From an optimization exercise on the open Yosys and OpenROAD flow, aimed at small area and a short achievable clock period; shortcuts taken in it are not production practice. Where RTL was checked, it was by simulation tests only, not by an equivalence proof against the original. Some runs may be left out. An edit can pass the tests and still lose a function that they never use. Only the layout flow was run in runs 5 to 10; the RTL was not checked for function there.

### flow/config.mk
export PLATFORM = sky130hd
export DESIGN_NAME = fpu16_top
export DESIGN_NICKNAME = fpu16_top
export VERILOG_FILES = /design/flow/design.v
export SDC_FILE = /design/flow/constraint.sdc
export NUM_CORES = 4
export LEC_CHECK = 0
export CAP_MARGIN = 20
export CORE_MARGIN = 2
export CORE_UTILIZATION = 40
export SLEW_MARGIN = 20
### flow/run.sh
#!/bin/bash
# synth_recipe.tcl (not shown) runs the flow's synth.tcl, then flattens the netlist and writes it again
# the make line also repeats each setting of config.mk as NAME=value (left out here)
make -C /OpenROAD-flow-scripts/flow DESIGN_CONFIG=/design/flow/config.mk WORK_HOME=/design/flow/orfs CLKGATE_MAP_FILE= SYNTH_SCRIPT=/design/flow/synth_recipe.tcl finish
### flow/design.v
module fpu_add_pipe(
    input aclk,
    input [15:0] s_axis_a_tdata,                
    input [15:0] s_axis_b_tdata,                
    input s_axis_a_tvalid,
    input s_axis_b_tvalid,
    output reg [15:0] m_axis_result_tdata,               
    output  m_axis_result_tvalid
    );
    reg [1:0] error_num;
    reg is_ready_out;
    reg [14:0] sum_raw_1;
    reg sum_raw_zero_1;
    reg [4:0] l_e_1;
    reg [4:0] l_e_0_1;
    reg [10:0] l_m_1; 
    reg l_s_1;
    reg is_valid_ain_1, is_valid_bin_1;
    reg [15:0] opa_1, opb_1;
    reg s_zero_1;
    reg [1:0] ls_zero_1;
    reg pos_add_neg_inf_1;
    reg guard_2;
    reg round_bit_2;
    reg sticky_2;
    reg [14:0] sum_raw_2;
    reg sum_raw_zero_2;
    reg [4:0] sum_e_0_2;
    reg [3:0] shift_m_2;
    reg e_subnormal_2;
    reg normalize_flag_2;
    reg [4:0] l_e_0_2;
    reg l_s_2;
    reg [4:0] l_e_2;
    reg [10:0] l_m_2; 
    reg is_valid_ain_2, is_valid_bin_2;
    reg [15:0] opa_2, opb_2;
    reg s_zero_2;
    reg [1:0] ls_zero_2;
    reg pos_add_neg_inf_2;
    reg guard_3;
    reg round_bit_3;
    reg sticky_3;
    reg [10:0] sum_normalize_3;
    reg [4:0] sum_e_3;
    reg l_s_3;
    reg [4:0] l_e_0_3;
    reg [10:0] l_m_3; 
    reg sum_raw_zero_3;
    reg is_valid_ain_3, is_valid_bin_3;
    reg [15:0] opa_3, opb_3;
    reg s_zero_3;
    reg [1:0] ls_zero_3;
    reg pos_add_neg_inf_3;
    wire opa_s;
    wire opb_s;
    wire [4:0] opa_e;
    wire [4:0] opb_e;
    wire [4:0] opa_e_s;
    wire [4:0] opb_e_s;
    wire [10:0] opa_m;
    wire [10:0] opb_m;
    wire subnormal_a;
    wire subnormal_b;
    wire is_valid_ain_0;
    wire is_valid_bin_0;
    wire [15:0] opa_0;
    wire [15:0] opb_0;
    assign opa_s = s_axis_a_tdata[15];
    assign opb_s = s_axis_b_tdata[15];
    assign subnormal_a = ~(|opa_e);
    assign subnormal_b = ~(|opb_e);
    assign opa_e = s_axis_a_tdata[14:10];
    assign opb_e = s_axis_b_tdata[14:10];
    assign opa_e_s = subnormal_a ? opa_e + 1 : opa_e;
    assign opb_e_s = subnormal_b ? opb_e + 1 : opb_e;
    assign opa_m = subnormal_a ? {1'b0, s_axis_a_tdata[9:0]} : {1'b1, s_axis_a_tdata[9:0]};
    assign opb_m = subnormal_b ? {1'b0, s_axis_b_tdata[9:0]} : {1'b1, s_axis_b_tdata[9:0]};
    assign is_valid_ain_0 = s_axis_a_tvalid;
    assign is_valid_bin_0 = s_axis_b_tvalid;
    assign opa_0 = s_axis_a_tdata;
    assign opb_0 = s_axis_b_tdata;
    wire opa_lt_opb = (opa_e > opb_e) ? 1 : ((opa_e == opb_e) && (s_axis_a_tdata[9:0] > s_axis_b_tdata[9:0])) ? 1 : 0;
    wire l_s = opa_lt_opb ? opa_s : opb_s;
    wire s_s = opa_lt_opb ? opb_s : opa_s;
    wire l_subnormal = opa_lt_opb ? subnormal_a : subnormal_b;
    wire s_subnormal = opa_lt_opb ? subnormal_b : subnormal_a;
    wire [4:0] l_e_0 = opa_lt_opb ? opa_e : opb_e;
    wire [4:0] s_e_0 = opa_lt_opb ? opb_e : opa_e;
    wire [4:0] l_e = opa_lt_opb ? opa_e_s : opb_e_s;
    wire [4:0] s_e = opa_lt_opb ? opb_e_s : opa_e_s;
    wire [10:0] l_m = opa_lt_opb ? opa_m : opb_m;
    wire [10:0] s_m = opa_lt_opb ? opb_m : opa_m;
    wire s_zero = s_subnormal && ~(|s_m[9:0]);
    wire [1:0] ls_zero = { l_s && s_s, (l_subnormal && ~(|l_m[9:0])) && s_zero };
    wire pos_add_neg_inf = (l_s ^ s_s) && (&s_e) && (~(|s_axis_a_tdata[9:0])&&~(|s_axis_b_tdata[9:0])); 
    wire [4:0] diff = l_e - s_e;
    wire [3:0] diff_e = diff > 4'd14 ? 4'd14 : diff;
    wire [13:0] s_m_shift_0 = {s_m, 3'b0};
    reg sticky;
    always@(*)begin
        case(diff_e)
        00: sticky = 1'b0;
        01: sticky = s_m_shift_0[0];
        02: sticky = |s_m_shift_0[01:0];
        03: sticky = |s_m_shift_0[02:0];
        04: sticky = |s_m_shift_0[03:0];
        05: sticky = |s_m_shift_0[04:0];
        06: sticky = |s_m_shift_0[05:0];
        07: sticky = |s_m_shift_0[06:0];
        08: sticky = |s_m_shift_0[07:0];
        09: sticky = |s_m_shift_0[08:0];
        10: sticky = |s_m_shift_0[09:0];
        11: sticky = |s_m_shift_0[10:0];
        12: sticky = |s_m_shift_0[11:0];
        13: sticky = |s_m_shift_0[12:0];
        default: sticky = |s_m_shift_0[13:0];
        endcase
    end
    wire [13:0] s_m_shift_1 = s_m_shift_0 >> diff_e;
    wire [13:0] s_m_shift = {s_m_shift_1[13:1], s_m_shift_1[0] | sticky};
    wire sub_add_flag = s_s ^ l_s;
    wire [13:0] l_m_longer = {l_m, 3'b0};
    wire [14:0] sum_raw = sub_add_flag ? l_m_longer - s_m_shift : l_m_longer + s_m_shift;
    wire sum_raw_zero = ~(|sum_raw);
    wire normalize_flag = sum_raw_1[14];
    wire [5:0] e_right_shift = l_e_1 + 1;   
    wire [4:0] sum_e_right = e_right_shift[5] ? 5'b11111 : e_right_shift[4:0];
    wire [4:0] sum_e_0 = normalize_flag ? sum_e_right : l_e_1; 
    wire [10:0] sum_for_normalize = normalize_flag ? sum_raw_1[13:4] : sum_raw_1[12:3];
    wire [3:0] shift_m_0;
    LZC_for_fadd_new U0_shift_module(sum_raw_1[13:3], shift_m_0);
    wire guard_0 = normalize_flag ? sum_raw_1[3] : sum_raw_1[2];
    wire round_bit_0 = normalize_flag ? sum_raw_1[2] : sum_raw_1[1];
    wire sticky_n_0 = normalize_flag ? (sum_raw_1[1] | sum_raw_1[0]) : sum_raw_1[0];
    wire e_subnormal = (sum_e_0 <= shift_m_0 && ~normalize_flag) || (sum_e_0==1 && l_e_0_1==0);
    wire [3:0] shift_m = (sum_e_0 == 1 || normalize_flag) ? 0 : 
                        e_subnormal ? l_e_1 - 1 : shift_m_0;
    wire guard;
    wire round_bit;
    Rounding_bit_gen U0_rounding_module(shift_m, guard_0, round_bit_0, guard, round_bit);
    wire [14:0] sum_normalize_00 = sum_raw_2 << shift_m_2;
    wire [10:0] sum_normalize_0 = normalize_flag_2 ? sum_raw_2[13:4] : sum_normalize_00[12:3];
    wire [4:0] sum_e = (e_subnormal_2 && ~sum_normalize_00[13])? sum_e_0_2 - shift_m_2 - 1 : sum_e_0_2 - shift_m_2;
    wire [10:0] sum_m = (guard_3 && (round_bit_3 | sticky_3 | sum_normalize_3[0])) ? sum_normalize_3 + 1 :
                                                                                sum_normalize_3;
    wire [4:0] sum_e_f = sum_m[10] ? sum_e_3 + 1 : sum_e_3;
    reg [15:0] sum_f;
    reg [15:0] sum_ff;
    reg [4:0] sum_e_ff;
    reg pos_add_neg_inf_ff;
    reg vld_ff;
    always@(posedge aclk)begin
        sum_f <= pos_add_neg_inf_3 ? 16'hfe00 :
            ls_zero_3[0] ? {ls_zero_3[1], 15'b0} : 16'hffff;
        sum_ff <= s_zero_3 | (&l_e_0_3) ? {l_s_3, l_e_0_3, l_m_3[9:0]} : 
            sum_raw_zero_3 ? 16'b0 :
            &sum_e_f ? {l_s_3, sum_e_f, 10'b0} : {l_s_3, sum_e_f, sum_m[9:0]};     
        sum_e_ff <= sum_e_f;   
        pos_add_neg_inf_ff <= pos_add_neg_inf_3;
        vld_ff <= is_valid_ain_3 & is_valid_bin_3;
    end
    reg [15:0] sum_fff;
    reg [15:0] sum_e_fff;
    reg pos_add_neg_inf_fff;
    reg vld_fff;
    always@(posedge aclk)begin
        sum_fff <= &sum_f ? sum_ff : sum_f;
        sum_e_fff <= sum_e_ff;
        pos_add_neg_inf_fff <= pos_add_neg_inf_ff;
        vld_fff <= vld_ff;
    end
    always@(posedge aclk)begin
        m_axis_result_tdata <= sum_fff;
        is_ready_out <= vld_fff;
        error_num <= (&(sum_fff[14:10]) && |(sum_fff[9:0])) | pos_add_neg_inf_fff ? 1:(&(sum_fff[14:10]) && ~(|sum_fff[9:0])) ? 2:0;
    end
    assign m_axis_result_tvalid = ~(|error_num) && is_ready_out;
    always@(posedge aclk)begin
        l_e_1 <= l_e;
        l_e_0_1 <= l_e_0;
        l_m_1 <= l_m;
        l_s_1 <= l_s;
        sum_raw_1 <= sum_raw;
        sum_raw_zero_1 <= sum_raw_zero;
        is_valid_ain_1 <= is_valid_ain_0;
        is_valid_bin_1 <= is_valid_bin_0;
        opa_1 <= opa_0;
        opb_1 <= opb_0;
        s_zero_1 <= s_zero;
        ls_zero_1 <= ls_zero;
        pos_add_neg_inf_1 <= pos_add_neg_inf;
    end
    always@(posedge aclk)begin
        sum_raw_2 <= sum_raw_1;
        sum_raw_zero_2 <= sum_raw_zero_1;
        sum_e_0_2 <= sum_e_0;
        guard_2 <= guard;
        round_bit_2 <= round_bit;
        sticky_2 <= sticky_n_0;
        shift_m_2 <= shift_m;
        e_subnormal_2 <= e_subnormal;
        normalize_flag_2 <= normalize_flag;
        l_e_0_2 <= l_e_0_1;
        l_s_2 <= l_s_1;
        l_e_2 <= l_e_1;
        l_m_2 <= l_m_1;
        is_valid_ain_2 <= is_valid_ain_1;
        is_valid_bin_2 <= is_valid_bin_1;
        opa_2 <= opa_1;
        opb_2 <= opb_1;
        s_zero_2 <= s_zero_1;
        ls_zero_2 <= ls_zero_1;
        pos_add_neg_inf_2 <= pos_add_neg_inf_1;             
    end
    always@(posedge aclk)begin
        guard_3 <= guard_2;
        round_bit_3 <= round_bit_2;
        sticky_3 <= sticky_2;
        sum_normalize_3 <= sum_normalize_0;
        sum_raw_zero_3 <= sum_raw_zero_2;
        sum_e_3 <= sum_e;
        l_s_3 <= l_s_2;
        l_e_0_3 <= l_e_0_2;
        l_m_3 <= l_m_2;
        is_valid_ain_3 <= is_valid_ain_2;
        is_valid_bin_3 <= is_valid_bin_2;
        opa_3 <= opa_2;
        opb_3 <= opb_2;
        s_zero_3 <= s_zero_2;
        ls_zero_3 <= ls_zero_2;
        pos_add_neg_inf_3 <= pos_add_neg_inf_2;        
    end
endmodule
module LZC_for_fadd_new(
    input wire [10:0] op,
    output wire [3:0] shift_cnt
    );
    assign shift_cnt =
    op[10] ? 0 :
    op[9] ? 1 :
    op[8] ? 2 :
    op[7] ? 3 :
    op[6] ? 4 :
    op[5] ? 5 :
    op[4] ? 6 :
    op[3] ? 7 :
    op[2] ? 8 :
    op[1] ? 9 :
    op[0] ? 10:
    11;
endmodule
module Rounding_bit_gen(
    input wire [3:0] shift_m,
    input wire guard_i,
    input wire round_bit_i,
    output wire guard_o,
    output wire round_bit_o
    );
    reg guard;
    reg round_bit;
    always@(*)begin
        case(shift_m)
        0: begin 
            guard = guard_i; 
            round_bit = round_bit_i;
        end
        1: begin
            guard = round_bit_i;
            round_bit = 0;
        end
        default: begin
            guard = 0;
            round_bit = 0;
        end
        endcase
    end
    assign guard_o = guard;
    assign round_bit_o = round_bit;
endmodule
module fpu_sub_pipe(
    input aclk,
    input [15:0] s_axis_a_tdata,                
    input [15:0] s_axis_b_tdata,                
    input s_axis_a_tvalid,
    input s_axis_b_tvalid,
    output reg [15:0] m_axis_result_tdata,               
    output  m_axis_result_tvalid
    );
    reg is_ready_out;
    reg [1:0] error_num;
    reg [14:0] sum_raw_1;
    reg sum_raw_zero_1;
    reg [4:0] l_e_1;
    reg [4:0] l_e_0_1;
    reg [10:0] l_m_1; 
    reg f_s_1;
    reg l_s_1;
    reg is_valid_ain_1, is_valid_bin_1;
    reg [15:0] opa_1, opb_1;
    reg s_zero_1;
    reg [1:0] ls_zero_1;
    reg pos_add_neg_inf_1;
    reg guard_2;
    reg round_bit_2;
    reg sticky_2;
    reg [14:0] sum_raw_2;
    reg sum_raw_zero_2;
    reg [4:0] sum_e_0_2;
    reg [3:0] shift_m_2;
    reg e_subnormal_2;
    reg normalize_flag_2;
    reg [4:0] l_e_0_2;
    reg f_s_2;
    reg l_s_2;
    reg [4:0] l_e_2;
    reg [10:0] l_m_2; 
    reg is_valid_ain_2, is_valid_bin_2;
    reg [15:0] opa_2, opb_2;
    reg s_zero_2;
    reg [1:0] ls_zero_2;
    reg pos_add_neg_inf_2;
    reg guard_3;
    reg round_bit_3;
    reg sticky_3;
    reg [10:0] sum_normalize_3;
    reg [4:0] sum_e_3;
    reg f_s_3;
    reg l_s_3;
    reg [4:0] l_e_0_3;
    reg [10:0] l_m_3; 
    reg sum_raw_zero_3;
    reg is_valid_ain_3, is_valid_bin_3;
    reg [15:0] opa_3, opb_3;
    reg s_zero_3;
    reg [1:0] ls_zero_3;
    reg pos_add_neg_inf_3;
    wire opa_s;
    wire opb_s;
    wire [4:0] opa_e;
    wire [4:0] opb_e;
    wire [4:0] opa_e_s;
    wire [4:0] opb_e_s;
    wire [10:0] opa_m;
    wire [10:0] opb_m;
    wire subnormal_a;
    wire subnormal_b;
    wire is_valid_ain_0;
    wire is_valid_bin_0;
    wire [15:0] opa_0;
    wire [15:0] opb_0;
    assign opa_s = s_axis_a_tdata[15];
    assign opb_s = s_axis_b_tdata[15];
    assign subnormal_a = ~(|opa_e);
    assign subnormal_b = ~(|opb_e);
    assign opa_e = s_axis_a_tdata[14:10];
    assign opb_e = s_axis_b_tdata[14:10];
    assign opa_e_s = subnormal_a ? opa_e + 1 : opa_e;
    assign opb_e_s = subnormal_b ? opb_e + 1 : opb_e;
    assign opa_m = subnormal_a ? {1'b0, s_axis_a_tdata[9:0]} : {1'b1, s_axis_a_tdata[9:0]};
    assign opb_m = subnormal_b ? {1'b0, s_axis_b_tdata[9:0]} : {1'b1, s_axis_b_tdata[9:0]};
    assign is_valid_ain_0 = s_axis_a_tvalid;
    assign is_valid_bin_0 = s_axis_b_tvalid;
    assign opa_0 = s_axis_a_tdata;
    assign opb_0 = s_axis_b_tdata;
    wire opa_lt_opb = (opa_e > opb_e) ? 1 : ((opa_e == opb_e) && (s_axis_a_tdata[9:0] > s_axis_b_tdata[9:0])) ? 1 : 0;
    wire f_s = ((opa_lt_opb && ~opa_s) || (~opa_lt_opb && opb_s)) ? 0 : 1; 
    wire l_s = opa_lt_opb ? opa_s : opb_s;
    wire s_s = opa_lt_opb ? opb_s : opa_s;
    wire l_subnormal = opa_lt_opb ? subnormal_a : subnormal_b;
    wire s_subnormal = opa_lt_opb ? subnormal_b : subnormal_a;
    wire [4:0] l_e_0 = opa_lt_opb ? opa_e : opb_e;
    wire [4:0] s_e_0 = opa_lt_opb ? opb_e : opa_e;
    wire [4:0] l_e = opa_lt_opb ? opa_e_s : opb_e_s;
    wire [4:0] s_e = opa_lt_opb ? opb_e_s : opa_e_s;
    wire [10:0] l_m = opa_lt_opb ? opa_m : opb_m;
    wire [10:0] s_m = opa_lt_opb ? opb_m : opa_m;
    wire s_zero = s_subnormal && ~(|s_m[9:0]);
    wire [1:0] ls_zero = { l_s && s_s, (l_subnormal && ~(|l_m[9:0])) && s_zero };
    wire pos_add_neg_inf = (l_s ^ s_s) && (&s_e) && (~(|s_axis_a_tdata[9:0])&&~(|s_axis_b_tdata[9:0])); 
    wire [4:0] diff = l_e - s_e;
    wire [3:0] diff_e = diff > 4'd14 ? 4'd14 : diff;
    wire [13:0] s_m_shift_0 = {s_m, 3'b0};
    reg sticky;
    always@(*)begin
        case(diff_e)
        00: sticky = 1'b0;
        01: sticky = s_m_shift_0[0];
        02: sticky = |s_m_shift_0[01:0];
        03: sticky = |s_m_shift_0[02:0];
        04: sticky = |s_m_shift_0[03:0];
        05: sticky = |s_m_shift_0[04:0];
        06: sticky = |s_m_shift_0[05:0];
        07: sticky = |s_m_shift_0[06:0];
        08: sticky = |s_m_shift_0[07:0];
        09: sticky = |s_m_shift_0[08:0];
        10: sticky = |s_m_shift_0[09:0];
        11: sticky = |s_m_shift_0[10:0];
        12: sticky = |s_m_shift_0[11:0];
        13: sticky = |s_m_shift_0[12:0];
        default: sticky = |s_m_shift_0[13:0];
        endcase
    end
    wire [13:0] s_m_shift_1 = s_m_shift_0 >> diff_e;
    wire [13:0] s_m_shift = {s_m_shift_1[13:1], s_m_shift_1[0] | sticky};
    wire sub_add_flag = s_s ^ l_s;
    wire [13:0] l_m_longer = {l_m, 3'b0};
    wire [14:0] sum_raw = sub_add_flag ? l_m_longer + s_m_shift : l_m_longer - s_m_shift;
    wire sum_raw_zero = ~(|sum_raw);
    wire normalize_flag = sum_raw_1[14];
    wire [5:0] e_right_shift = l_e_1 + 1;   
    wire [4:0] sum_e_right = e_right_shift[5] ? 5'b11111 : e_right_shift[4:0];
    wire [4:0] sum_e_0 = normalize_flag ? sum_e_right : l_e_1; 
    wire [10:0] sum_for_normalize = normalize_flag ? sum_raw_1[13:4] : sum_raw_1[12:3];
    wire [3:0] shift_m_0;
    LZC_for_fadd_new U0_shift_module(sum_raw_1[13:3], shift_m_0);
    wire guard_0 = normalize_flag ? sum_raw_1[3] : sum_raw_1[2];
    wire round_bit_0 = normalize_flag ? sum_raw_1[2] : sum_raw_1[1];
    wire sticky_n_0 = normalize_flag ? (sum_raw_1[1] | sum_raw_1[0]) : sum_raw_1[0];
    wire e_subnormal = (sum_e_0 <= shift_m_0 && ~normalize_flag) || (sum_e_0==1 && l_e_0_1==0);
    wire [3:0] shift_m = (sum_e_0 == 1 || normalize_flag) ? 0 : 
                        e_subnormal ? l_e_1 - 1 : shift_m_0;
    wire guard;
    wire round_bit;
    Rounding_bit_gen U0_rounding_module(shift_m, guard_0, round_bit_0, guard, round_bit);
    wire [14:0] sum_normalize_00 = sum_raw_2 << shift_m_2;
    wire [10:0] sum_normalize_0 = normalize_flag_2 ? sum_raw_2[13:4] : sum_normalize_00[12:3];
    wire [4:0] sum_e = (e_subnormal_2 && ~sum_normalize_00[13])? sum_e_0_2 - shift_m_2 - 1 : sum_e_0_2 - shift_m_2;
    wire [10:0] sum_m = (guard_3 && (round_bit_3 | sticky_3 | sum_normalize_3[0])) ? sum_normalize_3 + 1 :
                                                                                sum_normalize_3;
    wire [4:0] sum_e_f = sum_m[10] ? sum_e_3 + 1 : sum_e_3;
    reg [15:0] sum_f;
    reg [15:0] sum_ff;
    reg [4:0] sum_e_ff;
    reg pos_add_neg_inf_ff;
    reg vld_ff;
    always@(posedge aclk)begin
        sum_f <= pos_add_neg_inf_3 ? 16'hfe00 :
            ls_zero_3[0] ? {ls_zero_3[1], 15'b0} : 16'hffff;
        sum_ff <= s_zero_3 | (&l_e_0_3) ? {f_s_3, l_e_0_3, l_m_3[9:0]} : 
            sum_raw_zero_3 ? 16'b0 :
            &sum_e_f ? {f_s_3, sum_e_f, 10'b0} : {f_s_3, sum_e_f, sum_m[9:0]};     
        sum_e_ff <= sum_e_f;   
        pos_add_neg_inf_ff <= pos_add_neg_inf_3;
        vld_ff <= is_valid_ain_3 & is_valid_bin_3;
    end
    reg [15:0] sum_fff;
    reg [15:0] sum_e_fff;
    reg pos_add_neg_inf_fff;
    reg vld_fff;
    always@(posedge aclk)begin
        sum_fff <= &sum_f ? sum_ff : sum_f;
        sum_e_fff <= sum_e_ff;
        pos_add_neg_inf_fff <= pos_add_neg_inf_ff;
        vld_fff <= vld_ff;
    end
    always@(posedge aclk)begin
        m_axis_result_tdata <= sum_fff;
        is_ready_out <= vld_fff;
        error_num <= (&(sum_fff[14:10]) && |(sum_fff[9:0])) | pos_add_neg_inf_fff ? 1:(&(sum_fff[14:10]) && ~(|sum_fff[9:0])) ? 2:0;
    end
    assign m_axis_result_tvalid = ~(|error_num) && is_ready_out;
    always@(posedge aclk)begin
        l_e_1 <= l_e;
        l_e_0_1 <= l_e_0;
        l_m_1 <= l_m;
        l_s_1 <= l_s;
        f_s_1 <= f_s;
        sum_raw_1 <= sum_raw;
        sum_raw_zero_1 <= sum_raw_zero;
        is_valid_ain_1 <= is_valid_ain_0;
        is_valid_bin_1 <= is_valid_bin_0;
        opa_1 <= opa_0;
        opb_1 <= opb_0;
        s_zero_1 <= s_zero;
        ls_zero_1 <= ls_zero;
        pos_add_neg_inf_1 <= pos_add_neg_inf;
    end
    always@(posedge aclk)begin
        sum_raw_2 <= sum_raw_1;
        sum_raw_zero_2 <= sum_raw_zero_1;
        sum_e_0_2 <= sum_e_0;
        guard_2 <= guard;
        round_bit_2 <= round_bit;
        sticky_2 <= sticky_n_0;
        shift_m_2 <= shift_m;
        e_subnormal_2 <= e_subnormal;
        normalize_flag_2 <= normalize_flag;
        l_e_0_2 <= l_e_0_1;
        l_s_2 <= l_s_1;
        f_s_2 <= f_s_1;
        l_e_2 <= l_e_1;
        l_m_2 <= l_m_1;
        is_valid_ain_2 <= is_valid_ain_1;
        is_valid_bin_2 <= is_valid_bin_1;
        opa_2 <= opa_1;
        opb_2 <= opb_1;
        s_zero_2 <= s_zero_1;
        ls_zero_2 <= ls_zero_1;
        pos_add_neg_inf_2 <= pos_add_neg_inf_1;             
    end
    always@(posedge aclk)begin
        guard_3 <= guard_2;
        round_bit_3 <= round_bit_2;
        sticky_3 <= sticky_2;
        sum_normalize_3 <= sum_normalize_0;
        sum_raw_zero_3 <= sum_raw_zero_2;
        sum_e_3 <= sum_e;
        l_s_3 <= l_s_2;
        f_s_3 <= f_s_2;
        l_e_0_3 <= l_e_0_2;
        l_m_3 <= l_m_2;
        is_valid_ain_3 <= is_valid_ain_2;
        is_valid_bin_3 <= is_valid_bin_2;
        opa_3 <= opa_2;
        opb_3 <= opb_2;
        s_zero_3 <= s_zero_2;
        ls_zero_3 <= ls_zero_2;
        pos_add_neg_inf_3 <= pos_add_neg_inf_2;        
    end
endmodule
module fpu_mul_pipe(
    input aclk,
    input [15:0] s_axis_a_tdata,   
    input [15:0] s_axis_b_tdata,   
    input s_axis_a_tvalid,
    input s_axis_b_tvalid,
    output reg [15:0] m_axis_result_tdata,  
    output m_axis_result_tvalid
    );
    reg is_ready_out;
    reg [1:0] error_num;
    reg [6:0] opa_e_s_1, opb_e_s_1;
    reg [10:0] opa_m_s_1, opb_m_s_1;
    reg opa_s_1, opb_s_1;
    reg is_valid_ain_1, is_valid_bin_1;
    reg zero_mul_1;
    reg [1:0] nan_mul_1;
    reg [15:0] opa_1, opb_1;
    reg [6:0] mul_e_2;
    reg mul_s_2;
    reg [21:0] mul_m_raw_2;
    reg is_valid_ain_2, is_valid_bin_2;
    reg zero_mul_2;
    reg [1:0] nan_mul_2;    
    reg [15:0] opa_2, opb_2;
    reg [6:0] mul_e_test_3;
    reg [21:0] mul_m_raw_3;
    reg [21:0] mul_normalize_test_3;
    reg [6:0] mul_e_3;
    reg mul_s_3;
    reg is_valid_ain_3, is_valid_bin_3;
    reg zero_mul_3;
    reg [1:0] nan_mul_3;    
    reg [15:0] opa_3, opb_3;
    reg [11:0] mul_normalize_4;
    reg sticky_4;
    reg ovf_4;
    reg mul_s_4;
    reg round_up_or_not_4;
    reg [6:0] mul_e_test_f_4;
    reg is_valid_ain_4, is_valid_bin_4;
    reg zero_mul_4;
    reg [1:0] nan_mul_4;    
    reg [15:0] opa_4, opb_4;
    wire ovf;
    wire opa_s, opb_s;
    wire [4:0] opa_e, opb_e;
    wire [6:0] opa_e_n, opb_e_n;
    wire [6:0] opa_e_s, opb_e_s;
    wire [10:0] opa_m, opb_m;
    wire [10:0] opa_m_s, opb_m_s;
    wire subnormal_a, subnormal_b;
    wire nan_a, nan_b;
    wire is_valid_ain_0, is_valid_bin_0;
    wire [15:0] opa_0, opb_0;
    assign opa_s = s_axis_a_tdata[15];
    assign opb_s = s_axis_b_tdata[15];
    assign subnormal_a = ~(|opa_e);
    assign subnormal_b = ~(|opb_e);
    assign opa_e = s_axis_a_tdata[14:10];
    assign opb_e = s_axis_b_tdata[14:10];
    assign opa_e_n = opa_e - 7'd15;
    assign opb_e_n = opb_e - 7'd15;
    assign nan_a = &opa_e;
    assign nan_b = &opb_e;
    assign opa_m = subnormal_a ? {1'b0, s_axis_a_tdata[9:0]} : {1'b1, s_axis_a_tdata[9:0]};
    assign opb_m = subnormal_b ? {1'b0, s_axis_b_tdata[9:0]} : {1'b1, s_axis_b_tdata[9:0]};
    assign is_valid_ain_0 = s_axis_a_tvalid;
    assign is_valid_bin_0 = s_axis_b_tvalid;
    assign opa_0 = s_axis_a_tdata;
    assign opb_0 = s_axis_b_tdata;
    wire [3:0] shift_a;
    wire [3:0] shift_b;
    LZC_for_fmul_pipe U1_shift_module(opa_m, shift_a);
    LZC_for_fmul_pipe U2_shift_module(opb_m, shift_b);
    assign opa_m_s = subnormal_a ? opa_m << shift_a : opa_m;
    assign opb_m_s = subnormal_b ? opb_m << shift_b : opb_m;
    assign opa_e_s = subnormal_a ? opa_e_n + 1 - shift_a : opa_e_n;
    assign opb_e_s = subnormal_b ? opb_e_n + 1 - shift_b : opb_e_n;
    wire zero_mul = (~(|opa_e) && ~(|s_axis_a_tdata[9:0])) | (~(|opb_e) && ~(|s_axis_b_tdata[9:0]));
    wire [1:0] nan_mul = {nan_a, nan_b};
    wire [6:0] mul_e = opb_e_s + opa_e_s + 1;
    wire mul_s = opa_s ^ opb_s;
    wire [21:0] mul_m_raw = opa_m_s * opb_m_s;
    wire normalize_flag = mul_m_raw_2[21];
    wire [3:0] shift_m_0;
    LZC_for_fmul_pipe U0_shift_module(mul_m_raw_2[21:11], shift_m_0);
    wire [4:0] shift_m_test = normalize_flag ? 0 : shift_m_0;
    wire [21:0] mul_normalize_test = mul_m_raw_2 << shift_m_test;
    wire [6:0] mul_e_test = mul_e_2 - shift_m_test;
    wire right_normalize_flag = $signed(mul_e_test_3) < -14;
    wire [6:0] right_shift = right_normalize_flag ? -14 - mul_e_test_3 : 0;
    reg [6:0] right_sft_ff;
    reg [6:0] mul_e_test_33;
    reg [21:0] mul_normalize_test_33;
    reg [21:0] mul_m_raw_33;
    reg [6:0] mul_e_33;
    reg [1:0] nan_mul_33;
    reg mul_s_33;
    reg is_valid_ain_33, is_valid_bin_33;
    reg zero_mul_33;
    reg [15:0] opa_33, opb_33;
    always@(posedge aclk) begin
        right_sft_ff <= right_shift;
        mul_e_test_33 <= mul_e_test_3;
        mul_normalize_test_33 <= mul_normalize_test_3;
        mul_m_raw_33 <= mul_m_raw_3;
        mul_e_33 <= mul_e_3;
        nan_mul_33 <= nan_mul_3;
        mul_s_33 <= mul_s_3;
        is_valid_ain_33 <= is_valid_ain_3;
        is_valid_bin_33 <= is_valid_bin_3;
        zero_mul_33 <= zero_mul_3;
        opa_33 <= opa_3;
        opb_33 <= opb_3; 
    end
    wire [6:0] mul_e_test_f = mul_e_test_33 + right_sft_ff;
    wire [21:0] mul_normalize_test_right = mul_normalize_test_33 >> right_sft_ff;
    wire or_result;
    assign or_result = |mul_normalize_test_33[9:0];
    reg sticky;
    always@(*)begin
        case(right_sft_ff)
        7'd00: sticky = or_result;
        01: sticky = mul_normalize_test_33[10] | or_result;
        02: sticky = |mul_normalize_test_33[11:10] | or_result;
        03: sticky = |mul_normalize_test_33[12:10] | or_result;
        04: sticky = |mul_normalize_test_33[13:10] | or_result;
        05: sticky = |mul_normalize_test_33[14:10] | or_result;
        06: sticky = |mul_normalize_test_33[15:10] | or_result;
        07: sticky = |mul_normalize_test_33[16:10] | or_result;
        08: sticky = |mul_normalize_test_33[17:10] | or_result;
        09: sticky = |mul_normalize_test_33[18:10] | or_result;
        10: sticky = |mul_normalize_test_33[19:10] | or_result;
        11: sticky = |mul_normalize_test_33[20:10] | or_result;
        default: sticky = |mul_normalize_test_33[21:10] | or_result;
        endcase
    end
    reg [6:0] right_sft_fff;
    reg [6:0] mul_e_test_ff;
    reg [21:0]  mul_normalize_test_right_f;
    reg [21:0] mul_m_raw_333;
    reg [6:0] mul_e_333;
    reg [1:0] nan_mul_333;
    reg sticky_333;
    reg mul_s_333;
    reg is_valid_ain_333, is_valid_bin_333;
    reg zero_mul_333;
    reg [15:0] opa_333, opb_333;
    always@(posedge aclk)begin
        right_sft_fff <= right_sft_ff;
        mul_e_test_ff <= mul_e_test_f;
        mul_normalize_test_right_f <= mul_normalize_test_right;
        mul_m_raw_333 <= mul_m_raw_33;
        sticky_333 <= sticky;
        mul_e_333 <= mul_e_33;
        nan_mul_333 <= nan_mul_33;
        mul_s_333 <= mul_s_33;
        is_valid_ain_333 <= is_valid_ain_33;
        is_valid_bin_333 <= is_valid_bin_33;
        zero_mul_333 <= zero_mul_33;
        opa_333 <= opa_33;
        opb_333 <= opb_33; 
    end
    wire ovf_1 = (mul_m_raw_333[21] && (& (mul_e_333 + 15))) || (|nan_mul_333) ? 1 : 0;
    wire [10:0] round_bits = mul_normalize_test_right_f[10:0];
    wire last_mantissa = mul_normalize_test_right_f[11];
    wire [9:0] round_bits_nos = round_bits[9:0];
    reg round_up_or_not;
    always@(*)begin
        if(round_bits[10] == 1 && ((|round_bits_nos) | sticky_333))begin
            round_up_or_not = 1;
        end
        else if(round_bits[10] == 1 && (~(|round_bits_nos))) begin
            round_up_or_not = last_mantissa ? 1:0;
        end
        else begin
            round_up_or_not = 0;
        end        
    end
    wire [11:0] mul_normalize = ovf_1 ? 11'b0 :
                mul_normalize_test_right_f[21:11] + round_up_or_not; 
    always@(posedge aclk)begin
        ovf_4 <= ovf_1;
        mul_normalize_4 <= mul_normalize;
        mul_s_4 <= mul_s_333;
        mul_e_test_f_4 <= mul_e_test_ff;
        is_valid_ain_4 <= is_valid_ain_333;
        is_valid_bin_4 <= is_valid_bin_333;
        zero_mul_4 <= zero_mul_333;
        nan_mul_4 <= nan_mul_333;  
        opa_4 <= opa_333;
        opb_4 <= opb_333;     
    end
    wire [6:0] mul_e_f = mul_normalize_4[11] ? mul_e_test_f_4 + 1: mul_e_test_f_4;
    wire [6:0] mul_e_ff = mul_e_f + 15;
    wire ovf_f = $signed(mul_e_ff) > 30;
    wire [6:0] mul_e_fff = $signed(mul_e_ff[4:0]) == 1 && ~mul_normalize_4[10] ? 6'd0 :
                            mul_e_ff;
    wire [15:0] mul_r = {mul_s_4, mul_e_fff[4:0], mul_normalize_4[9:0]};
    reg [6:0] mul_e_fff1;
    reg ovf_f1;
    reg [15:0] mul_r_f;
    reg mul_s_5;
    reg is_valid_ain_5, is_valid_bin_5;
    reg zero_mul_5;
    reg [1:0] nan_mul_5;    
    reg [15:0] opa_5, opb_5;
    always@(posedge aclk)begin
        mul_e_fff1 <= mul_e_fff;
        ovf_f1 <= ovf_f | ovf_4;
        mul_r_f <= mul_r;
        is_valid_ain_5 <= is_valid_ain_4;
        is_valid_bin_5 <= is_valid_bin_4;
        zero_mul_5 <= zero_mul_4;
        nan_mul_5 <= nan_mul_4;  
        mul_s_5 <= mul_s_4;
        opa_5 <= opa_4;
        opb_5 <= opb_4;  
    end
    wire [15:0] mul_f;
    assign mul_f = nan_mul_5[1] ? {mul_s_5, opa_5[14:0]} :
                nan_mul_5[0] && ~nan_mul_5[1] ? {mul_s_5, opb_5[14:0]} : 
                zero_mul_5 ? {mul_s_5, 15'b0} : 
                ovf_f1 && ~(|nan_mul_5) ? {mul_s_5, 5'b11111, 10'b0} : 
                mul_r_f;
    always@(posedge aclk)begin
        m_axis_result_tdata <= mul_f;
        error_num <= (ovf_f1 && |(mul_f[9:0])) ? 1 : 
                    (ovf_f1 && ~(|mul_f[9:0])) ? 2 : 0;
        is_ready_out <= is_valid_ain_5 & is_valid_bin_5;
    end
    assign m_axis_result_tvalid = ~(|error_num) && is_ready_out;
    always@(posedge aclk)begin
        mul_e_2 <= mul_e;
        mul_s_2 <= mul_s;
        mul_m_raw_2 <= mul_m_raw;
        is_valid_ain_2 <= is_valid_ain_0;
        is_valid_bin_2 <= is_valid_bin_0;
        zero_mul_2 <= zero_mul;
        nan_mul_2 <= nan_mul;
        opa_2 <= opa_0;
        opb_2 <= opb_0;
    end
    always @(posedge aclk) begin
        mul_s_3 <= mul_s_2;
        mul_e_test_3 <= mul_e_test;
        mul_m_raw_3 <= mul_m_raw_2;
        mul_normalize_test_3 <= mul_normalize_test;
        mul_e_3 <= mul_e_2;
        is_valid_ain_3 <= is_valid_ain_2;
        is_valid_bin_3 <= is_valid_bin_2;
        zero_mul_3 <= zero_mul_2;
        nan_mul_3 <= nan_mul_2;  
        opa_3 <= opa_2;
        opb_3 <= opb_2;         
    end
endmodule
module LZC_for_fmul_pipe(
    input wire [10:0] op,
    output wire [3:0] shift_cnt
    );
    assign shift_cnt =
    op[10] ? 0 :
    op[9] ? 1 :
    op[8] ? 2 :
    op[7] ? 3 :
    op[6] ? 4 :
    op[5] ? 5 :
    op[4] ? 6 :
    op[3] ? 7 :
    op[2] ? 8 :
    op[1] ? 9 :
    op[0] ? 10:
    11;
endmodule
module fpu_comp_large(
    input aclk,
    input [15:0] s_axis_a_tdata,                
    input [15:0] s_axis_b_tdata,                
    input s_axis_a_tvalid,
    input s_axis_b_tvalid,
    output [7:0] m_axis_result_tdata,               
    output reg m_axis_result_tvalid
    );
    wire opa_s;
    wire opb_s;
    wire [4:0] opa_e;
    wire [4:0] opb_e;
    wire [4:0] opa_e_s;
    wire [4:0] opb_e_s;
    wire [10:0] opa_m;
    wire [10:0] opb_m;
    wire [15:0] opa_0;
    wire [15:0] opb_0;
    reg [15:0] opa_1;
    reg [15:0] opb_1;
    wire is_valid_ain_0, is_valid_bin_0;
    reg is_valid_ain_1, is_valid_bin_1;
    reg is_ready_out;
    reg [1:0] error_num;
    assign opa_s = s_axis_a_tdata[15];
    assign opb_s = s_axis_b_tdata[15];
    assign opa_e = s_axis_a_tdata[14:10];
    assign opb_e = s_axis_b_tdata[14:10];
    assign opa_m = s_axis_a_tdata[9:0];
    assign opb_m = s_axis_b_tdata[9:0];
    assign opa_0 = s_axis_a_tdata;
    assign opb_0 = s_axis_b_tdata;
    assign is_valid_ain_0 = s_axis_a_tvalid;
    assign is_valid_bin_0 = s_axis_b_tvalid;
    wire a_e_b = ~(| (s_axis_a_tdata ^ s_axis_b_tdata));
    wire s_a_g_b = (~opa_s) & opb_s;
    wire s_a_e_b = ~(opa_s ^ opb_s);
    wire e_a_g_b = (opa_e > opb_e);
    wire e_a_l_b = (opa_e < opb_e);
    wire e_a_e_b = (opa_e == opb_e);
    wire m_a_g_b = (opa_m > opb_m);
    wire m_a_l_b = (opa_m < opb_m);
    reg con1;
    reg con2;
    reg con3;
    reg con4;
    reg con5;
    reg con6;
    always@(posedge aclk)begin
        con1 <= a_e_b;
        con2 <= ~a_e_b & s_a_g_b;
        con3 <= ~a_e_b & s_a_e_b & (~opa_s) & e_a_g_b;
        con4 <= ~a_e_b & s_a_e_b & (~opa_s) & e_a_e_b & m_a_g_b;
        con5 <= ~a_e_b & s_a_e_b & opa_s & e_a_l_b;
        con6 <= ~a_e_b & s_a_e_b & opa_s & e_a_e_b & m_a_l_b;     
        opa_1 <= opa_0;
        opb_1 <= opb_0;   
        is_valid_ain_1 <= is_valid_ain_0;
        is_valid_bin_1 <= is_valid_bin_0;
    end
    assign m_axis_result_tdata = (con1 | con2 | con3 | con4 | con5 | con6) ? 8'b00000001 : 8'b00000000;
    always@(*)begin
        m_axis_result_tvalid = is_valid_ain_1 & is_valid_bin_1;
        is_ready_out = m_axis_result_tvalid;
    end
endmodule
module fpu16_top(
    input         aclk,
    input  [15:0] a,
    input  [15:0] b,
    input         a_valid,
    input         b_valid,
    output [15:0] add_result,
    output        add_valid,
    output [15:0] sub_result,
    output        sub_valid,
    output [15:0] mul_result,
    output        mul_valid,
    output [7:0]  cmp_result,
    output        cmp_valid
    );
    fpu_add_pipe u_add(
        .aclk(aclk),
        .s_axis_a_tdata(a), .s_axis_b_tdata(b),
        .s_axis_a_tvalid(a_valid), .s_axis_b_tvalid(b_valid),
        .m_axis_result_tdata(add_result), .m_axis_result_tvalid(add_valid));
    fpu_sub_pipe u_sub(
        .aclk(aclk),
        .s_axis_a_tdata(a), .s_axis_b_tdata(b),
        .s_axis_a_tvalid(a_valid), .s_axis_b_tvalid(b_valid),
        .m_axis_result_tdata(sub_result), .m_axis_result_tvalid(sub_valid));
    fpu_mul_pipe u_mul(
        .aclk(aclk),
        .s_axis_a_tdata(a), .s_axis_b_tdata(b),
        .s_axis_a_tvalid(a_valid), .s_axis_b_tvalid(b_valid),
        .m_axis_result_tdata(mul_result), .m_axis_result_tvalid(mul_valid));
    fpu_comp_large u_cmp(
        .aclk(aclk),
        .s_axis_a_tdata(a), .s_axis_b_tdata(b),
        .s_axis_a_tvalid(a_valid), .s_axis_b_tvalid(b_valid),
        .m_axis_result_tdata(cmp_result), .m_axis_result_tvalid(cmp_valid));
endmodule
### flow/constraint.sdc
create_clock -name core_clock -period 8.0 [get_ports {aclk}]
set_input_delay 1.6000 -clock core_clock [delete_from_list [all_inputs] [get_ports {aclk}]]
set_output_delay 1.6000 -clock core_clock [all_outputs]
set_load 0.01 [all_outputs]
==> impl_table.tex, run 1 <==
\begin{tabular}{lr}
\hline
Metric & Value \\
\hline
\multicolumn{2}{l}{\textbf{Cells and area}} \\
Register fraction of the total cell area & 34.9\% \\
Area overhead of the layout relative to synthesis & 29.0\% \\
Area share of buffers outside the clock network & 11.7\% \\
Share of cells above drive strength 1 & 23.3\% \\
Total number of sequential cells & 703 \\
Share of cell area taken by multi-input logic gates & 41.5\% \\
Multi-input combinational gate total & 2170 \\
Flip-flop and latch area & 14100 µm² \\
Count of fill cells added during filler insertion & 7074 \\
\multicolumn{2}{l}{\textbf{STA}} \\
Final Max Tran Viols & 0 \\
Slew at the pin with the worst max-slew slack & 1.11 ns \\
Worst max-slew margin expressed relative to the limit & 25.0\% \\
Worst hold margin & 0.301 ns \\
Fin Clk Skew & 0.0294 ns \\
Finish-stage setup viols & 0 \\
RSZ-0062 raised after global routing & true \\
\multicolumn{2}{l}{\textbf{GRT}} \\
Number of antenna violations at the first check in global routing & 10 \\
GRT Residual Overflow & 0 \\
Number of global-route vias before repair & 22800 \\
GRT Overall Usage & 19.4\% \\
Pin count of the biggest net entering global routing & 42 \\
First-pass GRT wire length & 126 mm \\
\multicolumn{2}{l}{\textbf{Clock network}} \\
Clock input transition at the sequential cells of the worst setup and hold paths & 0.06 ns \\
Number of buffers created by CTS & 70 \\
Post\_cts resized & 50 \\
Setup fix buffers added after clock tree synthesis & 12 \\
Buffer depth of the longest clock path & 3 \\
Clk root buf & sky130\_fd\_sc\_hd\_\_clkbuf\_16 \\
Number of hold buffers added after cts & 0 \\
\multicolumn{2}{l}{\textbf{Drt}} \\
Routed length per placed instance & 16.4 µm \\
Length of routed met3 wiring & 4.30 mm \\
Uppermost layer routed & met5 \\
DRC violation count after routing & 0 \\
\multicolumn{2}{l}{\textbf{Worst hold path}} \\
Hold Crit Start & u\_mul.opb\_33[7] \\
Hold Path Cell Cnt & 0 \\
\multicolumn{2}{l}{\textbf{Placed design}} \\
\# placed instances & 4691 \\
Final HPWL from detailed placement & 61.8 mm \\
Worst slack, placed & -1.05 ns \\
\multicolumn{2}{l}{\textbf{Floorplanning}} \\
Number of tap cells added at floorplan & 1040 \\
Core Region & 77300 µm² \\
Starting density of the core & 40.4\% \\
Row count & 102 \\
\multicolumn{2}{l}{\textbf{Outcome}} \\
Status & no timing/DRC/antenna violations \\
\multicolumn{2}{l}{\textbf{Critical path}} \\
Critical Path Sink & u\_mul.mul\_m\_raw\_2[21] \\
Class of the most critical setup path & in2reg \\
Stages on worst setup path & 34 \\
Critical path's most frequent cell & sky130\_fd\_sc\_hd\_\_fa\_1 \\
Endpoint of the worst-slack reg-to-reg timing path & u\_add.round\_bit\_2 \\
Combined buffer and inverter count along the critical path & 9 \\
Slowest-stage cell, CP & sky130\_fd\_sc\_hd\_\_fa\_1 \\
FF-to-FF setup slack & 4.08 ns \\
Required @ worst endpoint & 8.53 ns \\
Arr. time, crit path & 8.39 ns \\
\multicolumn{2}{l}{\textbf{Yosys}} \\
Mean instance size in the synthesized netlist & 9.54 µm² \\
Post-synthesis simple-gate area fraction & 14.3\% \\
Fraction of the mapped netlist area in adder cells & 12.8\% \\
Netlist area before placement & 31200 µm² \\
Xor and xnor area share after synthesis & 3.36\% \\
Most frequent cell after synthesis & sky130\_fd\_sc\_hd\_\_dfxtp\_1 \\
Sequential fraction of the synthesis area & 45.1\% \\
\hline
\end{tabular}
Run 1, clock wires, drivers and flops:
Drawn at 1.5 px/µm.
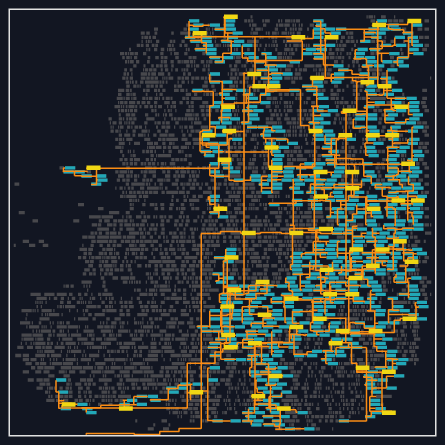
Key: flip-flops = cyan [count 703]; cells driving clock nets = yellow [count 70]; clock wires = orange [length 7190 µm]
There are 71 routed clock nets.

Run 1, routing congestion:
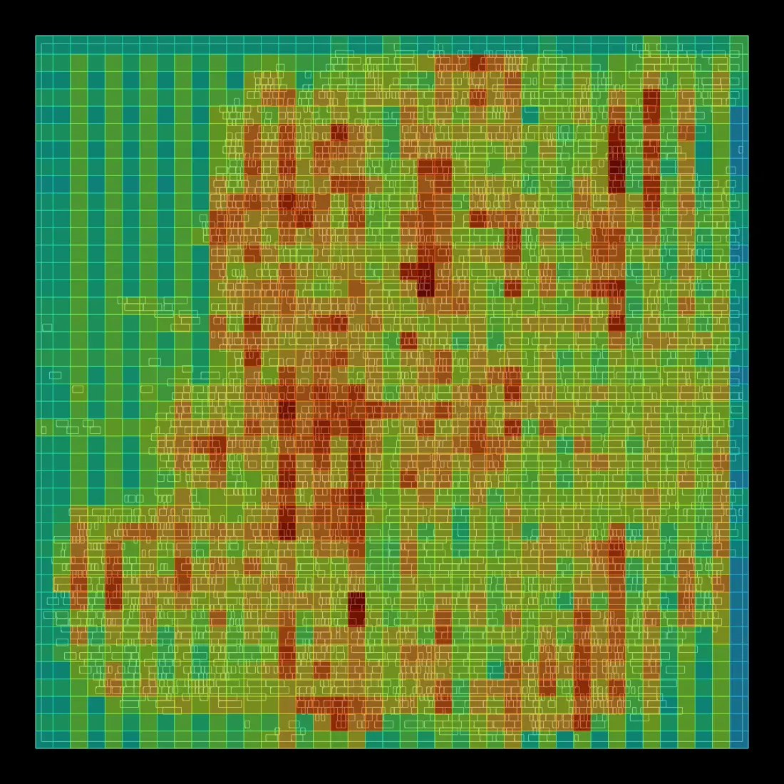
met3 capacity usage during global routing: 2.59%
met1 routing resource usage after global routing: 28.9%
gr busiest metal: met2
final core utilization: 52.1%

Run 1, floorplan with the power grid:
Drawn at 1.5 px/µm. Pins as bars on the die edge.
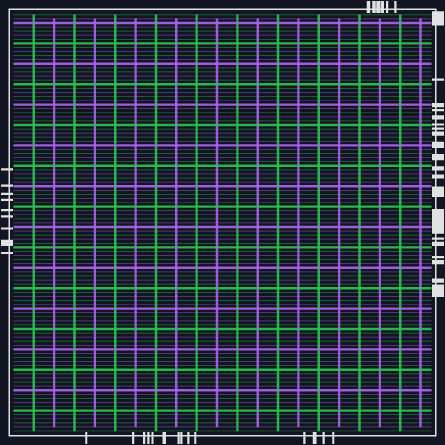
Key: VSS = green; VDD = purple
20 straps on met4. 103 met1 rails follow the rows. The core has 102 rows. 20 straps on met5. 95 signal pins sit on the boundary.

Run 1, top view of the die:
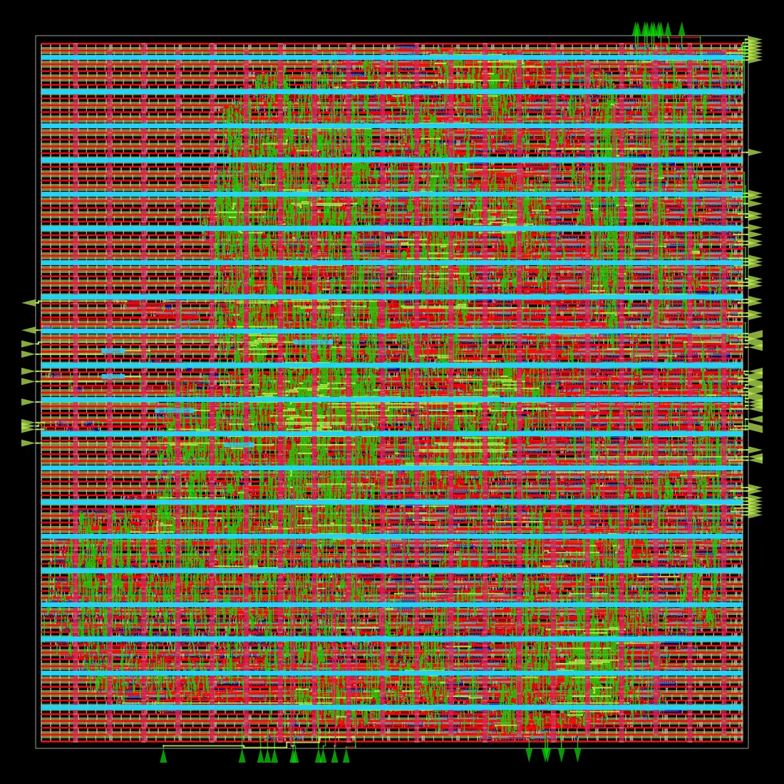
width of the die: 283 µm
y dimension of the die: 283 µm
die area: 80300 µm²
I/O pins: 95

Run 1, gate families picked out:
Drawn at 2 px/µm.
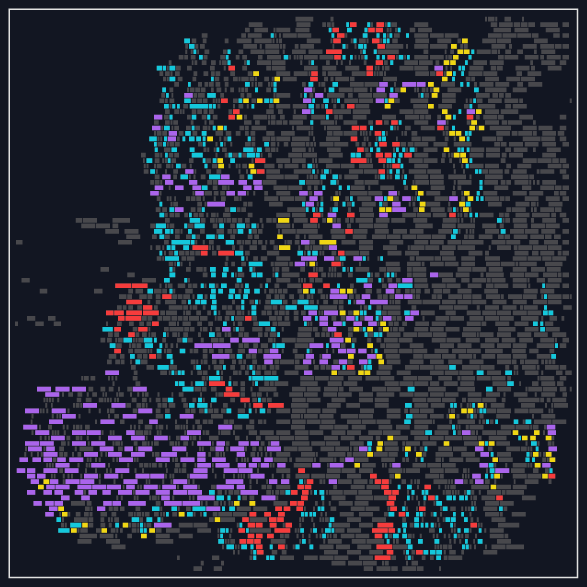

## Run 2: files that changed since run 1, shown whole
==> flow/design.v <==
module fpu_addsub_core(
    input  [15:0] a,
    input  [15:0] b,
    output [15:0] add_res,
    output [15:0] sub_res
    );
    wire sa = a[15], sb = b[15];
    wire a_gt = a[14:0] > b[14:0];
    wire [14:0] l = a_gt ? a[14:0] : b[14:0];
    wire [14:0] s = a_gt ? b[14:0] : a[14:0];
    wire l_s = a_gt ? sa : sb;
    wire s_s = a_gt ? sb : sa;
    wire l_sub = ~(|l[14:10]);
    wire s_sub = ~(|s[14:10]);
    wire [4:0] l_e = {l[14:11], l[10] | l_sub};
    wire [4:0] s_e = {s[14:11], s[10] | s_sub};
    wire [10:0] l_m = {~l_sub, l[9:0]};
    wire [10:0] s_m = {~s_sub, s[9:0]};
    wire s_zero = s_sub & ~(|s[9:0]);
    wire l_zero = l_sub & ~(|l[9:0]);
    wire l_inf = &l[14:10];
    wire eff_sub = sa ^ sb;
    wire pani = eff_sub & (&s[14:10]) & ~(|a[9:0]) & ~(|b[9:0]);
    wire [4:0] diff = l_e - s_e;
    wire [3:0] d = diff > 5'd14 ? 4'd14 : diff[3:0];
    wire [13:0] s_ext = {s_m, 3'b0};
    wire [13:0] s_shr = s_ext >> d;
    wire [13:0] lost = s_ext & ~(14'h3fff << d);
    wire [13:0] s_al = {s_shr[13:1], s_shr[0] | (|lost)};
    wire [13:0] l_ext = {l_m, 3'b0};
    wire [14:0] ps = {1'b0, l_ext} + {1'b0, s_al};
    wire p_nf = ps[14];
    wire [9:0] p_fr = p_nf ? ps[13:4] : ps[12:3];
    wire p_g = p_nf ? ps[3] : ps[2];
    wire p_r = p_nf ? ps[2] : ps[1];
    wire p_st = p_nf ? (ps[1] | ps[0]) : ps[0];
    wire [4:0] p_e = p_nf ? l_e + 5'd1 : (ps[13] ? l_e : 5'd0);
    wire p_inc = p_g & (p_r | p_st | p_fr[0]);
    wire [10:0] p_m = {1'b0, p_fr} + p_inc;
    wire [4:0] p_ef = p_e + p_m[10];
    wire [14:0] p_res = (&p_ef) ? {5'b11111, 10'b0} : {p_ef, p_m[9:0]};
    wire p_zero = ~(|ps);
    wire [14:0] ms = {1'b0, l_ext} - {1'b0, s_al};
    wire [10:0] mt = ms[13:3];
    wire [3:0] lzc =
        mt[10] ? 4'd0 : mt[9] ? 4'd1 : mt[8] ? 4'd2 : mt[7] ? 4'd3 :
        mt[6] ? 4'd4 : mt[5] ? 4'd5 : mt[4] ? 4'd6 : mt[3] ? 4'd7 :
        mt[2] ? 4'd8 : mt[1] ? 4'd9 : mt[0] ? 4'd10 : 4'd11;
    wire [4:0] lem1 = l_e - 5'd1;
    wire m_esub = ({1'b0, lzc} >= l_e) | (l_e == 5'd1 && l[14:10] == 5'd0);
    wire [3:0] sh = (l_e == 5'd1) ? 4'd0 : ({1'b0, lzc} >= l_e) ? lem1[3:0] : lzc;
    wire [14:0] mn = ms << sh;
    wire [9:0] m_fr = mn[12:3];
    wire m_g = (sh == 4'd0) ? ms[2] : (sh == 4'd1) ? ms[1] : 1'b0;
    wire m_r = (sh == 4'd0) ? ms[1] : 1'b0;
    wire m_st = ms[0];
    wire [4:0] m_e = (m_esub & ~mn[13]) ? 5'd0 : l_e - {1'b0, sh};
    wire m_inc = m_g & (m_r | m_st | m_fr[0]);
    wire [10:0] m_m = {1'b0, m_fr} + m_inc;
    wire [4:0] m_ef = m_e + m_m[10];
    wire [14:0] m_res = (&m_ef) ? {5'b11111, 10'b0} : {m_ef, m_m[9:0]};
    wire m_zero = ~(|ms);
    wire f_s = a_gt ? sa : ~sb;
    wire both_zero = l_zero & s_zero;
    wire pass_l = s_zero | l_inf;
    wire [14:0] add_mag = eff_sub ? m_res : p_res;
    wire [14:0] sub_mag = eff_sub ? p_res : m_res;
    wire add_z = eff_sub ? m_zero : p_zero;
    wire sub_z = eff_sub ? p_zero : m_zero;
    assign add_res = pani ? 16'hfe00 : both_zero ? {l_s & s_s, 15'b0} :
                     pass_l ? {l_s, l} : add_z ? 16'b0 : {l_s, add_mag};
    assign sub_res = pani ? 16'hfe00 : both_zero ? {l_s & s_s, 15'b0} :
                     pass_l ? {f_s, l} : sub_z ? 16'b0 : {f_s, sub_mag};
endmodule
module fpu_mul_core(
    input  [15:0] a,
    input  [15:0] b,
    output [15:0] res,
    output        err
    );
    wire sa = a[15], sb = b[15];
    wire [4:0] ea = a[14:10], eb = b[14:10];
    wire sub_a = ~(|ea), sub_b = ~(|eb);
    wire nan_a = &ea, nan_b = &eb;
    wire [10:0] ma = {~sub_a, a[9:0]};
    wire [10:0] mb = {~sub_b, b[9:0]};
    wire [3:0] lza, lzb;
    lzc11 u_lza(ma, lza);
    lzc11 u_lzb(mb, lzb);
    wire [10:0] ma_s = sub_a ? ma << lza : ma;
    wire [10:0] mb_s = sub_b ? mb << lzb : mb;
    wire [6:0] ea_s = sub_a ? 7'd114 - {3'b0, lza} : {2'b0, ea} - 7'd15;
    wire [6:0] eb_s = sub_b ? 7'd114 - {3'b0, lzb} : {2'b0, eb} - 7'd15;
    wire zero = (sub_a & ~(|a[9:0])) | (sub_b & ~(|b[9:0]));
    wire s = sa ^ sb;
    wire [6:0] mul_e = ea_s + eb_s + 7'd1;
    wire [21:0] P = ma_s * mb_s;
    wire nf = P[21];
    wire [3:0] lzp;
    lzc11 u_lzp(P[21:11], lzp);
    wire [3:0] sht = nf ? 4'd0 : lzp;
    wire [21:0] norm = P << sht;
    wire [6:0] e_t = mul_e - {3'b0, sht};
    wire rnf = $signed(e_t) < -14;
    wire [6:0] rs = rnf ? 7'd114 - e_t : 7'd0;
    wire [6:0] e_tf = e_t + rs;
    wire [21:0] normr = norm >> rs;
    wire [7:0] rs10 = {1'b0, rs} + 8'd10;
    wire sticky = |(norm & ~({22{1'b1}} << rs10));
    wire ovf_1 = nan_a | nan_b;
    wire ru = normr[10] & ((|normr[9:0]) | sticky | normr[11]);
    wire [11:0] mant = ovf_1 ? 12'b0 : {1'b0, normr[21:11]} + ru;
    wire [6:0] e_f = mant[11] ? e_tf + 7'd1 : e_tf;
    wire [6:0] e_ff = e_f + 7'd15;
    wire ovf_f = $signed(e_ff) > 30;
    wire [4:0] e_fff = (e_ff[4:0] == 5'd1 && ~mant[10]) ? 5'd0 : e_ff[4:0];
    wire ovf = ovf_f | ovf_1;
    assign res = nan_a ? {s, a[14:0]} : nan_b ? {s, b[14:0]} : zero ? {s, 15'b0} :
                 ovf ? {s, 5'b11111, 10'b0} : {s, e_fff, mant[9:0]};
    assign err = ovf;
endmodule
module lzc11(
    input  [10:0] op,
    output [3:0]  cnt
    );
    assign cnt =
        op[10] ? 4'd0 : op[9] ? 4'd1 : op[8] ? 4'd2 : op[7] ? 4'd3 :
        op[6] ? 4'd4 : op[5] ? 4'd5 : op[4] ? 4'd6 : op[3] ? 4'd7 :
        op[2] ? 4'd8 : op[1] ? 4'd9 : op[0] ? 4'd10 : 4'd11;
endmodule
module fpu_cmp_core(
    input  [15:0] a,
    input  [15:0] b,
    output        ge
    );
    wire mag_ge = a[14:0] >= b[14:0];
    wire mag_le = a[14:0] <= b[14:0];
    assign ge = (a[15] ^ b[15]) ? ~a[15] : (a[15] ? mag_le : mag_ge);
endmodule
module fpu16_top(
    input         aclk,
    input  [15:0] a,
    input  [15:0] b,
    input         a_valid,
    input         b_valid,
    output [15:0] add_result,
    output        add_valid,
    output [15:0] sub_result,
    output        sub_valid,
    output [15:0] mul_result,
    output        mul_valid,
    output [7:0]  cmp_result,
    output        cmp_valid
    );
    reg [15:0] a0, a1, a2, a3, a4, a5;
    reg [15:0] b0, b1, b2, b3, b4, b5;
    reg v0, v1, v2, v3, v4, v5;
    always @(posedge aclk) begin
        a0 <= a;  b0 <= b;  v0 <= a_valid & b_valid;
        a1 <= a0; b1 <= b0; v1 <= v0;
        a2 <= a1; b2 <= b1; v2 <= v1;
        a3 <= a2; b3 <= b2; v3 <= v2;
        a4 <= a3; b4 <= b3; v4 <= v3;
        a5 <= a4; b5 <= b4; v5 <= v4;
    end
    wire ge;
    fpu_cmp_core u_cmp(.a(a0), .b(b0), .ge(ge));
    assign cmp_result = {7'b0, ge};
    assign cmp_valid = v0;
    wire [15:0] add_c, sub_c;
    fpu_addsub_core u_as(.a(a4), .b(b4), .add_res(add_c), .sub_res(sub_c));
    reg [15:0] add_q, sub_q;
    reg add_vq, sub_vq;
    always @(posedge aclk) begin
        add_q <= add_c;
        sub_q <= sub_c;
        add_vq <= v4 & ~(&add_c[14:10]);
        sub_vq <= v4 & ~(&sub_c[14:10]);
    end
    assign add_result = add_q;
    assign add_valid = add_vq;
    assign sub_result = sub_q;
    assign sub_valid = sub_vq;
    wire [15:0] mul_c;
    wire mul_err;
    fpu_mul_core u_mul(.a(a5), .b(b5), .res(mul_c), .err(mul_err));
    reg [15:0] mul_q;
    reg mul_vq;
    always @(posedge aclk) begin
        mul_q <= mul_c;
        mul_vq <= v5 & ~mul_err;
    end
    assign mul_result = mul_q;
    assign mul_valid = mul_vq;
endmodule
Run 2, gate families picked out:
Drawn at 2 px/µm.
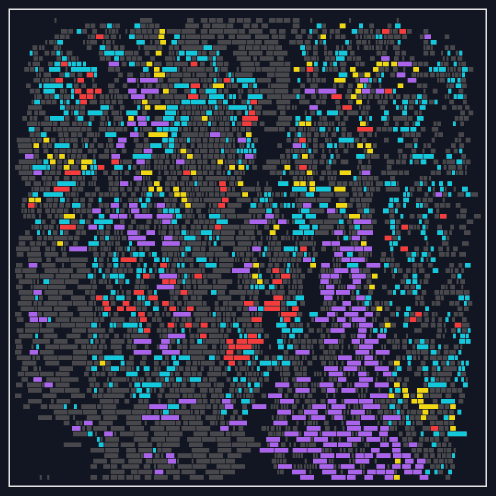
Key: XOR/XNOR gates = yellow [cells 110, most used xnor2_1, where all over the die]; adder and majority cells = purple [cells 249, most used ha_1]; inverting AOI/OAI gates = cyan [cells 584, most used a21oi_1, where all over the die]; multiplexers = red [cells 95, most used mux2i_1]

Run 2, floorplan with the power grid:
Drawn at 2 px/µm. Pins as bars on the die edge.
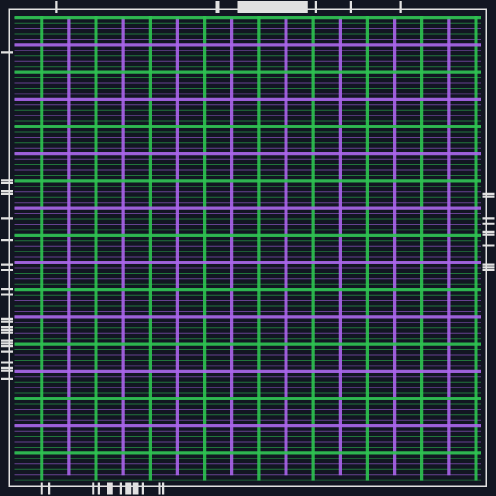
Key: VSS = green; VDD = purple
17 straps on met5. 86 met1 rails follow the rows. The core has 85 rows. 17 straps on met4. 95 signal pins sit on the boundary.

==> impl_table.tex, run 2 <==
\begin{tabular}{lr}
\hline
Metric & Value \\
\hline
\multicolumn{2}{l}{\textbf{Clock network}} \\
CTS H-Tree Depth & 1 \\
Clock input transition at the sequential cells of the worst setup and hold paths & 0.07 ns (about the same) \\
Sinks on the clock net & 249 \\
Setup fix buffers added after clock tree synthesis & 111 (+99) \\
Post\_cts resized & 177 (+250\%) \\
Number of hold buffers added after cts & 0 (unchanged) \\
Buffer depth of the longest clock path & 3 (unchanged) \\
Worst-skew pair later-pin latency & 0.56 ns \\
Clk root buf & sky130\_fd\_sc\_hd\_\_clkbuf\_16 \\
Number of buffers created by CTS & 24 (-66\%) \\
CTS tree & yes \\
\multicolumn{2}{l}{\textbf{GRT}} \\
Number of global-route vias before repair & 25800 (+13\%) \\
GRT Residual Overflow & 0 (unchanged) \\
First-pass GRT wire length & 138 mm (+9.6\%) \\
Met3 capacity usage during global routing & 3.32\% (+0.73 points) \\
Met1 routing resource usage after global routing & 36.1\% (+7.2 points) \\
GRT Overall Usage & 30.7\% (+11 points) \\
Gr busiest metal & met2 \\
Met2 usage in global routing & 55.5\% \\
Pin count of the biggest net entering global routing & 32 (-24\%) \\
Number of antenna violations at the first check in global routing & 0 (-10) \\
\multicolumn{2}{l}{\textbf{Job}} \\
Max-Cap Viols & 0 \\
\multicolumn{2}{l}{\textbf{Floorplanning}} \\
Starting density of the core & 40.5\% (+0.17 points) \\
Number of tap cells added at floorplan & 696 (-33\%) \\
Row count & 85 (-17\%) \\
Die area & 56500 µm² (-30\%) \\
Width of the die & 238 µm (-16\%) \\
I/O pins & 95 (unchanged) \\
Y dimension of the die & 238 µm (-16\%) \\
Core Region & 53900 µm² (-30\%) \\
\multicolumn{2}{l}{\textbf{Yosys}} \\
Mean instance size in the synthesized netlist & 7.88 µm² (-17\%) \\
Post-synthesis simple-gate area fraction & 21.3\% (+7.0 points) \\
Number of enable flip-flop cells after synthesis & 0 \\
Combinational family with the most area after synthesis & compound AO/OA/AOI/OAI gates \\
Top\_reg\_cell synth & sky130\_fd\_sc\_hd\_\_dfxtp\_1 \\
Synth area leaders & sky130\_fd\_sc\_hd\_\_dfxtp\_1 (23\%), sky130\_fd\_sc\_hd\_\_ha\_1 (9.2\%), sky130\_fd\_sc\_hd\_\_fa\_1 (8.0\%) \\
Sequential fraction of the synthesis area & 22.8\% (-22 points) \\
Most frequent cell after synthesis & sky130\_fd\_sc\_hd\_\_nor2\_1 \\
Netlist area before placement & 21900 µm² (-30\%) \\
Share of Yosys cell area claimed by the top area cell type & 22.8\% \\
Compound-Gate Fraction of Synth Area & 22.8\% \\
Library cells used by synthesis & 115 \\
Dominant cell type by area after synthesis & sky130\_fd\_sc\_hd\_\_dfxtp\_1 \\
Top cells by instance count after synthesis & sky130\_fd\_sc\_hd\_\_nor2\_1 (275), sky130\_fd\_sc\_hd\_\_nand2\_1 (270), sky130\_fd\_sc\_hd\_\_inv\_1 (253) \\
Warnings from Yosys & 1 \\
Seq cells post-synth & 249 \\
Proportion of synthesized area in mux cells & 4.56\% \\
Xor and xnor area share after synthesis & 4.44\% (+1.1 points) \\
Syn Inst Count & 2774 \\
Asr flop ratio synth & 0\% \\
Fraction of the mapped netlist area in adder cells & 17.2\% (+4.5 points) \\
\multicolumn{2}{l}{\textbf{STA}} \\
Worst hold margin & 0.324 ns (+0.0229 ns) \\
Period Utilization, post-route & 170\% \\
Worst max-slew margin expressed relative to the limit & 11.3\% (-14 points) \\
Slew at the pin with the worst max-slew slack & 1.32 ns (+0.205 ns) \\
RSZ-0062 raised after global routing & true \\
Setup tns final & -211.13 ns \\
Shortest period the worst path allows & 13.58 ns \\
Finish-stage setup viols & 50 (+50) \\
Number of hold violations in the final report & 0 \\
Max Clock Freq & 73.7 MHz \\
Worst path setup slack after routing & -5.58 ns \\
Final Max Tran Viols & 0 (unchanged) \\
Fin Clk Skew & 0.0276 ns (-0.00177 ns) \\
\multicolumn{2}{l}{\textbf{Cells and area}} \\
Multi-input combinational gate total & 2150 (-0.92\%) \\
Total Nets Final & 4184 \\
Final core utilization & 65.3\% (+13 points) \\
Flip-flop and latch area & 5010 µm² (-64\%) \\
Number of ordinary and repair buffers in the finished layout & 1220 \\
Register fraction of the total cell area & 14.2\% (-21 points) \\
Area of combinational cells with multiple inputs & 17800 µm² \\
Count of inverters other than clock inverters in the layout & 257 \\
Number of cells in the finished layout apart from fillers & 4616 \\
Total number of sequential cells & 249 (-65\%) \\
Highest-count cells in the layout ignoring fill and taps & sky130\_fd\_sc\_hd\_\_buf\_4 (1087), sky130\_fd\_sc\_hd\_\_nand2\_1 (254), sky130\_fd\_sc\_hd\_\_nor2\_1 (244) \\
Share of cells above drive strength 1 & 41.8\% (+19 points) \\
Biggest Area Class & multi-input gates \\
Share of cell area taken by multi-input logic gates & 50.6\% (+9.1 points) \\
Area of all placed cells without fillers & 35200 µm² \\
Area overhead of the layout relative to synthesis & 61.2\% \\
Clock buf/inv share & 2.44\% \\
Antenna diodes & 1 \\
Area share of buffers outside the clock network & 27.5\% (+16 points) \\
Leading cell type in the layout, fill and taps excluded & sky130\_fd\_sc\_hd\_\_buf\_4 \\
Clk\_buf instances & 31 \\
Count of fill cells added during filler insertion & 4432 (-37\%) \\
\multicolumn{2}{l}{\textbf{Worst hold path}} \\
Hold Path Cell Cnt & 0 (unchanged) \\
Hold/Removal Path Class & reg2reg \\
Worst hold path endpoint & b2[13] \\
Hold Crit Start & b1[13] \\
\multicolumn{2}{l}{\textbf{Critical path}} \\
Endpoint of the worst-slack reg-to-reg timing path & mul\_q[8] \\
Crit path max-delay family & compound AO/OA/AOI/OAI gates \\
Class of the most critical setup path & reg2reg \\
Critical Path Sink & mul\_q[8] \\
Arr. time, crit path & 14.05 ns (+5.66 ns) \\
Slowest Stage Delay on Critical Path & 0.52 ns \\
Crit. Startpoint & a5[10] \\
Stages on worst setup path & 64 (+88\%) \\
FF-to-FF Start & a5[10] \\
Number of cell instances on the worst register-to-register path & 64 \\
Slowest-stage cell, CP & sky130\_fd\_sc\_hd\_\_fa\_1 \\
Required @ worst endpoint & 8.47 ns (-0.06 ns) \\
Critical path's most frequent cell & sky130\_fd\_sc\_hd\_\_fa\_1 \\
Combined buffer and inverter count along the critical path & 16 (+7) \\
Critical path peak fanout & 9 \\
Kind of end point of the critical path & flip-flop \\
FF-to-FF setup slack & -5.58 ns (-9.66 ns) \\
Element type at the critical path start & flip-flop \\
\multicolumn{2}{l}{\textbf{Drt}} \\
Routed length per placed instance & 19.7 µm (+20\%) \\
DR pass1 iterations & 6 \\
Via count of the routed design & 25900 \\
Length of routed met3 wiring & 5.03 mm (+17\%) \\
Wire length after detailed routing & 90.9 mm \\
Uppermost layer routed & met4 \\
Number of nets with antenna violations after detailed routing & 0 \\
Routed met2 length & 44.7 mm \\
DRC violation count after routing & 0 (unchanged) \\
Routed met1 length & 36.3 mm \\
Iteration-0 DRC Markers & 2037 \\
Post-DR vias/cell & 5.61 \\
\multicolumn{2}{l}{\textbf{Placed design}} \\
\# placed instances & 4415 (-5.9\%) \\
Final HPWL from detailed placement & 71.0 mm (+15\%) \\
\# port buffers & 87 \\
Gpl congestion & 1.01 \\
Worst slack, placed & -5.91 ns (-4.86 ns) \\
Placed Area & 31300 µm² \\
\multicolumn{2}{l}{\textbf{Outcome}} \\
Failing Checks & negative setup slack \\
Status & finished with violations \\
\hline
\end{tabular}
Run 2, top view of the die:
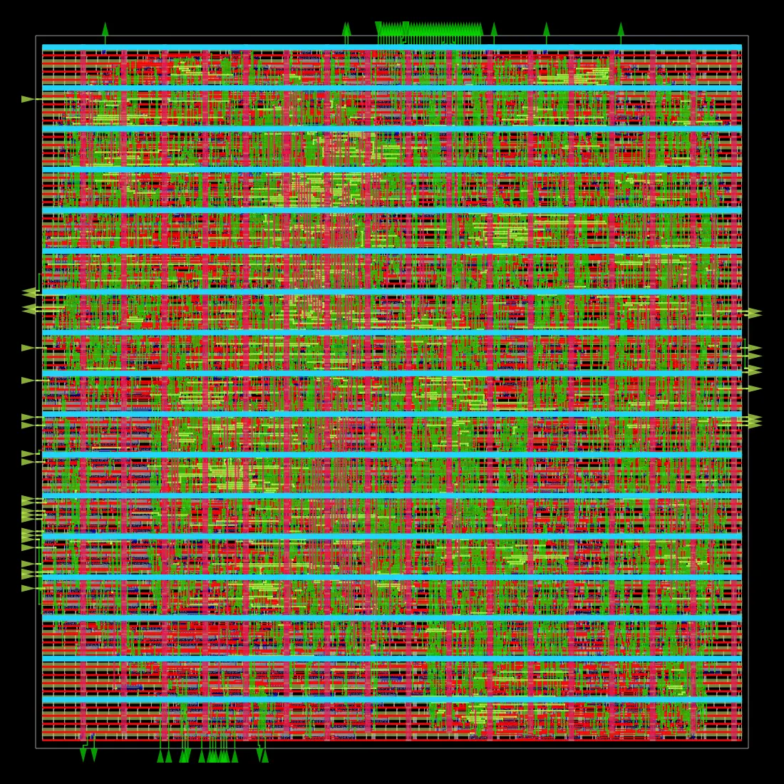

--- run 3 (changed files replaced; the others as in run 2) ---
==> flow/design.v <==
module fpu_as_s1(
    input  [15:0] a,
    input  [15:0] b,
    output [14:0] l,        
    output [13:0] s_al,     
    output        l_s,      
    output        eff_sub,  
    output        f_s,      
    output        pani,     
    output        both_zero,
    output        pass_l    
    );
    wire sa = a[15], sb = b[15];
    wire a_gt = a[14:0] > b[14:0];
    assign l = a_gt ? a[14:0] : b[14:0];
    wire [14:0] s = a_gt ? b[14:0] : a[14:0];
    assign l_s = a_gt ? sa : sb;
    assign f_s = a_gt ? sa : ~sb;
    assign eff_sub = sa ^ sb;
    wire l_sub = ~(|l[14:10]);
    wire s_sub = ~(|s[14:10]);
    wire [4:0] l_e = {l[14:11], l[10] | l_sub};
    wire [4:0] s_e = {s[14:11], s[10] | s_sub};
    wire [10:0] s_m = {~s_sub, s[9:0]};
    wire s_zero = s_sub & ~(|s[9:0]);
    wire l_zero = l_sub & ~(|l[9:0]);
    assign both_zero = l_zero & s_zero;
    assign pass_l = s_zero | (&l[14:10]);
    assign pani = eff_sub & (&s[14:10]) & ~(|a[9:0]) & ~(|b[9:0]);
    wire [4:0] diff = l_e - s_e;
    wire [3:0] d = diff > 5'd14 ? 4'd14 : diff[3:0];
    wire [13:0] s_ext = {s_m, 3'b0};
    wire [13:0] s_shr = s_ext >> d;
    wire [13:0] lost = s_ext & ~(14'h3fff << d);
    assign s_al = {s_shr[13:1], s_shr[0] | (|lost)};
endmodule
module fpu_as_s2(
    input  [14:0] l,
    input  [13:0] s_al,
    input         l_s,
    input         eff_sub,
    input         f_s,
    input         pani,
    input         both_zero,
    input         pass_l,
    output [15:0] add_res,
    output [15:0] sub_res
    );
    wire l_sub = ~(|l[14:10]);
    wire [4:0] l_e = {l[14:11], l[10] | l_sub};
    wire [13:0] l_ext = {~l_sub, l[9:0], 3'b0};
    wire [14:0] ps = {1'b0, l_ext} + {1'b0, s_al};
    wire p_nf = ps[14];
    wire [9:0] p_fr = p_nf ? ps[13:4] : ps[12:3];
    wire p_g = p_nf ? ps[3] : ps[2];
    wire p_r = p_nf ? ps[2] : ps[1];
    wire p_st = p_nf ? (ps[1] | ps[0]) : ps[0];
    wire [4:0] p_e = p_nf ? l_e + 5'd1 : (ps[13] ? l_e : 5'd0);
    wire p_inc = p_g & (p_r | p_st | p_fr[0]);
    wire [10:0] p_m = {1'b0, p_fr} + p_inc;
    wire [4:0] p_ef = p_e + p_m[10];
    wire [14:0] p_res = (&p_ef) ? {5'b11111, 10'b0} : {p_ef, p_m[9:0]};
    wire p_zero = ~(|ps);
    wire [14:0] ms = {1'b0, l_ext} - {1'b0, s_al};
    wire [10:0] mt = ms[13:3];
    wire [3:0] lzc =
        mt[10] ? 4'd0 : mt[9] ? 4'd1 : mt[8] ? 4'd2 : mt[7] ? 4'd3 :
        mt[6] ? 4'd4 : mt[5] ? 4'd5 : mt[4] ? 4'd6 : mt[3] ? 4'd7 :
        mt[2] ? 4'd8 : mt[1] ? 4'd9 : mt[0] ? 4'd10 : 4'd11;
    wire [4:0] lem1 = l_e - 5'd1;
    wire m_esub = ({1'b0, lzc} >= l_e) | (l_e == 5'd1 && l[14:10] == 5'd0);
    wire [3:0] sh = (l_e == 5'd1) ? 4'd0 : ({1'b0, lzc} >= l_e) ? lem1[3:0] : lzc;
    wire [14:0] mn = ms << sh;
    wire [9:0] m_fr = mn[12:3];
    wire m_g = (sh == 4'd0) ? ms[2] : (sh == 4'd1) ? ms[1] : 1'b0;
    wire m_r = (sh == 4'd0) ? ms[1] : 1'b0;
    wire m_st = ms[0];
    wire [4:0] m_e = (m_esub & ~mn[13]) ? 5'd0 : l_e - {1'b0, sh};
    wire m_inc = m_g & (m_r | m_st | m_fr[0]);
    wire [10:0] m_m = {1'b0, m_fr} + m_inc;
    wire [4:0] m_ef = m_e + m_m[10];
    wire [14:0] m_res = (&m_ef) ? {5'b11111, 10'b0} : {m_ef, m_m[9:0]};
    wire m_zero = ~(|ms);
    wire [14:0] add_mag = eff_sub ? m_res : p_res;
    wire [14:0] sub_mag = eff_sub ? p_res : m_res;
    wire add_z = eff_sub ? m_zero : p_zero;
    wire sub_z = eff_sub ? p_zero : m_zero;
    wire zs = both_zero & l_s & ~eff_sub;
    assign add_res = pani ? 16'hfe00 : both_zero ? {zs, 15'b0} :
                     pass_l ? {l_s, l} : add_z ? 16'b0 : {l_s, add_mag};
    assign sub_res = pani ? 16'hfe00 : both_zero ? {zs, 15'b0} :
                     pass_l ? {f_s, l} : sub_z ? 16'b0 : {f_s, sub_mag};
endmodule
module fpu_mul_s1(
    input  [15:0] a,
    input  [15:0] b,
    output [21:0] q,       
    output [6:0]  t,       
    output [4:0]  tz,      
    output        s,
    output        nan,
    output        zero
    );
    wire [4:0] ea = a[14:10], eb = b[14:10];
    wire sub_a = ~(|ea), sub_b = ~(|eb);
    wire nan_a = &ea, nan_b = &eb;
    wire [10:0] ma = {~sub_a, a[9:0]};
    wire [10:0] mb = {~sub_b, b[9:0]};
    wire one_a = nan_b & ~nan_a;
    wire [10:0] ma1 = {ma[10] | one_a, ma[9:0] & {10{~one_a}}};
    wire [10:0] mb1 = {mb[10] | nan_a, mb[9:0] & {10{~nan_a}}};
    assign q = ma1 * mb1;
    assign t = {2'b0, ea[4:1], ea[0] | sub_a} + {2'b0, eb[4:1], eb[0] | sub_b} - 7'd15;
    wire [3:0] tza, tzb;
    tzc11 u_tza(ma1, tza);
    tzc11 u_tzb(mb1, tzb);
    assign tz = tza + tzb;
    assign s = a[15] ^ b[15];
    assign nan = nan_a | nan_b;
    assign zero = (sub_a & ~(|a[9:0])) | (sub_b & ~(|b[9:0]));
endmodule
module fpu_mul_s2(
    input  [21:0] q,
    input  [6:0]  t,
    input  [4:0]  tz,
    input         s,
    input         nan,
    input         zero,
    output [15:0] res,
    output        err
    );
    wire [3:0] lq =
        q[21] ? 4'd0 : q[20] ? 4'd1 : q[19] ? 4'd2 : q[18] ? 4'd3 :
        q[17] ? 4'd4 : q[16] ? 4'd5 : q[15] ? 4'd6 : q[14] ? 4'd7 :
        q[13] ? 4'd8 : q[12] ? 4'd9 : q[11] ? 4'd10 : 4'd11;
    wire normal = ~t[6] & (t[5:0] >= {2'b0, lq});
    wire [6:0] l = normal ? {3'b0, lq} : t;
    wire [32:0] qp = {q, 11'b0};
    wire [6:0] sh = 7'd11 - l;
    wire [32:0] z = qp >> sh[4:0];
    wire [11:0] win = z[21:10];
    wire [6:0] tzl = {2'b0, tz} + l;
    wire sticky = $signed(tzl) <= 9;
    wire inc = win[0] & (sticky | win[1]);
    wire [11:0] m = {1'b0, win[11:1]} + inc;
    wire [6:0] e = t + 7'd1 - {3'b0, lq};
    wire [6:0] ef = e + m[11];
    wire ovf = normal & ($signed(ef) > 30);
    wire [4:0] field = normal ? ef[4:0] : {4'b0, m[10]};
    assign res = nan ? {s, 5'b11111, m[9:0]} : zero ? {s, 15'b0} :
                 ovf ? {s, 5'b11111, 10'b0} : {s, field, m[9:0]};
    assign err = nan | (ovf & ~zero);
endmodule
module tzc11(
    input  [10:0] op,
    output [3:0]  cnt
    );
    assign cnt =
        op[0] ? 4'd0 : op[1] ? 4'd1 : op[2] ? 4'd2 : op[3] ? 4'd3 :
        op[4] ? 4'd4 : op[5] ? 4'd5 : op[6] ? 4'd6 : op[7] ? 4'd7 :
        op[8] ? 4'd8 : op[9] ? 4'd9 : 4'd10;
endmodule
module fpu_cmp_core(
    input  [15:0] a,
    input  [15:0] b,
    output        ge
    );
    wire mag_ge = a[14:0] >= b[14:0];
    wire mag_le = a[14:0] <= b[14:0];
    assign ge = (a[15] ^ b[15]) ? ~a[15] : (a[15] ? mag_le : mag_ge);
endmodule
module fpu16_top(
    input         aclk,
    input  [15:0] a,
    input  [15:0] b,
    input         a_valid,
    input         b_valid,
    output [15:0] add_result,
    output        add_valid,
    output [15:0] sub_result,
    output        sub_valid,
    output [15:0] mul_result,
    output        mul_valid,
    output [7:0]  cmp_result,
    output        cmp_valid
    );
    reg [15:0] a0, a1, a2, a3, a4;
    reg [15:0] b0, b1, b2, b3, b4;
    reg v0, v1, v2, v3, v4, v5;
    always @(posedge aclk) begin
        a0 <= a;  b0 <= b;  v0 <= a_valid & b_valid;
        a1 <= a0; b1 <= b0; v1 <= v0;
        a2 <= a1; b2 <= b1; v2 <= v1;
        a3 <= a2; b3 <= b2; v3 <= v2;
        a4 <= a3; b4 <= b3; v4 <= v3;
        v5 <= v4;
    end
    wire ge;
    fpu_cmp_core u_cmp(.a(a), .b(b), .ge(ge));
    reg cmp_q;
    always @(posedge aclk) cmp_q <= ge;
    assign cmp_result = {7'b0, cmp_q};
    assign cmp_valid = v0;
    wire [14:0] as_l;
    wire [13:0] as_sal;
    wire as_ls, as_es, as_fs, as_pani, as_bz, as_pl;
    fpu_as_s1 u_as1(.a(a3), .b(b3), .l(as_l), .s_al(as_sal), .l_s(as_ls),
        .eff_sub(as_es), .f_s(as_fs), .pani(as_pani), .both_zero(as_bz), .pass_l(as_pl));
    reg [14:0] as_l4;
    reg [13:0] as_sal4;
    reg as_ls4, as_es4, as_fs4, as_pani4, as_bz4, as_pl4;
    always @(posedge aclk) begin
        as_l4 <= as_l; as_sal4 <= as_sal; as_ls4 <= as_ls; as_es4 <= as_es;
        as_fs4 <= as_fs; as_pani4 <= as_pani; as_bz4 <= as_bz; as_pl4 <= as_pl;
    end
    wire [15:0] add_c, sub_c;
    fpu_as_s2 u_as2(.l(as_l4), .s_al(as_sal4), .l_s(as_ls4), .eff_sub(as_es4),
        .f_s(as_fs4), .pani(as_pani4), .both_zero(as_bz4), .pass_l(as_pl4),
        .add_res(add_c), .sub_res(sub_c));
    reg [15:0] add_q, sub_q;
    reg add_vq, sub_vq;
    always @(posedge aclk) begin
        add_q <= add_c;
        sub_q <= sub_c;
        add_vq <= v4 & ~(&add_c[14:10]);
        sub_vq <= v4 & ~(&sub_c[14:10]);
    end
    assign add_result = add_q;
    assign add_valid = add_vq;
    assign sub_result = sub_q;
    assign sub_valid = sub_vq;
    wire [21:0] m_q;
    wire [6:0] m_t;
    wire [4:0] m_tz;
    wire m_s, m_nan, m_zero;
    fpu_mul_s1 u_mul1(.a(a4), .b(b4), .q(m_q), .t(m_t), .tz(m_tz), .s(m_s),
        .nan(m_nan), .zero(m_zero));
    reg [21:0] m_q5;
    reg [6:0] m_t5;
    reg [4:0] m_tz5;
    reg m_s5, m_nan5, m_zero5;
    always @(posedge aclk) begin
        m_q5 <= m_q; m_t5 <= m_t; m_tz5 <= m_tz;
        m_s5 <= m_s; m_nan5 <= m_nan; m_zero5 <= m_zero;
    end
    wire [15:0] mul_c;
    wire mul_err;
    fpu_mul_s2 u_mul2(.q(m_q5), .t(m_t5), .tz(m_tz5), .s(m_s5), .nan(m_nan5),
        .zero(m_zero5), .res(mul_c), .err(mul_err));
    reg [15:0] mul_q;
    reg mul_vq;
    always @(posedge aclk) begin
        mul_q <= mul_c;
        mul_vq <= v5 & ~mul_err;
    end
    assign mul_result = mul_q;
    assign mul_valid = mul_vq;
endmodule
==> flow/config.mk <==
export PLATFORM = sky130hd
export DESIGN_NAME = fpu16_top
export DESIGN_NICKNAME = fpu16_top
export VERILOG_FILES = /design/flow/design.v
export SDC_FILE = /design/flow/constraint.sdc
export NUM_CORES = 4
export LEC_CHECK = 0
export CAP_MARGIN = 20
export CORE_MARGIN = 2
export CORE_UTILIZATION = 40
export SETUP_SLACK_MARGIN = 4.5
export SLEW_MARGIN = 20
Run 3, top view of the die:
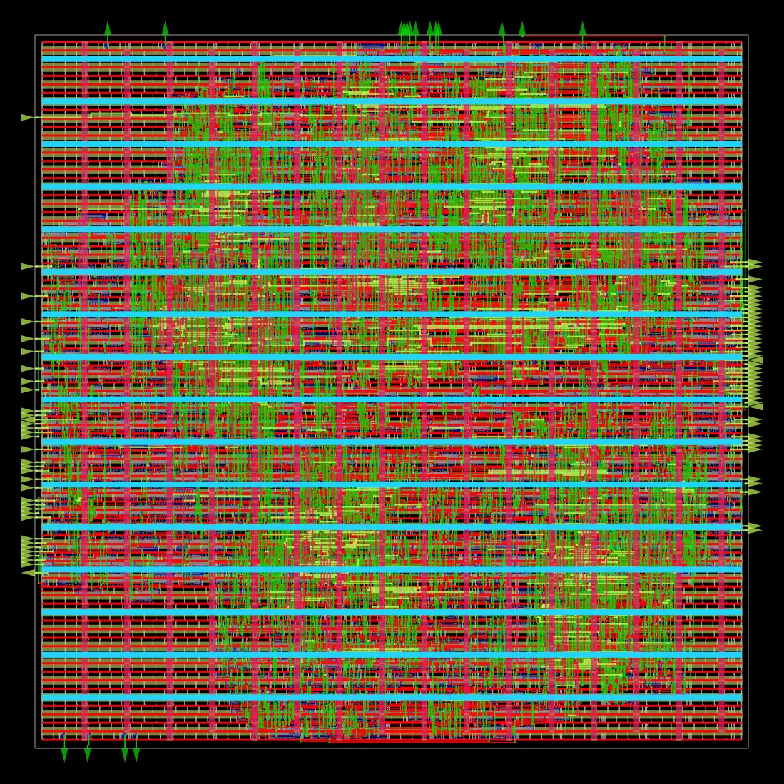
number of cells in the finished layout apart from fillers: 3371
die area: 52000 µm²

Run 3, floorplan with the power grid:
Drawn at 2 px/µm. Pins as bars on the die edge.
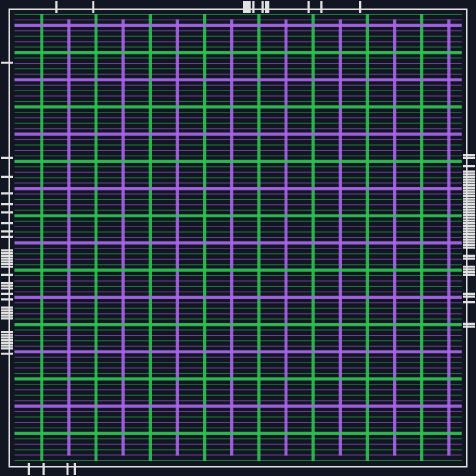
Key: VSS = green; VDD = purple
16 straps on met5. 95 signal pins sit on the boundary. 83 met1 rails follow the rows. 16 straps on met4.

==> impl_table.tex, run 3 <==
\begin{tabular}{lr}
\hline
Metric & Value \\
\hline
\multicolumn{2}{l}{\textbf{Outcome}} \\
Status & no timing/DRC/antenna violations \\
\multicolumn{2}{l}{\textbf{Clock network}} \\
Worst-skew pair later-pin latency & 0.56 ns (about the same) \\
Sinks on the clock net & 290 (+16\%) \\
CTS tree & yes \\
Number of hold buffers added after cts & 0 (unchanged) \\
CTS H-Tree Depth & 2 (+1) \\
Clock input transition at the sequential cells of the worst setup and hold paths & 0.07 ns (about the same) \\
Clk root buf & sky130\_fd\_sc\_hd\_\_clkbuf\_16 \\
Buffer depth of the longest clock path & 3 (unchanged) \\
Post\_cts resized & 435 (+150\%) \\
Number of buffers created by CTS & 34 (+42\%) \\
Setup fix buffers added after clock tree synthesis & 216 (+95\%) \\
\multicolumn{2}{l}{\textbf{Cells and area}} \\
Area overhead of the layout relative to synthesis & 41.7\% \\
Area of all placed cells without fillers & 28400 µm² (-19\%) \\
Antenna diodes & 0 (-1) \\
Share of cells above drive strength 1 & 34.5\% (-7.3 points) \\
Total Nets Final & 2960 (-29\%) \\
Register fraction of the total cell area & 20.8\% (+6.6 points) \\
Count of inverters other than clock inverters in the layout & 206 (-20\%) \\
Total number of sequential cells & 290 (+16\%) \\
Clk\_buf instances & 40 (+29\%) \\
Final core utilization & 57.0\% (-8.3 points) \\
Multi-input combinational gate total & 1755 (-18\%) \\
Biggest Area Class & multi-input gates \\
Flip-flop and latch area & 5920 µm² (+18\%) \\
Share of cell area taken by multi-input logic gates & 56.8\% (+6.2 points) \\
Flip-flop count of the largest register, all copies and words added & 22 \\
Area of combinational cells with multiple inputs & 16100 µm² (-9.4\%) \\
Area share of buffers outside the clock network & 12.4\% (-15 points) \\
Largest Register & m\_q5 \\
Clock buf/inv share & 4.15\% (+1.7 points) \\
Number of ordinary and repair buffers in the finished layout & 387 (-68\%) \\
Count of fill cells added during filler insertion & 4259 (-3.9\%) \\
Leading cell type in the layout, fill and taps excluded & sky130\_fd\_sc\_hd\_\_dfxtp\_1 \\
Highest-count cells in the layout ignoring fill and taps & sky130\_fd\_sc\_hd\_\_dfxtp\_1 (239), sky130\_fd\_sc\_hd\_\_buf\_4 (222), sky130\_fd\_sc\_hd\_\_nand2\_1 (176) \\
\multicolumn{2}{l}{\textbf{Floorplanning}} \\
Starting density of the core & 40.2\% (-0.30 points) \\
Row count & 82 (-3.5\%) \\
Number of tap cells added at floorplan & 672 (-3.4\%) \\
Core Region & 49900 µm² (-7.5\%) \\
I/O pins & 95 (unchanged) \\
Y dimension of the die & 228 µm (-4.1\%) \\
Width of the die & 228 µm (-4.1\%) \\
\multicolumn{2}{l}{\textbf{Drt}} \\
DR pass1 iterations & 6 (unchanged) \\
Wire length after detailed routing & 68.4 mm (-25\%) \\
Routed length per placed instance & 20.3 µm (+2.9\%) \\
DRC violation count after routing & 0 (unchanged) \\
Post-DR vias/cell & 5.78 (+3.1\%) \\
Via count of the routed design & 19500 (-25\%) \\
Uppermost layer routed & met4 \\
Routed met2 length & 31.7 mm (-29\%) \\
Iteration-0 DRC Markers & 1503 (-26\%) \\
Length of routed met3 wiring & 4.59 mm (-8.8\%) \\
Routed met1 length & 29.1 mm (-20\%) \\
Number of nets with antenna violations after detailed routing & 0 (unchanged) \\
\multicolumn{2}{l}{\textbf{Critical path}} \\
Arr. time, crit path & 7.25 ns (-6.80 ns) \\
Slowest-stage cell, CP & sky130\_fd\_sc\_hd\_\_ha\_2 \\
Required @ worst endpoint & 8.44 ns (-0.03 ns) \\
Combined buffer and inverter count along the critical path & 4 (-12) \\
Class of the most critical setup path & reg2reg \\
FF-to-FF setup slack & 1.19 ns (+6.77 ns) \\
Crit path max-delay family & simple AND/OR/NAND/NOR gates \\
Critical path peak fanout & 9 (unchanged) \\
Critical path's most frequent cell & sky130\_fd\_sc\_hd\_\_buf\_4 \\
Stages on worst setup path & 30 (-53\%) \\
FF-to-FF Start & as\_l4[7] \\
Endpoint of the worst-slack reg-to-reg timing path & sub\_q[9] \\
Element type at the critical path start & flip-flop \\
Critical Path Sink & sub\_q[9] \\
Crit. Startpoint & as\_l4[7] \\
Number of cell instances on the worst register-to-register path & 30 (-53\%) \\
Kind of end point of the critical path & flip-flop \\
Slowest Stage Delay on Critical Path & 0.45 ns (-0.07 ns) \\
\multicolumn{2}{l}{\textbf{Yosys}} \\
Compound-Gate Fraction of Synth Area & 18.9\% (-3.9 points) \\
Sequential fraction of the synthesis area & 28.9\% (+6.1 points) \\
Post-synthesis simple-gate area fraction & 20.2\% (-1.1 points) \\
Library cells used by synthesis & 120 (+4.3\%) \\
Combinational family with the most area after synthesis & simple AND/OR/NAND/NOR gates \\
Fraction of the mapped netlist area in adder cells & 18.9\% (+1.7 points) \\
Asr flop ratio synth & 0\% (unchanged) \\
Most frequent cell after synthesis & sky130\_fd\_sc\_hd\_\_dfxtp\_1 \\
Syn Inst Count & 2335 (-16\%) \\
Xor and xnor area share after synthesis & 3.40\% (-1.0 points) \\
Top cells by instance count after synthesis & sky130\_fd\_sc\_hd\_\_dfxtp\_1 (290), sky130\_fd\_sc\_hd\_\_nand2\_1 (215), sky130\_fd\_sc\_hd\_\_inv\_1 (196) \\
Mean instance size in the synthesized netlist & 8.59 µm² (+9.1\%) \\
Netlist area before placement & 20100 µm² (-8.2\%) \\
Dominant cell type by area after synthesis & sky130\_fd\_sc\_hd\_\_dfxtp\_1 \\
Warnings from Yosys & 1 (unchanged) \\
Seq cells post-synth & 290 (+16\%) \\
Synth area leaders & sky130\_fd\_sc\_hd\_\_dfxtp\_1 (29\%), sky130\_fd\_sc\_hd\_\_ha\_1 (10\%), sky130\_fd\_sc\_hd\_\_fa\_1 (8.8\%) \\
Top\_reg\_cell synth & sky130\_fd\_sc\_hd\_\_dfxtp\_1 \\
Share of Yosys cell area claimed by the top area cell type & 28.9\% (+6.1 points) \\
Proportion of synthesized area in mux cells & 3.36\% (-1.2 points) \\
Number of enable flip-flop cells after synthesis & 0 (unchanged) \\
\multicolumn{2}{l}{\textbf{GRT}} \\
First-pass GRT wire length & 105 mm (-24\%) \\
Gr busiest metal & met2 \\
Met3 capacity usage during global routing & 4.14\% (+0.82 points) \\
Number of antenna violations at the first check in global routing & 1 (+1) \\
Number of global-route vias before repair & 19100 (-26\%) \\
Pin count of the biggest net entering global routing & 35 (+9.4\%) \\
GRT Overall Usage & 25.0\% (-5.7 points) \\
GRT Residual Overflow & 0 (unchanged) \\
Met2 usage in global routing & 40.7\% (-15 points) \\
Met1 routing resource usage after global routing & 32.6\% (-3.5 points) \\
\multicolumn{2}{l}{\textbf{Placed design}} \\
Gpl congestion & 0.940 (-6.5\%) \\
Worst slack, placed & 0.257 ns (+6.17 ns) \\
Placed Area & 22200 µm² (-29\%) \\
Final HPWL from detailed placement & 47.0 mm (-34\%) \\
\# port buffers & 87 (unchanged) \\
\# placed instances & 3020 (-32\%) \\
\multicolumn{2}{l}{\textbf{STA}} \\
Finish-stage setup viols & 0 (-100\%) \\
Setup tns final & 0 ns (+211.13 ns) \\
Worst max-slew margin expressed relative to the limit & 34.3\% (+23 points) \\
Period Utilization, post-route & 85.1\% (-85 points) \\
Slew at the pin with the worst max-slew slack & 0.984 ns (-0.335 ns) \\
Worst path setup slack after routing & 1.19 ns (+6.77 ns) \\
Shortest period the worst path allows & 6.81 ns (-6.77 ns) \\
Final Max Tran Viols & 0 (unchanged) \\
Max Clock Freq & 147 MHz (+99\%) \\
Number of hold violations in the final report & 0 (unchanged) \\
Worst hold margin & 0.314 ns (-0.0104 ns) \\
Fin Clk Skew & 0.0214 ns (-0.00621 ns) \\
RSZ-0062 raised after global routing & true \\
\multicolumn{2}{l}{\textbf{Job}} \\
Max-Cap Viols & 0 (unchanged) \\
\multicolumn{2}{l}{\textbf{Worst hold path}} \\
Hold Crit Start & a2[11] \\
Hold/Removal Path Class & reg2reg \\
Hold Path Cell Cnt & 0 (unchanged) \\
Worst hold path endpoint & a3[11] \\
\hline
\end{tabular}
Run 3, clock wires, drivers and flops:
Drawn at 2 px/µm.
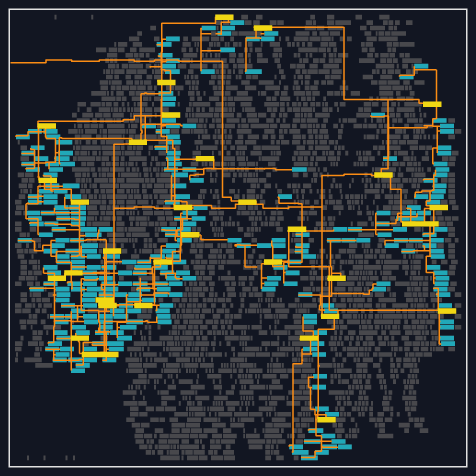

==> run 3 -> run 4 <==
--- a/flow/config.mk
+++ b/flow/config.mk
@@ -9,4 +9,3 @@
 export CORE_MARGIN = 2
 export CORE_UTILIZATION = 40
-export SETUP_SLACK_MARGIN = 4.5
 export SLEW_MARGIN = 20
Run 4, clock wires, drivers and flops:
Drawn at 2 px/µm.
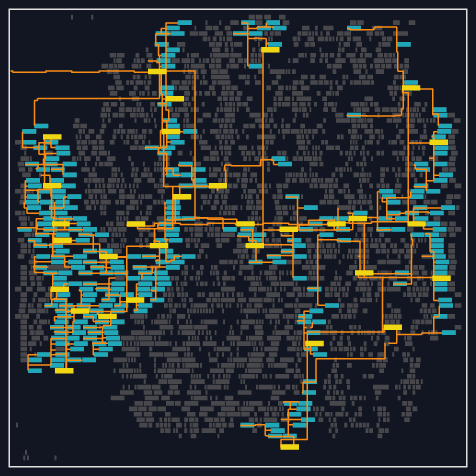
Key: cells driving clock nets = yellow [count 31]; flip-flops = cyan [count 290]; clock wires = orange [length 3590 µm]
There are 32 routed clock nets.

Run 4, routing congestion:
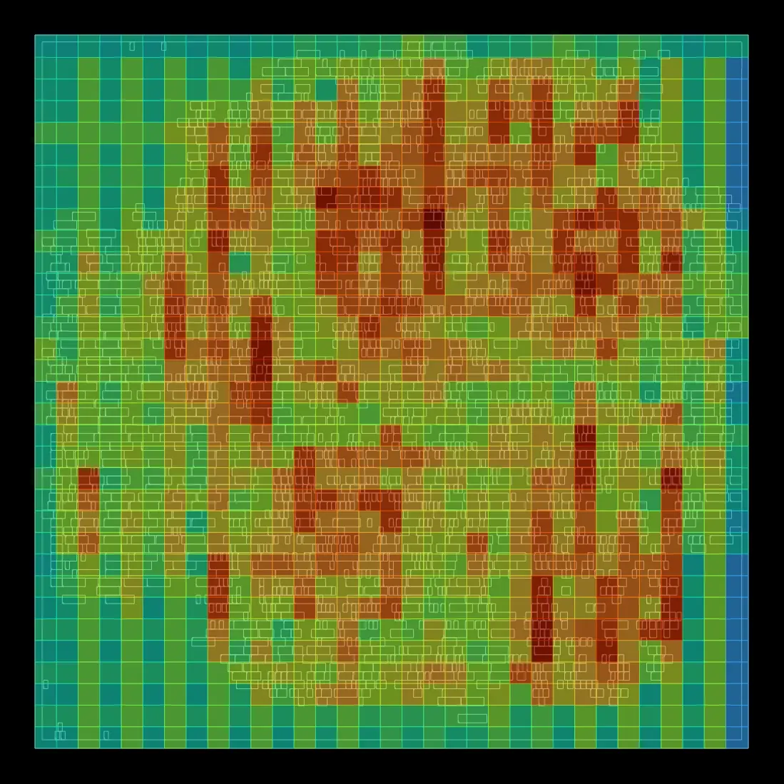
met1 routing resource usage after global routing: 30.8%
final core utilization: 45.6%
met3 capacity usage during global routing: 2.61%
met2 usage in global routing: 35.8%

==> impl_table.tex, run 4 <==
\begin{tabular}{lr}
\hline
Metric & Value \\
\hline
\multicolumn{2}{l}{\textbf{Worst hold path}} \\
Hold Crit Start & a2[15] \\
Worst hold path endpoint & a3[15] \\
Hold/Removal Path Class & reg2reg \\
Hold Path Cell Cnt & 0 (unchanged) \\
\multicolumn{2}{l}{\textbf{Drt}} \\
DR pass1 iterations & 5 (-1) \\
Routed length per placed instance & 18.7 µm (-7.7\%) \\
Wire length after detailed routing & 58.0 mm (-15\%) \\
Iteration-0 DRC Markers & 1288 (-14\%) \\
Post-DR vias/cell & 5.65 (-2.3\%) \\
Length of routed met3 wiring & 3.45 mm (-25\%) \\
Routed met2 length & 26.3 mm (-17\%) \\
Via count of the routed design & 17500 (-10\%) \\
DRC violation count after routing & 0 (unchanged) \\
Routed met1 length & 26.9 mm (-7.5\%) \\
Uppermost layer routed & met4 \\
\multicolumn{2}{l}{\textbf{Critical path}} \\
Element type at the critical path start & flip-flop \\
Critical path peak fanout & 22 (+13) \\
Slowest-stage cell, CP & sky130\_fd\_sc\_hd\_\_or4\_4 \\
FF-to-FF Start & as\_l4[3] \\
Combined buffer and inverter count along the critical path & 1 (-3) \\
Endpoint of the worst-slack reg-to-reg timing path & sub\_q[9] \\
Slowest Stage Delay on Critical Path & 0.44 ns (about the same) \\
Arr. time, crit path & 7.96 ns (+0.71 ns) \\
FF-to-FF setup slack & 0.51 ns (-0.68 ns) \\
Critical Path Sink & sub\_q[9] \\
Class of the most critical setup path & reg2reg \\
Crit path max-delay family & compound AO/OA/AOI/OAI gates \\
Stages on worst setup path & 30 (unchanged) \\
Required @ worst endpoint & 8.48 ns (+0.04 ns) \\
Crit. Startpoint & as\_l4[3] \\
\multicolumn{2}{l}{\textbf{Yosys}} \\
Syn Inst Count & 2335 (unchanged) \\
Post-synthesis simple-gate area fraction & 20.2\% (unchanged) \\
Synth area leaders & sky130\_fd\_sc\_hd\_\_dfxtp\_1 (29\%), sky130\_fd\_sc\_hd\_\_ha\_1 (10\%), sky130\_fd\_sc\_hd\_\_fa\_1 (8.8\%) \\
Compound-Gate Fraction of Synth Area & 18.9\% (unchanged) \\
Mean instance size in the synthesized netlist & 8.59 µm² (unchanged) \\
Dominant cell type by area after synthesis & sky130\_fd\_sc\_hd\_\_dfxtp\_1 \\
Fraction of the mapped netlist area in adder cells & 18.9\% (unchanged) \\
Asr flop ratio synth & 0\% (unchanged) \\
Warnings from Yosys & 1 (unchanged) \\
Sequential fraction of the synthesis area & 28.9\% (unchanged) \\
Most frequent cell after synthesis & sky130\_fd\_sc\_hd\_\_dfxtp\_1 \\
Combinational family with the most area after synthesis & simple AND/OR/NAND/NOR gates \\
Netlist area before placement & 20100 µm² (unchanged) \\
Seq cells post-synth & 290 (unchanged) \\
Top\_reg\_cell synth & sky130\_fd\_sc\_hd\_\_dfxtp\_1 \\
Top cells by instance count after synthesis & sky130\_fd\_sc\_hd\_\_dfxtp\_1 (290), sky130\_fd\_sc\_hd\_\_nand2\_1 (215), sky130\_fd\_sc\_hd\_\_inv\_1 (196) \\
Share of Yosys cell area claimed by the top area cell type & 28.9\% (unchanged) \\
Library cells used by synthesis & 120 (unchanged) \\
Xor and xnor area share after synthesis & 3.40\% (unchanged) \\
Proportion of synthesized area in mux cells & 3.36\% (unchanged) \\
Number of enable flip-flop cells after synthesis & 0 (unchanged) \\
\multicolumn{2}{l}{\textbf{GRT}} \\
Pin count of the biggest net entering global routing & 35 (unchanged) \\
Number of global-route vias before repair & 16900 (-11\%) \\
Number of antenna violations at the first check in global routing & 1 (unchanged) \\
GRT Overall Usage & 21.9\% (-3.1 points) \\
Gr busiest metal & met2 \\
First-pass GRT wire length & 92.8 mm (-11\%) \\
GRT Residual Overflow & 0 (unchanged) \\
\multicolumn{2}{l}{\textbf{STA}} \\
Finish-stage setup viols & 0 (unchanged) \\
Shortest period the worst path allows & 7.49 ns (+0.676 ns) \\
Worst hold margin & 0.311 ns (-0.00237 ns) \\
Number of hold violations in the final report & 0 (unchanged) \\
Final Max Tran Viols & 0 (unchanged) \\
Max Clock Freq & 134 MHz (-9.0\%) \\
Fin Clk Skew & 0.0284 ns (+0.00694 ns) \\
Setup tns final & 0 ns (unchanged) \\
Period Utilization, post-route & 93.6\% (+8.5 points) \\
Slew at the pin with the worst max-slew slack & 1.08 ns (+0.0971 ns) \\
Worst max-slew margin expressed relative to the limit & 27.8\% (-6.6 points) \\
RSZ-0062 raised after global routing & false \\
\multicolumn{2}{l}{\textbf{Clock network}} \\
Clock input transition at the sequential cells of the worst setup and hold paths & 0.07 ns (about the same) \\
Number of buffers created by CTS & 31 (-8.8\%) \\
Sinks on the clock net & 290 (unchanged) \\
Buffer depth of the longest clock path & 3 (unchanged) \\
Setup fix buffers added after clock tree synthesis & 0 (-100\%) \\
Post\_cts resized & 1 (-99.8\%) \\
CTS H-Tree Depth & 1 (-1) \\
Worst-skew pair later-pin latency & 0.59 ns (+0.03 ns) \\
Number of hold buffers added after cts & 0 (unchanged) \\
Clk root buf & sky130\_fd\_sc\_hd\_\_clkbuf\_16 \\
CTS tree & yes \\
\multicolumn{2}{l}{\textbf{Floorplanning}} \\
I/O pins & 95 (unchanged) \\
Y dimension of the die & 228 µm (unchanged) \\
Die area & 52000 µm² (unchanged) \\
Core Region & 49900 µm² (unchanged) \\
Width of the die & 228 µm (unchanged) \\
Starting density of the core & 40.2\% (unchanged) \\
Row count & 82 (unchanged) \\
\multicolumn{2}{l}{\textbf{Cells and area}} \\
Leading cell type in the layout, fill and taps excluded & sky130\_fd\_sc\_hd\_\_dfxtp\_1 \\
Largest Register & m\_q5 \\
Number of cells in the finished layout apart from fillers & 3098 (-8.1\%) \\
Total Nets Final & 2687 (-9.2\%) \\
Area of combinational cells with multiple inputs & 13100 µm² (-19\%) \\
Multi-input combinational gate total & 1746 (-0.51\%) \\
Share of cells above drive strength 1 & 8.78\% (-26 points) \\
Count of inverters other than clock inverters in the layout & 204 (-0.97\%) \\
Flip-flop count of the largest register, all copies and words added & 22 (unchanged) \\
Total number of sequential cells & 290 (unchanged) \\
Antenna diodes & 0 (unchanged) \\
Highest-count cells in the layout ignoring fill and taps & sky130\_fd\_sc\_hd\_\_dfxtp\_1 (290), sky130\_fd\_sc\_hd\_\_nand2\_1 (215), sky130\_fd\_sc\_hd\_\_inv\_1 (196) \\
Area overhead of the layout relative to synthesis & 13.3\% \\
Clk\_buf instances & 42 (+5.0\%) \\
Clock buf/inv share & 4.70\% (+0.55 points) \\
Flip-flop and latch area & 5810 µm² (-1.9\%) \\
Register fraction of the total cell area & 25.5\% (+4.7 points) \\
Area of all placed cells without fillers & 22700 µm² (-20\%) \\
Share of cell area taken by multi-input logic gates & 57.5\% (+0.71 points) \\
Biggest Area Class & multi-input gates \\
Area share of buffers outside the clock network & 5.18\% (-7.2 points) \\
Count of fill cells added during filler insertion & 4894 (+15\%) \\
Number of ordinary and repair buffers in the finished layout & 128 (-67\%) \\
\multicolumn{2}{l}{\textbf{Placed design}} \\
\# port buffers & 87 (unchanged) \\
Placed Area & 21600 µm² (-2.5\%) \\
Worst slack, placed & -0.00340 ns (-0.260 ns) \\
Gpl congestion & 0.938 (-0.19\%) \\
\# placed instances & 3038 (+0.60\%) \\
Final HPWL from detailed placement & 46.3 mm (-1.4\%) \\
\multicolumn{2}{l}{\textbf{Outcome}} \\
Status & no timing/DRC/antenna violations \\
\multicolumn{2}{l}{\textbf{Job}} \\
Max-Cap Viols & 0 (unchanged) \\
\hline
\end{tabular}
Run 4, gate families picked out:
Drawn at 2 px/µm.
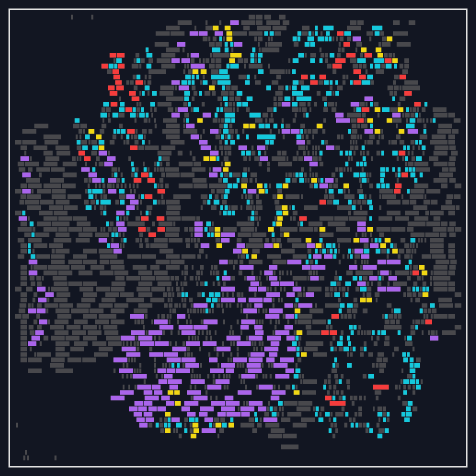

==> run 5: a larger rewrite; changed files in full <==
==> flow/design.v <==
module mul11_cs(
    input  [10:0] x,
    input  [10:0] y,
    output [21:0] r0,
    output [21:0] r1
    );
    wire w1 = x[0] & y[9] ^ x[1] & y[8];
    wire w2 = x[0] & y[9] & x[1] & y[8];
    wire w3 = x[0] & y[10] ^ x[1] & y[9] ^ x[2] & y[8];
    wire w4 = (x[0] & y[10] & x[1] & y[9]) | (x[0] & y[10] & x[2] & y[8]) | (x[1] & y[9] & x[2] & y[8]);
    wire w5 = x[3] & y[7] ^ x[4] & y[6];
    wire w6 = x[3] & y[7] & x[4] & y[6];
    wire w7 = x[1] & y[10] ^ x[2] & y[9] ^ x[3] & y[8];
    wire w8 = (x[1] & y[10] & x[2] & y[9]) | (x[1] & y[10] & x[3] & y[8]) | (x[2] & y[9] & x[3] & y[8]);
    wire w9 = x[4] & y[7] ^ x[5] & y[6];
    wire w10 = x[4] & y[7] & x[5] & y[6];
    wire w11 = x[2] & y[10] ^ x[3] & y[9] ^ x[4] & y[8];
    wire w12 = (x[2] & y[10] & x[3] & y[9]) | (x[2] & y[10] & x[4] & y[8]) | (x[3] & y[9] & x[4] & y[8]);
    wire w13 = x[0] & y[6] ^ x[1] & y[5];
    wire w14 = x[0] & y[6] & x[1] & y[5];
    wire w15 = x[0] & y[7] ^ x[1] & y[6] ^ x[2] & y[5];
    wire w16 = (x[0] & y[7] & x[1] & y[6]) | (x[0] & y[7] & x[2] & y[5]) | (x[1] & y[6] & x[2] & y[5]);
    wire w17 = x[3] & y[4] ^ x[4] & y[3];
    wire w18 = x[3] & y[4] & x[4] & y[3];
    wire w19 = x[0] & y[8] ^ x[1] & y[7] ^ x[2] & y[6];
    wire w20 = (x[0] & y[8] & x[1] & y[7]) | (x[0] & y[8] & x[2] & y[6]) | (x[1] & y[7] & x[2] & y[6]);
    wire w21 = x[3] & y[5] ^ x[4] & y[4] ^ x[5] & y[3];
    wire w22 = (x[3] & y[5] & x[4] & y[4]) | (x[3] & y[5] & x[5] & y[3]) | (x[4] & y[4] & x[5] & y[3]);
    wire w23 = x[6] & y[2] ^ x[7] & y[1];
    wire w24 = x[6] & y[2] & x[7] & y[1];
    wire w25 = w1 ^ x[2] & y[7] ^ x[3] & y[6];
    wire w26 = (w1 & x[2] & y[7]) | (w1 & x[3] & y[6]) | (x[2] & y[7] & x[3] & y[6]);
    wire w27 = x[4] & y[5] ^ x[5] & y[4] ^ x[6] & y[3];
    wire w28 = (x[4] & y[5] & x[5] & y[4]) | (x[4] & y[5] & x[6] & y[3]) | (x[5] & y[4] & x[6] & y[3]);
    wire w29 = x[7] & y[2] ^ x[8] & y[1] ^ x[9] & y[0];
    wire w30 = (x[7] & y[2] & x[8] & y[1]) | (x[7] & y[2] & x[9] & y[0]) | (x[8] & y[1] & x[9] & y[0]);
    wire w31 = w2 ^ w3 ^ w5;
    wire w32 = (w2 & w3) | (w2 & w5) | (w3 & w5);
    wire w33 = x[5] & y[5] ^ x[6] & y[4] ^ x[7] & y[3];
    wire w34 = (x[5] & y[5] & x[6] & y[4]) | (x[5] & y[5] & x[7] & y[3]) | (x[6] & y[4] & x[7] & y[3]);
    wire w35 = x[8] & y[2] ^ x[9] & y[1] ^ x[10] & y[0];
    wire w36 = (x[8] & y[2] & x[9] & y[1]) | (x[8] & y[2] & x[10] & y[0]) | (x[9] & y[1] & x[10] & y[0]);
    wire w37 = w4 ^ w6 ^ w7;
    wire w38 = (w4 & w6) | (w4 & w7) | (w6 & w7);
    wire w39 = w9 ^ x[6] & y[5] ^ x[7] & y[4];
    wire w40 = (w9 & x[6] & y[5]) | (w9 & x[7] & y[4]) | (x[6] & y[5] & x[7] & y[4]);
    wire w41 = x[8] & y[3] ^ x[9] & y[2] ^ x[10] & y[1];
    wire w42 = (x[8] & y[3] & x[9] & y[2]) | (x[8] & y[3] & x[10] & y[1]) | (x[9] & y[2] & x[10] & y[1]);
    wire w43 = w8 ^ w10 ^ w11;
    wire w44 = (w8 & w10) | (w8 & w11) | (w10 & w11);
    wire w45 = x[5] & y[7] ^ x[6] & y[6] ^ x[7] & y[5];
    wire w46 = (x[5] & y[7] & x[6] & y[6]) | (x[5] & y[7] & x[7] & y[5]) | (x[6] & y[6] & x[7] & y[5]);
    wire w47 = x[8] & y[4] ^ x[9] & y[3] ^ x[10] & y[2];
    wire w48 = (x[8] & y[4] & x[9] & y[3]) | (x[8] & y[4] & x[10] & y[2]) | (x[9] & y[3] & x[10] & y[2]);
    wire w49 = w12 ^ x[3] & y[10] ^ x[4] & y[9];
    wire w50 = (w12 & x[3] & y[10]) | (w12 & x[4] & y[9]) | (x[3] & y[10] & x[4] & y[9]);
    wire w51 = x[5] & y[8] ^ x[6] & y[7] ^ x[7] & y[6];
    wire w52 = (x[5] & y[8] & x[6] & y[7]) | (x[5] & y[8] & x[7] & y[6]) | (x[6] & y[7] & x[7] & y[6]);
    wire w53 = x[8] & y[5] ^ x[9] & y[4] ^ x[10] & y[3];
    wire w54 = (x[8] & y[5] & x[9] & y[4]) | (x[8] & y[5] & x[10] & y[3]) | (x[9] & y[4] & x[10] & y[3]);
    wire w55 = x[4] & y[10] ^ x[5] & y[9] ^ x[6] & y[8];
    wire w56 = (x[4] & y[10] & x[5] & y[9]) | (x[4] & y[10] & x[6] & y[8]) | (x[5] & y[9] & x[6] & y[8]);
    wire w57 = x[7] & y[7] ^ x[8] & y[6] ^ x[9] & y[5];
    wire w58 = (x[7] & y[7] & x[8] & y[6]) | (x[7] & y[7] & x[9] & y[5]) | (x[8] & y[6] & x[9] & y[5]);
    wire w59 = x[5] & y[10] ^ x[6] & y[9] ^ x[7] & y[8];
    wire w60 = (x[5] & y[10] & x[6] & y[9]) | (x[5] & y[10] & x[7] & y[8]) | (x[6] & y[9] & x[7] & y[8]);
    wire w61 = x[0] & y[4] ^ x[1] & y[3];
    wire w62 = x[0] & y[4] & x[1] & y[3];
    wire w63 = x[0] & y[5] ^ x[1] & y[4] ^ x[2] & y[3];
    wire w64 = (x[0] & y[5] & x[1] & y[4]) | (x[0] & y[5] & x[2] & y[3]) | (x[1] & y[4] & x[2] & y[3]);
    wire w65 = x[3] & y[2] ^ x[4] & y[1];
    wire w66 = x[3] & y[2] & x[4] & y[1];
    wire w67 = w13 ^ x[2] & y[4] ^ x[3] & y[3];
    wire w68 = (w13 & x[2] & y[4]) | (w13 & x[3] & y[3]) | (x[2] & y[4] & x[3] & y[3]);
    wire w69 = x[4] & y[2] ^ x[5] & y[1] ^ x[6] & y[0];
    wire w70 = (x[4] & y[2] & x[5] & y[1]) | (x[4] & y[2] & x[6] & y[0]) | (x[5] & y[1] & x[6] & y[0]);
    wire w71 = w14 ^ w15 ^ w17;
    wire w72 = (w14 & w15) | (w14 & w17) | (w15 & w17);
    wire w73 = x[5] & y[2] ^ x[6] & y[1] ^ x[7] & y[0];
    wire w74 = (x[5] & y[2] & x[6] & y[1]) | (x[5] & y[2] & x[7] & y[0]) | (x[6] & y[1] & x[7] & y[0]);
    wire w75 = w16 ^ w18 ^ w19;
    wire w76 = (w16 & w18) | (w16 & w19) | (w18 & w19);
    wire w77 = w21 ^ w23 ^ x[8] & y[0];
    wire w78 = (w21 & w23) | (w21 & x[8] & y[0]) | (w23 & x[8] & y[0]);
    wire w79 = w20 ^ w22 ^ w24;
    wire w80 = (w20 & w22) | (w20 & w24) | (w22 & w24);
    wire w81 = w25 ^ w27 ^ w29;
    wire w82 = (w25 & w27) | (w25 & w29) | (w27 & w29);
    wire w83 = w26 ^ w28 ^ w30;
    wire w84 = (w26 & w28) | (w26 & w30) | (w28 & w30);
    wire w85 = w31 ^ w33 ^ w35;
    wire w86 = (w31 & w33) | (w31 & w35) | (w33 & w35);
    wire w87 = w32 ^ w34 ^ w36;
    wire w88 = (w32 & w34) | (w32 & w36) | (w34 & w36);
    wire w89 = w37 ^ w39 ^ w41;
    wire w90 = (w37 & w39) | (w37 & w41) | (w39 & w41);
    wire w91 = w38 ^ w40 ^ w42;
    wire w92 = (w38 & w40) | (w38 & w42) | (w40 & w42);
    wire w93 = w43 ^ w45 ^ w47;
    wire w94 = (w43 & w45) | (w43 & w47) | (w45 & w47);
    wire w95 = w44 ^ w46 ^ w48;
    wire w96 = (w44 & w46) | (w44 & w48) | (w46 & w48);
    wire w97 = w49 ^ w51 ^ w53;
    wire w98 = (w49 & w51) | (w49 & w53) | (w51 & w53);
    wire w99 = w50 ^ w52 ^ w54;
    wire w100 = (w50 & w52) | (w50 & w54) | (w52 & w54);
    wire w101 = w55 ^ w57 ^ x[10] & y[4];
    wire w102 = (w55 & w57) | (w55 & x[10] & y[4]) | (w57 & x[10] & y[4]);
    wire w103 = w56 ^ w58 ^ w59;
    wire w104 = (w56 & w58) | (w56 & w59) | (w58 & w59);
    wire w105 = x[8] & y[7] ^ x[9] & y[6] ^ x[10] & y[5];
    wire w106 = (x[8] & y[7] & x[9] & y[6]) | (x[8] & y[7] & x[10] & y[5]) | (x[9] & y[6] & x[10] & y[5]);
    wire w107 = w60 ^ x[6] & y[10] ^ x[7] & y[9];
    wire w108 = (w60 & x[6] & y[10]) | (w60 & x[7] & y[9]) | (x[6] & y[10] & x[7] & y[9]);
    wire w109 = x[8] & y[8] ^ x[9] & y[7] ^ x[10] & y[6];
    wire w110 = (x[8] & y[8] & x[9] & y[7]) | (x[8] & y[8] & x[10] & y[6]) | (x[9] & y[7] & x[10] & y[6]);
    wire w111 = x[7] & y[10] ^ x[8] & y[9] ^ x[9] & y[8];
    wire w112 = (x[7] & y[10] & x[8] & y[9]) | (x[7] & y[10] & x[9] & y[8]) | (x[8] & y[9] & x[9] & y[8]);
    wire w113 = x[0] & y[3] ^ x[1] & y[2];
    wire w114 = x[0] & y[3] & x[1] & y[2];
    wire w115 = w61 ^ x[2] & y[2] ^ x[3] & y[1];
    wire w116 = (w61 & x[2] & y[2]) | (w61 & x[3] & y[1]) | (x[2] & y[2] & x[3] & y[1]);
    wire w117 = w62 ^ w63 ^ w65;
    wire w118 = (w62 & w63) | (w62 & w65) | (w63 & w65);
    wire w119 = w64 ^ w66 ^ w67;
    wire w120 = (w64 & w66) | (w64 & w67) | (w66 & w67);
    wire w121 = w68 ^ w70 ^ w71;
    wire w122 = (w68 & w70) | (w68 & w71) | (w70 & w71);
    wire w123 = w72 ^ w74 ^ w75;
    wire w124 = (w72 & w74) | (w72 & w75) | (w74 & w75);
    wire w125 = w76 ^ w78 ^ w79;
    wire w126 = (w76 & w78) | (w76 & w79) | (w78 & w79);
    wire w127 = w80 ^ w82 ^ w83;
    wire w128 = (w80 & w82) | (w80 & w83) | (w82 & w83);
    wire w129 = w84 ^ w86 ^ w87;
    wire w130 = (w84 & w86) | (w84 & w87) | (w86 & w87);
    wire w131 = w88 ^ w90 ^ w91;
    wire w132 = (w88 & w90) | (w88 & w91) | (w90 & w91);
    wire w133 = w92 ^ w94 ^ w95;
    wire w134 = (w92 & w94) | (w92 & w95) | (w94 & w95);
    wire w135 = w96 ^ w98 ^ w99;
    wire w136 = (w96 & w98) | (w96 & w99) | (w98 & w99);
    wire w137 = w100 ^ w102 ^ w103;
    wire w138 = (w100 & w102) | (w100 & w103) | (w102 & w103);
    wire w139 = w104 ^ w106 ^ w107;
    wire w140 = (w104 & w106) | (w104 & w107) | (w106 & w107);
    wire w141 = w108 ^ w110 ^ w111;
    wire w142 = (w108 & w110) | (w108 & w111) | (w110 & w111);
    wire w143 = w112 ^ x[8] & y[10] ^ x[9] & y[9];
    wire w144 = (w112 & x[8] & y[10]) | (w112 & x[9] & y[9]) | (x[8] & y[10] & x[9] & y[9]);
    wire w145 = x[0] & y[2] ^ x[1] & y[1];
    wire w146 = x[0] & y[2] & x[1] & y[1];
    wire w147 = w113 ^ x[2] & y[1] ^ x[3] & y[0];
    wire w148 = (w113 & x[2] & y[1]) | (w113 & x[3] & y[0]) | (x[2] & y[1] & x[3] & y[0]);
    wire w149 = w114 ^ w115 ^ x[4] & y[0];
    wire w150 = (w114 & w115) | (w114 & x[4] & y[0]) | (w115 & x[4] & y[0]);
    wire w151 = w116 ^ w117 ^ x[5] & y[0];
    wire w152 = (w116 & w117) | (w116 & x[5] & y[0]) | (w117 & x[5] & y[0]);
    wire w153 = w118 ^ w119 ^ w69;
    wire w154 = (w118 & w119) | (w118 & w69) | (w119 & w69);
    wire w155 = w120 ^ w121 ^ w73;
    wire w156 = (w120 & w121) | (w120 & w73) | (w121 & w73);
    wire w157 = w122 ^ w123 ^ w77;
    wire w158 = (w122 & w123) | (w122 & w77) | (w123 & w77);
    wire w159 = w124 ^ w125 ^ w81;
    wire w160 = (w124 & w125) | (w124 & w81) | (w125 & w81);
    wire w161 = w126 ^ w127 ^ w85;
    wire w162 = (w126 & w127) | (w126 & w85) | (w127 & w85);
    wire w163 = w128 ^ w129 ^ w89;
    wire w164 = (w128 & w129) | (w128 & w89) | (w129 & w89);
    wire w165 = w130 ^ w131 ^ w93;
    wire w166 = (w130 & w131) | (w130 & w93) | (w131 & w93);
    wire w167 = w132 ^ w133 ^ w97;
    wire w168 = (w132 & w133) | (w132 & w97) | (w133 & w97);
    wire w169 = w134 ^ w135 ^ w101;
    wire w170 = (w134 & w135) | (w134 & w101) | (w135 & w101);
    wire w171 = w136 ^ w137 ^ w105;
    wire w172 = (w136 & w137) | (w136 & w105) | (w137 & w105);
    wire w173 = w138 ^ w139 ^ w109;
    wire w174 = (w138 & w139) | (w138 & w109) | (w139 & w109);
    wire w175 = w140 ^ w141 ^ x[10] & y[7];
    wire w176 = (w140 & w141) | (w140 & x[10] & y[7]) | (w141 & x[10] & y[7]);
    wire w177 = w142 ^ w143 ^ x[10] & y[8];
    wire w178 = (w142 & w143) | (w142 & x[10] & y[8]) | (w143 & x[10] & y[8]);
    wire w179 = w144 ^ x[9] & y[10] ^ x[10] & y[9];
    wire w180 = (w144 & x[9] & y[10]) | (w144 & x[10] & y[9]) | (x[9] & y[10] & x[10] & y[9]);
    assign r0 = {1'b0, w180, w178, w176, w174, w172, w170, w168, w166, w164, w162, w160, w158, w156, w154, w152, w150, w148, w146, w145, x[0] & y[1], x[0] & y[0]};
    assign r1 = {1'b0, x[10] & y[10], w179, w177, w175, w173, w171, w169, w167, w165, w163, w161, w159, w157, w155, w153, w151, w149, w147, x[2] & y[0], x[1] & y[0], 1'b0};
endmodule
module lzc12(
    input  [11:0] op,
    output [3:0]  cnt
    );
    assign cnt =
        op[11] ? 4'd0 : op[10] ? 4'd1 : op[9] ? 4'd2 : op[8] ? 4'd3 :
        op[7] ? 4'd4 : op[6] ? 4'd5 : op[5] ? 4'd6 : op[4] ? 4'd7 :
        op[3] ? 4'd8 : op[2] ? 4'd9 : op[1] ? 4'd10 : op[0] ? 4'd11 : 4'd12;
endmodule
module tzc11(
    input  [10:0] op,
    output [3:0]  cnt
    );
    assign cnt =
        op[0] ? 4'd0 : op[1] ? 4'd1 : op[2] ? 4'd2 : op[3] ? 4'd3 :
        op[4] ? 4'd4 : op[5] ? 4'd5 : op[6] ? 4'd6 : op[7] ? 4'd7 :
        op[8] ? 4'd8 : op[9] ? 4'd9 : op[10] ? 4'd10 : 4'd11;
endmodule
module fpu_cmp_core(
    input  [15:0] a,
    input  [15:0] b,
    output        ge
    );
    wire mag_ge = a[14:0] >= b[14:0];
    wire mag_le = a[14:0] <= b[14:0];
    assign ge = (a[15] ^ b[15]) ? ~a[15] : (a[15] ? mag_le : mag_ge);
endmodule
module fpu16_top(
    input         aclk,
    input  [15:0] a,
    input  [15:0] b,
    input         a_valid,
    input         b_valid,
    output [15:0] add_result,
    output        add_valid,
    output [15:0] sub_result,
    output        sub_valid,
    output [15:0] mul_result,
    output        mul_valid,
    output [7:0]  cmp_result,
    output        cmp_valid
    );
    reg v0, v1, v2, v3, v4, v5;
    always @(posedge aclk) begin
        v0 <= a_valid & b_valid;
        v1 <= v0; v2 <= v1; v3 <= v2; v4 <= v3; v5 <= v4;
    end
    reg [15:0] a0, b0;
    reg cmp_q;
    wire ge;
    fpu_cmp_core u_cmp(.a(a), .b(b), .ge(ge));
    always @(posedge aclk) begin
        a0 <= a;
        b0 <= b;
        cmp_q <= ge;
    end
    assign cmp_result = {7'b0, cmp_q};
    assign cmp_valid = v0;
    wire a_gt = a0[14:0] > b0[14:0];
    wire h_a0 = |a0[14:10];
    wire h_b0 = |b0[14:10];
    wire [4:0] ea1 = {a0[14:11], a0[10] | ~h_a0};
    wire [4:0] eb1 = {b0[14:11], b0[10] | ~h_b0};
    wire [4:0] dab = ea1 - eb1;
    wire [4:0] dba = eb1 - ea1;
    wire [3:0] dab_c = (dab > 5'd14) ? 4'd14 : dab[3:0];
    wire [3:0] dba_c = (dba > 5'd14) ? 4'd14 : dba[3:0];
    reg [14:0] l1, s1;
    reg ls1, es1, fs1, hl1, hs1;
    reg [3:0] d1;
    always @(posedge aclk) begin
        l1  <= a_gt ? a0[14:0] : b0[14:0];
        s1  <= a_gt ? b0[14:0] : a0[14:0];
        ls1 <= a_gt ? a0[15] : b0[15];
        es1 <= a0[15] ^ b0[15];
        fs1 <= a_gt ? a0[15] : ~b0[15];
        hl1 <= a_gt ? h_a0 : h_b0;
        hs1 <= a_gt ? h_b0 : h_a0;
        d1  <= a_gt ? dab_c : dba_c;
    end
    wire [13:0] s_ext = {hs1, s1[9:0], 3'b0};
    wire [13:0] s_shr = s_ext >> d1;
    wire [13:0] s_lost = s_ext & ~(14'h3fff << d1);
    reg [14:0] l2;
    reg [13:0] sal2;
    reg ls2, es2, fs2, hl2, pani2, bz2;
    always @(posedge aclk) begin
        l2    <= l1;
        sal2  <= {s_shr[13:1], s_shr[0] | (|s_lost)};
        ls2   <= ls1;
        es2   <= es1;
        fs2   <= fs1;
        hl2   <= hl1;
        pani2 <= es1 & (&s1[14:10]) & ~(|l1[9:0]) & ~(|s1[9:0]);
        bz2   <= ~hl1 & ~(|l1[9:0]);
    end
    wire linf2 = &l2[14:10];
    wire [13:0] sal_e = linf2 ? 14'b0 : sal2;
    wire [13:0] l_ext = {hl2, l2[9:0], 3'b0};
    reg [14:0] ps3;
    reg [13:0] ms3;
    reg [4:0] le3;
    reg linf3, ls3, es3, fs3, pani3, bz3;
    always @(posedge aclk) begin
        ps3   <= {1'b0, l_ext} + {1'b0, sal_e};
        ms3   <= l_ext - sal_e;
        le3   <= {l2[14:11], l2[10] | ~hl2};
        linf3 <= linf2;
        ls3   <= ls2;
        es3   <= es2;
        fs3   <= fs2;
        pani3 <= pani2;
        bz3   <= bz2;
    end
    wire p_nf = ps3[14];
    wire [9:0] p_fr = p_nf ? ps3[13:4] : ps3[12:3];
    wire p_g  = p_nf ? ps3[3] : ps3[2];
    wire p_r  = p_nf ? ps3[2] : ps3[1];
    wire p_st = p_nf ? (ps3[1] | ps3[0]) : ps3[0];
    wire [4:0] p_e = p_nf ? le3 + 5'd1 : (ps3[13] ? le3 : 5'd0);
    wire p_inc = p_g & (p_r | p_st | p_fr[0]);
    wire [10:0] m_force = (le3 >= 5'd12) ? 11'b0 : (11'b1 << (5'd11 - le3));
    wire [10:0] m_top = ms3[13:3] | m_force;
    wire [3:0] m_sh =
        m_top[10] ? 4'd0 : m_top[9] ? 4'd1 : m_top[8] ? 4'd2 : m_top[7] ? 4'd3 :
        m_top[6] ? 4'd4 : m_top[5] ? 4'd5 : m_top[4] ? 4'd6 : m_top[3] ? 4'd7 :
        m_top[2] ? 4'd8 : m_top[1] ? 4'd9 : m_top[0] ? 4'd10 : 4'd11;
    wire [13:0] m_n = ms3 << m_sh;
    wire [4:0] m_e = m_n[13] ? le3 - {1'b0, m_sh} : 5'd0;
    wire m_inc = (m_sh == 4'd0) ? ms3[2] & (ms3[1] | ms3[0] | ms3[3]) :
                 (m_sh == 4'd1) ? ms3[1] & (ms3[0] | ms3[2]) : 1'b0;
    reg [14:0] pv4, mv4;
    reg pinc4, minc4, mz4, linf4, ls4, es4, fs4, pani4, bz4;
    always @(posedge aclk) begin
        pv4   <= {p_e, p_fr};
        pinc4 <= p_inc;
        mv4   <= {m_e, m_n[12:3]};
        minc4 <= m_inc;
        mz4   <= ~(|ms3);
        linf4 <= linf3;
        ls4   <= ls3;
        es4   <= es3;
        fs4   <= fs3;
        pani4 <= pani3;
        bz4   <= bz3;
    end
    wire [14:0] p_rnd = pv4 + pinc4;
    wire [14:0] m_rnd = mv4 + minc4;
    wire [14:0] p_res = ((&p_rnd[14:10]) & ~linf4) ? 15'h7c00 : p_rnd;
    wire [14:0] m_res = ((&m_rnd[14:10]) & ~linf4) ? 15'h7c00 : m_rnd;
    wire [14:0] add_mag = es4 ? m_res : p_res;
    wire [14:0] sub_mag = es4 ? p_res : m_res;
    wire zs = bz4 & ls4 & ~es4;
    wire [15:0] add_c = pani4 ? 16'hfe00 : bz4 ? {zs, 15'b0} :
                        (es4 & mz4) ? 16'b0 : {ls4, add_mag};
    wire [15:0] sub_c = pani4 ? 16'hfe00 : bz4 ? {zs, 15'b0} :
                        (~es4 & mz4) ? 16'b0 : {fs4, sub_mag};
    reg [15:0] add_q, sub_q;
    reg add_vq, sub_vq;
    always @(posedge aclk) begin
        add_q  <= add_c;
        sub_q  <= sub_c;
        add_vq <= v4 & ~(&add_c[14:10]);
        sub_vq <= v4 & ~(&sub_c[14:10]);
    end
    assign add_result = add_q;
    assign add_valid = add_vq;
    assign sub_result = sub_q;
    assign sub_valid = sub_vq;
    wire [10:0] m_x = {hl1, l1[9:0]};
    wire [10:0] m_y = {hs1, s1[9:0]};
    wire [21:0] cs0, cs1;
    mul11_cs u_mul(.x(m_x), .y(m_y), .r0(cs0), .r1(cs1));
    wire [3:0] tz_x, tz_y;
    tzc11 u_tzx(m_x, tz_x);
    tzc11 u_tzy(m_y, tz_y);
    reg [21:0] cs0_2, cs1_2;
    reg [6:0] t2;
    reg [4:0] tz2;
    reg msg2, nan2, psel2, zero2;
    always @(posedge aclk) begin
        cs0_2 <= cs0;
        cs1_2 <= cs1;
        t2    <= {2'b0, l1[14:11], l1[10] | ~hl1} + {2'b0, s1[14:11], s1[10] | ~hs1} - 7'd15;
        tz2   <= tz_x + tz_y;
        msg2  <= es1;
        nan2  <= &l1[14:10];
        psel2 <= (&s1[14:10]) & (ls1 ^ fs1);
        zero2 <= ~hs1 & ~(|s1[9:0]);
    end
    wire [21:0] q_sum = cs0_2 + cs1_2;
    wire [9:0] payload = psel2 ? sal2[12:3] : l2[9:0];
    reg [21:0] q3;
    reg [6:0] t3;
    reg [4:0] tz3;
    reg msg3, nan3, zero3;
    always @(posedge aclk) begin
        q3    <= nan2 ? {2'b01, payload, 10'b0} : q_sum;
        t3    <= t2;
        tz3   <= tz2;
        msg3  <= msg2;
        nan3  <= nan2;
        zero3 <= zero2;
    end
    wire [3:0] lq;
    lzc12 u_lq(q3[21:10], lq);
    wire normal = ~t3[6] & (t3[5:0] >= {2'b0, lq});
    wire [6:0] tzq = {2'b0, tz3} + {3'b0, lq};
    wire [6:0] tzt = {2'b0, tz3} + t3;
    reg [21:0] q4;
    reg [6:0] l4, e4;
    reg normal4, st4, msg4, nan4, zero4;
    always @(posedge aclk) begin
        q4      <= q3;
        l4      <= normal ? {3'b0, lq} : t3;
        e4      <= t3 + 7'd1 - {3'b0, lq};
        normal4 <= normal;
        st4     <= normal ? (tzq <= 7'd9) : ($signed(tzt) <= 9);
        msg4    <= msg3;
        nan4    <= nan3;
        zero4   <= zero3;
    end
    wire [32:0] q_pad = {q4, 11'b0};
    wire [6:0] q_sh = 7'd11 - l4;
    wire [32:0] q_z = q_pad >> q_sh[4:0];
    wire [11:0] win = q_z[21:10];
    reg [10:0] mant5;
    reg [6:0] e5;
    reg inc5, normal5, msg5, nan5, zero5;
    always @(posedge aclk) begin
        mant5   <= win[11:1];
        inc5    <= win[0] & (st4 | win[1]);
        e5      <= e4;
        normal5 <= normal4;
        msg5    <= msg4;
        nan5    <= nan4;
        zero5   <= zero4;
    end
    wire [11:0] mr = {1'b0, mant5} + inc5;
    wire [6:0] ef = e5 + mr[11];
    wire ovf = normal5 & ($signed(ef) > 30);
    wire [4:0] field = normal5 ? ef[4:0] : {4'b0, mr[10]};
    wire [15:0] mul_c = nan5 ? {msg5, 5'b11111, mr[9:0]} : zero5 ? {msg5, 15'b0} :
                        ovf ? {msg5, 5'b11111, 10'b0} : {msg5, field, mr[9:0]};
    wire mul_err = nan5 | (ovf & ~zero5);
    reg [15:0] mul_q;
    reg mul_vq;
    always @(posedge aclk) begin
        mul_q  <= mul_c;
        mul_vq <= v5 & ~mul_err;
    end
    assign mul_result = mul_q;
    assign mul_valid = mul_vq;
endmodule
Run 5, gate families picked out:
Drawn at 2 px/µm.
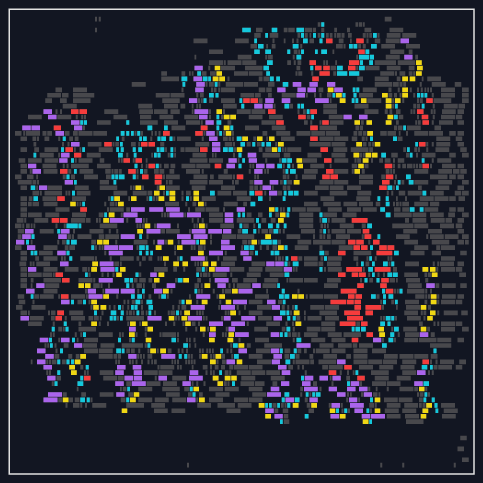
number of cells in the finished layout apart from fillers: 3038
leading cell type in the layout, fill and taps excluded: sky130_fd_sc_hd__dfxtp_1
share of cell area taken by multi-input logic gates: 49.8%

==> impl_table.tex, run 5 <==
\begin{tabular}{lr}
\hline
Metric & Value \\
\hline
\multicolumn{2}{l}{\textbf{Clock network}} \\
Number of hold buffers added after cts & 0 (unchanged) \\
Post\_cts resized & 0 (-1) \\
Setup fix buffers added after clock tree synthesis & 0 (unchanged) \\
Clk root buf & sky130\_fd\_sc\_hd\_\_clkbuf\_16 \\
Buffer depth of the longest clock path & 3 (unchanged) \\
Clock input transition at the sequential cells of the worst setup and hold paths & 0.06 ns (about the same) \\
Number of buffers created by CTS & 42 (+35\%) \\
\multicolumn{2}{l}{\textbf{Drt}} \\
Wire length after detailed routing & 48.1 mm (-17\%) \\
DRC violation count after routing & 0 (unchanged) \\
Uppermost layer routed & met4 \\
Routed length per placed instance & 15.8 µm (-15\%) \\
Routed met2 length & 21.7 mm (-17\%) \\
\multicolumn{2}{l}{\textbf{Yosys}} \\
Mean instance size in the synthesized netlist & 9.05 µm² (+5.3\%) \\
Warnings from Yosys & 1 (unchanged) \\
Proportion of synthesized area in mux cells & 6.14\% (+2.8 points) \\
Compound-Gate Fraction of Synth Area & 14.1\% (-4.8 points) \\
Fraction of the mapped netlist area in adder cells & 13.7\% (-5.2 points) \\
Top\_reg\_cell synth & sky130\_fd\_sc\_hd\_\_dfxtp\_1 \\
Top cells by instance count after synthesis & sky130\_fd\_sc\_hd\_\_dfxtp\_1 (395), sky130\_fd\_sc\_hd\_\_nand2\_1 (233), sky130\_fd\_sc\_hd\_\_nor2\_1 (185) \\
Most frequent cell after synthesis & sky130\_fd\_sc\_hd\_\_dfxtp\_1 \\
Combinational family with the most area after synthesis & simple AND/OR/NAND/NOR gates \\
Synth area leaders & sky130\_fd\_sc\_hd\_\_dfxtp\_1 (38\%), sky130\_fd\_sc\_hd\_\_ha\_1 (8.4\%), sky130\_fd\_sc\_hd\_\_fa\_1 (5.0\%) \\
Seq cells post-synth & 395 (+36\%) \\
Sequential fraction of the synthesis area & 38.1\% (+9.2 points) \\
Netlist area before placement & 20700 µm² (+3.3\%) \\
Post-synthesis simple-gate area fraction & 15.3\% (-4.9 points) \\
\multicolumn{2}{l}{\textbf{Worst hold path}} \\
Hold/Removal Path Class & reg2reg \\
Hold Path Cell Cnt & 0 (unchanged) \\
\multicolumn{2}{l}{\textbf{GRT}} \\
Gr busiest metal & met2 \\
First-pass GRT wire length & 78.1 mm (-16\%) \\
Met1 routing resource usage after global routing & 24.1\% (-6.7 points) \\
Pin count of the biggest net entering global routing & 39 (+11\%) \\
GRT Residual Overflow & 0 (unchanged) \\
\multicolumn{2}{l}{\textbf{Critical path}} \\
Element type at the critical path start & flip-flop \\
Endpoint of the worst-slack reg-to-reg timing path & cs1\_2[12] \\
Slowest-stage cell, CP & sky130\_fd\_sc\_hd\_\_dfxtp\_1 \\
FF-to-FF Start & s1[8] \\
Stages on worst setup path & 7 (-77\%) \\
Class of the most critical setup path & reg2reg \\
Crit path max-delay family & adder cells \\
\multicolumn{2}{l}{\textbf{Placed design}} \\
\# port buffers & 87 (unchanged) \\
\# placed instances & 2962 (-2.5\%) \\
Final HPWL from detailed placement & 36.8 mm (-21\%) \\
Placed Area & 22100 µm² (+2.1\%) \\
\multicolumn{2}{l}{\textbf{STA}} \\
Worst hold margin & 0.317 ns (+0.00531 ns) \\
Fin Clk Skew & 0.0312 ns (+0.00287 ns) \\
Slew at the pin with the worst max-slew slack & 1.02 ns (-0.0654 ns) \\
Setup tns final & 0 ns (unchanged) \\
Finish-stage setup viols & 0 (unchanged) \\
Max Clock Freq & 267 MHz (+100\%) \\
Period Utilization, post-route & 46.8\% (-47 points) \\
\multicolumn{2}{l}{\textbf{Cells and area}} \\
Clock buf/inv share & 6.28\% (+1.6 points) \\
Total number of sequential cells & 395 (+36\%) \\
Register fraction of the total cell area & 33.6\% (+8.1 points) \\
Clk\_buf instances & 57 (+36\%) \\
Area share of buffers outside the clock network & 3.95\% (-1.2 points) \\
Area of combinational cells with multiple inputs & 11700 µm² (-10\%) \\
Share of cells above drive strength 1 & 7.17\% (-1.6 points) \\
Antenna diodes & 0 (unchanged) \\
Area overhead of the layout relative to synthesis & 13.6\% \\
Count of inverters other than clock inverters in the layout & 176 (-14\%) \\
\multicolumn{2}{l}{\textbf{Outcome}} \\
Status & no timing/DRC/antenna violations \\
\multicolumn{2}{l}{\textbf{Floorplanning}} \\
Starting density of the core & 40.4\% (+0.17 points) \\
\hline
\end{tabular}
Run 5, floorplan with the power grid:
Drawn at 2 px/µm. Pins as bars on the die edge.
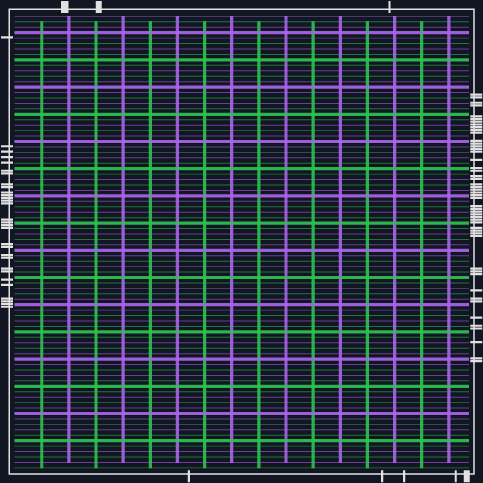
y dimension of the die: 232 µm
width of the die: 232 µm

Run 5, ports around the boundary:
Drawn at 2 px/µm. Pins as bars across the die edge, other pins in grey.
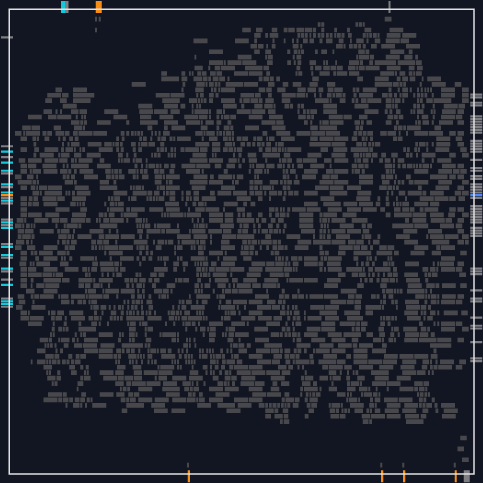

==> run 5 -> run 6 <==
--- a/flow/config.mk
+++ b/flow/config.mk
@@ -6,4 +6,5 @@
 export NUM_CORES = 4
 export LEC_CHECK = 0
+export ABC_AREA = 1
 export CAP_MARGIN = 20
 export CORE_MARGIN = 2
Run 6, ports around the boundary:
Drawn at 2 px/µm. Pins as bars across the die edge, other pins in grey.
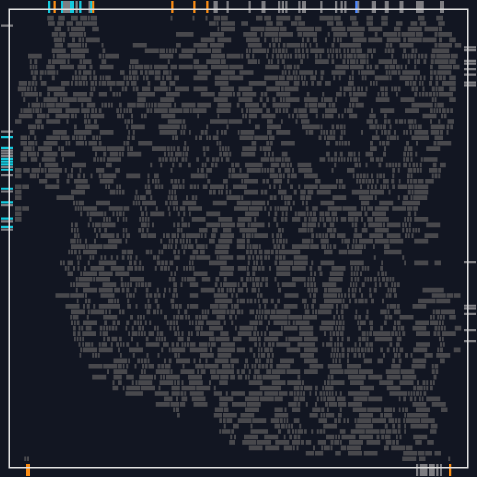
Key: add_valid = blue [pins 1, direction output, edge top]; cmp_result = orange [pins 8, direction output, edge 5 top, 3 bottom]; a = cyan [pins 16, direction input, edge 10 left, 6 top]
All pins by edge: 47 top, 21 left, 14 right, 13 bottom.

==> impl_table.tex, run 6 <==
\begin{tabular}{lr}
\hline
Metric & Value \\
\hline
\multicolumn{2}{l}{\textbf{Yosys}} \\
Sequential fraction of the synthesis area & 39.2\% (+1.1 points) \\
Asr flop ratio synth & 0\% \\
Netlist area before placement & 20200 µm² (-2.8\%) \\
Top cells by instance count after synthesis & sky130\_fd\_sc\_hd\_\_nand2\_1 (557), sky130\_fd\_sc\_hd\_\_dfxtp\_1 (395), sky130\_fd\_sc\_hd\_\_inv\_1 (342) \\
Number of enable flip-flop cells after synthesis & 0 \\
Synth area leaders & sky130\_fd\_sc\_hd\_\_dfxtp\_1 (39\%), sky130\_fd\_sc\_hd\_\_nand2\_1 (10\%), sky130\_fd\_sc\_hd\_\_ha\_1 (8.6\%) \\
Fraction of the mapped netlist area in adder cells & 13.8\% (+0.049 points) \\
Warnings from Yosys & 1 (unchanged) \\
Post-synthesis simple-gate area fraction & 19.3\% (+4.0 points) \\
Seq cells post-synth & 395 (unchanged) \\
Compound-Gate Fraction of Synth Area & 14.2\% (+0.11 points) \\
Library cells used by synthesis & 64 \\
Most frequent cell after synthesis & sky130\_fd\_sc\_hd\_\_nand2\_1 \\
Combinational family with the most area after synthesis & simple AND/OR/NAND/NOR gates \\
Top\_reg\_cell synth & sky130\_fd\_sc\_hd\_\_dfxtp\_1 \\
Xor and xnor area share after synthesis & 4.87\% \\
Proportion of synthesized area in mux cells & 0.149\% (-6.0 points) \\
Mean instance size in the synthesized netlist & 7.81 µm² (-14\%) \\
\multicolumn{2}{l}{\textbf{Clock network}} \\
Post\_cts resized & 0 (unchanged) \\
Clock input transition at the sequential cells of the worst setup and hold paths & 0.06 ns (about the same) \\
Number of hold buffers added after cts & 0 (unchanged) \\
Setup fix buffers added after clock tree synthesis & 0 (unchanged) \\
Number of buffers created by CTS & 43 (+2.4\%) \\
Buffer depth of the longest clock path & 3 (unchanged) \\
Clk root buf & sky130\_fd\_sc\_hd\_\_clkbuf\_16 \\
CTS H-Tree Depth & 2 \\
CTS tree & yes \\
Sinks on the clock net & 395 \\
\multicolumn{2}{l}{\textbf{Critical path}} \\
Endpoint of the worst-slack reg-to-reg timing path & cs1\_2[12] \\
Crit. Startpoint & l1[2] \\
FF-to-FF Start & l1[2] \\
Stages on worst setup path & 9 (+2) \\
Crit path max-delay family & adder cells \\
Critical path peak fanout & 16 \\
Combined buffer and inverter count along the critical path & 2 \\
Critical-path cell list & inv\_1 -> o21ai\_0 -> o21ai\_0 -> xnor2\_1 -> fa\_1 -> fa\_1 -> fa\_1 -> inv\_1 -> fa\_1 \\
Kind of end point of the critical path & flip-flop \\
Class of the most critical setup path & reg2reg \\
Slowest Stage Delay on Critical Path & 0.72 ns \\
Required @ worst endpoint & 8.44 ns \\
Slowest-stage cell, CP & sky130\_fd\_sc\_hd\_\_dfxtp\_1 \\
Critical path's most frequent cell & sky130\_fd\_sc\_hd\_\_fa\_1 \\
Arr. time, crit path & 4.14 ns \\
Number of cell instances on the worst register-to-register path & 9 \\
FF-to-FF setup slack & 4.30 ns \\
Element type at the critical path start & flip-flop \\
\multicolumn{2}{l}{\textbf{Cells and area}} \\
Total Nets Final & 2872 \\
Area overhead of the layout relative to synthesis & 15.0\% \\
Register fraction of the total cell area & 34.1\% (+0.53 points) \\
Antenna diodes & 0 (unchanged) \\
Share of cell area taken by multi-input logic gates & 45.6\% (-4.2 points) \\
Multi-input combinational gate total & 1752 \\
Area share of buffers outside the clock network & 3.98\% (+0.030 points) \\
Clock buf/inv share & 6.87\% (+0.58 points) \\
Leading cell type in the layout, fill and taps excluded & sky130\_fd\_sc\_hd\_\_nand2\_1 \\
Share of cells above drive strength 1 & 5.15\% (-2.0 points) \\
Total number of sequential cells & 395 (unchanged) \\
Biggest Area Class & multi-input gates \\
Final core utilization & 46.4\% \\
Count of inverters other than clock inverters in the layout & 360 (+100\%) \\
Clk\_buf instances & 51 (-11\%) \\
Number of cells in the finished layout apart from fillers & 3352 (+10\%) \\
Area of combinational cells with multiple inputs & 10600 µm² (-9.8\%) \\
\multicolumn{2}{l}{\textbf{STA}} \\
Worst hold margin & 0.322 ns (+0.00569 ns) \\
Fin Clk Skew & 0.0226 ns (-0.00862 ns) \\
Setup tns final & 0 ns (unchanged) \\
Number of hold violations in the final report & 0 \\
Slew at the pin with the worst max-slew slack & 0.979 ns (-0.0362 ns) \\
Max Clock Freq & 270 MHz (+1.1\%) \\
Finish-stage setup viols & 0 (unchanged) \\
Period Utilization, post-route & 46.3\% (-0.51 points) \\
Shortest period the worst path allows & 3.70 ns \\
Worst max-slew margin expressed relative to the limit & 34.6\% \\
Final Max Tran Viols & 0 \\
RSZ-0062 raised after global routing & false \\
\multicolumn{2}{l}{\textbf{Job}} \\
Max-Cap Viols & 0 \\
\multicolumn{2}{l}{\textbf{GRT}} \\
Pin count of the biggest net entering global routing & 46 (+18\%) \\
GRT Residual Overflow & 0 (unchanged) \\
Met2 usage in global routing & 34.5\% \\
Met1 routing resource usage after global routing & 25.3\% (+1.2 points) \\
Gr busiest metal & met2 \\
First-pass GRT wire length & 84.0 mm (+7.6\%) \\
Number of antenna violations at the first check in global routing & 0 \\
Met3 capacity usage during global routing & 2.73\% \\
\multicolumn{2}{l}{\textbf{Worst hold path}} \\
Hold Path Cell Cnt & 0 (unchanged) \\
Hold Crit Start & es2 \\
Worst hold path endpoint & es3 \\
Hold/Removal Path Class & reg2reg \\
\multicolumn{2}{l}{\textbf{Drt}} \\
Uppermost layer routed & met4 \\
Number of nets with antenna violations after detailed routing & 0 \\
DRC violation count after routing & 0 (unchanged) \\
Wire length after detailed routing & 52.2 mm (+8.5\%) \\
Length of routed met3 wiring & 2.23 mm \\
Via count of the routed design & 16700 \\
Iteration-0 DRC Markers & 1122 \\
Routed met2 length & 24.8 mm (+14\%) \\
Routed met1 length & 23.3 mm \\
Routed length per placed instance & 15.6 µm (-1.7\%) \\
\multicolumn{2}{l}{\textbf{Placed design}} \\
Gpl congestion & 0.918 \\
\# placed instances & 3273 (+10\%) \\
Final HPWL from detailed placement & 40.9 mm (+11\%) \\
Placed Area & 21600 µm² (-2.2\%) \\
\# port buffers & 87 (unchanged) \\
\multicolumn{2}{l}{\textbf{Floorplanning}} \\
Die area & 52200 µm² \\
I/O pins & 95 \\
Number of tap cells added at floorplan & 672 \\
Starting density of the core & 40.3\% (-0.084 points) \\
Row count & 82 \\
\multicolumn{2}{l}{\textbf{Outcome}} \\
Status & no timing/DRC/antenna violations \\
\hline
\end{tabular}
Run 6, floorplan with the power grid:
Drawn at 2 px/µm. Pins as bars on the die edge.
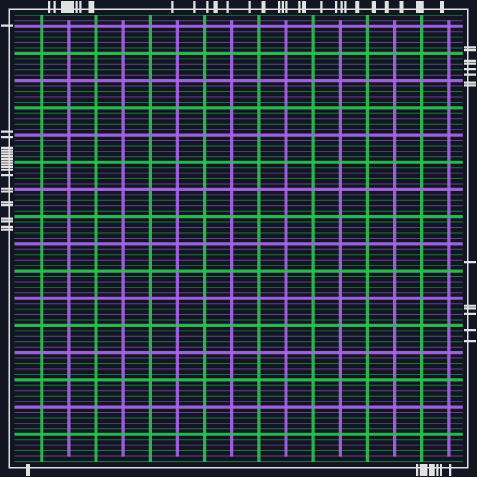
width of the die: 228 µm
y dimension of the die: 228 µm
Core Region: 50000 µm²

Run 6, gate families picked out:
Drawn at 2 px/µm.
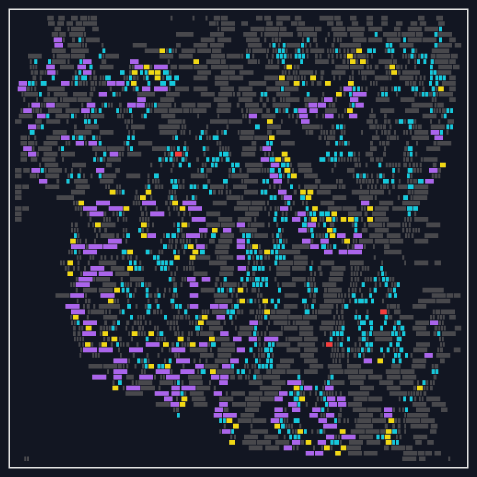

==> run 6 -> run 7 <==
--- a/flow/config.mk
+++ b/flow/config.mk
@@ -10,3 +10,4 @@
 export CORE_MARGIN = 2
 export CORE_UTILIZATION = 40
+export SETUP_SLACK_MARGIN = 4.9
 export SLEW_MARGIN = 20
Run 7, gate families picked out:
Drawn at 2 px/µm.
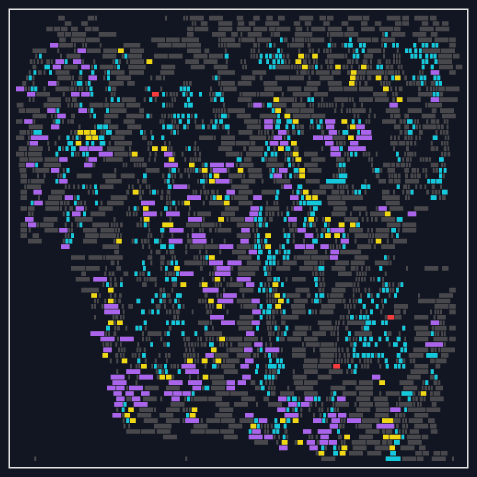
Key: multiplexers = red [cells 3, most used mux2i_1]; XOR/XNOR gates = yellow [cells 112, most used xor2_1]; inverting AOI/OAI gates = cyan [cells 505, most used o21ai_0, where all over the die]; adder and majority cells = purple [cells 191, most used ha_1]

Run 7, ports around the boundary:
Drawn at 2 px/µm. Pins as bars across the die edge, other pins in grey.
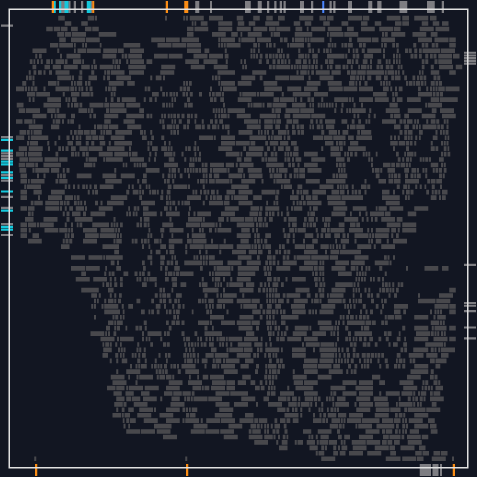
Key: cmp_result = orange [pins 8, direction output, edge 5 top, 3 bottom]; a = cyan [pins 16, direction input, edge 10 left, 6 top]; add_valid = blue [pins 1, direction output, edge top]
All pins by edge: 50 top, 21 left, 13 bottom, 11 right.

==> impl_table.tex, run 7 <==
\begin{tabular}{lr}
\hline
Metric & Value \\
\hline
\multicolumn{2}{l}{\textbf{Outcome}} \\
Status & no timing/DRC/antenna violations \\
\multicolumn{2}{l}{\textbf{Cells and area}} \\
Total number of sequential cells & 395 (unchanged) \\
Flip-flop and latch area & 7970 µm² \\
Area of combinational cells with multiple inputs & 10900 µm² (+3.4\%) \\
Final core utilization & 47.3\% (+0.87 points) \\
Area of all placed cells without fillers & 23600 µm² \\
Biggest Area Class & multi-input gates \\
Clk\_buf instances & 60 (+18\%) \\
Area share of buffers outside the clock network & 4.88\% (+0.90 points) \\
Total Nets Final & 2902 (+1.0\%) \\
Antenna diodes & 0 (unchanged) \\
Largest registers & q3 (22), q4 (22), cs0\_2 (21) \\
Number of cells in the finished layout apart from fillers & 3374 (+0.66\%) \\
Share of cells above drive strength 1 & 8.62\% (+3.5 points) \\
Leading cell type in the layout, fill and taps excluded & sky130\_fd\_sc\_hd\_\_nand2\_1 \\
Register fraction of the total cell area & 33.8\% (-0.36 points) \\
Clock buf/inv share & 5.78\% (-1.1 points) \\
Count of inverters other than clock inverters in the layout & 360 (unchanged) \\
Count of fill cells added during filler insertion & 4972 \\
Number of ordinary and repair buffers in the finished layout & 123 \\
Multi-input combinational gate total & 1754 (+0.11\%) \\
Highest-count cells in the layout ignoring fill and taps & sky130\_fd\_sc\_hd\_\_nand2\_1 (553), sky130\_fd\_sc\_hd\_\_dfxtp\_1 (371), sky130\_fd\_sc\_hd\_\_inv\_1 (337) \\
Area overhead of the layout relative to synthesis & 17.2\% \\
Share of cell area taken by multi-input logic gates & 46.2\% (+0.66 points) \\
\multicolumn{2}{l}{\textbf{Drt}} \\
Number of nets with antenna violations after detailed routing & 0 (unchanged) \\
Wire length after detailed routing & 54.0 mm (+3.6\%) \\
DR pass1 iterations & 5 \\
Length of routed met3 wiring & 2.40 mm (+8.0\%) \\
Post-DR vias/cell & 4.97 \\
Via count of the routed design & 16800 (+0.71\%) \\
Routed met1 length & 23.7 mm (+1.8\%) \\
Iteration-0 DRC Markers & 954 (-15\%) \\
DRC violation count after routing & 0 (unchanged) \\
Uppermost layer routed & met4 \\
Routed met2 length & 25.1 mm (+1.2\%) \\
Routed length per placed instance & 16.0 µm (+2.9\%) \\
\multicolumn{2}{l}{\textbf{Clock network}} \\
Setup fix buffers added after clock tree synthesis & 10 (+10) \\
Post\_cts resized & 44 (+44) \\
Clock input transition at the sequential cells of the worst setup and hold paths & 0.06 ns (about the same) \\
Number of buffers created by CTS & 42 (-2.3\%) \\
Sinks on the clock net & 395 (unchanged) \\
Number of hold buffers added after cts & 0 (unchanged) \\
Clk root buf & sky130\_fd\_sc\_hd\_\_clkbuf\_16 \\
CTS tree & yes \\
Worst-skew pair later-pin latency & 0.57 ns \\
CTS H-Tree Depth & 2 (unchanged) \\
Buffer depth of the longest clock path & 3 (unchanged) \\
\multicolumn{2}{l}{\textbf{Placed design}} \\
\# placed instances & 3272 (-0.031\%) \\
Gpl congestion & 0.944 (+2.8\%) \\
Placed Area & 21600 µm² (about the same) \\
Worst slack, placed & 4.26 ns \\
Final HPWL from detailed placement & 41.7 mm (+2.0\%) \\
\# port buffers & 87 (unchanged) \\
\multicolumn{2}{l}{\textbf{GRT}} \\
Pin count of the biggest net entering global routing & 46 (unchanged) \\
GRT Residual Overflow & 0 (unchanged) \\
Met3 capacity usage during global routing & 3.27\% (+0.54 points) \\
First-pass GRT wire length & 86.1 mm (+2.4\%) \\
GRT Overall Usage & 20.5\% \\
Gr busiest metal & met2 \\
Number of global-route vias before repair & 16500 \\
Number of antenna violations at the first check in global routing & 0 (unchanged) \\
Met2 usage in global routing & 34.7\% (+0.21 points) \\
Met1 routing resource usage after global routing & 25.4\% (+0.11 points) \\
\multicolumn{2}{l}{\textbf{Critical path}} \\
Stages on worst setup path & 1 (-8) \\
Combined buffer and inverter count along the critical path & 1 (-1) \\
FF-to-FF setup slack & 4.98 ns (+0.68 ns) \\
Required @ worst endpoint & 6.40 ns (-2.04 ns) \\
Number of cell instances on the worst register-to-register path & 10 (+1) \\
Class of the most critical setup path & reg2out \\
Kind of end point of the critical path & primary output \\
Endpoint of the worst-slack reg-to-reg timing path & cs1\_2[11] \\
Arr. time, crit path & 1.42 ns (-2.72 ns) \\
Critical path peak fanout & 1 (-15) \\
Slowest Stage Delay on Critical Path & 0.53 ns (-0.19 ns) \\
FF-to-FF Start & l1[0] \\
Crit. Startpoint & add\_q[14] \\
Crit path max-delay family & buffers and inverters \\
Critical Path Sink & add\_result[14] \\
Element type at the critical path start & flip-flop \\
Slowest-stage cell, CP & sky130\_fd\_sc\_hd\_\_clkdlybuf4s50\_1 \\
Critical-path cell list & clkdlybuf4s50\_1 \\
\multicolumn{2}{l}{\textbf{Yosys}} \\
Number of enable flip-flop cells after synthesis & 0 (unchanged) \\
Warnings from Yosys & 1 (unchanged) \\
Proportion of synthesized area in mux cells & 0.149\% (unchanged) \\
Library cells used by synthesis & 64 (unchanged) \\
Mean instance size in the synthesized netlist & 7.81 µm² (unchanged) \\
Share of Yosys cell area claimed by the top area cell type & 39.2\% \\
Post-synthesis simple-gate area fraction & 19.3\% (unchanged) \\
Sequential fraction of the synthesis area & 39.2\% (unchanged) \\
Compound-Gate Fraction of Synth Area & 14.2\% (unchanged) \\
Top cells by instance count after synthesis & sky130\_fd\_sc\_hd\_\_nand2\_1 (557), sky130\_fd\_sc\_hd\_\_dfxtp\_1 (395), sky130\_fd\_sc\_hd\_\_inv\_1 (342) \\
Xor and xnor area share after synthesis & 4.87\% (unchanged) \\
Asr flop ratio synth & 0\% (unchanged) \\
Dominant cell type by area after synthesis & sky130\_fd\_sc\_hd\_\_dfxtp\_1 \\
Seq cells post-synth & 395 (unchanged) \\
Synth area leaders & sky130\_fd\_sc\_hd\_\_dfxtp\_1 (39\%), sky130\_fd\_sc\_hd\_\_nand2\_1 (10\%), sky130\_fd\_sc\_hd\_\_ha\_1 (8.6\%) \\
Netlist area before placement & 20200 µm² (unchanged) \\
Most frequent cell after synthesis & sky130\_fd\_sc\_hd\_\_nand2\_1 \\
Top\_reg\_cell synth & sky130\_fd\_sc\_hd\_\_dfxtp\_1 \\
Combinational family with the most area after synthesis & simple AND/OR/NAND/NOR gates \\
Fraction of the mapped netlist area in adder cells & 13.8\% (unchanged) \\
\multicolumn{2}{l}{\textbf{Floorplanning}} \\
Die area & 52200 µm² (unchanged) \\
Number of tap cells added at floorplan & 672 (unchanged) \\
Core Region & 50000 µm² (unchanged) \\
I/O pins & 95 (unchanged) \\
Width of the die & 228 µm (unchanged) \\
Y dimension of the die & 228 µm (unchanged) \\
Row count & 82 (unchanged) \\
Starting density of the core & 40.3\% (unchanged) \\
\multicolumn{2}{l}{\textbf{STA}} \\
Shortest period the worst path allows & 3.02 ns (-0.685 ns) \\
Max Clock Freq & 331 MHz (+23\%) \\
Number of hold violations in the final report & 0 (unchanged) \\
Setup tns final & 0 ns (unchanged) \\
Slew at the pin with the worst max-slew slack & 1.08 ns (+0.0987 ns) \\
Worst hold margin & 0.310 ns (-0.0124 ns) \\
Worst path setup slack after routing & 4.98 ns \\
Final Max Tran Viols & 0 (unchanged) \\
Worst max-slew margin expressed relative to the limit & 27.5\% (-7.2 points) \\
Period Utilization, post-route & 37.7\% (-8.6 points) \\
RSZ-0062 raised after global routing & true \\
Finish-stage setup viols & 0 (unchanged) \\
Fin Clk Skew & 0.0237 ns (+0.00104 ns) \\
\multicolumn{2}{l}{\textbf{Worst hold path}} \\
Hold Path Cell Cnt & 0 (unchanged) \\
Hold Crit Start & bz3 \\
Worst hold path endpoint & bz4 \\
Hold/Removal Path Class & reg2reg \\
\multicolumn{2}{l}{\textbf{Job}} \\
Max-Cap Viols & 0 (unchanged) \\
\hline
\end{tabular}
Run 7, routing congestion:
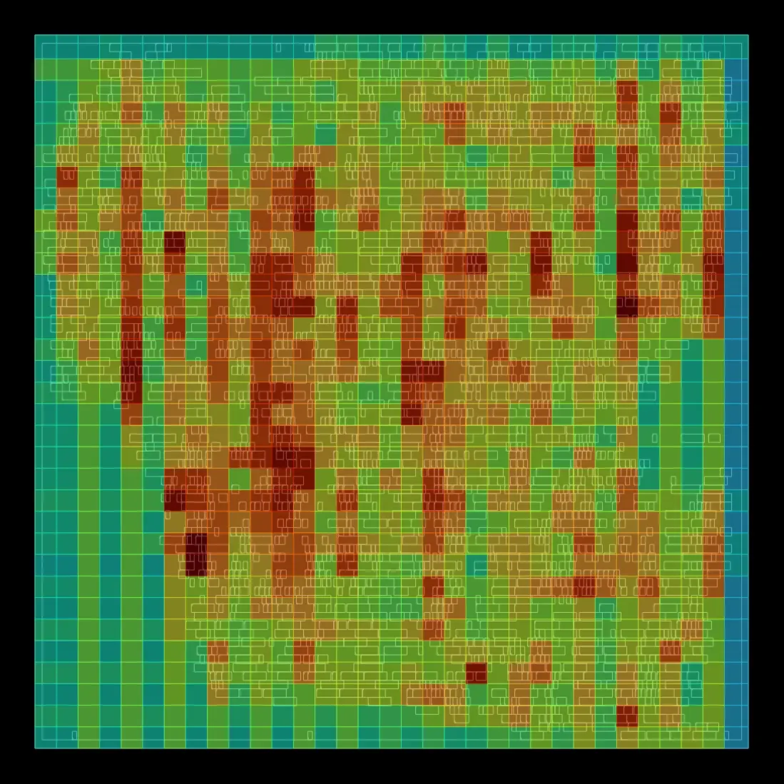

==> run 7 -> run 8 <==
--- a/flow/config.mk
+++ b/flow/config.mk
@@ -10,4 +10,4 @@
 export CORE_MARGIN = 2
 export CORE_UTILIZATION = 40
-export SETUP_SLACK_MARGIN = 4.9
+export SETUP_SLACK_MARGIN = 4.6
 export SLEW_MARGIN = 20
Run 8, routing congestion:
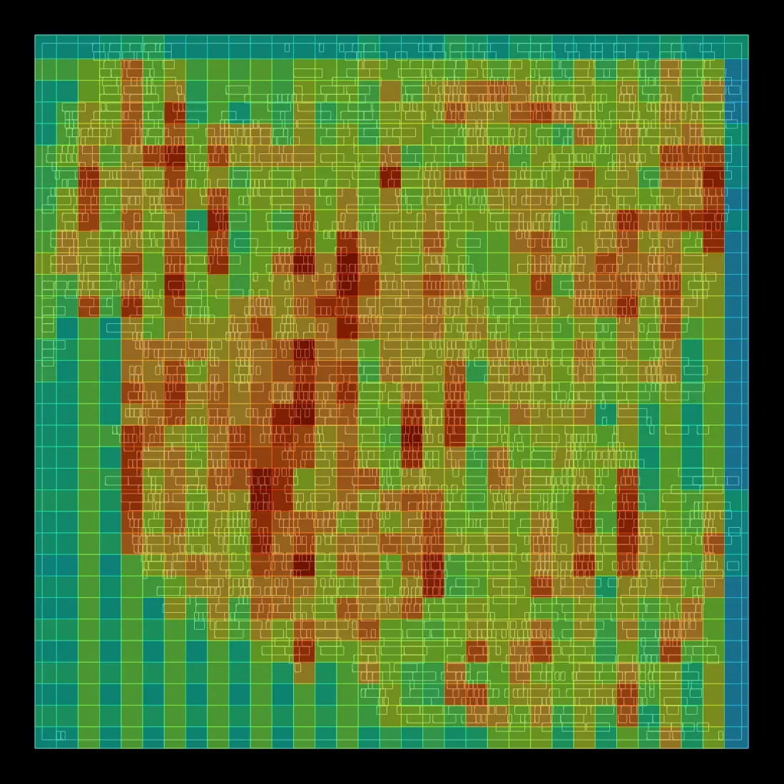
routed length per placed instance: 15.6 µm
final core utilization: 46.7%

Run 8, ports around the boundary:
Drawn at 2 px/µm. Pins as bars across the die edge, other pins in grey.
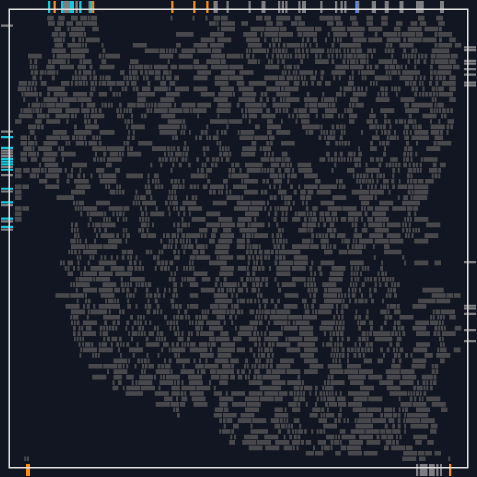
Key: cmp_result = orange [pins 8, direction output, edge 5 top, 3 bottom]; a = cyan [pins 16, direction input, edge 10 left, 6 top]; add_valid = blue [pins 1, direction output, edge top]
All pins by edge: 47 top, 21 left, 14 right, 13 bottom.

==> impl_table.tex, run 8 <==
\begin{tabular}{lr}
\hline
Metric & Value \\
\hline
\multicolumn{2}{l}{\textbf{Outcome}} \\
Status & no timing/DRC/antenna violations \\
\multicolumn{2}{l}{\textbf{Floorplanning}} \\
Row count & 82 (unchanged) \\
Y dimension of the die & 228 µm (unchanged) \\
I/O pins & 95 (unchanged) \\
Starting density of the core & 40.3\% (unchanged) \\
\multicolumn{2}{l}{\textbf{Placed design}} \\
Worst slack, placed & 4.29 ns (+0.0297 ns) \\
Gpl congestion & 0.918 (-2.8\%) \\
\# placed instances & 3273 (+0.031\%) \\
Final HPWL from detailed placement & 40.9 mm (-1.9\%) \\
\multicolumn{2}{l}{\textbf{Yosys}} \\
Share of Yosys cell area claimed by the top area cell type & 39.2\% (unchanged) \\
Combinational family with the most area after synthesis & simple AND/OR/NAND/NOR gates \\
Netlist area before placement & 20200 µm² (unchanged) \\
Asr flop ratio synth & 0\% (unchanged) \\
Mean instance size in the synthesized netlist & 7.81 µm² (unchanged) \\
Top cells by instance count after synthesis & sky130\_fd\_sc\_hd\_\_nand2\_1 (557), sky130\_fd\_sc\_hd\_\_dfxtp\_1 (395), sky130\_fd\_sc\_hd\_\_inv\_1 (342) \\
Post-synthesis simple-gate area fraction & 19.3\% (unchanged) \\
Warnings from Yosys & 1 (unchanged) \\
Number of enable flip-flop cells after synthesis & 0 (unchanged) \\
Compound-Gate Fraction of Synth Area & 14.2\% (unchanged) \\
Sequential fraction of the synthesis area & 39.2\% (unchanged) \\
Dominant cell type by area after synthesis & sky130\_fd\_sc\_hd\_\_dfxtp\_1 \\
\multicolumn{2}{l}{\textbf{Cells and area}} \\
Count of fill cells added during filler insertion & 4940 (-0.64\%) \\
Antenna diodes & 0 (unchanged) \\
Total number of sequential cells & 395 (unchanged) \\
Multi-input combinational gate total & 1754 (unchanged) \\
Clock buf/inv share & 6.82\% (+1.0 points) \\
Clk\_buf instances & 51 (-15\%) \\
Count of inverters other than clock inverters in the layout & 360 (unchanged) \\
Largest registers & q3 (22), q4 (22), cs0\_2 (21) \\
Biggest Area Class & multi-input gates \\
Number of cells in the finished layout apart from fillers & 3357 (-0.50\%) \\
Register fraction of the total cell area & 34.1\% (+0.30 points) \\
Highest-count cells in the layout ignoring fill and taps & sky130\_fd\_sc\_hd\_\_nand2\_1 (556), sky130\_fd\_sc\_hd\_\_dfxtp\_1 (377), sky130\_fd\_sc\_hd\_\_inv\_1 (340) \\
Area of all placed cells without fillers & 23300 µm² (-1.2\%) \\
Share of cells above drive strength 1 & 6.48\% (-2.1 points) \\
\multicolumn{2}{l}{\textbf{Critical path}} \\
Crit. Startpoint & s1[2] \\
FF-to-FF setup slack & 4.70 ns (-0.28 ns) \\
Required @ worst endpoint & 8.44 ns (+2.04 ns) \\
\multicolumn{2}{l}{\textbf{Clock network}} \\
Setup fix buffers added after clock tree synthesis & 0 (-10) \\
CTS H-Tree Depth & 2 (unchanged) \\
Worst-skew pair later-pin latency & 0.56 ns (about the same) \\
Buffer depth of the longest clock path & 3 (unchanged) \\
\multicolumn{2}{l}{\textbf{Drt}} \\
Post-DR vias/cell & 4.96 (-0.19\%) \\
Uppermost layer routed & met4 \\
DRC violation count after routing & 0 (unchanged) \\
Length of routed met3 wiring & 2.05 mm (-15\%) \\
Wire length after detailed routing & 52.3 mm (-3.1\%) \\
DR pass1 iterations & 6 (+1) \\
\multicolumn{2}{l}{\textbf{GRT}} \\
Number of antenna violations at the first check in global routing & 0 (unchanged) \\
Met3 capacity usage during global routing & 2.73\% (-0.54 points) \\
Met2 usage in global routing & 34.6\% (-0.14 points) \\
Met1 routing resource usage after global routing & 25.3\% (-0.12 points) \\
Number of global-route vias before repair & 16100 (-2.6\%) \\
\multicolumn{2}{l}{\textbf{Worst hold path}} \\
Hold/Removal Path Class & reg2reg \\
Worst hold path endpoint & es3 \\
Hold Path Cell Cnt & 0 (unchanged) \\
Hold Crit Start & es2 \\
\multicolumn{2}{l}{\textbf{STA}} \\
Worst hold margin & 0.322 ns (+0.0124 ns) \\
Period Utilization, post-route & 41.3\% (+3.6 points) \\
RSZ-0062 raised after global routing & false \\
Worst max-slew margin expressed relative to the limit & 32.9\% (+5.5 points) \\
Max Clock Freq & 303 MHz (-8.6\%) \\
Finish-stage setup viols & 0 (unchanged) \\
Setup tns final & 0 ns (unchanged) \\
Fin Clk Skew & 0.0222 ns (-0.00146 ns) \\
\multicolumn{2}{l}{\textbf{Job}} \\
Max-Cap Viols & 0 (unchanged) \\
\hline
\end{tabular}
Run 8, clock wires, drivers and flops:
Drawn at 2 px/µm.
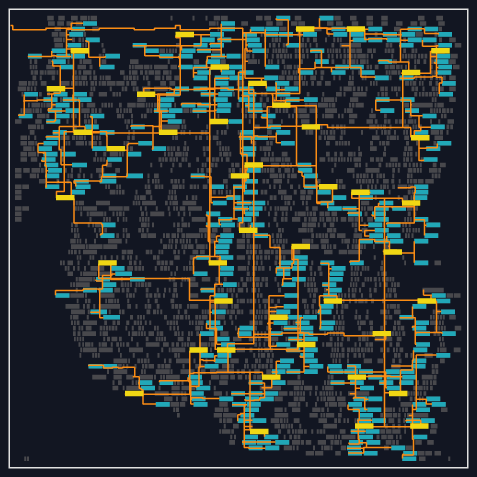

==> run 8 -> run 9 <==
--- a/flow/design.v
+++ b/flow/design.v
@@ -211,7 +211,36 @@
     output        ge
     );
-    wire mag_ge = a[14:0] >= b[14:0];
-    wire mag_le = a[14:0] <= b[14:0];
-    assign ge = (a[15] ^ b[15]) ? ~a[15] : (a[15] ? mag_le : mag_ge);
+    wire gt, eq;
+    mag_cmp15 u_mag(.x(a[14:0]), .y(b[14:0]), .gt(gt), .eq(eq));
+    assign ge = (a[15] ^ b[15]) ? ~a[15] : (a[15] ? ~gt : (gt | eq));
+endmodule
+module mag_cmp15(
+    input  [14:0] x,
+    input  [14:0] y,
+    output        gt,
+    output        eq
+    );
+    wire [15:0] g0 = {1'b0, x & ~y};
+    wire [15:0] e0 = {1'b1, ~(x ^ y)};
+    wire [7:0] g1, e1;
+    wire [3:0] g2, e2;
+    wire [1:0] g3, e3;
+    genvar i;
+    generate
+        for (i = 0; i < 8; i = i + 1) begin : l1
+            assign g1[i] = g0[2*i+1] | (e0[2*i+1] & g0[2*i]);
+            assign e1[i] = e0[2*i+1] & e0[2*i];
+        end
+        for (i = 0; i < 4; i = i + 1) begin : l2
+            assign g2[i] = g1[2*i+1] | (e1[2*i+1] & g1[2*i]);
+            assign e2[i] = e1[2*i+1] & e1[2*i];
+        end
+        for (i = 0; i < 2; i = i + 1) begin : l3
+            assign g3[i] = g2[2*i+1] | (e2[2*i+1] & g2[2*i]);
+            assign e3[i] = e2[2*i+1] & e2[2*i];
+        end
+    endgenerate
+    assign gt = g3[1] | (e3[1] & g3[0]);
+    assign eq = e3[1] & e3[0];
 endmodule
 module fpu16_top(
@@ -246,5 +275,6 @@
     assign cmp_result = {7'b0, cmp_q};
     assign cmp_valid = v0;
-    wire a_gt = a0[14:0] > b0[14:0];
+    wire a_gt, a_eq;
+    mag_cmp15 u_agt(.x(a0[14:0]), .y(b0[14:0]), .gt(a_gt), .eq(a_eq));
     wire h_a0 = |a0[14:10];
     wire h_b0 = |b0[14:10];
--- a/flow/config.mk
+++ b/flow/config.mk
@@ -10,4 +10,6 @@
 export CORE_MARGIN = 2
 export CORE_UTILIZATION = 40
-export SETUP_SLACK_MARGIN = 4.6
+export CTS_CLUSTER_DIAMETER = 100
+export CTS_CLUSTER_SIZE = 30
+export SETUP_SLACK_MARGIN = 5.0
 export SLEW_MARGIN = 20
Run 9, clock wires, drivers and flops:
Drawn at 2 px/µm.
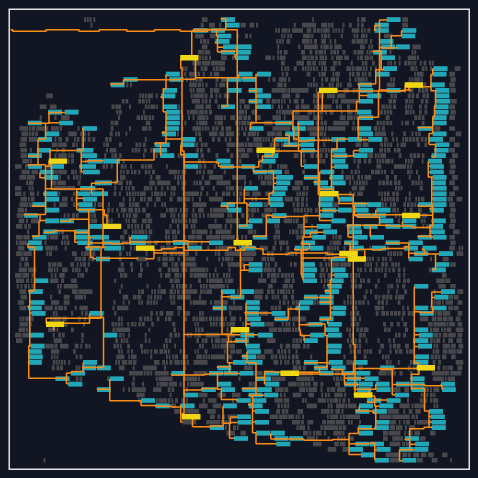
Key: clock wires = orange [length 4190 µm]; flip-flops = cyan [count 395]; cells driving clock nets = yellow [count 18]
There are 19 routed clock nets. Position of the flops: all over the die.

Run 9, ports around the boundary:
Drawn at 2 px/µm. Pins as bars across the die edge, other pins in grey.
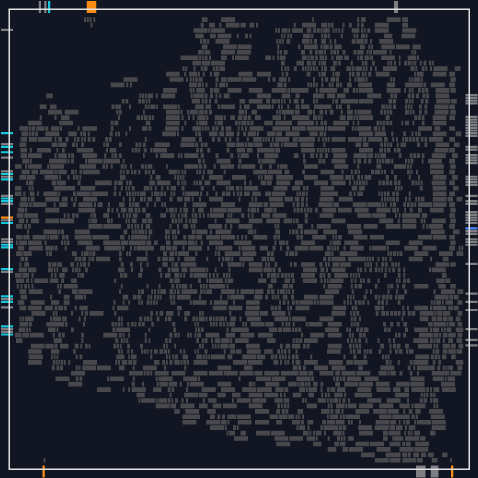
# port buffers: 87
width of the die: 229 µm

==> impl_table.tex, run 9 <==
\begin{tabular}{lr}
\hline
Metric & Value \\
\hline
\multicolumn{2}{l}{\textbf{Worst hold path}} \\
Worst hold path endpoint & t3[3] \\
Hold Crit Start & t2[3] \\
Hold/Removal Path Class & reg2reg \\
Hold Path Cell Cnt & 0 (unchanged) \\
\multicolumn{2}{l}{\textbf{Cells and area}} \\
Count of fill cells added during filler insertion & 4991 (+1.0\%) \\
Biggest Area Class & multi-input gates \\
Clock buf/inv share & 2.45\% (-4.4 points) \\
Register fraction of the total cell area & 34.1\% (about the same) \\
Share of cells above drive strength 1 & 10.6\% (+4.1 points) \\
Largest registers & q3 (22), q4 (22), cs0\_2 (21) \\
Number of cells in the finished layout apart from fillers & 3387 (+0.89\%) \\
Highest-count cells in the layout ignoring fill and taps & sky130\_fd\_sc\_hd\_\_nand2\_1 (523), sky130\_fd\_sc\_hd\_\_dfxtp\_1 (363), sky130\_fd\_sc\_hd\_\_inv\_1 (348) \\
Total number of sequential cells & 395 (unchanged) \\
Multi-input combinational gate total & 1748 (-0.34\%) \\
Antenna diodes & 0 (unchanged) \\
Final core utilization & 46.9\% (+0.16 points) \\
Count of inverters other than clock inverters in the layout & 370 (+2.8\%) \\
Area of all placed cells without fillers & 23500 µm² (+0.56\%) \\
Clk\_buf instances & 21 (-59\%) \\
\multicolumn{2}{l}{\textbf{Clock network}} \\
CTS H-Tree Depth & 1 (-1) \\
Buffer depth of the longest clock path & 3 (unchanged) \\
Worst-skew pair later-pin latency & 0.56 ns (about the same) \\
Sinks on the clock net & 395 \\
Setup fix buffers added after clock tree synthesis & 55 (+55) \\
\multicolumn{2}{l}{\textbf{Drt}} \\
Uppermost layer routed & met4 \\
Post-DR vias/cell & 4.95 (-0.24\%) \\
DRC violation count after routing & 0 (unchanged) \\
DR pass1 iterations & 5 (-1) \\
Length of routed met3 wiring & 2.62 mm (+28\%) \\
Wire length after detailed routing & 52.8 mm (+0.83\%) \\
Routed length per placed instance & 15.6 µm (about the same) \\
Routed met2 length & 25.0 mm \\
\multicolumn{2}{l}{\textbf{Yosys}} \\
Warnings from Yosys & 1 (unchanged) \\
Sequential fraction of the synthesis area & 39.0\% (-0.27 points) \\
Combinational family with the most area after synthesis & simple AND/OR/NAND/NOR gates \\
Dominant cell type by area after synthesis & sky130\_fd\_sc\_hd\_\_dfxtp\_1 \\
Post-synthesis simple-gate area fraction & 19.3\% (about the same) \\
Top cells by instance count after synthesis & sky130\_fd\_sc\_hd\_\_nand2\_1 (533), sky130\_fd\_sc\_hd\_\_dfxtp\_1 (395), sky130\_fd\_sc\_hd\_\_inv\_1 (360) \\
Xor and xnor area share after synthesis & 4.92\% \\
Mean instance size in the synthesized netlist & 7.82 µm² (+0.12\%) \\
Share of Yosys cell area claimed by the top area cell type & 39.0\% (-0.27 points) \\
Compound-Gate Fraction of Synth Area & 14.0\% (-0.17 points) \\
Asr flop ratio synth & 0\% (unchanged) \\
Netlist area before placement & 20300 µm² (+0.70\%) \\
Number of enable flip-flop cells after synthesis & 0 (unchanged) \\
\multicolumn{2}{l}{\textbf{GRT}} \\
Met3 capacity usage during global routing & 2.37\% (-0.37 points) \\
Met2 usage in global routing & 34.4\% (-0.19 points) \\
First-pass GRT wire length & 83.8 mm \\
Gr busiest metal & met2 \\
Number of antenna violations at the first check in global routing & 0 (unchanged) \\
Met1 routing resource usage after global routing & 25.1\% (-0.24 points) \\
Number of global-route vias before repair & 16200 (+0.34\%) \\
\multicolumn{2}{l}{\textbf{Critical path}} \\
Stages on worst setup path & 24 \\
Endpoint of the worst-slack reg-to-reg timing path & mul\_q[3] \\
Class of the most critical setup path & reg2reg \\
FF-to-FF Start & mant5[0] \\
Required @ worst endpoint & 8.44 ns (about the same) \\
Critical path's most frequent cell & sky130\_fd\_sc\_hd\_\_buf\_4 \\
FF-to-FF setup slack & 4.93 ns (+0.24 ns) \\
Kind of end point of the critical path & flip-flop \\
Crit. Startpoint & mant5[0] \\
\multicolumn{2}{l}{\textbf{STA}} \\
Max Clock Freq & 326 MHz (+7.7\%) \\
Fin Clk Skew & 0.0233 ns (+0.00112 ns) \\
Finish-stage setup viols & 0 (unchanged) \\
Period Utilization, post-route & 38.3\% (-3.0 points) \\
RSZ-0062 raised after global routing & true \\
Worst hold margin & 0.324 ns (+0.00137 ns) \\
Worst path setup slack after routing & 4.93 ns \\
Worst max-slew margin expressed relative to the limit & 44.7\% (+12 points) \\
Setup tns final & 0 ns (unchanged) \\
\multicolumn{2}{l}{\textbf{Floorplanning}} \\
Starting density of the core & 40.5\% (+0.20 points) \\
Row count & 82 (unchanged) \\
I/O pins & 95 (unchanged) \\
\multicolumn{2}{l}{\textbf{Outcome}} \\
Status & no timing/DRC/antenna violations \\
\multicolumn{2}{l}{\textbf{Placed design}} \\
Worst slack, placed & 4.34 ns (+0.0530 ns) \\
Final HPWL from detailed placement & 40.6 mm (-0.71\%) \\
Gpl congestion & 0.910 (-0.84\%) \\
\# placed instances & 3273 (unchanged) \\
\multicolumn{2}{l}{\textbf{Job}} \\
Max-Cap Viols & 0 (unchanged) \\
\hline
\end{tabular}
Run 9, floorplan with the power grid:
Drawn at 2 px/µm. Pins as bars on the die edge.
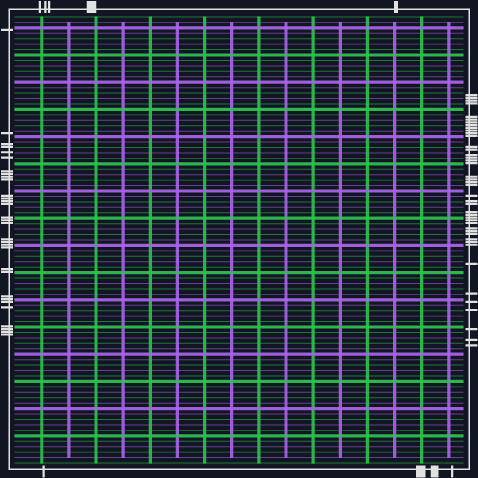

==> run 9 -> run 10 <==
==> flow/flow/run.sh (new file) <==
#!/bin/bash
# The standard layout, with stronger port buffers and a tighter setup repair target.
set -euo pipefail
bash standard.sh SETUP_SLACK_MARGIN=5.3 "BUFFER_PORTS_ARGS=-buffer_cell sky130_fd_sc_hd__buf_4" finish > standard.log 2>&1
==> flow/standard.sh (new file) <==
#!/bin/bash
# synth_recipe.tcl (not shown) runs the flow's synth.tcl, then flattens the netlist and writes it again
# the make line also repeats each setting of config.mk as NAME=value (left out here)
make -C /OpenROAD-flow-scripts/flow DESIGN_CONFIG=/design/flow/config.mk WORK_HOME=/design/flow/orfs CLKGATE_MAP_FILE= SYNTH_SCRIPT=/design/flow/synth_recipe.tcl "${@:-finish}"
--- a/flow/config.mk
+++ b/flow/config.mk
@@ -10,6 +10,3 @@
 export CORE_MARGIN = 2
 export CORE_UTILIZATION = 40
-export CTS_CLUSTER_DIAMETER = 100
-export CTS_CLUSTER_SIZE = 30
-export SETUP_SLACK_MARGIN = 5.0
 export SLEW_MARGIN = 20
removed: flow/run.sh
Run 10, floorplan with the power grid:
Drawn at 2 px/µm. Pins as bars on the die edge.
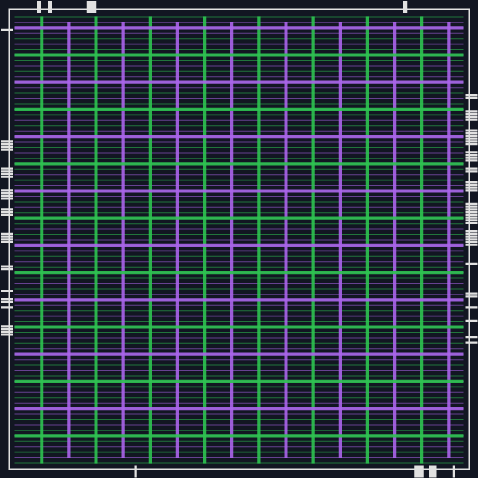
Key: VSS = green; VDD = purple
16 straps on met4. 83 met1 rails follow the rows. The core has 82 rows.

Run 10, clock wires, drivers and flops:
Drawn at 2 px/µm.
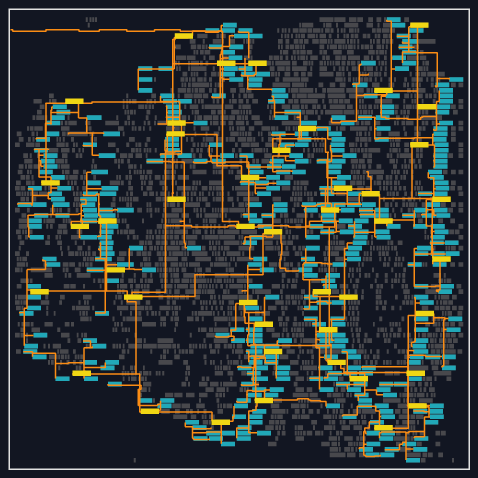
Key: cells driving clock nets = yellow [count 44]; flip-flops = cyan [count 395]; clock wires = orange [length 4860 µm]
Position of the flops: all over the die.

==> impl_table.tex, run 10 <==
\begin{tabular}{lr}
\hline
Metric & Value \\
\hline
\multicolumn{2}{l}{\textbf{Outcome}} \\
Status & no timing/DRC/antenna violations \\
\multicolumn{2}{l}{\textbf{Clock network}} \\
Setup fix buffers added after clock tree synthesis & 83 (+51\%) \\
CTS tree & yes \\
Clock input transition at the sequential cells of the worst setup and hold paths & 0.06 ns \\
Number of buffers created by CTS & 44 \\
Number of hold buffers added after cts & 0 \\
Worst-skew pair later-pin latency & 0.58 ns (+0.02 ns) \\
Clk root buf & sky130\_fd\_sc\_hd\_\_clkbuf\_16 \\
Post\_cts resized & 167 \\
CTS H-Tree Depth & 2 (+1) \\
Buffer depth of the longest clock path & 3 (unchanged) \\
Sinks on the clock net & 395 (unchanged) \\
\multicolumn{2}{l}{\textbf{Cells and area}} \\
Antenna diodes & 1 (+1) \\
Multi-input combinational gate total & 1749 (+0.057\%) \\
Area of combinational cells with multiple inputs & 11800 µm² \\
Highest-count cells in the layout ignoring fill and taps & sky130\_fd\_sc\_hd\_\_nand2\_1 (497), sky130\_fd\_sc\_hd\_\_dfxtp\_1 (360), sky130\_fd\_sc\_hd\_\_inv\_1 (320) \\
Area overhead of the layout relative to synthesis & 25.8\% \\
Clock buf/inv share & 6.15\% (+3.7 points) \\
Total Nets Final & 3016 \\
Clk\_buf instances & 55 (+160\%) \\
Count of inverters other than clock inverters in the layout & 373 (+0.81\%) \\
Leading cell type in the layout, fill and taps excluded & sky130\_fd\_sc\_hd\_\_nand2\_1 \\
Share of cell area taken by multi-input logic gates & 46.2\% \\
Largest registers & q3 (22), q4 (22), cs0\_2 (21) \\
Register fraction of the total cell area & 31.4\% (-2.7 points) \\
Area of all placed cells without fillers & 25500 µm² (+8.8\%) \\
Area share of buffers outside the clock network & 7.16\% \\
Flip-flop and latch area & 8010 µm² \\
Count of fill cells added during filler insertion & 4711 (-5.6\%) \\
Share of cells above drive strength 1 & 21.8\% (+11 points) \\
Number of ordinary and repair buffers in the finished layout & 226 \\
Total number of sequential cells & 395 (unchanged) \\
Biggest Area Class & multi-input gates \\
Final core utilization & 51.0\% (+4.1 points) \\
Number of cells in the finished layout apart from fillers & 3497 (+3.2\%) \\
\multicolumn{2}{l}{\textbf{STA}} \\
Slew at the pin with the worst max-slew slack & 0.876 ns \\
Fin Clk Skew & 0.0130 ns (-0.0103 ns) \\
Finish-stage setup viols & 0 (unchanged) \\
Worst max-slew margin expressed relative to the limit & 41.1\% (-3.6 points) \\
Setup tns final & 0 ns (unchanged) \\
Final Max Tran Viols & 0 \\
Worst hold margin & 0.323 ns (-0.00114 ns) \\
Worst path setup slack after routing & 5.04 ns (+0.104 ns) \\
RSZ-0062 raised after global routing & true \\
Max Clock Freq & 338 MHz (+3.5\%) \\
Shortest period the worst path allows & 2.96 ns \\
Period Utilization, post-route & 37.0\% (-1.3 points) \\
Number of hold violations in the final report & 0 \\
\multicolumn{2}{l}{\textbf{Critical path}} \\
Class of the most critical setup path & reg2reg \\
Required @ worst endpoint & 8.52 ns (+0.08 ns) \\
Endpoint of the worst-slack reg-to-reg timing path & cs1\_2[13] \\
Slowest-stage cell, CP & sky130\_fd\_sc\_hd\_\_fa\_2 \\
FF-to-FF setup slack & 5.04 ns (+0.10 ns) \\
FF-to-FF Start & hs1 \\
Crit path max-delay family & adder cells \\
Slowest Stage Delay on Critical Path & 0.53 ns \\
Arr. time, crit path & 3.48 ns \\
Critical-path cell list & buf\_6 -> nand2\_1 -> inv\_2 -> nand3\_4 -> nand2\_2 -> xnor2\_2 -> fa\_2 -> fa\_2 -> fa\_2 -> inv\_2 -> fa\_2 \\
Number of cell instances on the worst register-to-register path & 11 \\
Stages on worst setup path & 11 (-54\%) \\
Crit. Startpoint & hs1 \\
Critical Path Sink & cs1\_2[13] \\
Critical path's most frequent cell & sky130\_fd\_sc\_hd\_\_fa\_2 \\
Combined buffer and inverter count along the critical path & 3 \\
Kind of end point of the critical path & flip-flop \\
Critical path peak fanout & 4 \\
Element type at the critical path start & flip-flop \\
\multicolumn{2}{l}{\textbf{Placed design}} \\
Placed Area & 21500 µm² \\
\# placed instances & 3276 (+0.092\%) \\
Gpl congestion & 0.937 (+3.0\%) \\
Worst slack, placed & 4.58 ns (+0.240 ns) \\
\# port buffers & 87 (unchanged) \\
Final HPWL from detailed placement & 40.5 mm (-0.15\%) \\
\multicolumn{2}{l}{\textbf{Yosys}} \\
Xor and xnor area share after synthesis & 4.92\% (unchanged) \\
Top\_reg\_cell synth & sky130\_fd\_sc\_hd\_\_dfxtp\_1 \\
Dominant cell type by area after synthesis & sky130\_fd\_sc\_hd\_\_dfxtp\_1 \\
Top cells by instance count after synthesis & sky130\_fd\_sc\_hd\_\_nand2\_1 (533), sky130\_fd\_sc\_hd\_\_dfxtp\_1 (395), sky130\_fd\_sc\_hd\_\_inv\_1 (360) \\
Number of enable flip-flop cells after synthesis & 0 (unchanged) \\
Post-synthesis simple-gate area fraction & 19.3\% (unchanged) \\
Syn Inst Count & 2594 \\
Fraction of the mapped netlist area in adder cells & 13.8\% \\
Share of Yosys cell area claimed by the top area cell type & 39.0\% (unchanged) \\
Warnings from Yosys & 1 (unchanged) \\
Combinational family with the most area after synthesis & simple AND/OR/NAND/NOR gates \\
Mean instance size in the synthesized netlist & 7.82 µm² (unchanged) \\
Proportion of synthesized area in mux cells & 0.148\% \\
Asr flop ratio synth & 0\% (unchanged) \\
Library cells used by synthesis & 63 \\
Seq cells post-synth & 395 \\
Most frequent cell after synthesis & sky130\_fd\_sc\_hd\_\_nand2\_1 \\
Sequential fraction of the synthesis area & 39.0\% (unchanged) \\
Compound-Gate Fraction of Synth Area & 14.0\% (unchanged) \\
Synth area leaders & sky130\_fd\_sc\_hd\_\_dfxtp\_1 (39\%), sky130\_fd\_sc\_hd\_\_nand2\_1 (9.9\%), sky130\_fd\_sc\_hd\_\_ha\_1 (8.6\%) \\
Netlist area before placement & 20300 µm² (unchanged) \\
\multicolumn{2}{l}{\textbf{Worst hold path}} \\
Worst hold path endpoint & tz3[0] \\
Hold Crit Start & tz2[0] \\
Hold Path Cell Cnt & 0 (unchanged) \\
Hold/Removal Path Class & reg2reg \\
\multicolumn{2}{l}{\textbf{Floorplanning}} \\
Core Region & 50100 µm² \\
Width of the die & 229 µm (unchanged) \\
Y dimension of the die & 229 µm \\
I/O pins & 95 (unchanged) \\
Starting density of the core & 40.5\% (unchanged) \\
Die area & 52500 µm² \\
Number of tap cells added at floorplan & 672 \\
Row count & 82 (unchanged) \\
\multicolumn{2}{l}{\textbf{Job}} \\
Max-Cap Viols & 0 (unchanged) \\
\multicolumn{2}{l}{\textbf{Drt}} \\
Routed met1 length & 24.0 mm \\
Routed met2 length & 26.6 mm (+6.3\%) \\
Iteration-0 DRC Markers & 1086 \\
DRC violation count after routing & 0 (unchanged) \\
Via count of the routed design & 17400 \\
Uppermost layer routed & met4 \\
Length of routed met3 wiring & 2.84 mm (+8.3\%) \\
DR pass1 iterations & 7 (+2) \\
Wire length after detailed routing & 55.4 mm (+5.0\%) \\
Routed length per placed instance & 15.8 µm (+1.7\%) \\
Post-DR vias/cell & 4.98 (+0.64\%) \\
Number of nets with antenna violations after detailed routing & 0 \\
\multicolumn{2}{l}{\textbf{GRT}} \\
Number of global-route vias before repair & 16900 (+4.6\%) \\
GRT Overall Usage & 20.4\% \\
Pin count of the biggest net entering global routing & 47 \\
Gr busiest metal & met2 \\
Met3 capacity usage during global routing & 2.86\% (+0.50 points) \\
Met1 routing resource usage after global routing & 25.8\% (+0.71 points) \\
Met2 usage in global routing & 35.0\% (+0.68 points) \\
Number of antenna violations at the first check in global routing & 0 (unchanged) \\
GRT Residual Overflow & 0 \\
First-pass GRT wire length & 87.0 mm (+3.7\%) \\
\hline
\end{tabular}
Run 10, gate families picked out:
Drawn at 2 px/µm.
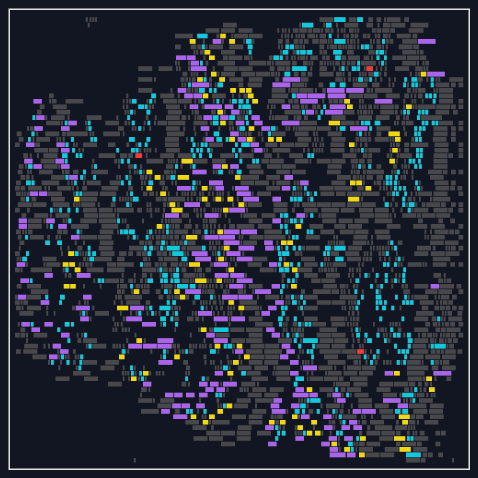

==> run 10 -> run 11 <==
--- a/flow/design.v
+++ b/flow/design.v
@@ -303,5 +303,5 @@
     reg [14:0] l2;
     reg [13:0] sal2;
-    reg ls2, es2, fs2, hl2, pani2, bz2;
+    reg ls2, es2, fs2, hl2, linf2, pani2, bz2;
     always @(posedge aclk) begin
         l2    <= l1;
@@ -311,8 +311,8 @@
         fs2   <= fs1;
         hl2   <= hl1;
+        linf2 <= &l1[14:10];
         pani2 <= es1 & (&s1[14:10]) & ~(|l1[9:0]) & ~(|s1[9:0]);
         bz2   <= ~hl1 & ~(|l1[9:0]);
     end
-    wire linf2 = &l2[14:10];
     wire [13:0] sal_e = linf2 ? 14'b0 : sal2;
     wire [13:0] l_ext = {hl2, l2[9:0], 3'b0};
@@ -444,11 +444,14 @@
     wire [32:0] q_z = q_pad >> q_sh[4:0];
     wire [11:0] win = q_z[21:10];
+    wire [6:0] e4p1 = e4 + 7'd1;
     reg [10:0] mant5;
-    reg [6:0] e5;
-    reg inc5, normal5, msg5, nan5, zero5;
+    reg [4:0] e5;
+    reg inc5, ovn5, ovc5, normal5, msg5, nan5, zero5;
     always @(posedge aclk) begin
         mant5   <= win[11:1];
         inc5    <= win[0] & (st4 | win[1]);
-        e5      <= e4;
+        e5      <= e4[4:0];
+        ovn5    <= normal4 & ($signed(e4) > 30);
+        ovc5    <= normal4 & ($signed(e4p1) > 30);
         normal5 <= normal4;
         msg5    <= msg4;
@@ -457,7 +460,7 @@
     end
     wire [11:0] mr = {1'b0, mant5} + inc5;
-    wire [6:0] ef = e5 + mr[11];
-    wire ovf = normal5 & ($signed(ef) > 30);
-    wire [4:0] field = normal5 ? ef[4:0] : {4'b0, mr[10]};
+    wire carry = inc5 & (&mant5);
+    wire ovf = carry ? ovc5 : ovn5;
+    wire [4:0] field = ~normal5 ? {4'b0, mr[10]} : carry ? e5 + 5'd1 : e5;
     wire [15:0] mul_c = nan5 ? {msg5, 5'b11111, mr[9:0]} : zero5 ? {msg5, 15'b0} :
                         ovf ? {msg5, 5'b11111, 10'b0} : {msg5, field, mr[9:0]};
==> flow/run.sh (new file) <==
#!/bin/bash
# synth_recipe.tcl (not shown) runs the flow's synth.tcl, then flattens the netlist and writes it again
# the make line also repeats each setting of config.mk as NAME=value (left out here)
make -C /OpenROAD-flow-scripts/flow DESIGN_CONFIG=/design/flow/config.mk WORK_HOME=/design/flow/orfs CLKGATE_MAP_FILE= SYNTH_SCRIPT=/design/flow/synth_recipe.tcl finish
--- a/flow/config.mk
+++ b/flow/config.mk
@@ -10,3 +10,5 @@
 export CORE_MARGIN = 2
 export CORE_UTILIZATION = 40
+export CTS_BUF_LIST = sky130_fd_sc_hd__clkbuf_8
+export SETUP_SLACK_MARGIN = 4.9
 export SLEW_MARGIN = 20
removed: flow/flow/run.sh
removed: flow/standard.sh
Run 11, gate families picked out:
Drawn at 2 px/µm.
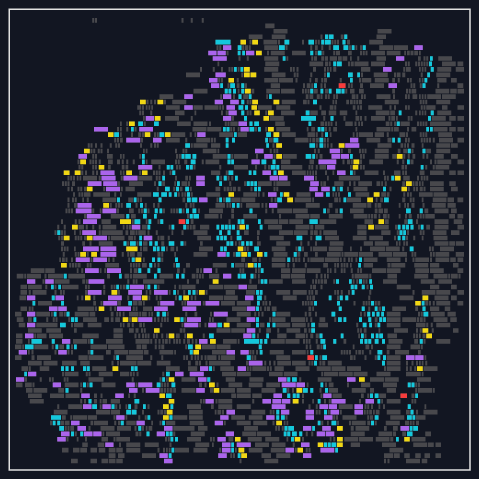
share of cell area taken by multi-input logic gates: 46.2%
number of cells in the finished layout apart from fillers: 3452
leading cell type in the layout, fill and taps excluded: sky130_fd_sc_hd__nand2_1

Run 11, floorplan with the power grid:
Drawn at 2 px/µm. Pins as bars on the die edge.
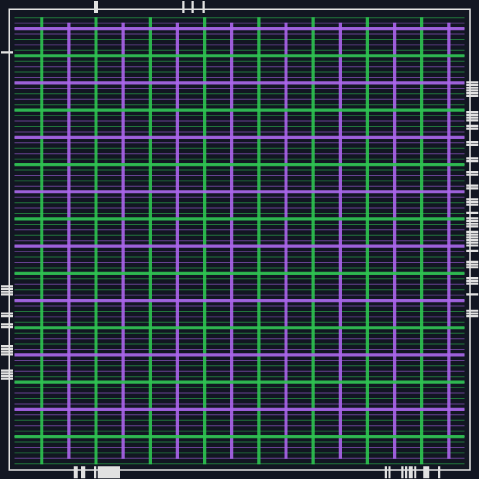
width of the die: 230 µm
Core Region: 50200 µm²
y dimension of the die: 230 µm

==> impl_table.tex, run 11 <==
\begin{tabular}{lr}
\hline
Metric & Value \\
\hline
\multicolumn{2}{l}{\textbf{Outcome}} \\
Status & no timing/DRC/antenna violations \\
\multicolumn{2}{l}{\textbf{Placed design}} \\
\# port buffers & 87 (unchanged) \\
Final HPWL from detailed placement & 38.6 mm (-4.6\%) \\
\multicolumn{2}{l}{\textbf{Yosys}} \\
Proportion of synthesized area in mux cells & 0.197\% (+0.049 points) \\
Number of enable flip-flop cells after synthesis & 0 (unchanged) \\
Compound-Gate Fraction of Synth Area & 13.8\% (-0.20 points) \\
Library cells used by synthesis & 63 (unchanged) \\
Mean instance size in the synthesized netlist & 7.73 µm² (-1.2\%) \\
Syn Inst Count & 2634 (+1.5\%) \\
Dominant cell type by area after synthesis & sky130\_fd\_sc\_hd\_\_dfxtp\_1 \\
Most frequent cell after synthesis & sky130\_fd\_sc\_hd\_\_nand2\_1 \\
Share of Yosys cell area claimed by the top area cell type & 38.6\% (-0.33 points) \\
\multicolumn{2}{l}{\textbf{Drt}} \\
Uppermost layer routed & met4 \\
Routed length per placed instance & 14.6 µm (-8.0\%) \\
Length of routed met3 wiring & 2.49 mm (-12\%) \\
DRC violation count after routing & 0 (unchanged) \\
DR pass1 iterations & 5 (-2) \\
Wire length after detailed routing & 50.3 mm (-9.2\%) \\
Routed met1 length & 21.9 mm (-8.7\%) \\
Iteration-0 DRC Markers & 746 (-31\%) \\
\multicolumn{2}{l}{\textbf{Critical path}} \\
Crit. Startpoint & l1[2] \\
Critical-path cell list & buf\_4 -> buf\_4 -> nand3\_1 -> nand2\_1 -> xnor2\_2 -> fa\_1 -> fa\_2 -> fa\_1 -> inv\_1 -> fa\_1 \\
Slowest Stage Delay on Critical Path & 0.50 ns (-0.03 ns) \\
Stages on worst setup path & 10 (-1) \\
Critical path peak fanout & 4 (unchanged) \\
Critical path's most frequent cell & sky130\_fd\_sc\_hd\_\_fa\_1 \\
Arr. time, crit path & 3.58 ns (+0.10 ns) \\
\multicolumn{2}{l}{\textbf{Cells and area}} \\
Total Nets Final & 2960 (-1.9\%) \\
Final core utilization & 47.1\% (-3.9 points) \\
Area of combinational cells with multiple inputs & 10900 µm² (-7.5\%) \\
Count of inverters other than clock inverters in the layout & 371 (-0.54\%) \\
Clock buf/inv share & 6.27\% (+0.12 points) \\
Antenna diodes & 1 (unchanged) \\
Area share of buffers outside the clock network & 4.46\% (-2.7 points) \\
Clk\_buf instances & 79 (+44\%) \\
Total number of sequential cells & 393 (-0.51\%) \\
Area overhead of the layout relative to synthesis & 15.9\% \\
\multicolumn{2}{l}{\textbf{GRT}} \\
Gr busiest metal & met2 \\
Pin count of the biggest net entering global routing & 49 (+4.3\%) \\
First-pass GRT wire length & 82.0 mm (-5.7\%) \\
Met2 usage in global routing & 33.3\% (-1.8 points) \\
GRT Residual Overflow & 0 (unchanged) \\
\multicolumn{2}{l}{\textbf{Clock network}} \\
Clk root buf & sky130\_fd\_sc\_hd\_\_clkbuf\_8 \\
CTS H-Tree Depth & 3 (+1) \\
Clock input transition at the sequential cells of the worst setup and hold paths & 0.06 ns (about the same) \\
Post\_cts resized & 63 (-62\%) \\
CTS tree & yes \\
Number of buffers created by CTS & 66 (+50\%) \\
Number of hold buffers added after cts & 0 (unchanged) \\
Setup fix buffers added after clock tree synthesis & 11 (-87\%) \\
\multicolumn{2}{l}{\textbf{STA}} \\
Fin Clk Skew & 0.0446 ns (+0.0315 ns) \\
Worst max-slew margin expressed relative to the limit & 41.2\% (+0.13 points) \\
Slew at the pin with the worst max-slew slack & 0.881 ns (+0.00498 ns) \\
Max Clock Freq & 326 MHz (-3.4\%) \\
Finish-stage setup viols & 0 (unchanged) \\
Number of hold violations in the final report & 0 (unchanged) \\
\multicolumn{2}{l}{\textbf{Floorplanning}} \\
I/O pins & 95 (unchanged) \\
Number of tap cells added at floorplan & 672 (unchanged) \\
Row count & 82 (unchanged) \\
Starting density of the core & 40.6\% (+0.052 points) \\
\multicolumn{2}{l}{\textbf{Worst hold path}} \\
Worst hold path endpoint & q4[9] \\
Hold Path Cell Cnt & 0 (unchanged) \\
\multicolumn{2}{l}{\textbf{Job}} \\
Max-Cap Viols & 0 (unchanged) \\
\hline
\end{tabular}
Run 11, ports around the boundary:
Drawn at 2 px/µm. Pins as bars across the die edge, other pins in grey.
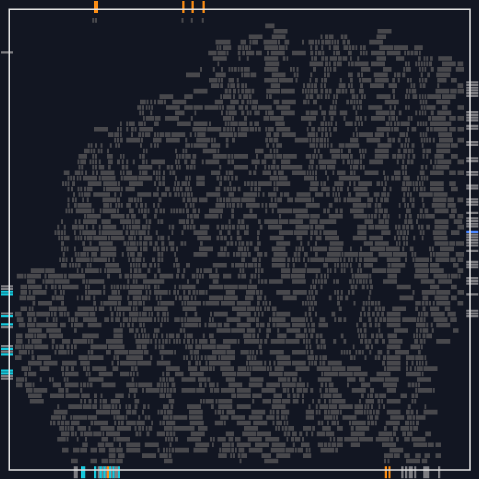

==> run 11 -> run 12 <==
--- a/flow/config.mk
+++ b/flow/config.mk
@@ -10,5 +10,4 @@
 export CORE_MARGIN = 2
 export CORE_UTILIZATION = 40
-export CTS_BUF_LIST = sky130_fd_sc_hd__clkbuf_8
 export SETUP_SLACK_MARGIN = 4.9
 export SLEW_MARGIN = 20
Run 12, ports around the boundary:
Drawn at 2 px/µm. Pins as bars across the die edge, other pins in grey.
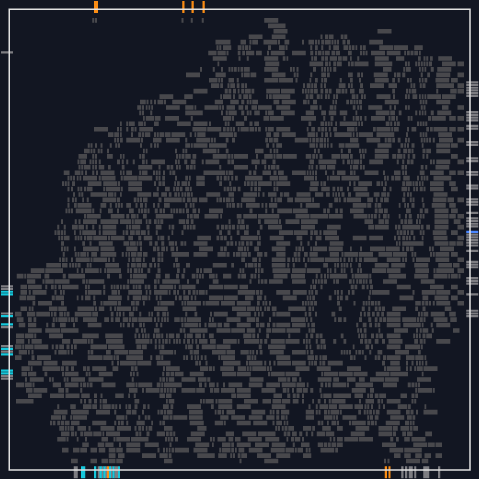
Key: add_valid = blue [pins 1, direction output, edge right]; cmp_result = orange [pins 8, direction output, edge 5 top, 3 bottom]; a = cyan [pins 16, direction input, edge 8 left, 8 bottom]
All pins by edge: 45 right, 28 bottom, 17 left, 5 top.

Run 12, top view of the die:
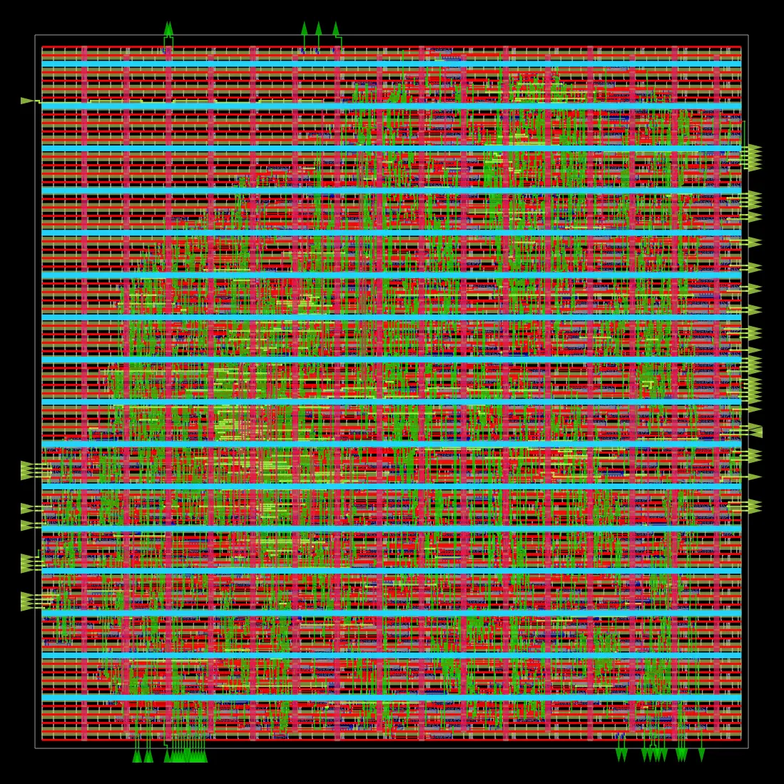
number of cells in the finished layout apart from fillers: 3413
wire length after detailed routing: 50.3 mm
row count: 82

==> impl_table.tex, run 12 <==
\begin{tabular}{lr}
\hline
Metric & Value \\
\hline
\multicolumn{2}{l}{\textbf{Critical path}} \\
Arr. time, crit path & 3.50 ns (-0.08 ns) \\
Slowest-stage cell, CP & sky130\_fd\_sc\_hd\_\_fa\_1 \\
Number of cell instances on the worst register-to-register path & 9 \\
Critical path peak fanout & 4 (unchanged) \\
Stages on worst setup path & 9 (-1) \\
FF-to-FF Start & l1[2] \\
Combined buffer and inverter count along the critical path & 2 \\
Required @ worst endpoint & 8.42 ns \\
Critical path's most frequent cell & sky130\_fd\_sc\_hd\_\_fa\_1 \\
Class of the most critical setup path & reg2reg \\
FF-to-FF setup slack & 4.93 ns \\
Element type at the critical path start & flip-flop \\
Slowest Stage Delay on Critical Path & 0.52 ns (+0.02 ns) \\
Endpoint of the worst-slack reg-to-reg timing path & cs1\_2[13] \\
Critical-path cell list & buf\_4 -> nand2\_1 -> o21ai\_0 -> nand2\_1 -> fa\_1 -> fa\_2 -> fa\_1 -> inv\_1 -> fa\_1 \\
Critical Path Sink & cs1\_2[13] \\
Crit path max-delay family & adder cells \\
Kind of end point of the critical path & flip-flop \\
Crit. Startpoint & l1[2] \\
\multicolumn{2}{l}{\textbf{Drt}} \\
Routed met2 length & 24.3 mm \\
DR pass1 iterations & 5 (unchanged) \\
Via count of the routed design & 16800 \\
Number of nets with antenna violations after detailed routing & 0 \\
Uppermost layer routed & met4 \\
DRC violation count after routing & 0 (unchanged) \\
Iteration-0 DRC Markers & 773 (+3.6\%) \\
Length of routed met3 wiring & 2.38 mm (-4.4\%) \\
Routed met1 length & 21.9 mm (-0.25\%) \\
Post-DR vias/cell & 4.91 \\
Routed length per placed instance & 14.7 µm (+1.1\%) \\
\multicolumn{2}{l}{\textbf{STA}} \\
Period Utilization, post-route & 38.4\% \\
Setup tns final & 0 ns \\
Fin Clk Skew & 0.0200 ns (-0.0246 ns) \\
Final Max Tran Viols & 0 \\
Worst max-slew margin expressed relative to the limit & 39.8\% (-1.5 points) \\
Slew at the pin with the worst max-slew slack & 0.895 ns (+0.0147 ns) \\
Max Clock Freq & 325 MHz (-0.30\%) \\
RSZ-0062 raised after global routing & true \\
Shortest period the worst path allows & 3.07 ns \\
Finish-stage setup viols & 0 (unchanged) \\
Number of hold violations in the final report & 0 (unchanged) \\
Worst hold margin & 0.324 ns \\
Worst path setup slack after routing & 4.93 ns \\
\multicolumn{2}{l}{\textbf{GRT}} \\
Met2 usage in global routing & 33.4\% (+0.085 points) \\
GRT Overall Usage & 18.9\% \\
Pin count of the biggest net entering global routing & 49 (unchanged) \\
Number of antenna violations at the first check in global routing & 1 \\
Met3 capacity usage during global routing & 2.59\% \\
GRT Residual Overflow & 0 (unchanged) \\
Met1 routing resource usage after global routing & 23.3\% \\
Number of global-route vias before repair & 16400 \\
Gr busiest metal & met2 \\
First-pass GRT wire length & 81.6 mm (-0.47\%) \\
\multicolumn{2}{l}{\textbf{Cells and area}} \\
Biggest Area Class & multi-input gates \\
Flip-flop and latch area & 7930 µm² \\
Area of combinational cells with multiple inputs & 10900 µm² (+0.16\%) \\
Antenna diodes & 0 (-1) \\
Area of all placed cells without fillers & 23600 µm² \\
Largest registers & q3 (22), q4 (22), cs0\_2 (21) \\
Count of fill cells added during filler insertion & 4936 \\
Area share of buffers outside the clock network & 4.83\% (+0.37 points) \\
Multi-input combinational gate total & 1788 \\
Area overhead of the layout relative to synthesis & 16.0\% (about the same) \\
Highest-count cells in the layout ignoring fill and taps & sky130\_fd\_sc\_hd\_\_nand2\_1 (601), sky130\_fd\_sc\_hd\_\_dfxtp\_1 (370), sky130\_fd\_sc\_hd\_\_inv\_1 (358) \\
Share of cell area taken by multi-input logic gates & 46.2\% (+0.052 points) \\
Share of cells above drive strength 1 & 7.04\% \\
Total number of sequential cells & 393 (unchanged) \\
Final core utilization & 47.1\% (about the same) \\
Clk\_buf instances & 57 (-28\%) \\
Number of ordinary and repair buffers in the finished layout & 116 \\
Clock buf/inv share & 5.83\% (-0.44 points) \\
Leading cell type in the layout, fill and taps excluded & sky130\_fd\_sc\_hd\_\_nand2\_1 \\
Count of inverters other than clock inverters in the layout & 371 (unchanged) \\
Total Nets Final & 2940 (-0.68\%) \\
Register fraction of the total cell area & 33.6\% \\
\multicolumn{2}{l}{\textbf{Placed design}} \\
\# port buffers & 87 (unchanged) \\
Placed Area & 21700 µm² \\
Final HPWL from detailed placement & 38.6 mm (unchanged) \\
\# placed instances & 3315 \\
Gpl congestion & 0.947 \\
Worst slack, placed & 4.26 ns \\
\multicolumn{2}{l}{\textbf{Worst hold path}} \\
Hold Crit Start & tz2[1] \\
Worst hold path endpoint & tz3[1] \\
Hold/Removal Path Class & reg2reg \\
Hold Path Cell Cnt & 0 (unchanged) \\
\multicolumn{2}{l}{\textbf{Yosys}} \\
Dominant cell type by area after synthesis & sky130\_fd\_sc\_hd\_\_dfxtp\_1 \\
Most frequent cell after synthesis & sky130\_fd\_sc\_hd\_\_nand2\_1 \\
Warnings from Yosys & 1 \\
Xor and xnor area share after synthesis & 4.65\% \\
Seq cells post-synth & 393 \\
Synth area leaders & sky130\_fd\_sc\_hd\_\_dfxtp\_1 (39\%), sky130\_fd\_sc\_hd\_\_nand2\_1 (11\%), sky130\_fd\_sc\_hd\_\_ha\_1 (8.7\%) \\
Number of enable flip-flop cells after synthesis & 0 (unchanged) \\
Syn Inst Count & 2634 (unchanged) \\
Compound-Gate Fraction of Synth Area & 13.8\% (unchanged) \\
Asr flop ratio synth & 0\% \\
Mean instance size in the synthesized netlist & 7.73 µm² (unchanged) \\
Combinational family with the most area after synthesis & simple AND/OR/NAND/NOR gates \\
Netlist area before placement & 20400 µm² \\
Top cells by instance count after synthesis & sky130\_fd\_sc\_hd\_\_nand2\_1 (602), sky130\_fd\_sc\_hd\_\_dfxtp\_1 (393), sky130\_fd\_sc\_hd\_\_inv\_1 (363) \\
Top\_reg\_cell synth & sky130\_fd\_sc\_hd\_\_dfxtp\_1 \\
Sequential fraction of the synthesis area & 38.6\% \\
Proportion of synthesized area in mux cells & 0.197\% (unchanged) \\
Post-synthesis simple-gate area fraction & 20.2\% \\
Library cells used by synthesis & 63 (unchanged) \\
Fraction of the mapped netlist area in adder cells & 13.8\% \\
Share of Yosys cell area claimed by the top area cell type & 38.6\% (unchanged) \\
\multicolumn{2}{l}{\textbf{Floorplanning}} \\
Die area & 52700 µm² \\
Starting density of the core & 40.6\% (unchanged) \\
Core Region & 50200 µm² (unchanged) \\
I/O pins & 95 (unchanged) \\
Width of the die & 230 µm (unchanged) \\
Y dimension of the die & 230 µm (unchanged) \\
Number of tap cells added at floorplan & 672 (unchanged) \\
\multicolumn{2}{l}{\textbf{Clock network}} \\
Clk root buf & sky130\_fd\_sc\_hd\_\_clkbuf\_16 \\
CTS H-Tree Depth & 2 (-1) \\
Number of buffers created by CTS & 42 (-36\%) \\
Setup fix buffers added after clock tree synthesis & 10 (-1) \\
Buffer depth of the longest clock path & 3 \\
Clock input transition at the sequential cells of the worst setup and hold paths & 0.06 ns (about the same) \\
Post\_cts resized & 37 (-41\%) \\
CTS tree & yes \\
Number of hold buffers added after cts & 0 (unchanged) \\
Sinks on the clock net & 393 \\
Worst-skew pair later-pin latency & 0.57 ns \\
\multicolumn{2}{l}{\textbf{Outcome}} \\
Status & no timing/DRC/antenna violations \\
\multicolumn{2}{l}{\textbf{Job}} \\
Max-Cap Viols & 0 (unchanged) \\
\hline
\end{tabular}
Run 12, routing congestion:
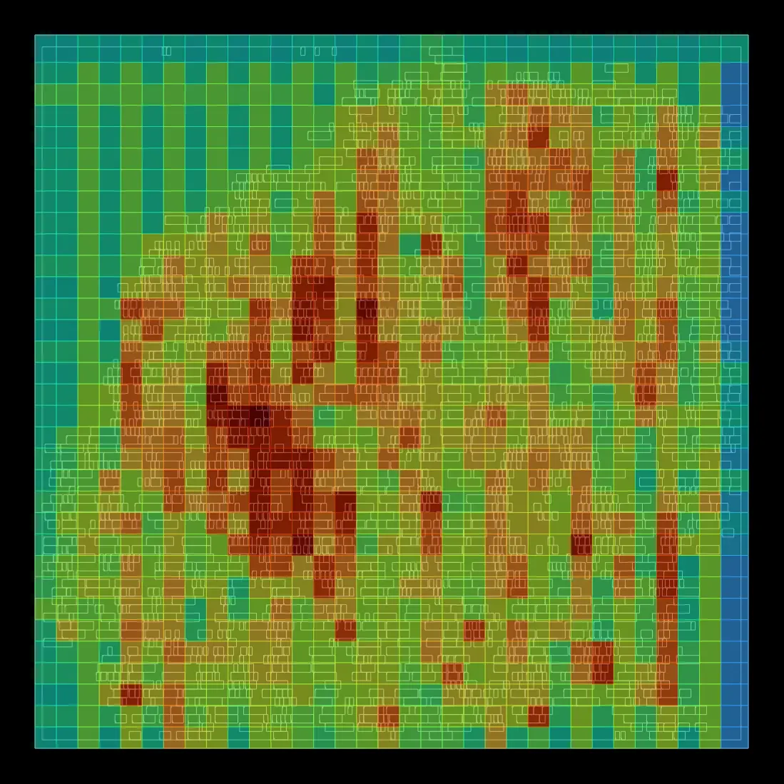

==> run 12 -> run 13 <==
--- a/flow/design.v
+++ b/flow/design.v
@@ -197,13 +197,4 @@
         op[3] ? 4'd8 : op[2] ? 4'd9 : op[1] ? 4'd10 : op[0] ? 4'd11 : 4'd12;
 endmodule
-module tzc11(
-    input  [10:0] op,
-    output [3:0]  cnt
-    );
-    assign cnt =
-        op[0] ? 4'd0 : op[1] ? 4'd1 : op[2] ? 4'd2 : op[3] ? 4'd3 :
-        op[4] ? 4'd4 : op[5] ? 4'd5 : op[6] ? 4'd6 : op[7] ? 4'd7 :
-        op[8] ? 4'd8 : op[9] ? 4'd9 : op[10] ? 4'd10 : 4'd11;
-endmodule
 module fpu_cmp_core(
     input  [15:0] a,
@@ -391,10 +382,6 @@
     wire [21:0] cs0, cs1;
     mul11_cs u_mul(.x(m_x), .y(m_y), .r0(cs0), .r1(cs1));
-    wire [3:0] tz_x, tz_y;
-    tzc11 u_tzx(m_x, tz_x);
-    tzc11 u_tzy(m_y, tz_y);
     reg [21:0] cs0_2, cs1_2;
     reg [6:0] t2;
-    reg [4:0] tz2;
     reg msg2, nan2, psel2, zero2;
     always @(posedge aclk) begin
@@ -402,5 +389,4 @@
         cs1_2 <= cs1;
         t2    <= {2'b0, l1[14:11], l1[10] | ~hl1} + {2'b0, s1[14:11], s1[10] | ~hs1} - 7'd15;
-        tz2   <= tz_x + tz_y;
         msg2  <= es1;
         nan2  <= &l1[14:10];
@@ -412,10 +398,8 @@
     reg [21:0] q3;
     reg [6:0] t3;
-    reg [4:0] tz3;
     reg msg3, nan3, zero3;
     always @(posedge aclk) begin
         q3    <= nan2 ? {2'b01, payload, 10'b0} : q_sum;
         t3    <= t2;
-        tz3   <= tz2;
         msg3  <= msg2;
         nan3  <= nan2;
@@ -425,9 +409,7 @@
     lzc12 u_lq(q3[21:10], lq);
     wire normal = ~t3[6] & (t3[5:0] >= {2'b0, lq});
-    wire [6:0] tzq = {2'b0, tz3} + {3'b0, lq};
-    wire [6:0] tzt = {2'b0, tz3} + t3;
     reg [21:0] q4;
     reg [6:0] l4, e4;
-    reg normal4, st4, msg4, nan4, zero4;
+    reg normal4, msg4, nan4, zero4;
     always @(posedge aclk) begin
         q4      <= q3;
@@ -435,5 +417,4 @@
         e4      <= t3 + 7'd1 - {3'b0, lq};
         normal4 <= normal;
-        st4     <= normal ? (tzq <= 7'd9) : ($signed(tzt) <= 9);
         msg4    <= msg3;
         nan4    <= nan3;
@@ -444,4 +425,6 @@
     wire [32:0] q_z = q_pad >> q_sh[4:0];
     wire [11:0] win = q_z[21:10];
+    wire [22:0] below = ~({23{1'b1}} << q_sh[4:0]);
+    wire st4 = |(q4 & below[22:1]);
     wire [6:0] e4p1 = e4 + 7'd1;
     reg [10:0] mant5;
--- a/flow/config.mk
+++ b/flow/config.mk
@@ -10,4 +10,4 @@
 export CORE_MARGIN = 2
 export CORE_UTILIZATION = 40
-export SETUP_SLACK_MARGIN = 4.9
+export SETUP_SLACK_MARGIN = 5.0
 export SLEW_MARGIN = 20
Run 13, routing congestion:
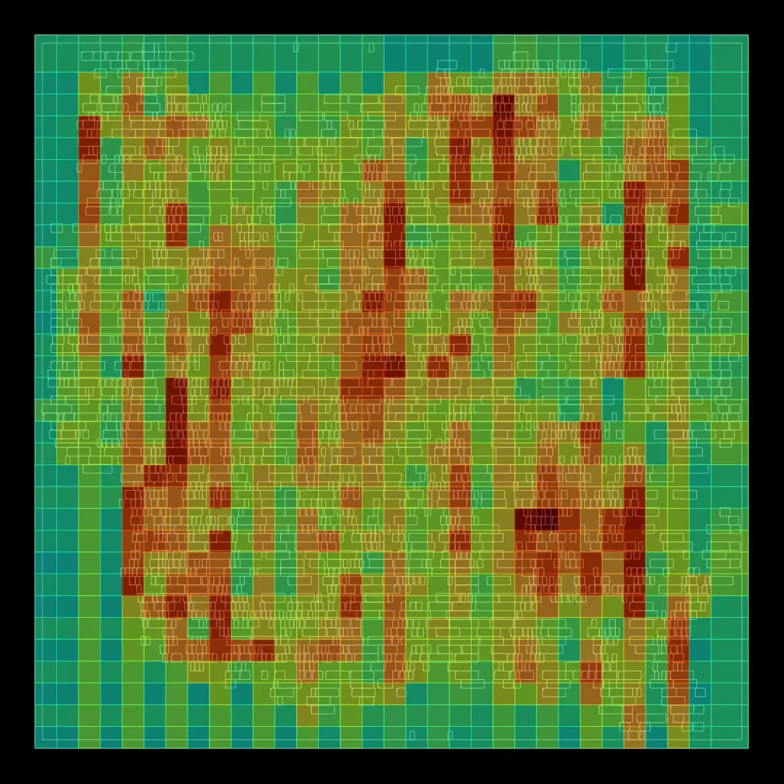
met1 routing resource usage after global routing: 23.5%
met2 usage in global routing: 33.5%
met3 capacity usage during global routing: 2.67%
final core utilization: 47.4%

==> impl_table.tex, run 13 <==
\begin{tabular}{lr}
\hline
Metric & Value \\
\hline
\multicolumn{2}{l}{\textbf{Cells and area}} \\
Area of combinational cells with multiple inputs & 10600 µm² (-2.9\%) \\
Area overhead of the layout relative to synthesis & 17.6\% \\
Clk\_buf instances & 56 (-1.8\%) \\
Total number of sequential cells & 382 (-2.8\%) \\
Antenna diodes & 0 (unchanged) \\
Count of inverters other than clock inverters in the layout & 350 (-5.7\%) \\
Share of cell area taken by multi-input logic gates & 45.9\% (-0.37 points) \\
Flip-flop and latch area & 7720 µm² (-2.6\%) \\
Multi-input combinational gate total & 1716 (-4.0\%) \\
Area share of buffers outside the clock network & 4.64\% (-0.19 points) \\
Number of cells in the finished layout apart from fillers & 3307 (-3.1\%) \\
Leading cell type in the layout, fill and taps excluded & sky130\_fd\_sc\_hd\_\_nand2\_1 \\
Clock buf/inv share & 6.70\% (+0.87 points) \\
Number of ordinary and repair buffers in the finished layout & 121 (+4.3\%) \\
Count of fill cells added during filler insertion & 4788 (-3.0\%) \\
Largest registers & q3 (22), q4 (22), cs0\_2 (21) \\
Total Nets Final & 2826 (-3.9\%) \\
Share of cells above drive strength 1 & 8.55\% (+1.5 points) \\
Register fraction of the total cell area & 33.4\% (-0.14 points) \\
Biggest Area Class & multi-input gates \\
\multicolumn{2}{l}{\textbf{Critical path}} \\
Stages on worst setup path & 11 (+2) \\
Kind of end point of the critical path & flip-flop \\
Number of cell instances on the worst register-to-register path & 9 (unchanged) \\
Critical-path cell list & clkdlybuf4s50\_1 -> inv\_1 -> ha\_1 -> nand2\_1 -> nor2\_1 -> a211oi\_2 -> o221ai\_1 -> nand2\_1 -> o211ai\_1 -> buf\_4 -> o22ai\_1 \\
Critical path peak fanout & 2 (-2) \\
Combined buffer and inverter count along the critical path & 3 (+1) \\
FF-to-FF setup slack & 5.11 ns (+0.18 ns) \\
Element type at the critical path start & input pin \\
Crit path max-delay family & buffers and inverters \\
Endpoint of the worst-slack reg-to-reg timing path & cs1\_2[15] \\
FF-to-FF Start & l1[4] \\
Crit. Startpoint & b[2] \\
Critical Path Sink & cmp\_q \\
Arr. time, crit path & 3.40 ns (-0.10 ns) \\
Required @ worst endpoint & 8.48 ns (+0.06 ns) \\
Slowest-stage cell, CP & sky130\_fd\_sc\_hd\_\_clkdlybuf4s50\_1 \\
Class of the most critical setup path & in2reg \\
Slowest Stage Delay on Critical Path & 0.47 ns (-0.05 ns) \\
Critical path's most frequent cell & sky130\_fd\_sc\_hd\_\_nand2\_1 \\
\multicolumn{2}{l}{\textbf{Yosys}} \\
Proportion of synthesized area in mux cells & 0.357\% (+0.16 points) \\
Mean instance size in the synthesized netlist & 7.76 µm² (+0.38\%) \\
Fraction of the mapped netlist area in adder cells & 13.2\% (-0.57 points) \\
Seq cells post-synth & 382 (-2.8\%) \\
Library cells used by synthesis & 63 (unchanged) \\
Asr flop ratio synth & 0\% (unchanged) \\
Combinational family with the most area after synthesis & simple AND/OR/NAND/NOR gates \\
Syn Inst Count & 2533 (-3.8\%) \\
Number of enable flip-flop cells after synthesis & 0 (unchanged) \\
Dominant cell type by area after synthesis & sky130\_fd\_sc\_hd\_\_dfxtp\_1 \\
Compound-Gate Fraction of Synth Area & 14.4\% (+0.59 points) \\
Netlist area before placement & 19700 µm² (-3.5\%) \\
Sequential fraction of the synthesis area & 38.9\% (+0.27 points) \\
Top cells by instance count after synthesis & sky130\_fd\_sc\_hd\_\_nand2\_1 (567), sky130\_fd\_sc\_hd\_\_dfxtp\_1 (382), sky130\_fd\_sc\_hd\_\_inv\_1 (334) \\
Warnings from Yosys & 1 (unchanged) \\
Most frequent cell after synthesis & sky130\_fd\_sc\_hd\_\_nand2\_1 \\
Post-synthesis simple-gate area fraction & 19.8\% (-0.34 points) \\
Share of Yosys cell area claimed by the top area cell type & 38.9\% (+0.27 points) \\
Synth area leaders & sky130\_fd\_sc\_hd\_\_dfxtp\_1 (39\%), sky130\_fd\_sc\_hd\_\_nand2\_1 (11\%), sky130\_fd\_sc\_hd\_\_ha\_1 (8.2\%) \\
Top\_reg\_cell synth & sky130\_fd\_sc\_hd\_\_dfxtp\_1 \\
Xor and xnor area share after synthesis & 4.55\% (-0.10 points) \\
\multicolumn{2}{l}{\textbf{Drt}} \\
Via count of the routed design & 16400 (-2.3\%) \\
Routed met2 length & 23.2 mm (-4.3\%) \\
Number of nets with antenna violations after detailed routing & 0 (unchanged) \\
Post-DR vias/cell & 4.95 (+0.80\%) \\
DRC violation count after routing & 0 (unchanged) \\
Iteration-0 DRC Markers & 971 (+26\%) \\
Uppermost layer routed & met4 \\
Routed length per placed instance & 14.6 µm (-0.62\%) \\
Routed met1 length & 21.4 mm (-2.2\%) \\
Length of routed met3 wiring & 2.25 mm (-5.2\%) \\
DR pass1 iterations & 8 (+3) \\
\multicolumn{2}{l}{\textbf{Placed design}} \\
\# port buffers & 87 (unchanged) \\
Placed Area & 21000 µm² (-3.5\%) \\
\# placed instances & 3199 (-3.5\%) \\
Gpl congestion & 0.894 (-5.5\%) \\
Final HPWL from detailed placement & 37.2 mm (-3.6\%) \\
Worst slack, placed & 4.41 ns (+0.150 ns) \\
\multicolumn{2}{l}{\textbf{STA}} \\
Max Clock Freq & 342 MHz (+5.2\%) \\
Setup tns final & 0 ns (unchanged) \\
Final Max Tran Viols & 0 (unchanged) \\
Worst hold margin & 0.323 ns (-0.00112 ns) \\
Worst path setup slack after routing & 5.08 ns (+0.152 ns) \\
Fin Clk Skew & 0.0194 ns (-0.000584 ns) \\
Period Utilization, post-route & 36.5\% (-1.9 points) \\
RSZ-0062 raised after global routing & true \\
Finish-stage setup viols & 0 (unchanged) \\
Number of hold violations in the final report & 0 (unchanged) \\
Shortest period the worst path allows & 2.92 ns (-0.152 ns) \\
Slew at the pin with the worst max-slew slack & 0.822 ns (-0.0729 ns) \\
Worst max-slew margin expressed relative to the limit & 45.1\% (+5.4 points) \\
\multicolumn{2}{l}{\textbf{GRT}} \\
Pin count of the biggest net entering global routing & 34 (-31\%) \\
First-pass GRT wire length & 78.6 mm (-3.7\%) \\
GRT Residual Overflow & 0 (unchanged) \\
GRT Overall Usage & 19.1\% (+0.17 points) \\
Gr busiest metal & met2 \\
Number of antenna violations at the first check in global routing & 0 (-1) \\
Number of global-route vias before repair & 15800 (-3.5\%) \\
\multicolumn{2}{l}{\textbf{Worst hold path}} \\
Hold/Removal Path Class & reg2reg \\
Hold Path Cell Cnt & 0 (unchanged) \\
Worst hold path endpoint & es4 \\
\multicolumn{2}{l}{\textbf{Floorplanning}} \\
Row count & 81 (-1.2\%) \\
Starting density of the core & 40.3\% (-0.26 points) \\
I/O pins & 95 (unchanged) \\
Number of tap cells added at floorplan & 664 (-1.2\%) \\
Width of the die & 226 µm (-1.7\%) \\
Core Region & 48700 µm² (-2.8\%) \\
\multicolumn{2}{l}{\textbf{Clock network}} \\
Number of buffers created by CTS & 42 (unchanged) \\
Post\_cts resized & 92 (+150\%) \\
Clock input transition at the sequential cells of the worst setup and hold paths & 0.06 ns (about the same) \\
Sinks on the clock net & 382 (-2.8\%) \\
Number of hold buffers added after cts & 0 (unchanged) \\
Clk root buf & sky130\_fd\_sc\_hd\_\_clkbuf\_16 \\
CTS tree & yes \\
CTS H-Tree Depth & 2 (unchanged) \\
Buffer depth of the longest clock path & 3 (unchanged) \\
Worst-skew pair later-pin latency & 0.57 ns (about the same) \\
\multicolumn{2}{l}{\textbf{Job}} \\
Max-Cap Viols & 0 (unchanged) \\
\multicolumn{2}{l}{\textbf{Outcome}} \\
Status & no timing/DRC/antenna violations \\
\hline
\end{tabular}
Run 13, top view of the die:
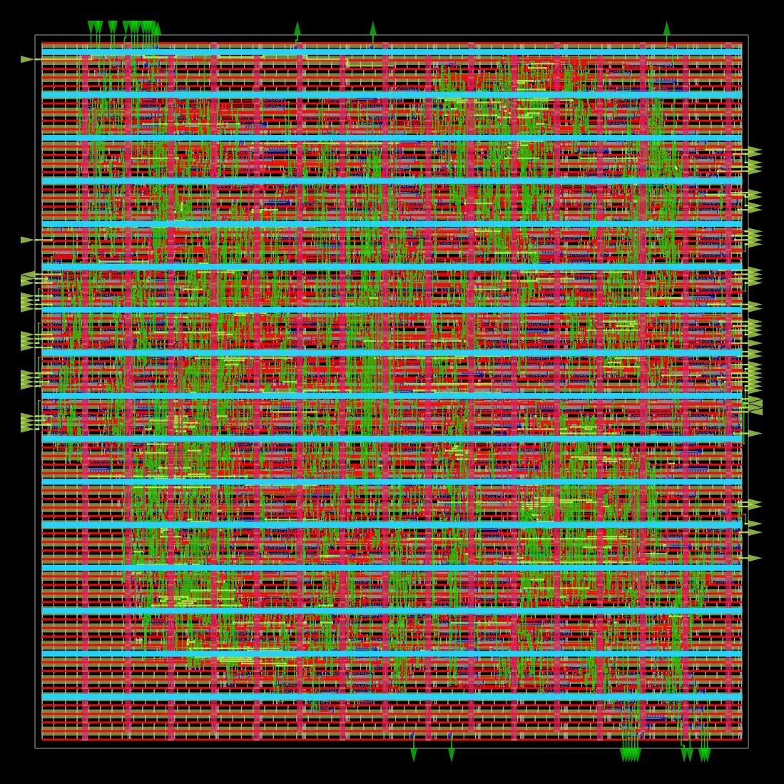
wire length after detailed routing: 48.4 mm
y dimension of the die: 226 µm
die area: 50900 µm²
area of all placed cells without fillers: 23100 µm²

Run 13, ports around the boundary:
Drawn at 2 px/µm. Pins as bars across the die edge, other pins in grey.
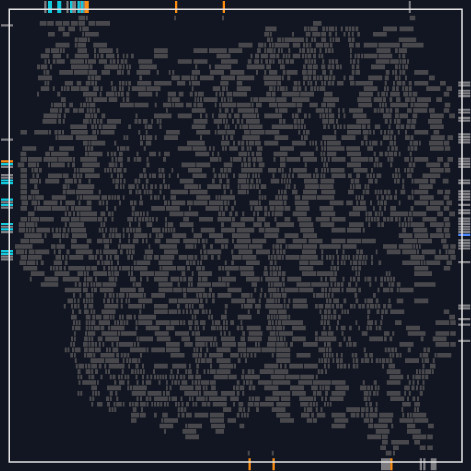

==> run 13 -> run 14 <==
--- a/flow/config.mk
+++ b/flow/config.mk
@@ -10,4 +10,5 @@
 export CORE_MARGIN = 2
 export CORE_UTILIZATION = 40
+export CTS_BUF_LIST = sky130_fd_sc_hd__clkbuf_4
 export SETUP_SLACK_MARGIN = 5.0
 export SLEW_MARGIN = 20
Run 14, ports around the boundary:
Drawn at 2 px/µm. Pins as bars across the die edge, other pins in grey.
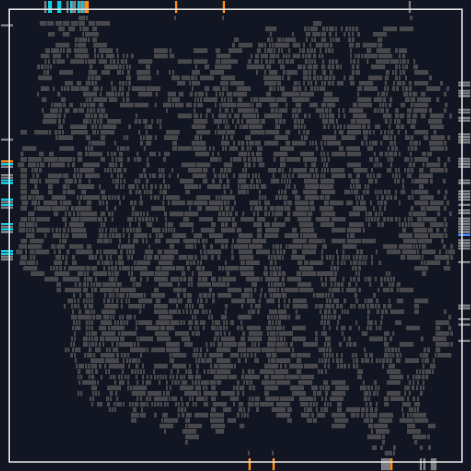
Key: a = cyan [pins 16, direction input, edge 9 left, 7 top]; add_valid = blue [pins 1, direction output, edge right]; cmp_result = orange [pins 8, direction output, edge 4 top, 3 bottom, 1 left]
All pins by edge: 43 right, 21 left, 18 top, 13 bottom.

Run 14, floorplan with the power grid:
Drawn at 2 px/µm. Pins as bars on the die edge.
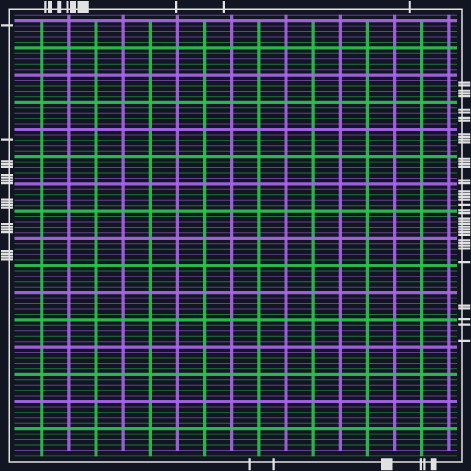
width of the die: 226 µm

==> impl_table.tex, run 14 <==
\begin{tabular}{lr}
\hline
Metric & Value \\
\hline
\multicolumn{2}{l}{\textbf{Critical path}} \\
Required @ worst endpoint & 8.65 ns (+0.17 ns) \\
Critical path's most frequent cell & sky130\_fd\_sc\_hd\_\_fa\_1 \\
Kind of end point of the critical path & flip-flop \\
Crit path max-delay family & adder cells \\
Crit. Startpoint & s1[9] \\
Critical path peak fanout & 6 (+4) \\
Arr. time, crit path & 3.54 ns (+0.14 ns) \\
Slowest-stage cell, CP & sky130\_fd\_sc\_hd\_\_fa\_1 \\
Endpoint of the worst-slack reg-to-reg timing path & cs1\_2[13] \\
FF-to-FF Start & s1[9] \\
Slowest Stage Delay on Critical Path & 0.50 ns (+0.03 ns) \\
Number of cell instances on the worst register-to-register path & 9 (unchanged) \\
Critical Path Sink & cs1\_2[13] \\
Class of the most critical setup path & reg2reg \\
Element type at the critical path start & flip-flop \\
Stages on worst setup path & 9 (-2) \\
Combined buffer and inverter count along the critical path & 2 (-1) \\
FF-to-FF setup slack & 5.11 ns (about the same) \\
Critical-path cell list & buf\_4 -> nand3\_1 -> nand2\_1 -> xnor2\_2 -> fa\_1 -> fa\_2 -> fa\_1 -> inv\_1 -> fa\_1 \\
\multicolumn{2}{l}{\textbf{STA}} \\
Finish-stage setup viols & 0 (unchanged) \\
Number of hold violations in the final report & 0 (unchanged) \\
Period Utilization, post-route & 36.1\% (-0.39 points) \\
Max Clock Freq & 346 MHz (+1.1\%) \\
Final Max Tran Viols & 0 (unchanged) \\
Worst hold margin & 0.311 ns (-0.0116 ns) \\
Fin Clk Skew & 0.0493 ns (+0.0299 ns) \\
RSZ-0062 raised after global routing & true \\
Worst path setup slack after routing & 5.11 ns (+0.0308 ns) \\
Setup tns final & 0 ns (unchanged) \\
Slew at the pin with the worst max-slew slack & 0.823 ns (+0.000947 ns) \\
Worst max-slew margin expressed relative to the limit & 45.0\% (-0.063 points) \\
Shortest period the worst path allows & 2.89 ns (-0.0308 ns) \\
\multicolumn{2}{l}{\textbf{Cells and area}} \\
Number of ordinary and repair buffers in the finished layout & 124 (+2.5\%) \\
Share of cells above drive strength 1 & 12.8\% (+4.3 points) \\
Final core utilization & 46.2\% (-1.2 points) \\
Clk\_buf instances & 139 (+150\%) \\
Highest-count cells in the layout ignoring fill and taps & sky130\_fd\_sc\_hd\_\_nand2\_1 (560), sky130\_fd\_sc\_hd\_\_dfxtp\_1 (353), sky130\_fd\_sc\_hd\_\_inv\_1 (329) \\
Count of fill cells added during filler insertion & 4930 (+3.0\%) \\
Leading cell type in the layout, fill and taps excluded & sky130\_fd\_sc\_hd\_\_nand2\_1 \\
Number of cells in the finished layout apart from fillers & 3410 (+3.1\%) \\
Clock buf/inv share & 5.31\% (-1.4 points) \\
Count of inverters other than clock inverters in the layout & 350 (unchanged) \\
Flip-flop and latch area & 7730 µm² (about the same) \\
Multi-input combinational gate total & 1716 (unchanged) \\
Antenna diodes & 1 (+1) \\
Biggest Area Class & multi-input gates \\
Area share of buffers outside the clock network & 4.05\% (-0.59 points) \\
Register fraction of the total cell area & 34.3\% (+0.85 points) \\
Area overhead of the layout relative to synthesis & 14.7\% \\
Share of cell area taken by multi-input logic gates & 46.8\% (+0.89 points) \\
Total Nets Final & 2885 (+2.1\%) \\
Total number of sequential cells & 382 (unchanged) \\
Area of combinational cells with multiple inputs & 10500 µm² (-0.58\%) \\
Largest registers & q3 (22), q4 (22), cs0\_2 (21) \\
Area of all placed cells without fillers & 22500 µm² (-2.5\%) \\
\multicolumn{2}{l}{\textbf{Yosys}} \\
Warnings from Yosys & 1 (unchanged) \\
Top\_reg\_cell synth & sky130\_fd\_sc\_hd\_\_dfxtp\_1 \\
Seq cells post-synth & 382 (unchanged) \\
Syn Inst Count & 2533 (unchanged) \\
Top cells by instance count after synthesis & sky130\_fd\_sc\_hd\_\_nand2\_1 (567), sky130\_fd\_sc\_hd\_\_dfxtp\_1 (382), sky130\_fd\_sc\_hd\_\_inv\_1 (334) \\
Share of Yosys cell area claimed by the top area cell type & 38.9\% (unchanged) \\
Most frequent cell after synthesis & sky130\_fd\_sc\_hd\_\_nand2\_1 \\
Combinational family with the most area after synthesis & simple AND/OR/NAND/NOR gates \\
Library cells used by synthesis & 63 (unchanged) \\
Fraction of the mapped netlist area in adder cells & 13.2\% (unchanged) \\
Number of enable flip-flop cells after synthesis & 0 (unchanged) \\
Asr flop ratio synth & 0\% (unchanged) \\
Proportion of synthesized area in mux cells & 0.357\% (unchanged) \\
Sequential fraction of the synthesis area & 38.9\% (unchanged) \\
Synth area leaders & sky130\_fd\_sc\_hd\_\_dfxtp\_1 (39\%), sky130\_fd\_sc\_hd\_\_nand2\_1 (11\%), sky130\_fd\_sc\_hd\_\_ha\_1 (8.2\%) \\
Xor and xnor area share after synthesis & 4.55\% (unchanged) \\
Mean instance size in the synthesized netlist & 7.76 µm² (unchanged) \\
Netlist area before placement & 19700 µm² (unchanged) \\
Dominant cell type by area after synthesis & sky130\_fd\_sc\_hd\_\_dfxtp\_1 \\
Post-synthesis simple-gate area fraction & 19.8\% (unchanged) \\
Compound-Gate Fraction of Synth Area & 14.4\% (unchanged) \\
\multicolumn{2}{l}{\textbf{Outcome}} \\
Status & no timing/DRC/antenna violations \\
\multicolumn{2}{l}{\textbf{Clock network}} \\
Worst-skew pair later-pin latency & 0.81 ns (+0.24 ns) \\
Buffer depth of the longest clock path & 3 (unchanged) \\
Clock input transition at the sequential cells of the worst setup and hold paths & 0.07 ns (about the same) \\
Post\_cts resized & 235 (+160\%) \\
Setup fix buffers added after clock tree synthesis & 11 \\
Sinks on the clock net & 382 (unchanged) \\
Number of hold buffers added after cts & 0 (unchanged) \\
CTS H-Tree Depth & 3 (+1) \\
Clk root buf & sky130\_fd\_sc\_hd\_\_clkbuf\_4 \\
CTS tree & yes \\
Number of buffers created by CTS & 98 (+130\%) \\
\multicolumn{2}{l}{\textbf{Worst hold path}} \\
Hold Path Cell Cnt & 0 (unchanged) \\
Worst hold path endpoint & t3[1] \\
Hold Crit Start & t2[1] \\
Hold/Removal Path Class & reg2reg \\
\multicolumn{2}{l}{\textbf{Placed design}} \\
Placed Area & 21000 µm² (unchanged) \\
Gpl congestion & 0.894 (unchanged) \\
\# port buffers & 87 (unchanged) \\
Final HPWL from detailed placement & 37.2 mm (unchanged) \\
Worst slack, placed & 4.41 ns (unchanged) \\
\# placed instances & 3199 (unchanged) \\
\multicolumn{2}{l}{\textbf{GRT}} \\
GRT Residual Overflow & 0 (unchanged) \\
Number of global-route vias before repair & 16300 (+3.4\%) \\
Met2 usage in global routing & 33.3\% (-0.17 points) \\
Met3 capacity usage during global routing & 3.81\% (+1.1 points) \\
Met1 routing resource usage after global routing & 23.2\% (-0.29 points) \\
Pin count of the biggest net entering global routing & 34 (unchanged) \\
First-pass GRT wire length & 79.6 mm (+1.3\%) \\
GRT Overall Usage & 19.3\% (+0.25 points) \\
Gr busiest metal & met2 \\
Number of antenna violations at the first check in global routing & 1 (+1) \\
\multicolumn{2}{l}{\textbf{Drt}} \\
Via count of the routed design & 16700 (+2.0\%) \\
Routed met1 length & 21.1 mm (-1.3\%) \\
Routed length per placed instance & 14.2 µm (-2.9\%) \\
DR pass1 iterations & 5 (-3) \\
Number of nets with antenna violations after detailed routing & 0 (unchanged) \\
Uppermost layer routed & met4 \\
Routed met2 length & 23.1 mm (-0.43\%) \\
DRC violation count after routing & 0 (unchanged) \\
Post-DR vias/cell & 4.90 (-1.0\%) \\
Length of routed met3 wiring & 2.47 mm (+9.7\%) \\
Iteration-0 DRC Markers & 976 (+0.51\%) \\
Wire length after detailed routing & 48.5 mm (+0.11\%) \\
\multicolumn{2}{l}{\textbf{Floorplanning}} \\
Die area & 50900 µm² (unchanged) \\
Number of tap cells added at floorplan & 664 (unchanged) \\
Row count & 81 (unchanged) \\
Core Region & 48700 µm² (unchanged) \\
Starting density of the core & 40.3\% (unchanged) \\
I/O pins & 95 (unchanged) \\
\multicolumn{2}{l}{\textbf{Job}} \\
Max-Cap Viols & 0 (unchanged) \\
\hline
\end{tabular}
==> run 14 -> run 15 <==
--- a/flow/config.mk
+++ b/flow/config.mk
@@ -11,4 +11,5 @@
 export CORE_UTILIZATION = 40
 export CTS_BUF_LIST = sky130_fd_sc_hd__clkbuf_4
+export CTS_CLUSTER_SIZE = 20
 export SETUP_SLACK_MARGIN = 5.0
 export SLEW_MARGIN = 20
Run 15, gate families picked out:
Drawn at 2 px/µm.
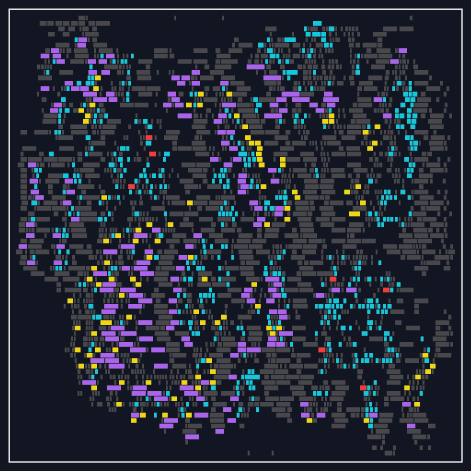
Key: adder and majority cells = purple [cells 178, most used ha_1]; XOR/XNOR gates = yellow [cells 102, most used xor2_1, where all over the die]; multiplexers = red [cells 7, most used mux2i_1]; inverting AOI/OAI gates = cyan [cells 462, most used o21ai_0, where all over the die]

Run 15, clock wires, drivers and flops:
Drawn at 2 px/µm.
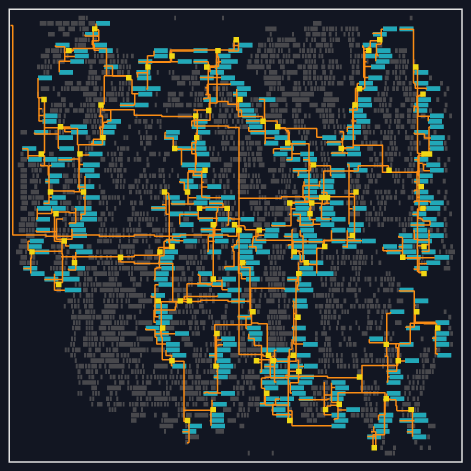
Key: cells driving clock nets = yellow [count 98]; clock wires = orange [length 4830 µm]; flip-flops = cyan [count 382]
There are 99 routed clock nets. Position of the flops: all over the die.

==> impl_table.tex, run 15 <==
\begin{tabular}{lr}
\hline
Metric & Value \\
\hline
\multicolumn{2}{l}{\textbf{Outcome}} \\
Status & no timing/DRC/antenna violations \\
\multicolumn{2}{l}{\textbf{STA}} \\
Slew at the pin with the worst max-slew slack & 0.823 ns (unchanged) \\
Max Clock Freq & 346 MHz (unchanged) \\
Finish-stage setup viols & 0 (unchanged) \\
Final Max Tran Viols & 0 (unchanged) \\
Period Utilization, post-route & 36.1\% (unchanged) \\
Shortest period the worst path allows & 2.89 ns (unchanged) \\
Worst path setup slack after routing & 5.11 ns (unchanged) \\
Fin Clk Skew & 0.0493 ns (unchanged) \\
Worst hold margin & 0.311 ns (unchanged) \\
Setup tns final & 0 ns (unchanged) \\
\multicolumn{2}{l}{\textbf{Cells and area}} \\
Antenna diodes & 1 (unchanged) \\
Largest registers & q3 (22), q4 (22), cs0\_2 (21) \\
Share of cells above drive strength 1 & 12.8\% (unchanged) \\
Final core utilization & 46.2\% (unchanged) \\
Area of combinational cells with multiple inputs & 10500 µm² (unchanged) \\
Total Nets Final & 2885 (unchanged) \\
Highest-count cells in the layout ignoring fill and taps & sky130\_fd\_sc\_hd\_\_nand2\_1 (560), sky130\_fd\_sc\_hd\_\_dfxtp\_1 (353), sky130\_fd\_sc\_hd\_\_inv\_1 (329) \\
Area of all placed cells without fillers & 22500 µm² (unchanged) \\
Flip-flop and latch area & 7730 µm² (unchanged) \\
Number of cells in the finished layout apart from fillers & 3410 (unchanged) \\
Leading cell type in the layout, fill and taps excluded & sky130\_fd\_sc\_hd\_\_nand2\_1 \\
Area overhead of the layout relative to synthesis & 14.7\% (unchanged) \\
Count of fill cells added during filler insertion & 4930 (unchanged) \\
Clock buf/inv share & 5.31\% (unchanged) \\
Area share of buffers outside the clock network & 4.05\% (unchanged) \\
Register fraction of the total cell area & 34.3\% (unchanged) \\
Multi-input combinational gate total & 1716 (unchanged) \\
\multicolumn{2}{l}{\textbf{Yosys}} \\
Xor and xnor area share after synthesis & 4.55\% (unchanged) \\
Top cells by instance count after synthesis & sky130\_fd\_sc\_hd\_\_nand2\_1 (567), sky130\_fd\_sc\_hd\_\_dfxtp\_1 (382), sky130\_fd\_sc\_hd\_\_inv\_1 (334) \\
Share of Yosys cell area claimed by the top area cell type & 38.9\% (unchanged) \\
Seq cells post-synth & 382 (unchanged) \\
Combinational family with the most area after synthesis & simple AND/OR/NAND/NOR gates \\
Number of enable flip-flop cells after synthesis & 0 (unchanged) \\
Synth area leaders & sky130\_fd\_sc\_hd\_\_dfxtp\_1 (39\%), sky130\_fd\_sc\_hd\_\_nand2\_1 (11\%), sky130\_fd\_sc\_hd\_\_ha\_1 (8.2\%) \\
Mean instance size in the synthesized netlist & 7.76 µm² (unchanged) \\
Top\_reg\_cell synth & sky130\_fd\_sc\_hd\_\_dfxtp\_1 \\
Syn Inst Count & 2533 (unchanged) \\
Library cells used by synthesis & 63 (unchanged) \\
Most frequent cell after synthesis & sky130\_fd\_sc\_hd\_\_nand2\_1 \\
Sequential fraction of the synthesis area & 38.9\% (unchanged) \\
Warnings from Yosys & 1 (unchanged) \\
Compound-Gate Fraction of Synth Area & 14.4\% (unchanged) \\
Post-synthesis simple-gate area fraction & 19.8\% (unchanged) \\
Asr flop ratio synth & 0\% (unchanged) \\
\multicolumn{2}{l}{\textbf{Drt}} \\
Post-DR vias/cell & 4.90 (unchanged) \\
Routed met1 length & 21.1 mm (unchanged) \\
Length of routed met3 wiring & 2.47 mm (unchanged) \\
Routed met2 length & 23.1 mm (unchanged) \\
Wire length after detailed routing & 48.5 mm (unchanged) \\
Number of nets with antenna violations after detailed routing & 0 (unchanged) \\
DRC violation count after routing & 0 (unchanged) \\
Via count of the routed design & 16700 (unchanged) \\
Routed length per placed instance & 14.2 µm (unchanged) \\
DR pass1 iterations & 5 (unchanged) \\
\multicolumn{2}{l}{\textbf{Placed design}} \\
\# placed instances & 3199 (unchanged) \\
Placed Area & 21000 µm² (unchanged) \\
Gpl congestion & 0.894 (unchanged) \\
Final HPWL from detailed placement & 37.2 mm (unchanged) \\
\multicolumn{2}{l}{\textbf{Floorplanning}} \\
Starting density of the core & 40.3\% (unchanged) \\
Core Region & 48700 µm² (unchanged) \\
Number of tap cells added at floorplan & 664 (unchanged) \\
I/O pins & 95 (unchanged) \\
Width of the die & 226 µm (unchanged) \\
Die area & 50900 µm² (unchanged) \\
Row count & 81 (unchanged) \\
\multicolumn{2}{l}{\textbf{Critical path}} \\
Kind of end point of the critical path & flip-flop \\
Stages on worst setup path & 9 (unchanged) \\
FF-to-FF Start & s1[9] \\
Crit. Startpoint & s1[9] \\
Required @ worst endpoint & 8.65 ns (about the same) \\
Slowest-stage cell, CP & sky130\_fd\_sc\_hd\_\_fa\_1 \\
Critical Path Sink & cs1\_2[13] \\
Class of the most critical setup path & reg2reg \\
Combined buffer and inverter count along the critical path & 2 (unchanged) \\
Critical path's most frequent cell & sky130\_fd\_sc\_hd\_\_fa\_1 \\
Slowest Stage Delay on Critical Path & 0.50 ns (about the same) \\
Critical-path cell list & buf\_4 -> nand3\_1 -> nand2\_1 -> xnor2\_2 -> fa\_1 -> fa\_2 -> fa\_1 -> inv\_1 -> fa\_1 \\
Endpoint of the worst-slack reg-to-reg timing path & cs1\_2[13] \\
\multicolumn{2}{l}{\textbf{Clock network}} \\
Number of buffers created by CTS & 98 (unchanged) \\
Number of hold buffers added after cts & 0 (unchanged) \\
Sinks on the clock net & 382 (unchanged) \\
Clk root buf & sky130\_fd\_sc\_hd\_\_clkbuf\_4 \\
Clock input transition at the sequential cells of the worst setup and hold paths & 0.07 ns (about the same) \\
Buffer depth of the longest clock path & 3 (unchanged) \\
Post\_cts resized & 235 (unchanged) \\
\multicolumn{2}{l}{\textbf{Worst hold path}} \\
Hold Crit Start & t2[1] \\
Hold/Removal Path Class & reg2reg \\
Worst hold path endpoint & t3[1] \\
\multicolumn{2}{l}{\textbf{GRT}} \\
Number of global-route vias before repair & 16300 (unchanged) \\
Met3 capacity usage during global routing & 3.81\% (unchanged) \\
Met1 routing resource usage after global routing & 23.2\% (unchanged) \\
GRT Residual Overflow & 0 (unchanged) \\
First-pass GRT wire length & 79.6 mm (unchanged) \\
Met2 usage in global routing & 33.3\% (unchanged) \\
Gr busiest metal & met2 \\
Number of antenna violations at the first check in global routing & 1 (unchanged) \\
\multicolumn{2}{l}{\textbf{Job}} \\
Max-Cap Viols & 0 (unchanged) \\
\hline
\end{tabular}
==> run 15 -> run 16 <==
--- a/flow/config.mk
+++ b/flow/config.mk
@@ -10,6 +10,5 @@
 export CORE_MARGIN = 2
 export CORE_UTILIZATION = 40
-export CTS_BUF_LIST = sky130_fd_sc_hd__clkbuf_4
-export CTS_CLUSTER_SIZE = 20
+export CTS_BUF_LIST = sky130_fd_sc_hd__clkbuf_2 sky130_fd_sc_hd__clkbuf_4
 export SETUP_SLACK_MARGIN = 5.0
 export SLEW_MARGIN = 20
Run 16, routing congestion:
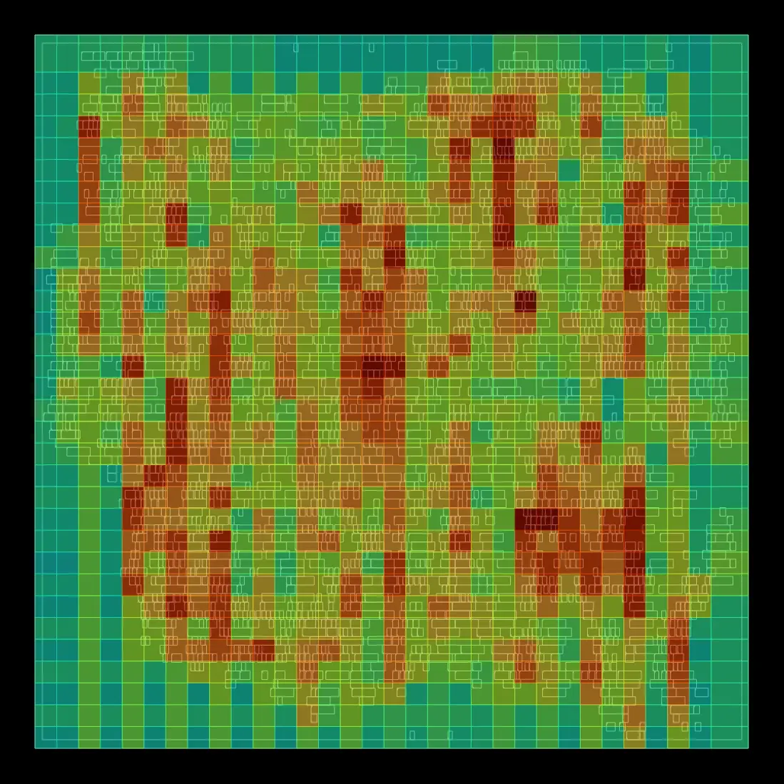
routed length per placed instance: 14.2 µm
GRT Overall Usage: 19.3%
met3 capacity usage during global routing: 3.81%

==> impl_table.tex, run 16 <==
\begin{tabular}{lr}
\hline
Metric & Value \\
\hline
\multicolumn{2}{l}{\textbf{Outcome}} \\
Status & no timing/DRC/antenna violations \\
\multicolumn{2}{l}{\textbf{Cells and area}} \\
Area overhead of the layout relative to synthesis & 14.7\% (unchanged) \\
Multi-input combinational gate total & 1716 (unchanged) \\
Clock buf/inv share & 5.31\% (unchanged) \\
Total number of sequential cells & 382 \\
Highest-count cells in the layout ignoring fill and taps & sky130\_fd\_sc\_hd\_\_nand2\_1 (560), sky130\_fd\_sc\_hd\_\_dfxtp\_1 (353), sky130\_fd\_sc\_hd\_\_inv\_1 (329) \\
Number of ordinary and repair buffers in the finished layout & 124 \\
Clk\_buf instances & 139 \\
Final core utilization & 46.2\% (unchanged) \\
Count of fill cells added during filler insertion & 4930 (unchanged) \\
Leading cell type in the layout, fill and taps excluded & sky130\_fd\_sc\_hd\_\_nand2\_1 \\
Antenna diodes & 1 (unchanged) \\
Area share of buffers outside the clock network & 4.05\% (unchanged) \\
Biggest Area Class & multi-input gates \\
Share of cell area taken by multi-input logic gates & 46.8\% \\
Share of cells above drive strength 1 & 12.8\% (unchanged) \\
Flip-flop and latch area & 7730 µm² (unchanged) \\
Area of all placed cells without fillers & 22500 µm² (unchanged) \\
Count of inverters other than clock inverters in the layout & 350 \\
Area of combinational cells with multiple inputs & 10500 µm² (unchanged) \\
Register fraction of the total cell area & 34.3\% (unchanged) \\
Largest registers & q3 (22), q4 (22), cs0\_2 (21) \\
Total Nets Final & 2885 (unchanged) \\
\multicolumn{2}{l}{\textbf{Critical path}} \\
Critical-path cell list & buf\_4 -> nand3\_1 -> nand2\_1 -> xnor2\_2 -> fa\_1 -> fa\_2 -> fa\_1 -> inv\_1 -> fa\_1 \\
Critical Path Sink & cs1\_2[13] \\
Crit. Startpoint & s1[9] \\
Number of cell instances on the worst register-to-register path & 9 \\
Kind of end point of the critical path & flip-flop \\
Critical path's most frequent cell & sky130\_fd\_sc\_hd\_\_fa\_1 \\
Slowest-stage cell, CP & sky130\_fd\_sc\_hd\_\_fa\_1 \\
Element type at the critical path start & flip-flop \\
Stages on worst setup path & 9 (unchanged) \\
Arr. time, crit path & 3.54 ns \\
Endpoint of the worst-slack reg-to-reg timing path & cs1\_2[13] \\
Slowest Stage Delay on Critical Path & 0.50 ns (about the same) \\
Critical path peak fanout & 6 \\
Combined buffer and inverter count along the critical path & 2 (unchanged) \\
Class of the most critical setup path & reg2reg \\
Required @ worst endpoint & 8.65 ns (about the same) \\
FF-to-FF Start & s1[9] \\
Crit path max-delay family & adder cells \\
FF-to-FF setup slack & 5.11 ns \\
\multicolumn{2}{l}{\textbf{Yosys}} \\
Dominant cell type by area after synthesis & sky130\_fd\_sc\_hd\_\_dfxtp\_1 \\
Fraction of the mapped netlist area in adder cells & 13.2\% \\
Combinational family with the most area after synthesis & simple AND/OR/NAND/NOR gates \\
Asr flop ratio synth & 0\% (unchanged) \\
Synth area leaders & sky130\_fd\_sc\_hd\_\_dfxtp\_1 (39\%), sky130\_fd\_sc\_hd\_\_nand2\_1 (11\%), sky130\_fd\_sc\_hd\_\_ha\_1 (8.2\%) \\
Most frequent cell after synthesis & sky130\_fd\_sc\_hd\_\_nand2\_1 \\
Post-synthesis simple-gate area fraction & 19.8\% (unchanged) \\
Xor and xnor area share after synthesis & 4.55\% (unchanged) \\
Syn Inst Count & 2533 (unchanged) \\
Sequential fraction of the synthesis area & 38.9\% (unchanged) \\
Top\_reg\_cell synth & sky130\_fd\_sc\_hd\_\_dfxtp\_1 \\
Warnings from Yosys & 1 (unchanged) \\
Library cells used by synthesis & 63 (unchanged) \\
Seq cells post-synth & 382 (unchanged) \\
Netlist area before placement & 19700 µm² \\
Mean instance size in the synthesized netlist & 7.76 µm² (unchanged) \\
Number of enable flip-flop cells after synthesis & 0 (unchanged) \\
Top cells by instance count after synthesis & sky130\_fd\_sc\_hd\_\_nand2\_1 (567), sky130\_fd\_sc\_hd\_\_dfxtp\_1 (382), sky130\_fd\_sc\_hd\_\_inv\_1 (334) \\
Compound-Gate Fraction of Synth Area & 14.4\% (unchanged) \\
Share of Yosys cell area claimed by the top area cell type & 38.9\% (unchanged) \\
Proportion of synthesized area in mux cells & 0.357\% \\
\multicolumn{2}{l}{\textbf{Placed design}} \\
Gpl congestion & 0.894 (unchanged) \\
\# port buffers & 87 \\
Placed Area & 21000 µm² (unchanged) \\
Final HPWL from detailed placement & 37.2 mm (unchanged) \\
Worst slack, placed & 4.41 ns \\
\# placed instances & 3199 (unchanged) \\
\multicolumn{2}{l}{\textbf{Drt}} \\
Iteration-0 DRC Markers & 976 \\
Length of routed met3 wiring & 2.47 mm (unchanged) \\
Via count of the routed design & 16700 (unchanged) \\
Wire length after detailed routing & 48.5 mm (unchanged) \\
Uppermost layer routed & met4 \\
Number of nets with antenna violations after detailed routing & 0 (unchanged) \\
Routed met2 length & 23.1 mm (unchanged) \\
DRC violation count after routing & 0 (unchanged) \\
Routed met1 length & 21.1 mm (unchanged) \\
DR pass1 iterations & 5 (unchanged) \\
Post-DR vias/cell & 4.90 (unchanged) \\
\multicolumn{2}{l}{\textbf{STA}} \\
Final Max Tran Viols & 0 (unchanged) \\
RSZ-0062 raised after global routing & true \\
Max Clock Freq & 346 MHz (unchanged) \\
Worst max-slew margin expressed relative to the limit & 45.0\% \\
Number of hold violations in the final report & 0 \\
Finish-stage setup viols & 0 (unchanged) \\
Setup tns final & 0 ns (unchanged) \\
Worst path setup slack after routing & 5.11 ns (unchanged) \\
Shortest period the worst path allows & 2.89 ns (unchanged) \\
Period Utilization, post-route & 36.1\% (unchanged) \\
Slew at the pin with the worst max-slew slack & 0.823 ns (unchanged) \\
Fin Clk Skew & 0.0493 ns (unchanged) \\
Worst hold margin & 0.311 ns (unchanged) \\
\multicolumn{2}{l}{\textbf{GRT}} \\
Number of global-route vias before repair & 16300 (unchanged) \\
Pin count of the biggest net entering global routing & 34 \\
Met1 routing resource usage after global routing & 23.2\% (unchanged) \\
Gr busiest metal & met2 \\
Met2 usage in global routing & 33.3\% (unchanged) \\
First-pass GRT wire length & 79.6 mm (unchanged) \\
GRT Residual Overflow & 0 (unchanged) \\
Number of antenna violations at the first check in global routing & 1 (unchanged) \\
\multicolumn{2}{l}{\textbf{Clock network}} \\
Setup fix buffers added after clock tree synthesis & 11 \\
Buffer depth of the longest clock path & 3 (unchanged) \\
Number of buffers created by CTS & 98 (unchanged) \\
Clk root buf & sky130\_fd\_sc\_hd\_\_clkbuf\_4 \\
Number of hold buffers added after cts & 0 (unchanged) \\
CTS H-Tree Depth & 3 \\
Worst-skew pair later-pin latency & 0.81 ns \\
Sinks on the clock net & 382 (unchanged) \\
Clock input transition at the sequential cells of the worst setup and hold paths & 0.07 ns (about the same) \\
CTS tree & yes \\
Post\_cts resized & 235 (unchanged) \\
\multicolumn{2}{l}{\textbf{Floorplanning}} \\
Die area & 50900 µm² (unchanged) \\
Number of tap cells added at floorplan & 664 (unchanged) \\
Y dimension of the die & 226 µm \\
I/O pins & 95 (unchanged) \\
Core Region & 48700 µm² (unchanged) \\
Width of the die & 226 µm (unchanged) \\
Starting density of the core & 40.3\% (unchanged) \\
\multicolumn{2}{l}{\textbf{Job}} \\
Max-Cap Viols & 0 (unchanged) \\
\multicolumn{2}{l}{\textbf{Worst hold path}} \\
Hold Path Cell Cnt & 0 \\
Hold/Removal Path Class & reg2reg \\
Worst hold path endpoint & t3[1] \\
Hold Crit Start & t2[1] \\
\hline
\end{tabular}
Run 16, top view of the die:
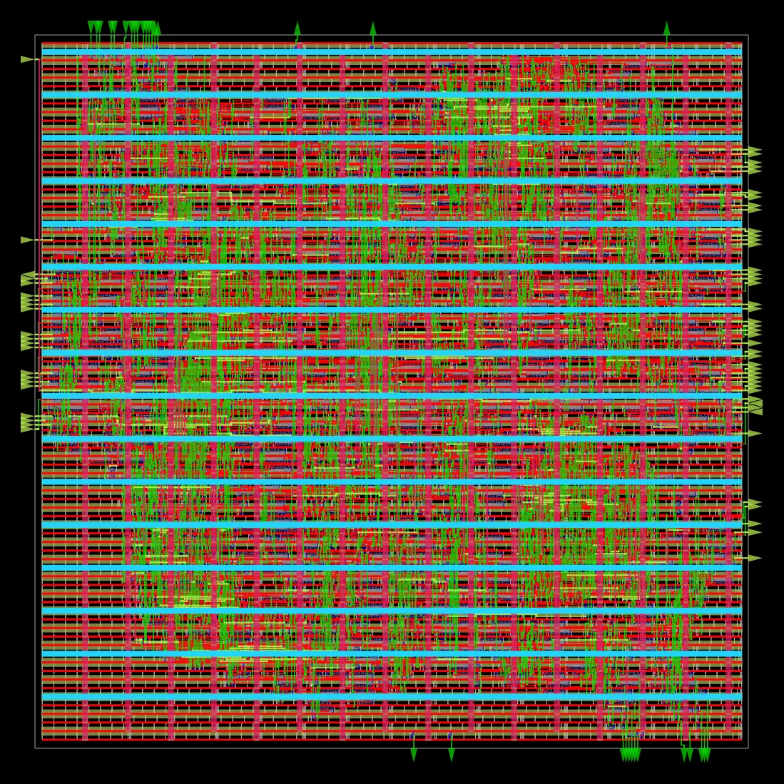
number of cells in the finished layout apart from fillers: 3410
row count: 81

[port drivers added, routing unchanged]
In the flow no input, the clock included, has a driving cell. The finished layouts below were timed again as built, in two steps. Step 1 sets driving cells, clkbuf_16 on the clock port and buf_2 on the other inputs (assumed; they add their load-dependent delay and slew). Step 2 times the ports against the registers' clock, not the clock port: input delays grow and output delays shrink by t, the midpoint of the rising clock arrivals with the driver on. a / b / c = ideal ports / drivers / drivers and shift; a / b = the first two.
| run | t (ns) | setup slack, ns | worst setup path after step 2 | clock arrival spread, ns |
|---|---|---|---|---|
| run 1 | 0.653 | 0.144 / 0.135 / -0.519 | input to register | 0.033 / 0.033 |
| run 2 | 0.605 | -5.576 / -5.576 / -5.576 | register to register | 0.029 / 0.029 |
| run 3 | 0.606 | 1.190 / 1.190 / 1.190 | register to register | 0.023 / 0.022 |
| run 4 | 0.633 | 0.514 / 0.514 / 0.514 | register to register | 0.030 / 0.030 |
| run 5 | 0.626 | 4.257 / 4.257 / 3.739 | input to register | 0.034 / 0.034 |
| run 6 | 0.610 | 4.298 / 4.298 / 4.298 | register to register | 0.025 / 0.024 |
| run 7 | 0.611 | 4.983 / 4.928 / 4.496 | input to register | 0.023 / 0.024 |
| run 8 | 0.610 | 4.699 / 4.699 / 4.309 | input to register | 0.024 / 0.024 |
| run 9 | 0.603 | 4.935 / 4.935 / 4.611 | input to register | 0.024 / 0.023 |
| run 10 | 0.627 | 5.039 / 5.039 / 4.985 | input to register | 0.014 / 0.015 |
| run 11 | 0.671 | 4.935 / 4.912 / 4.383 | input to register | 0.054 / 0.053 |
| run 12 | 0.610 | 4.926 / 4.926 / 4.442 | input to register | 0.021 / 0.022 |
| run 13 | 0.615 | 5.079 / 5.107 / 4.493 | input to register | 0.022 / 0.021 |
| run 14 | 0.834 | 5.109 / 5.068 / 4.453 | input to register | 0.054 / 0.055 |
| run 15 | 0.834 | 5.109 / 5.068 / 4.453 | input to register | 0.054 / 0.055 |
| run 16 | 0.834 | 5.109 / 5.068 / 4.453 | input to register | 0.054 / 0.055 |
Met with ideal ports but missed after step 2: setup timing in run 1. The setup slack of run 1, which loses most, moves by -0.009 ns with the drivers and by -0.663 ns with both steps.
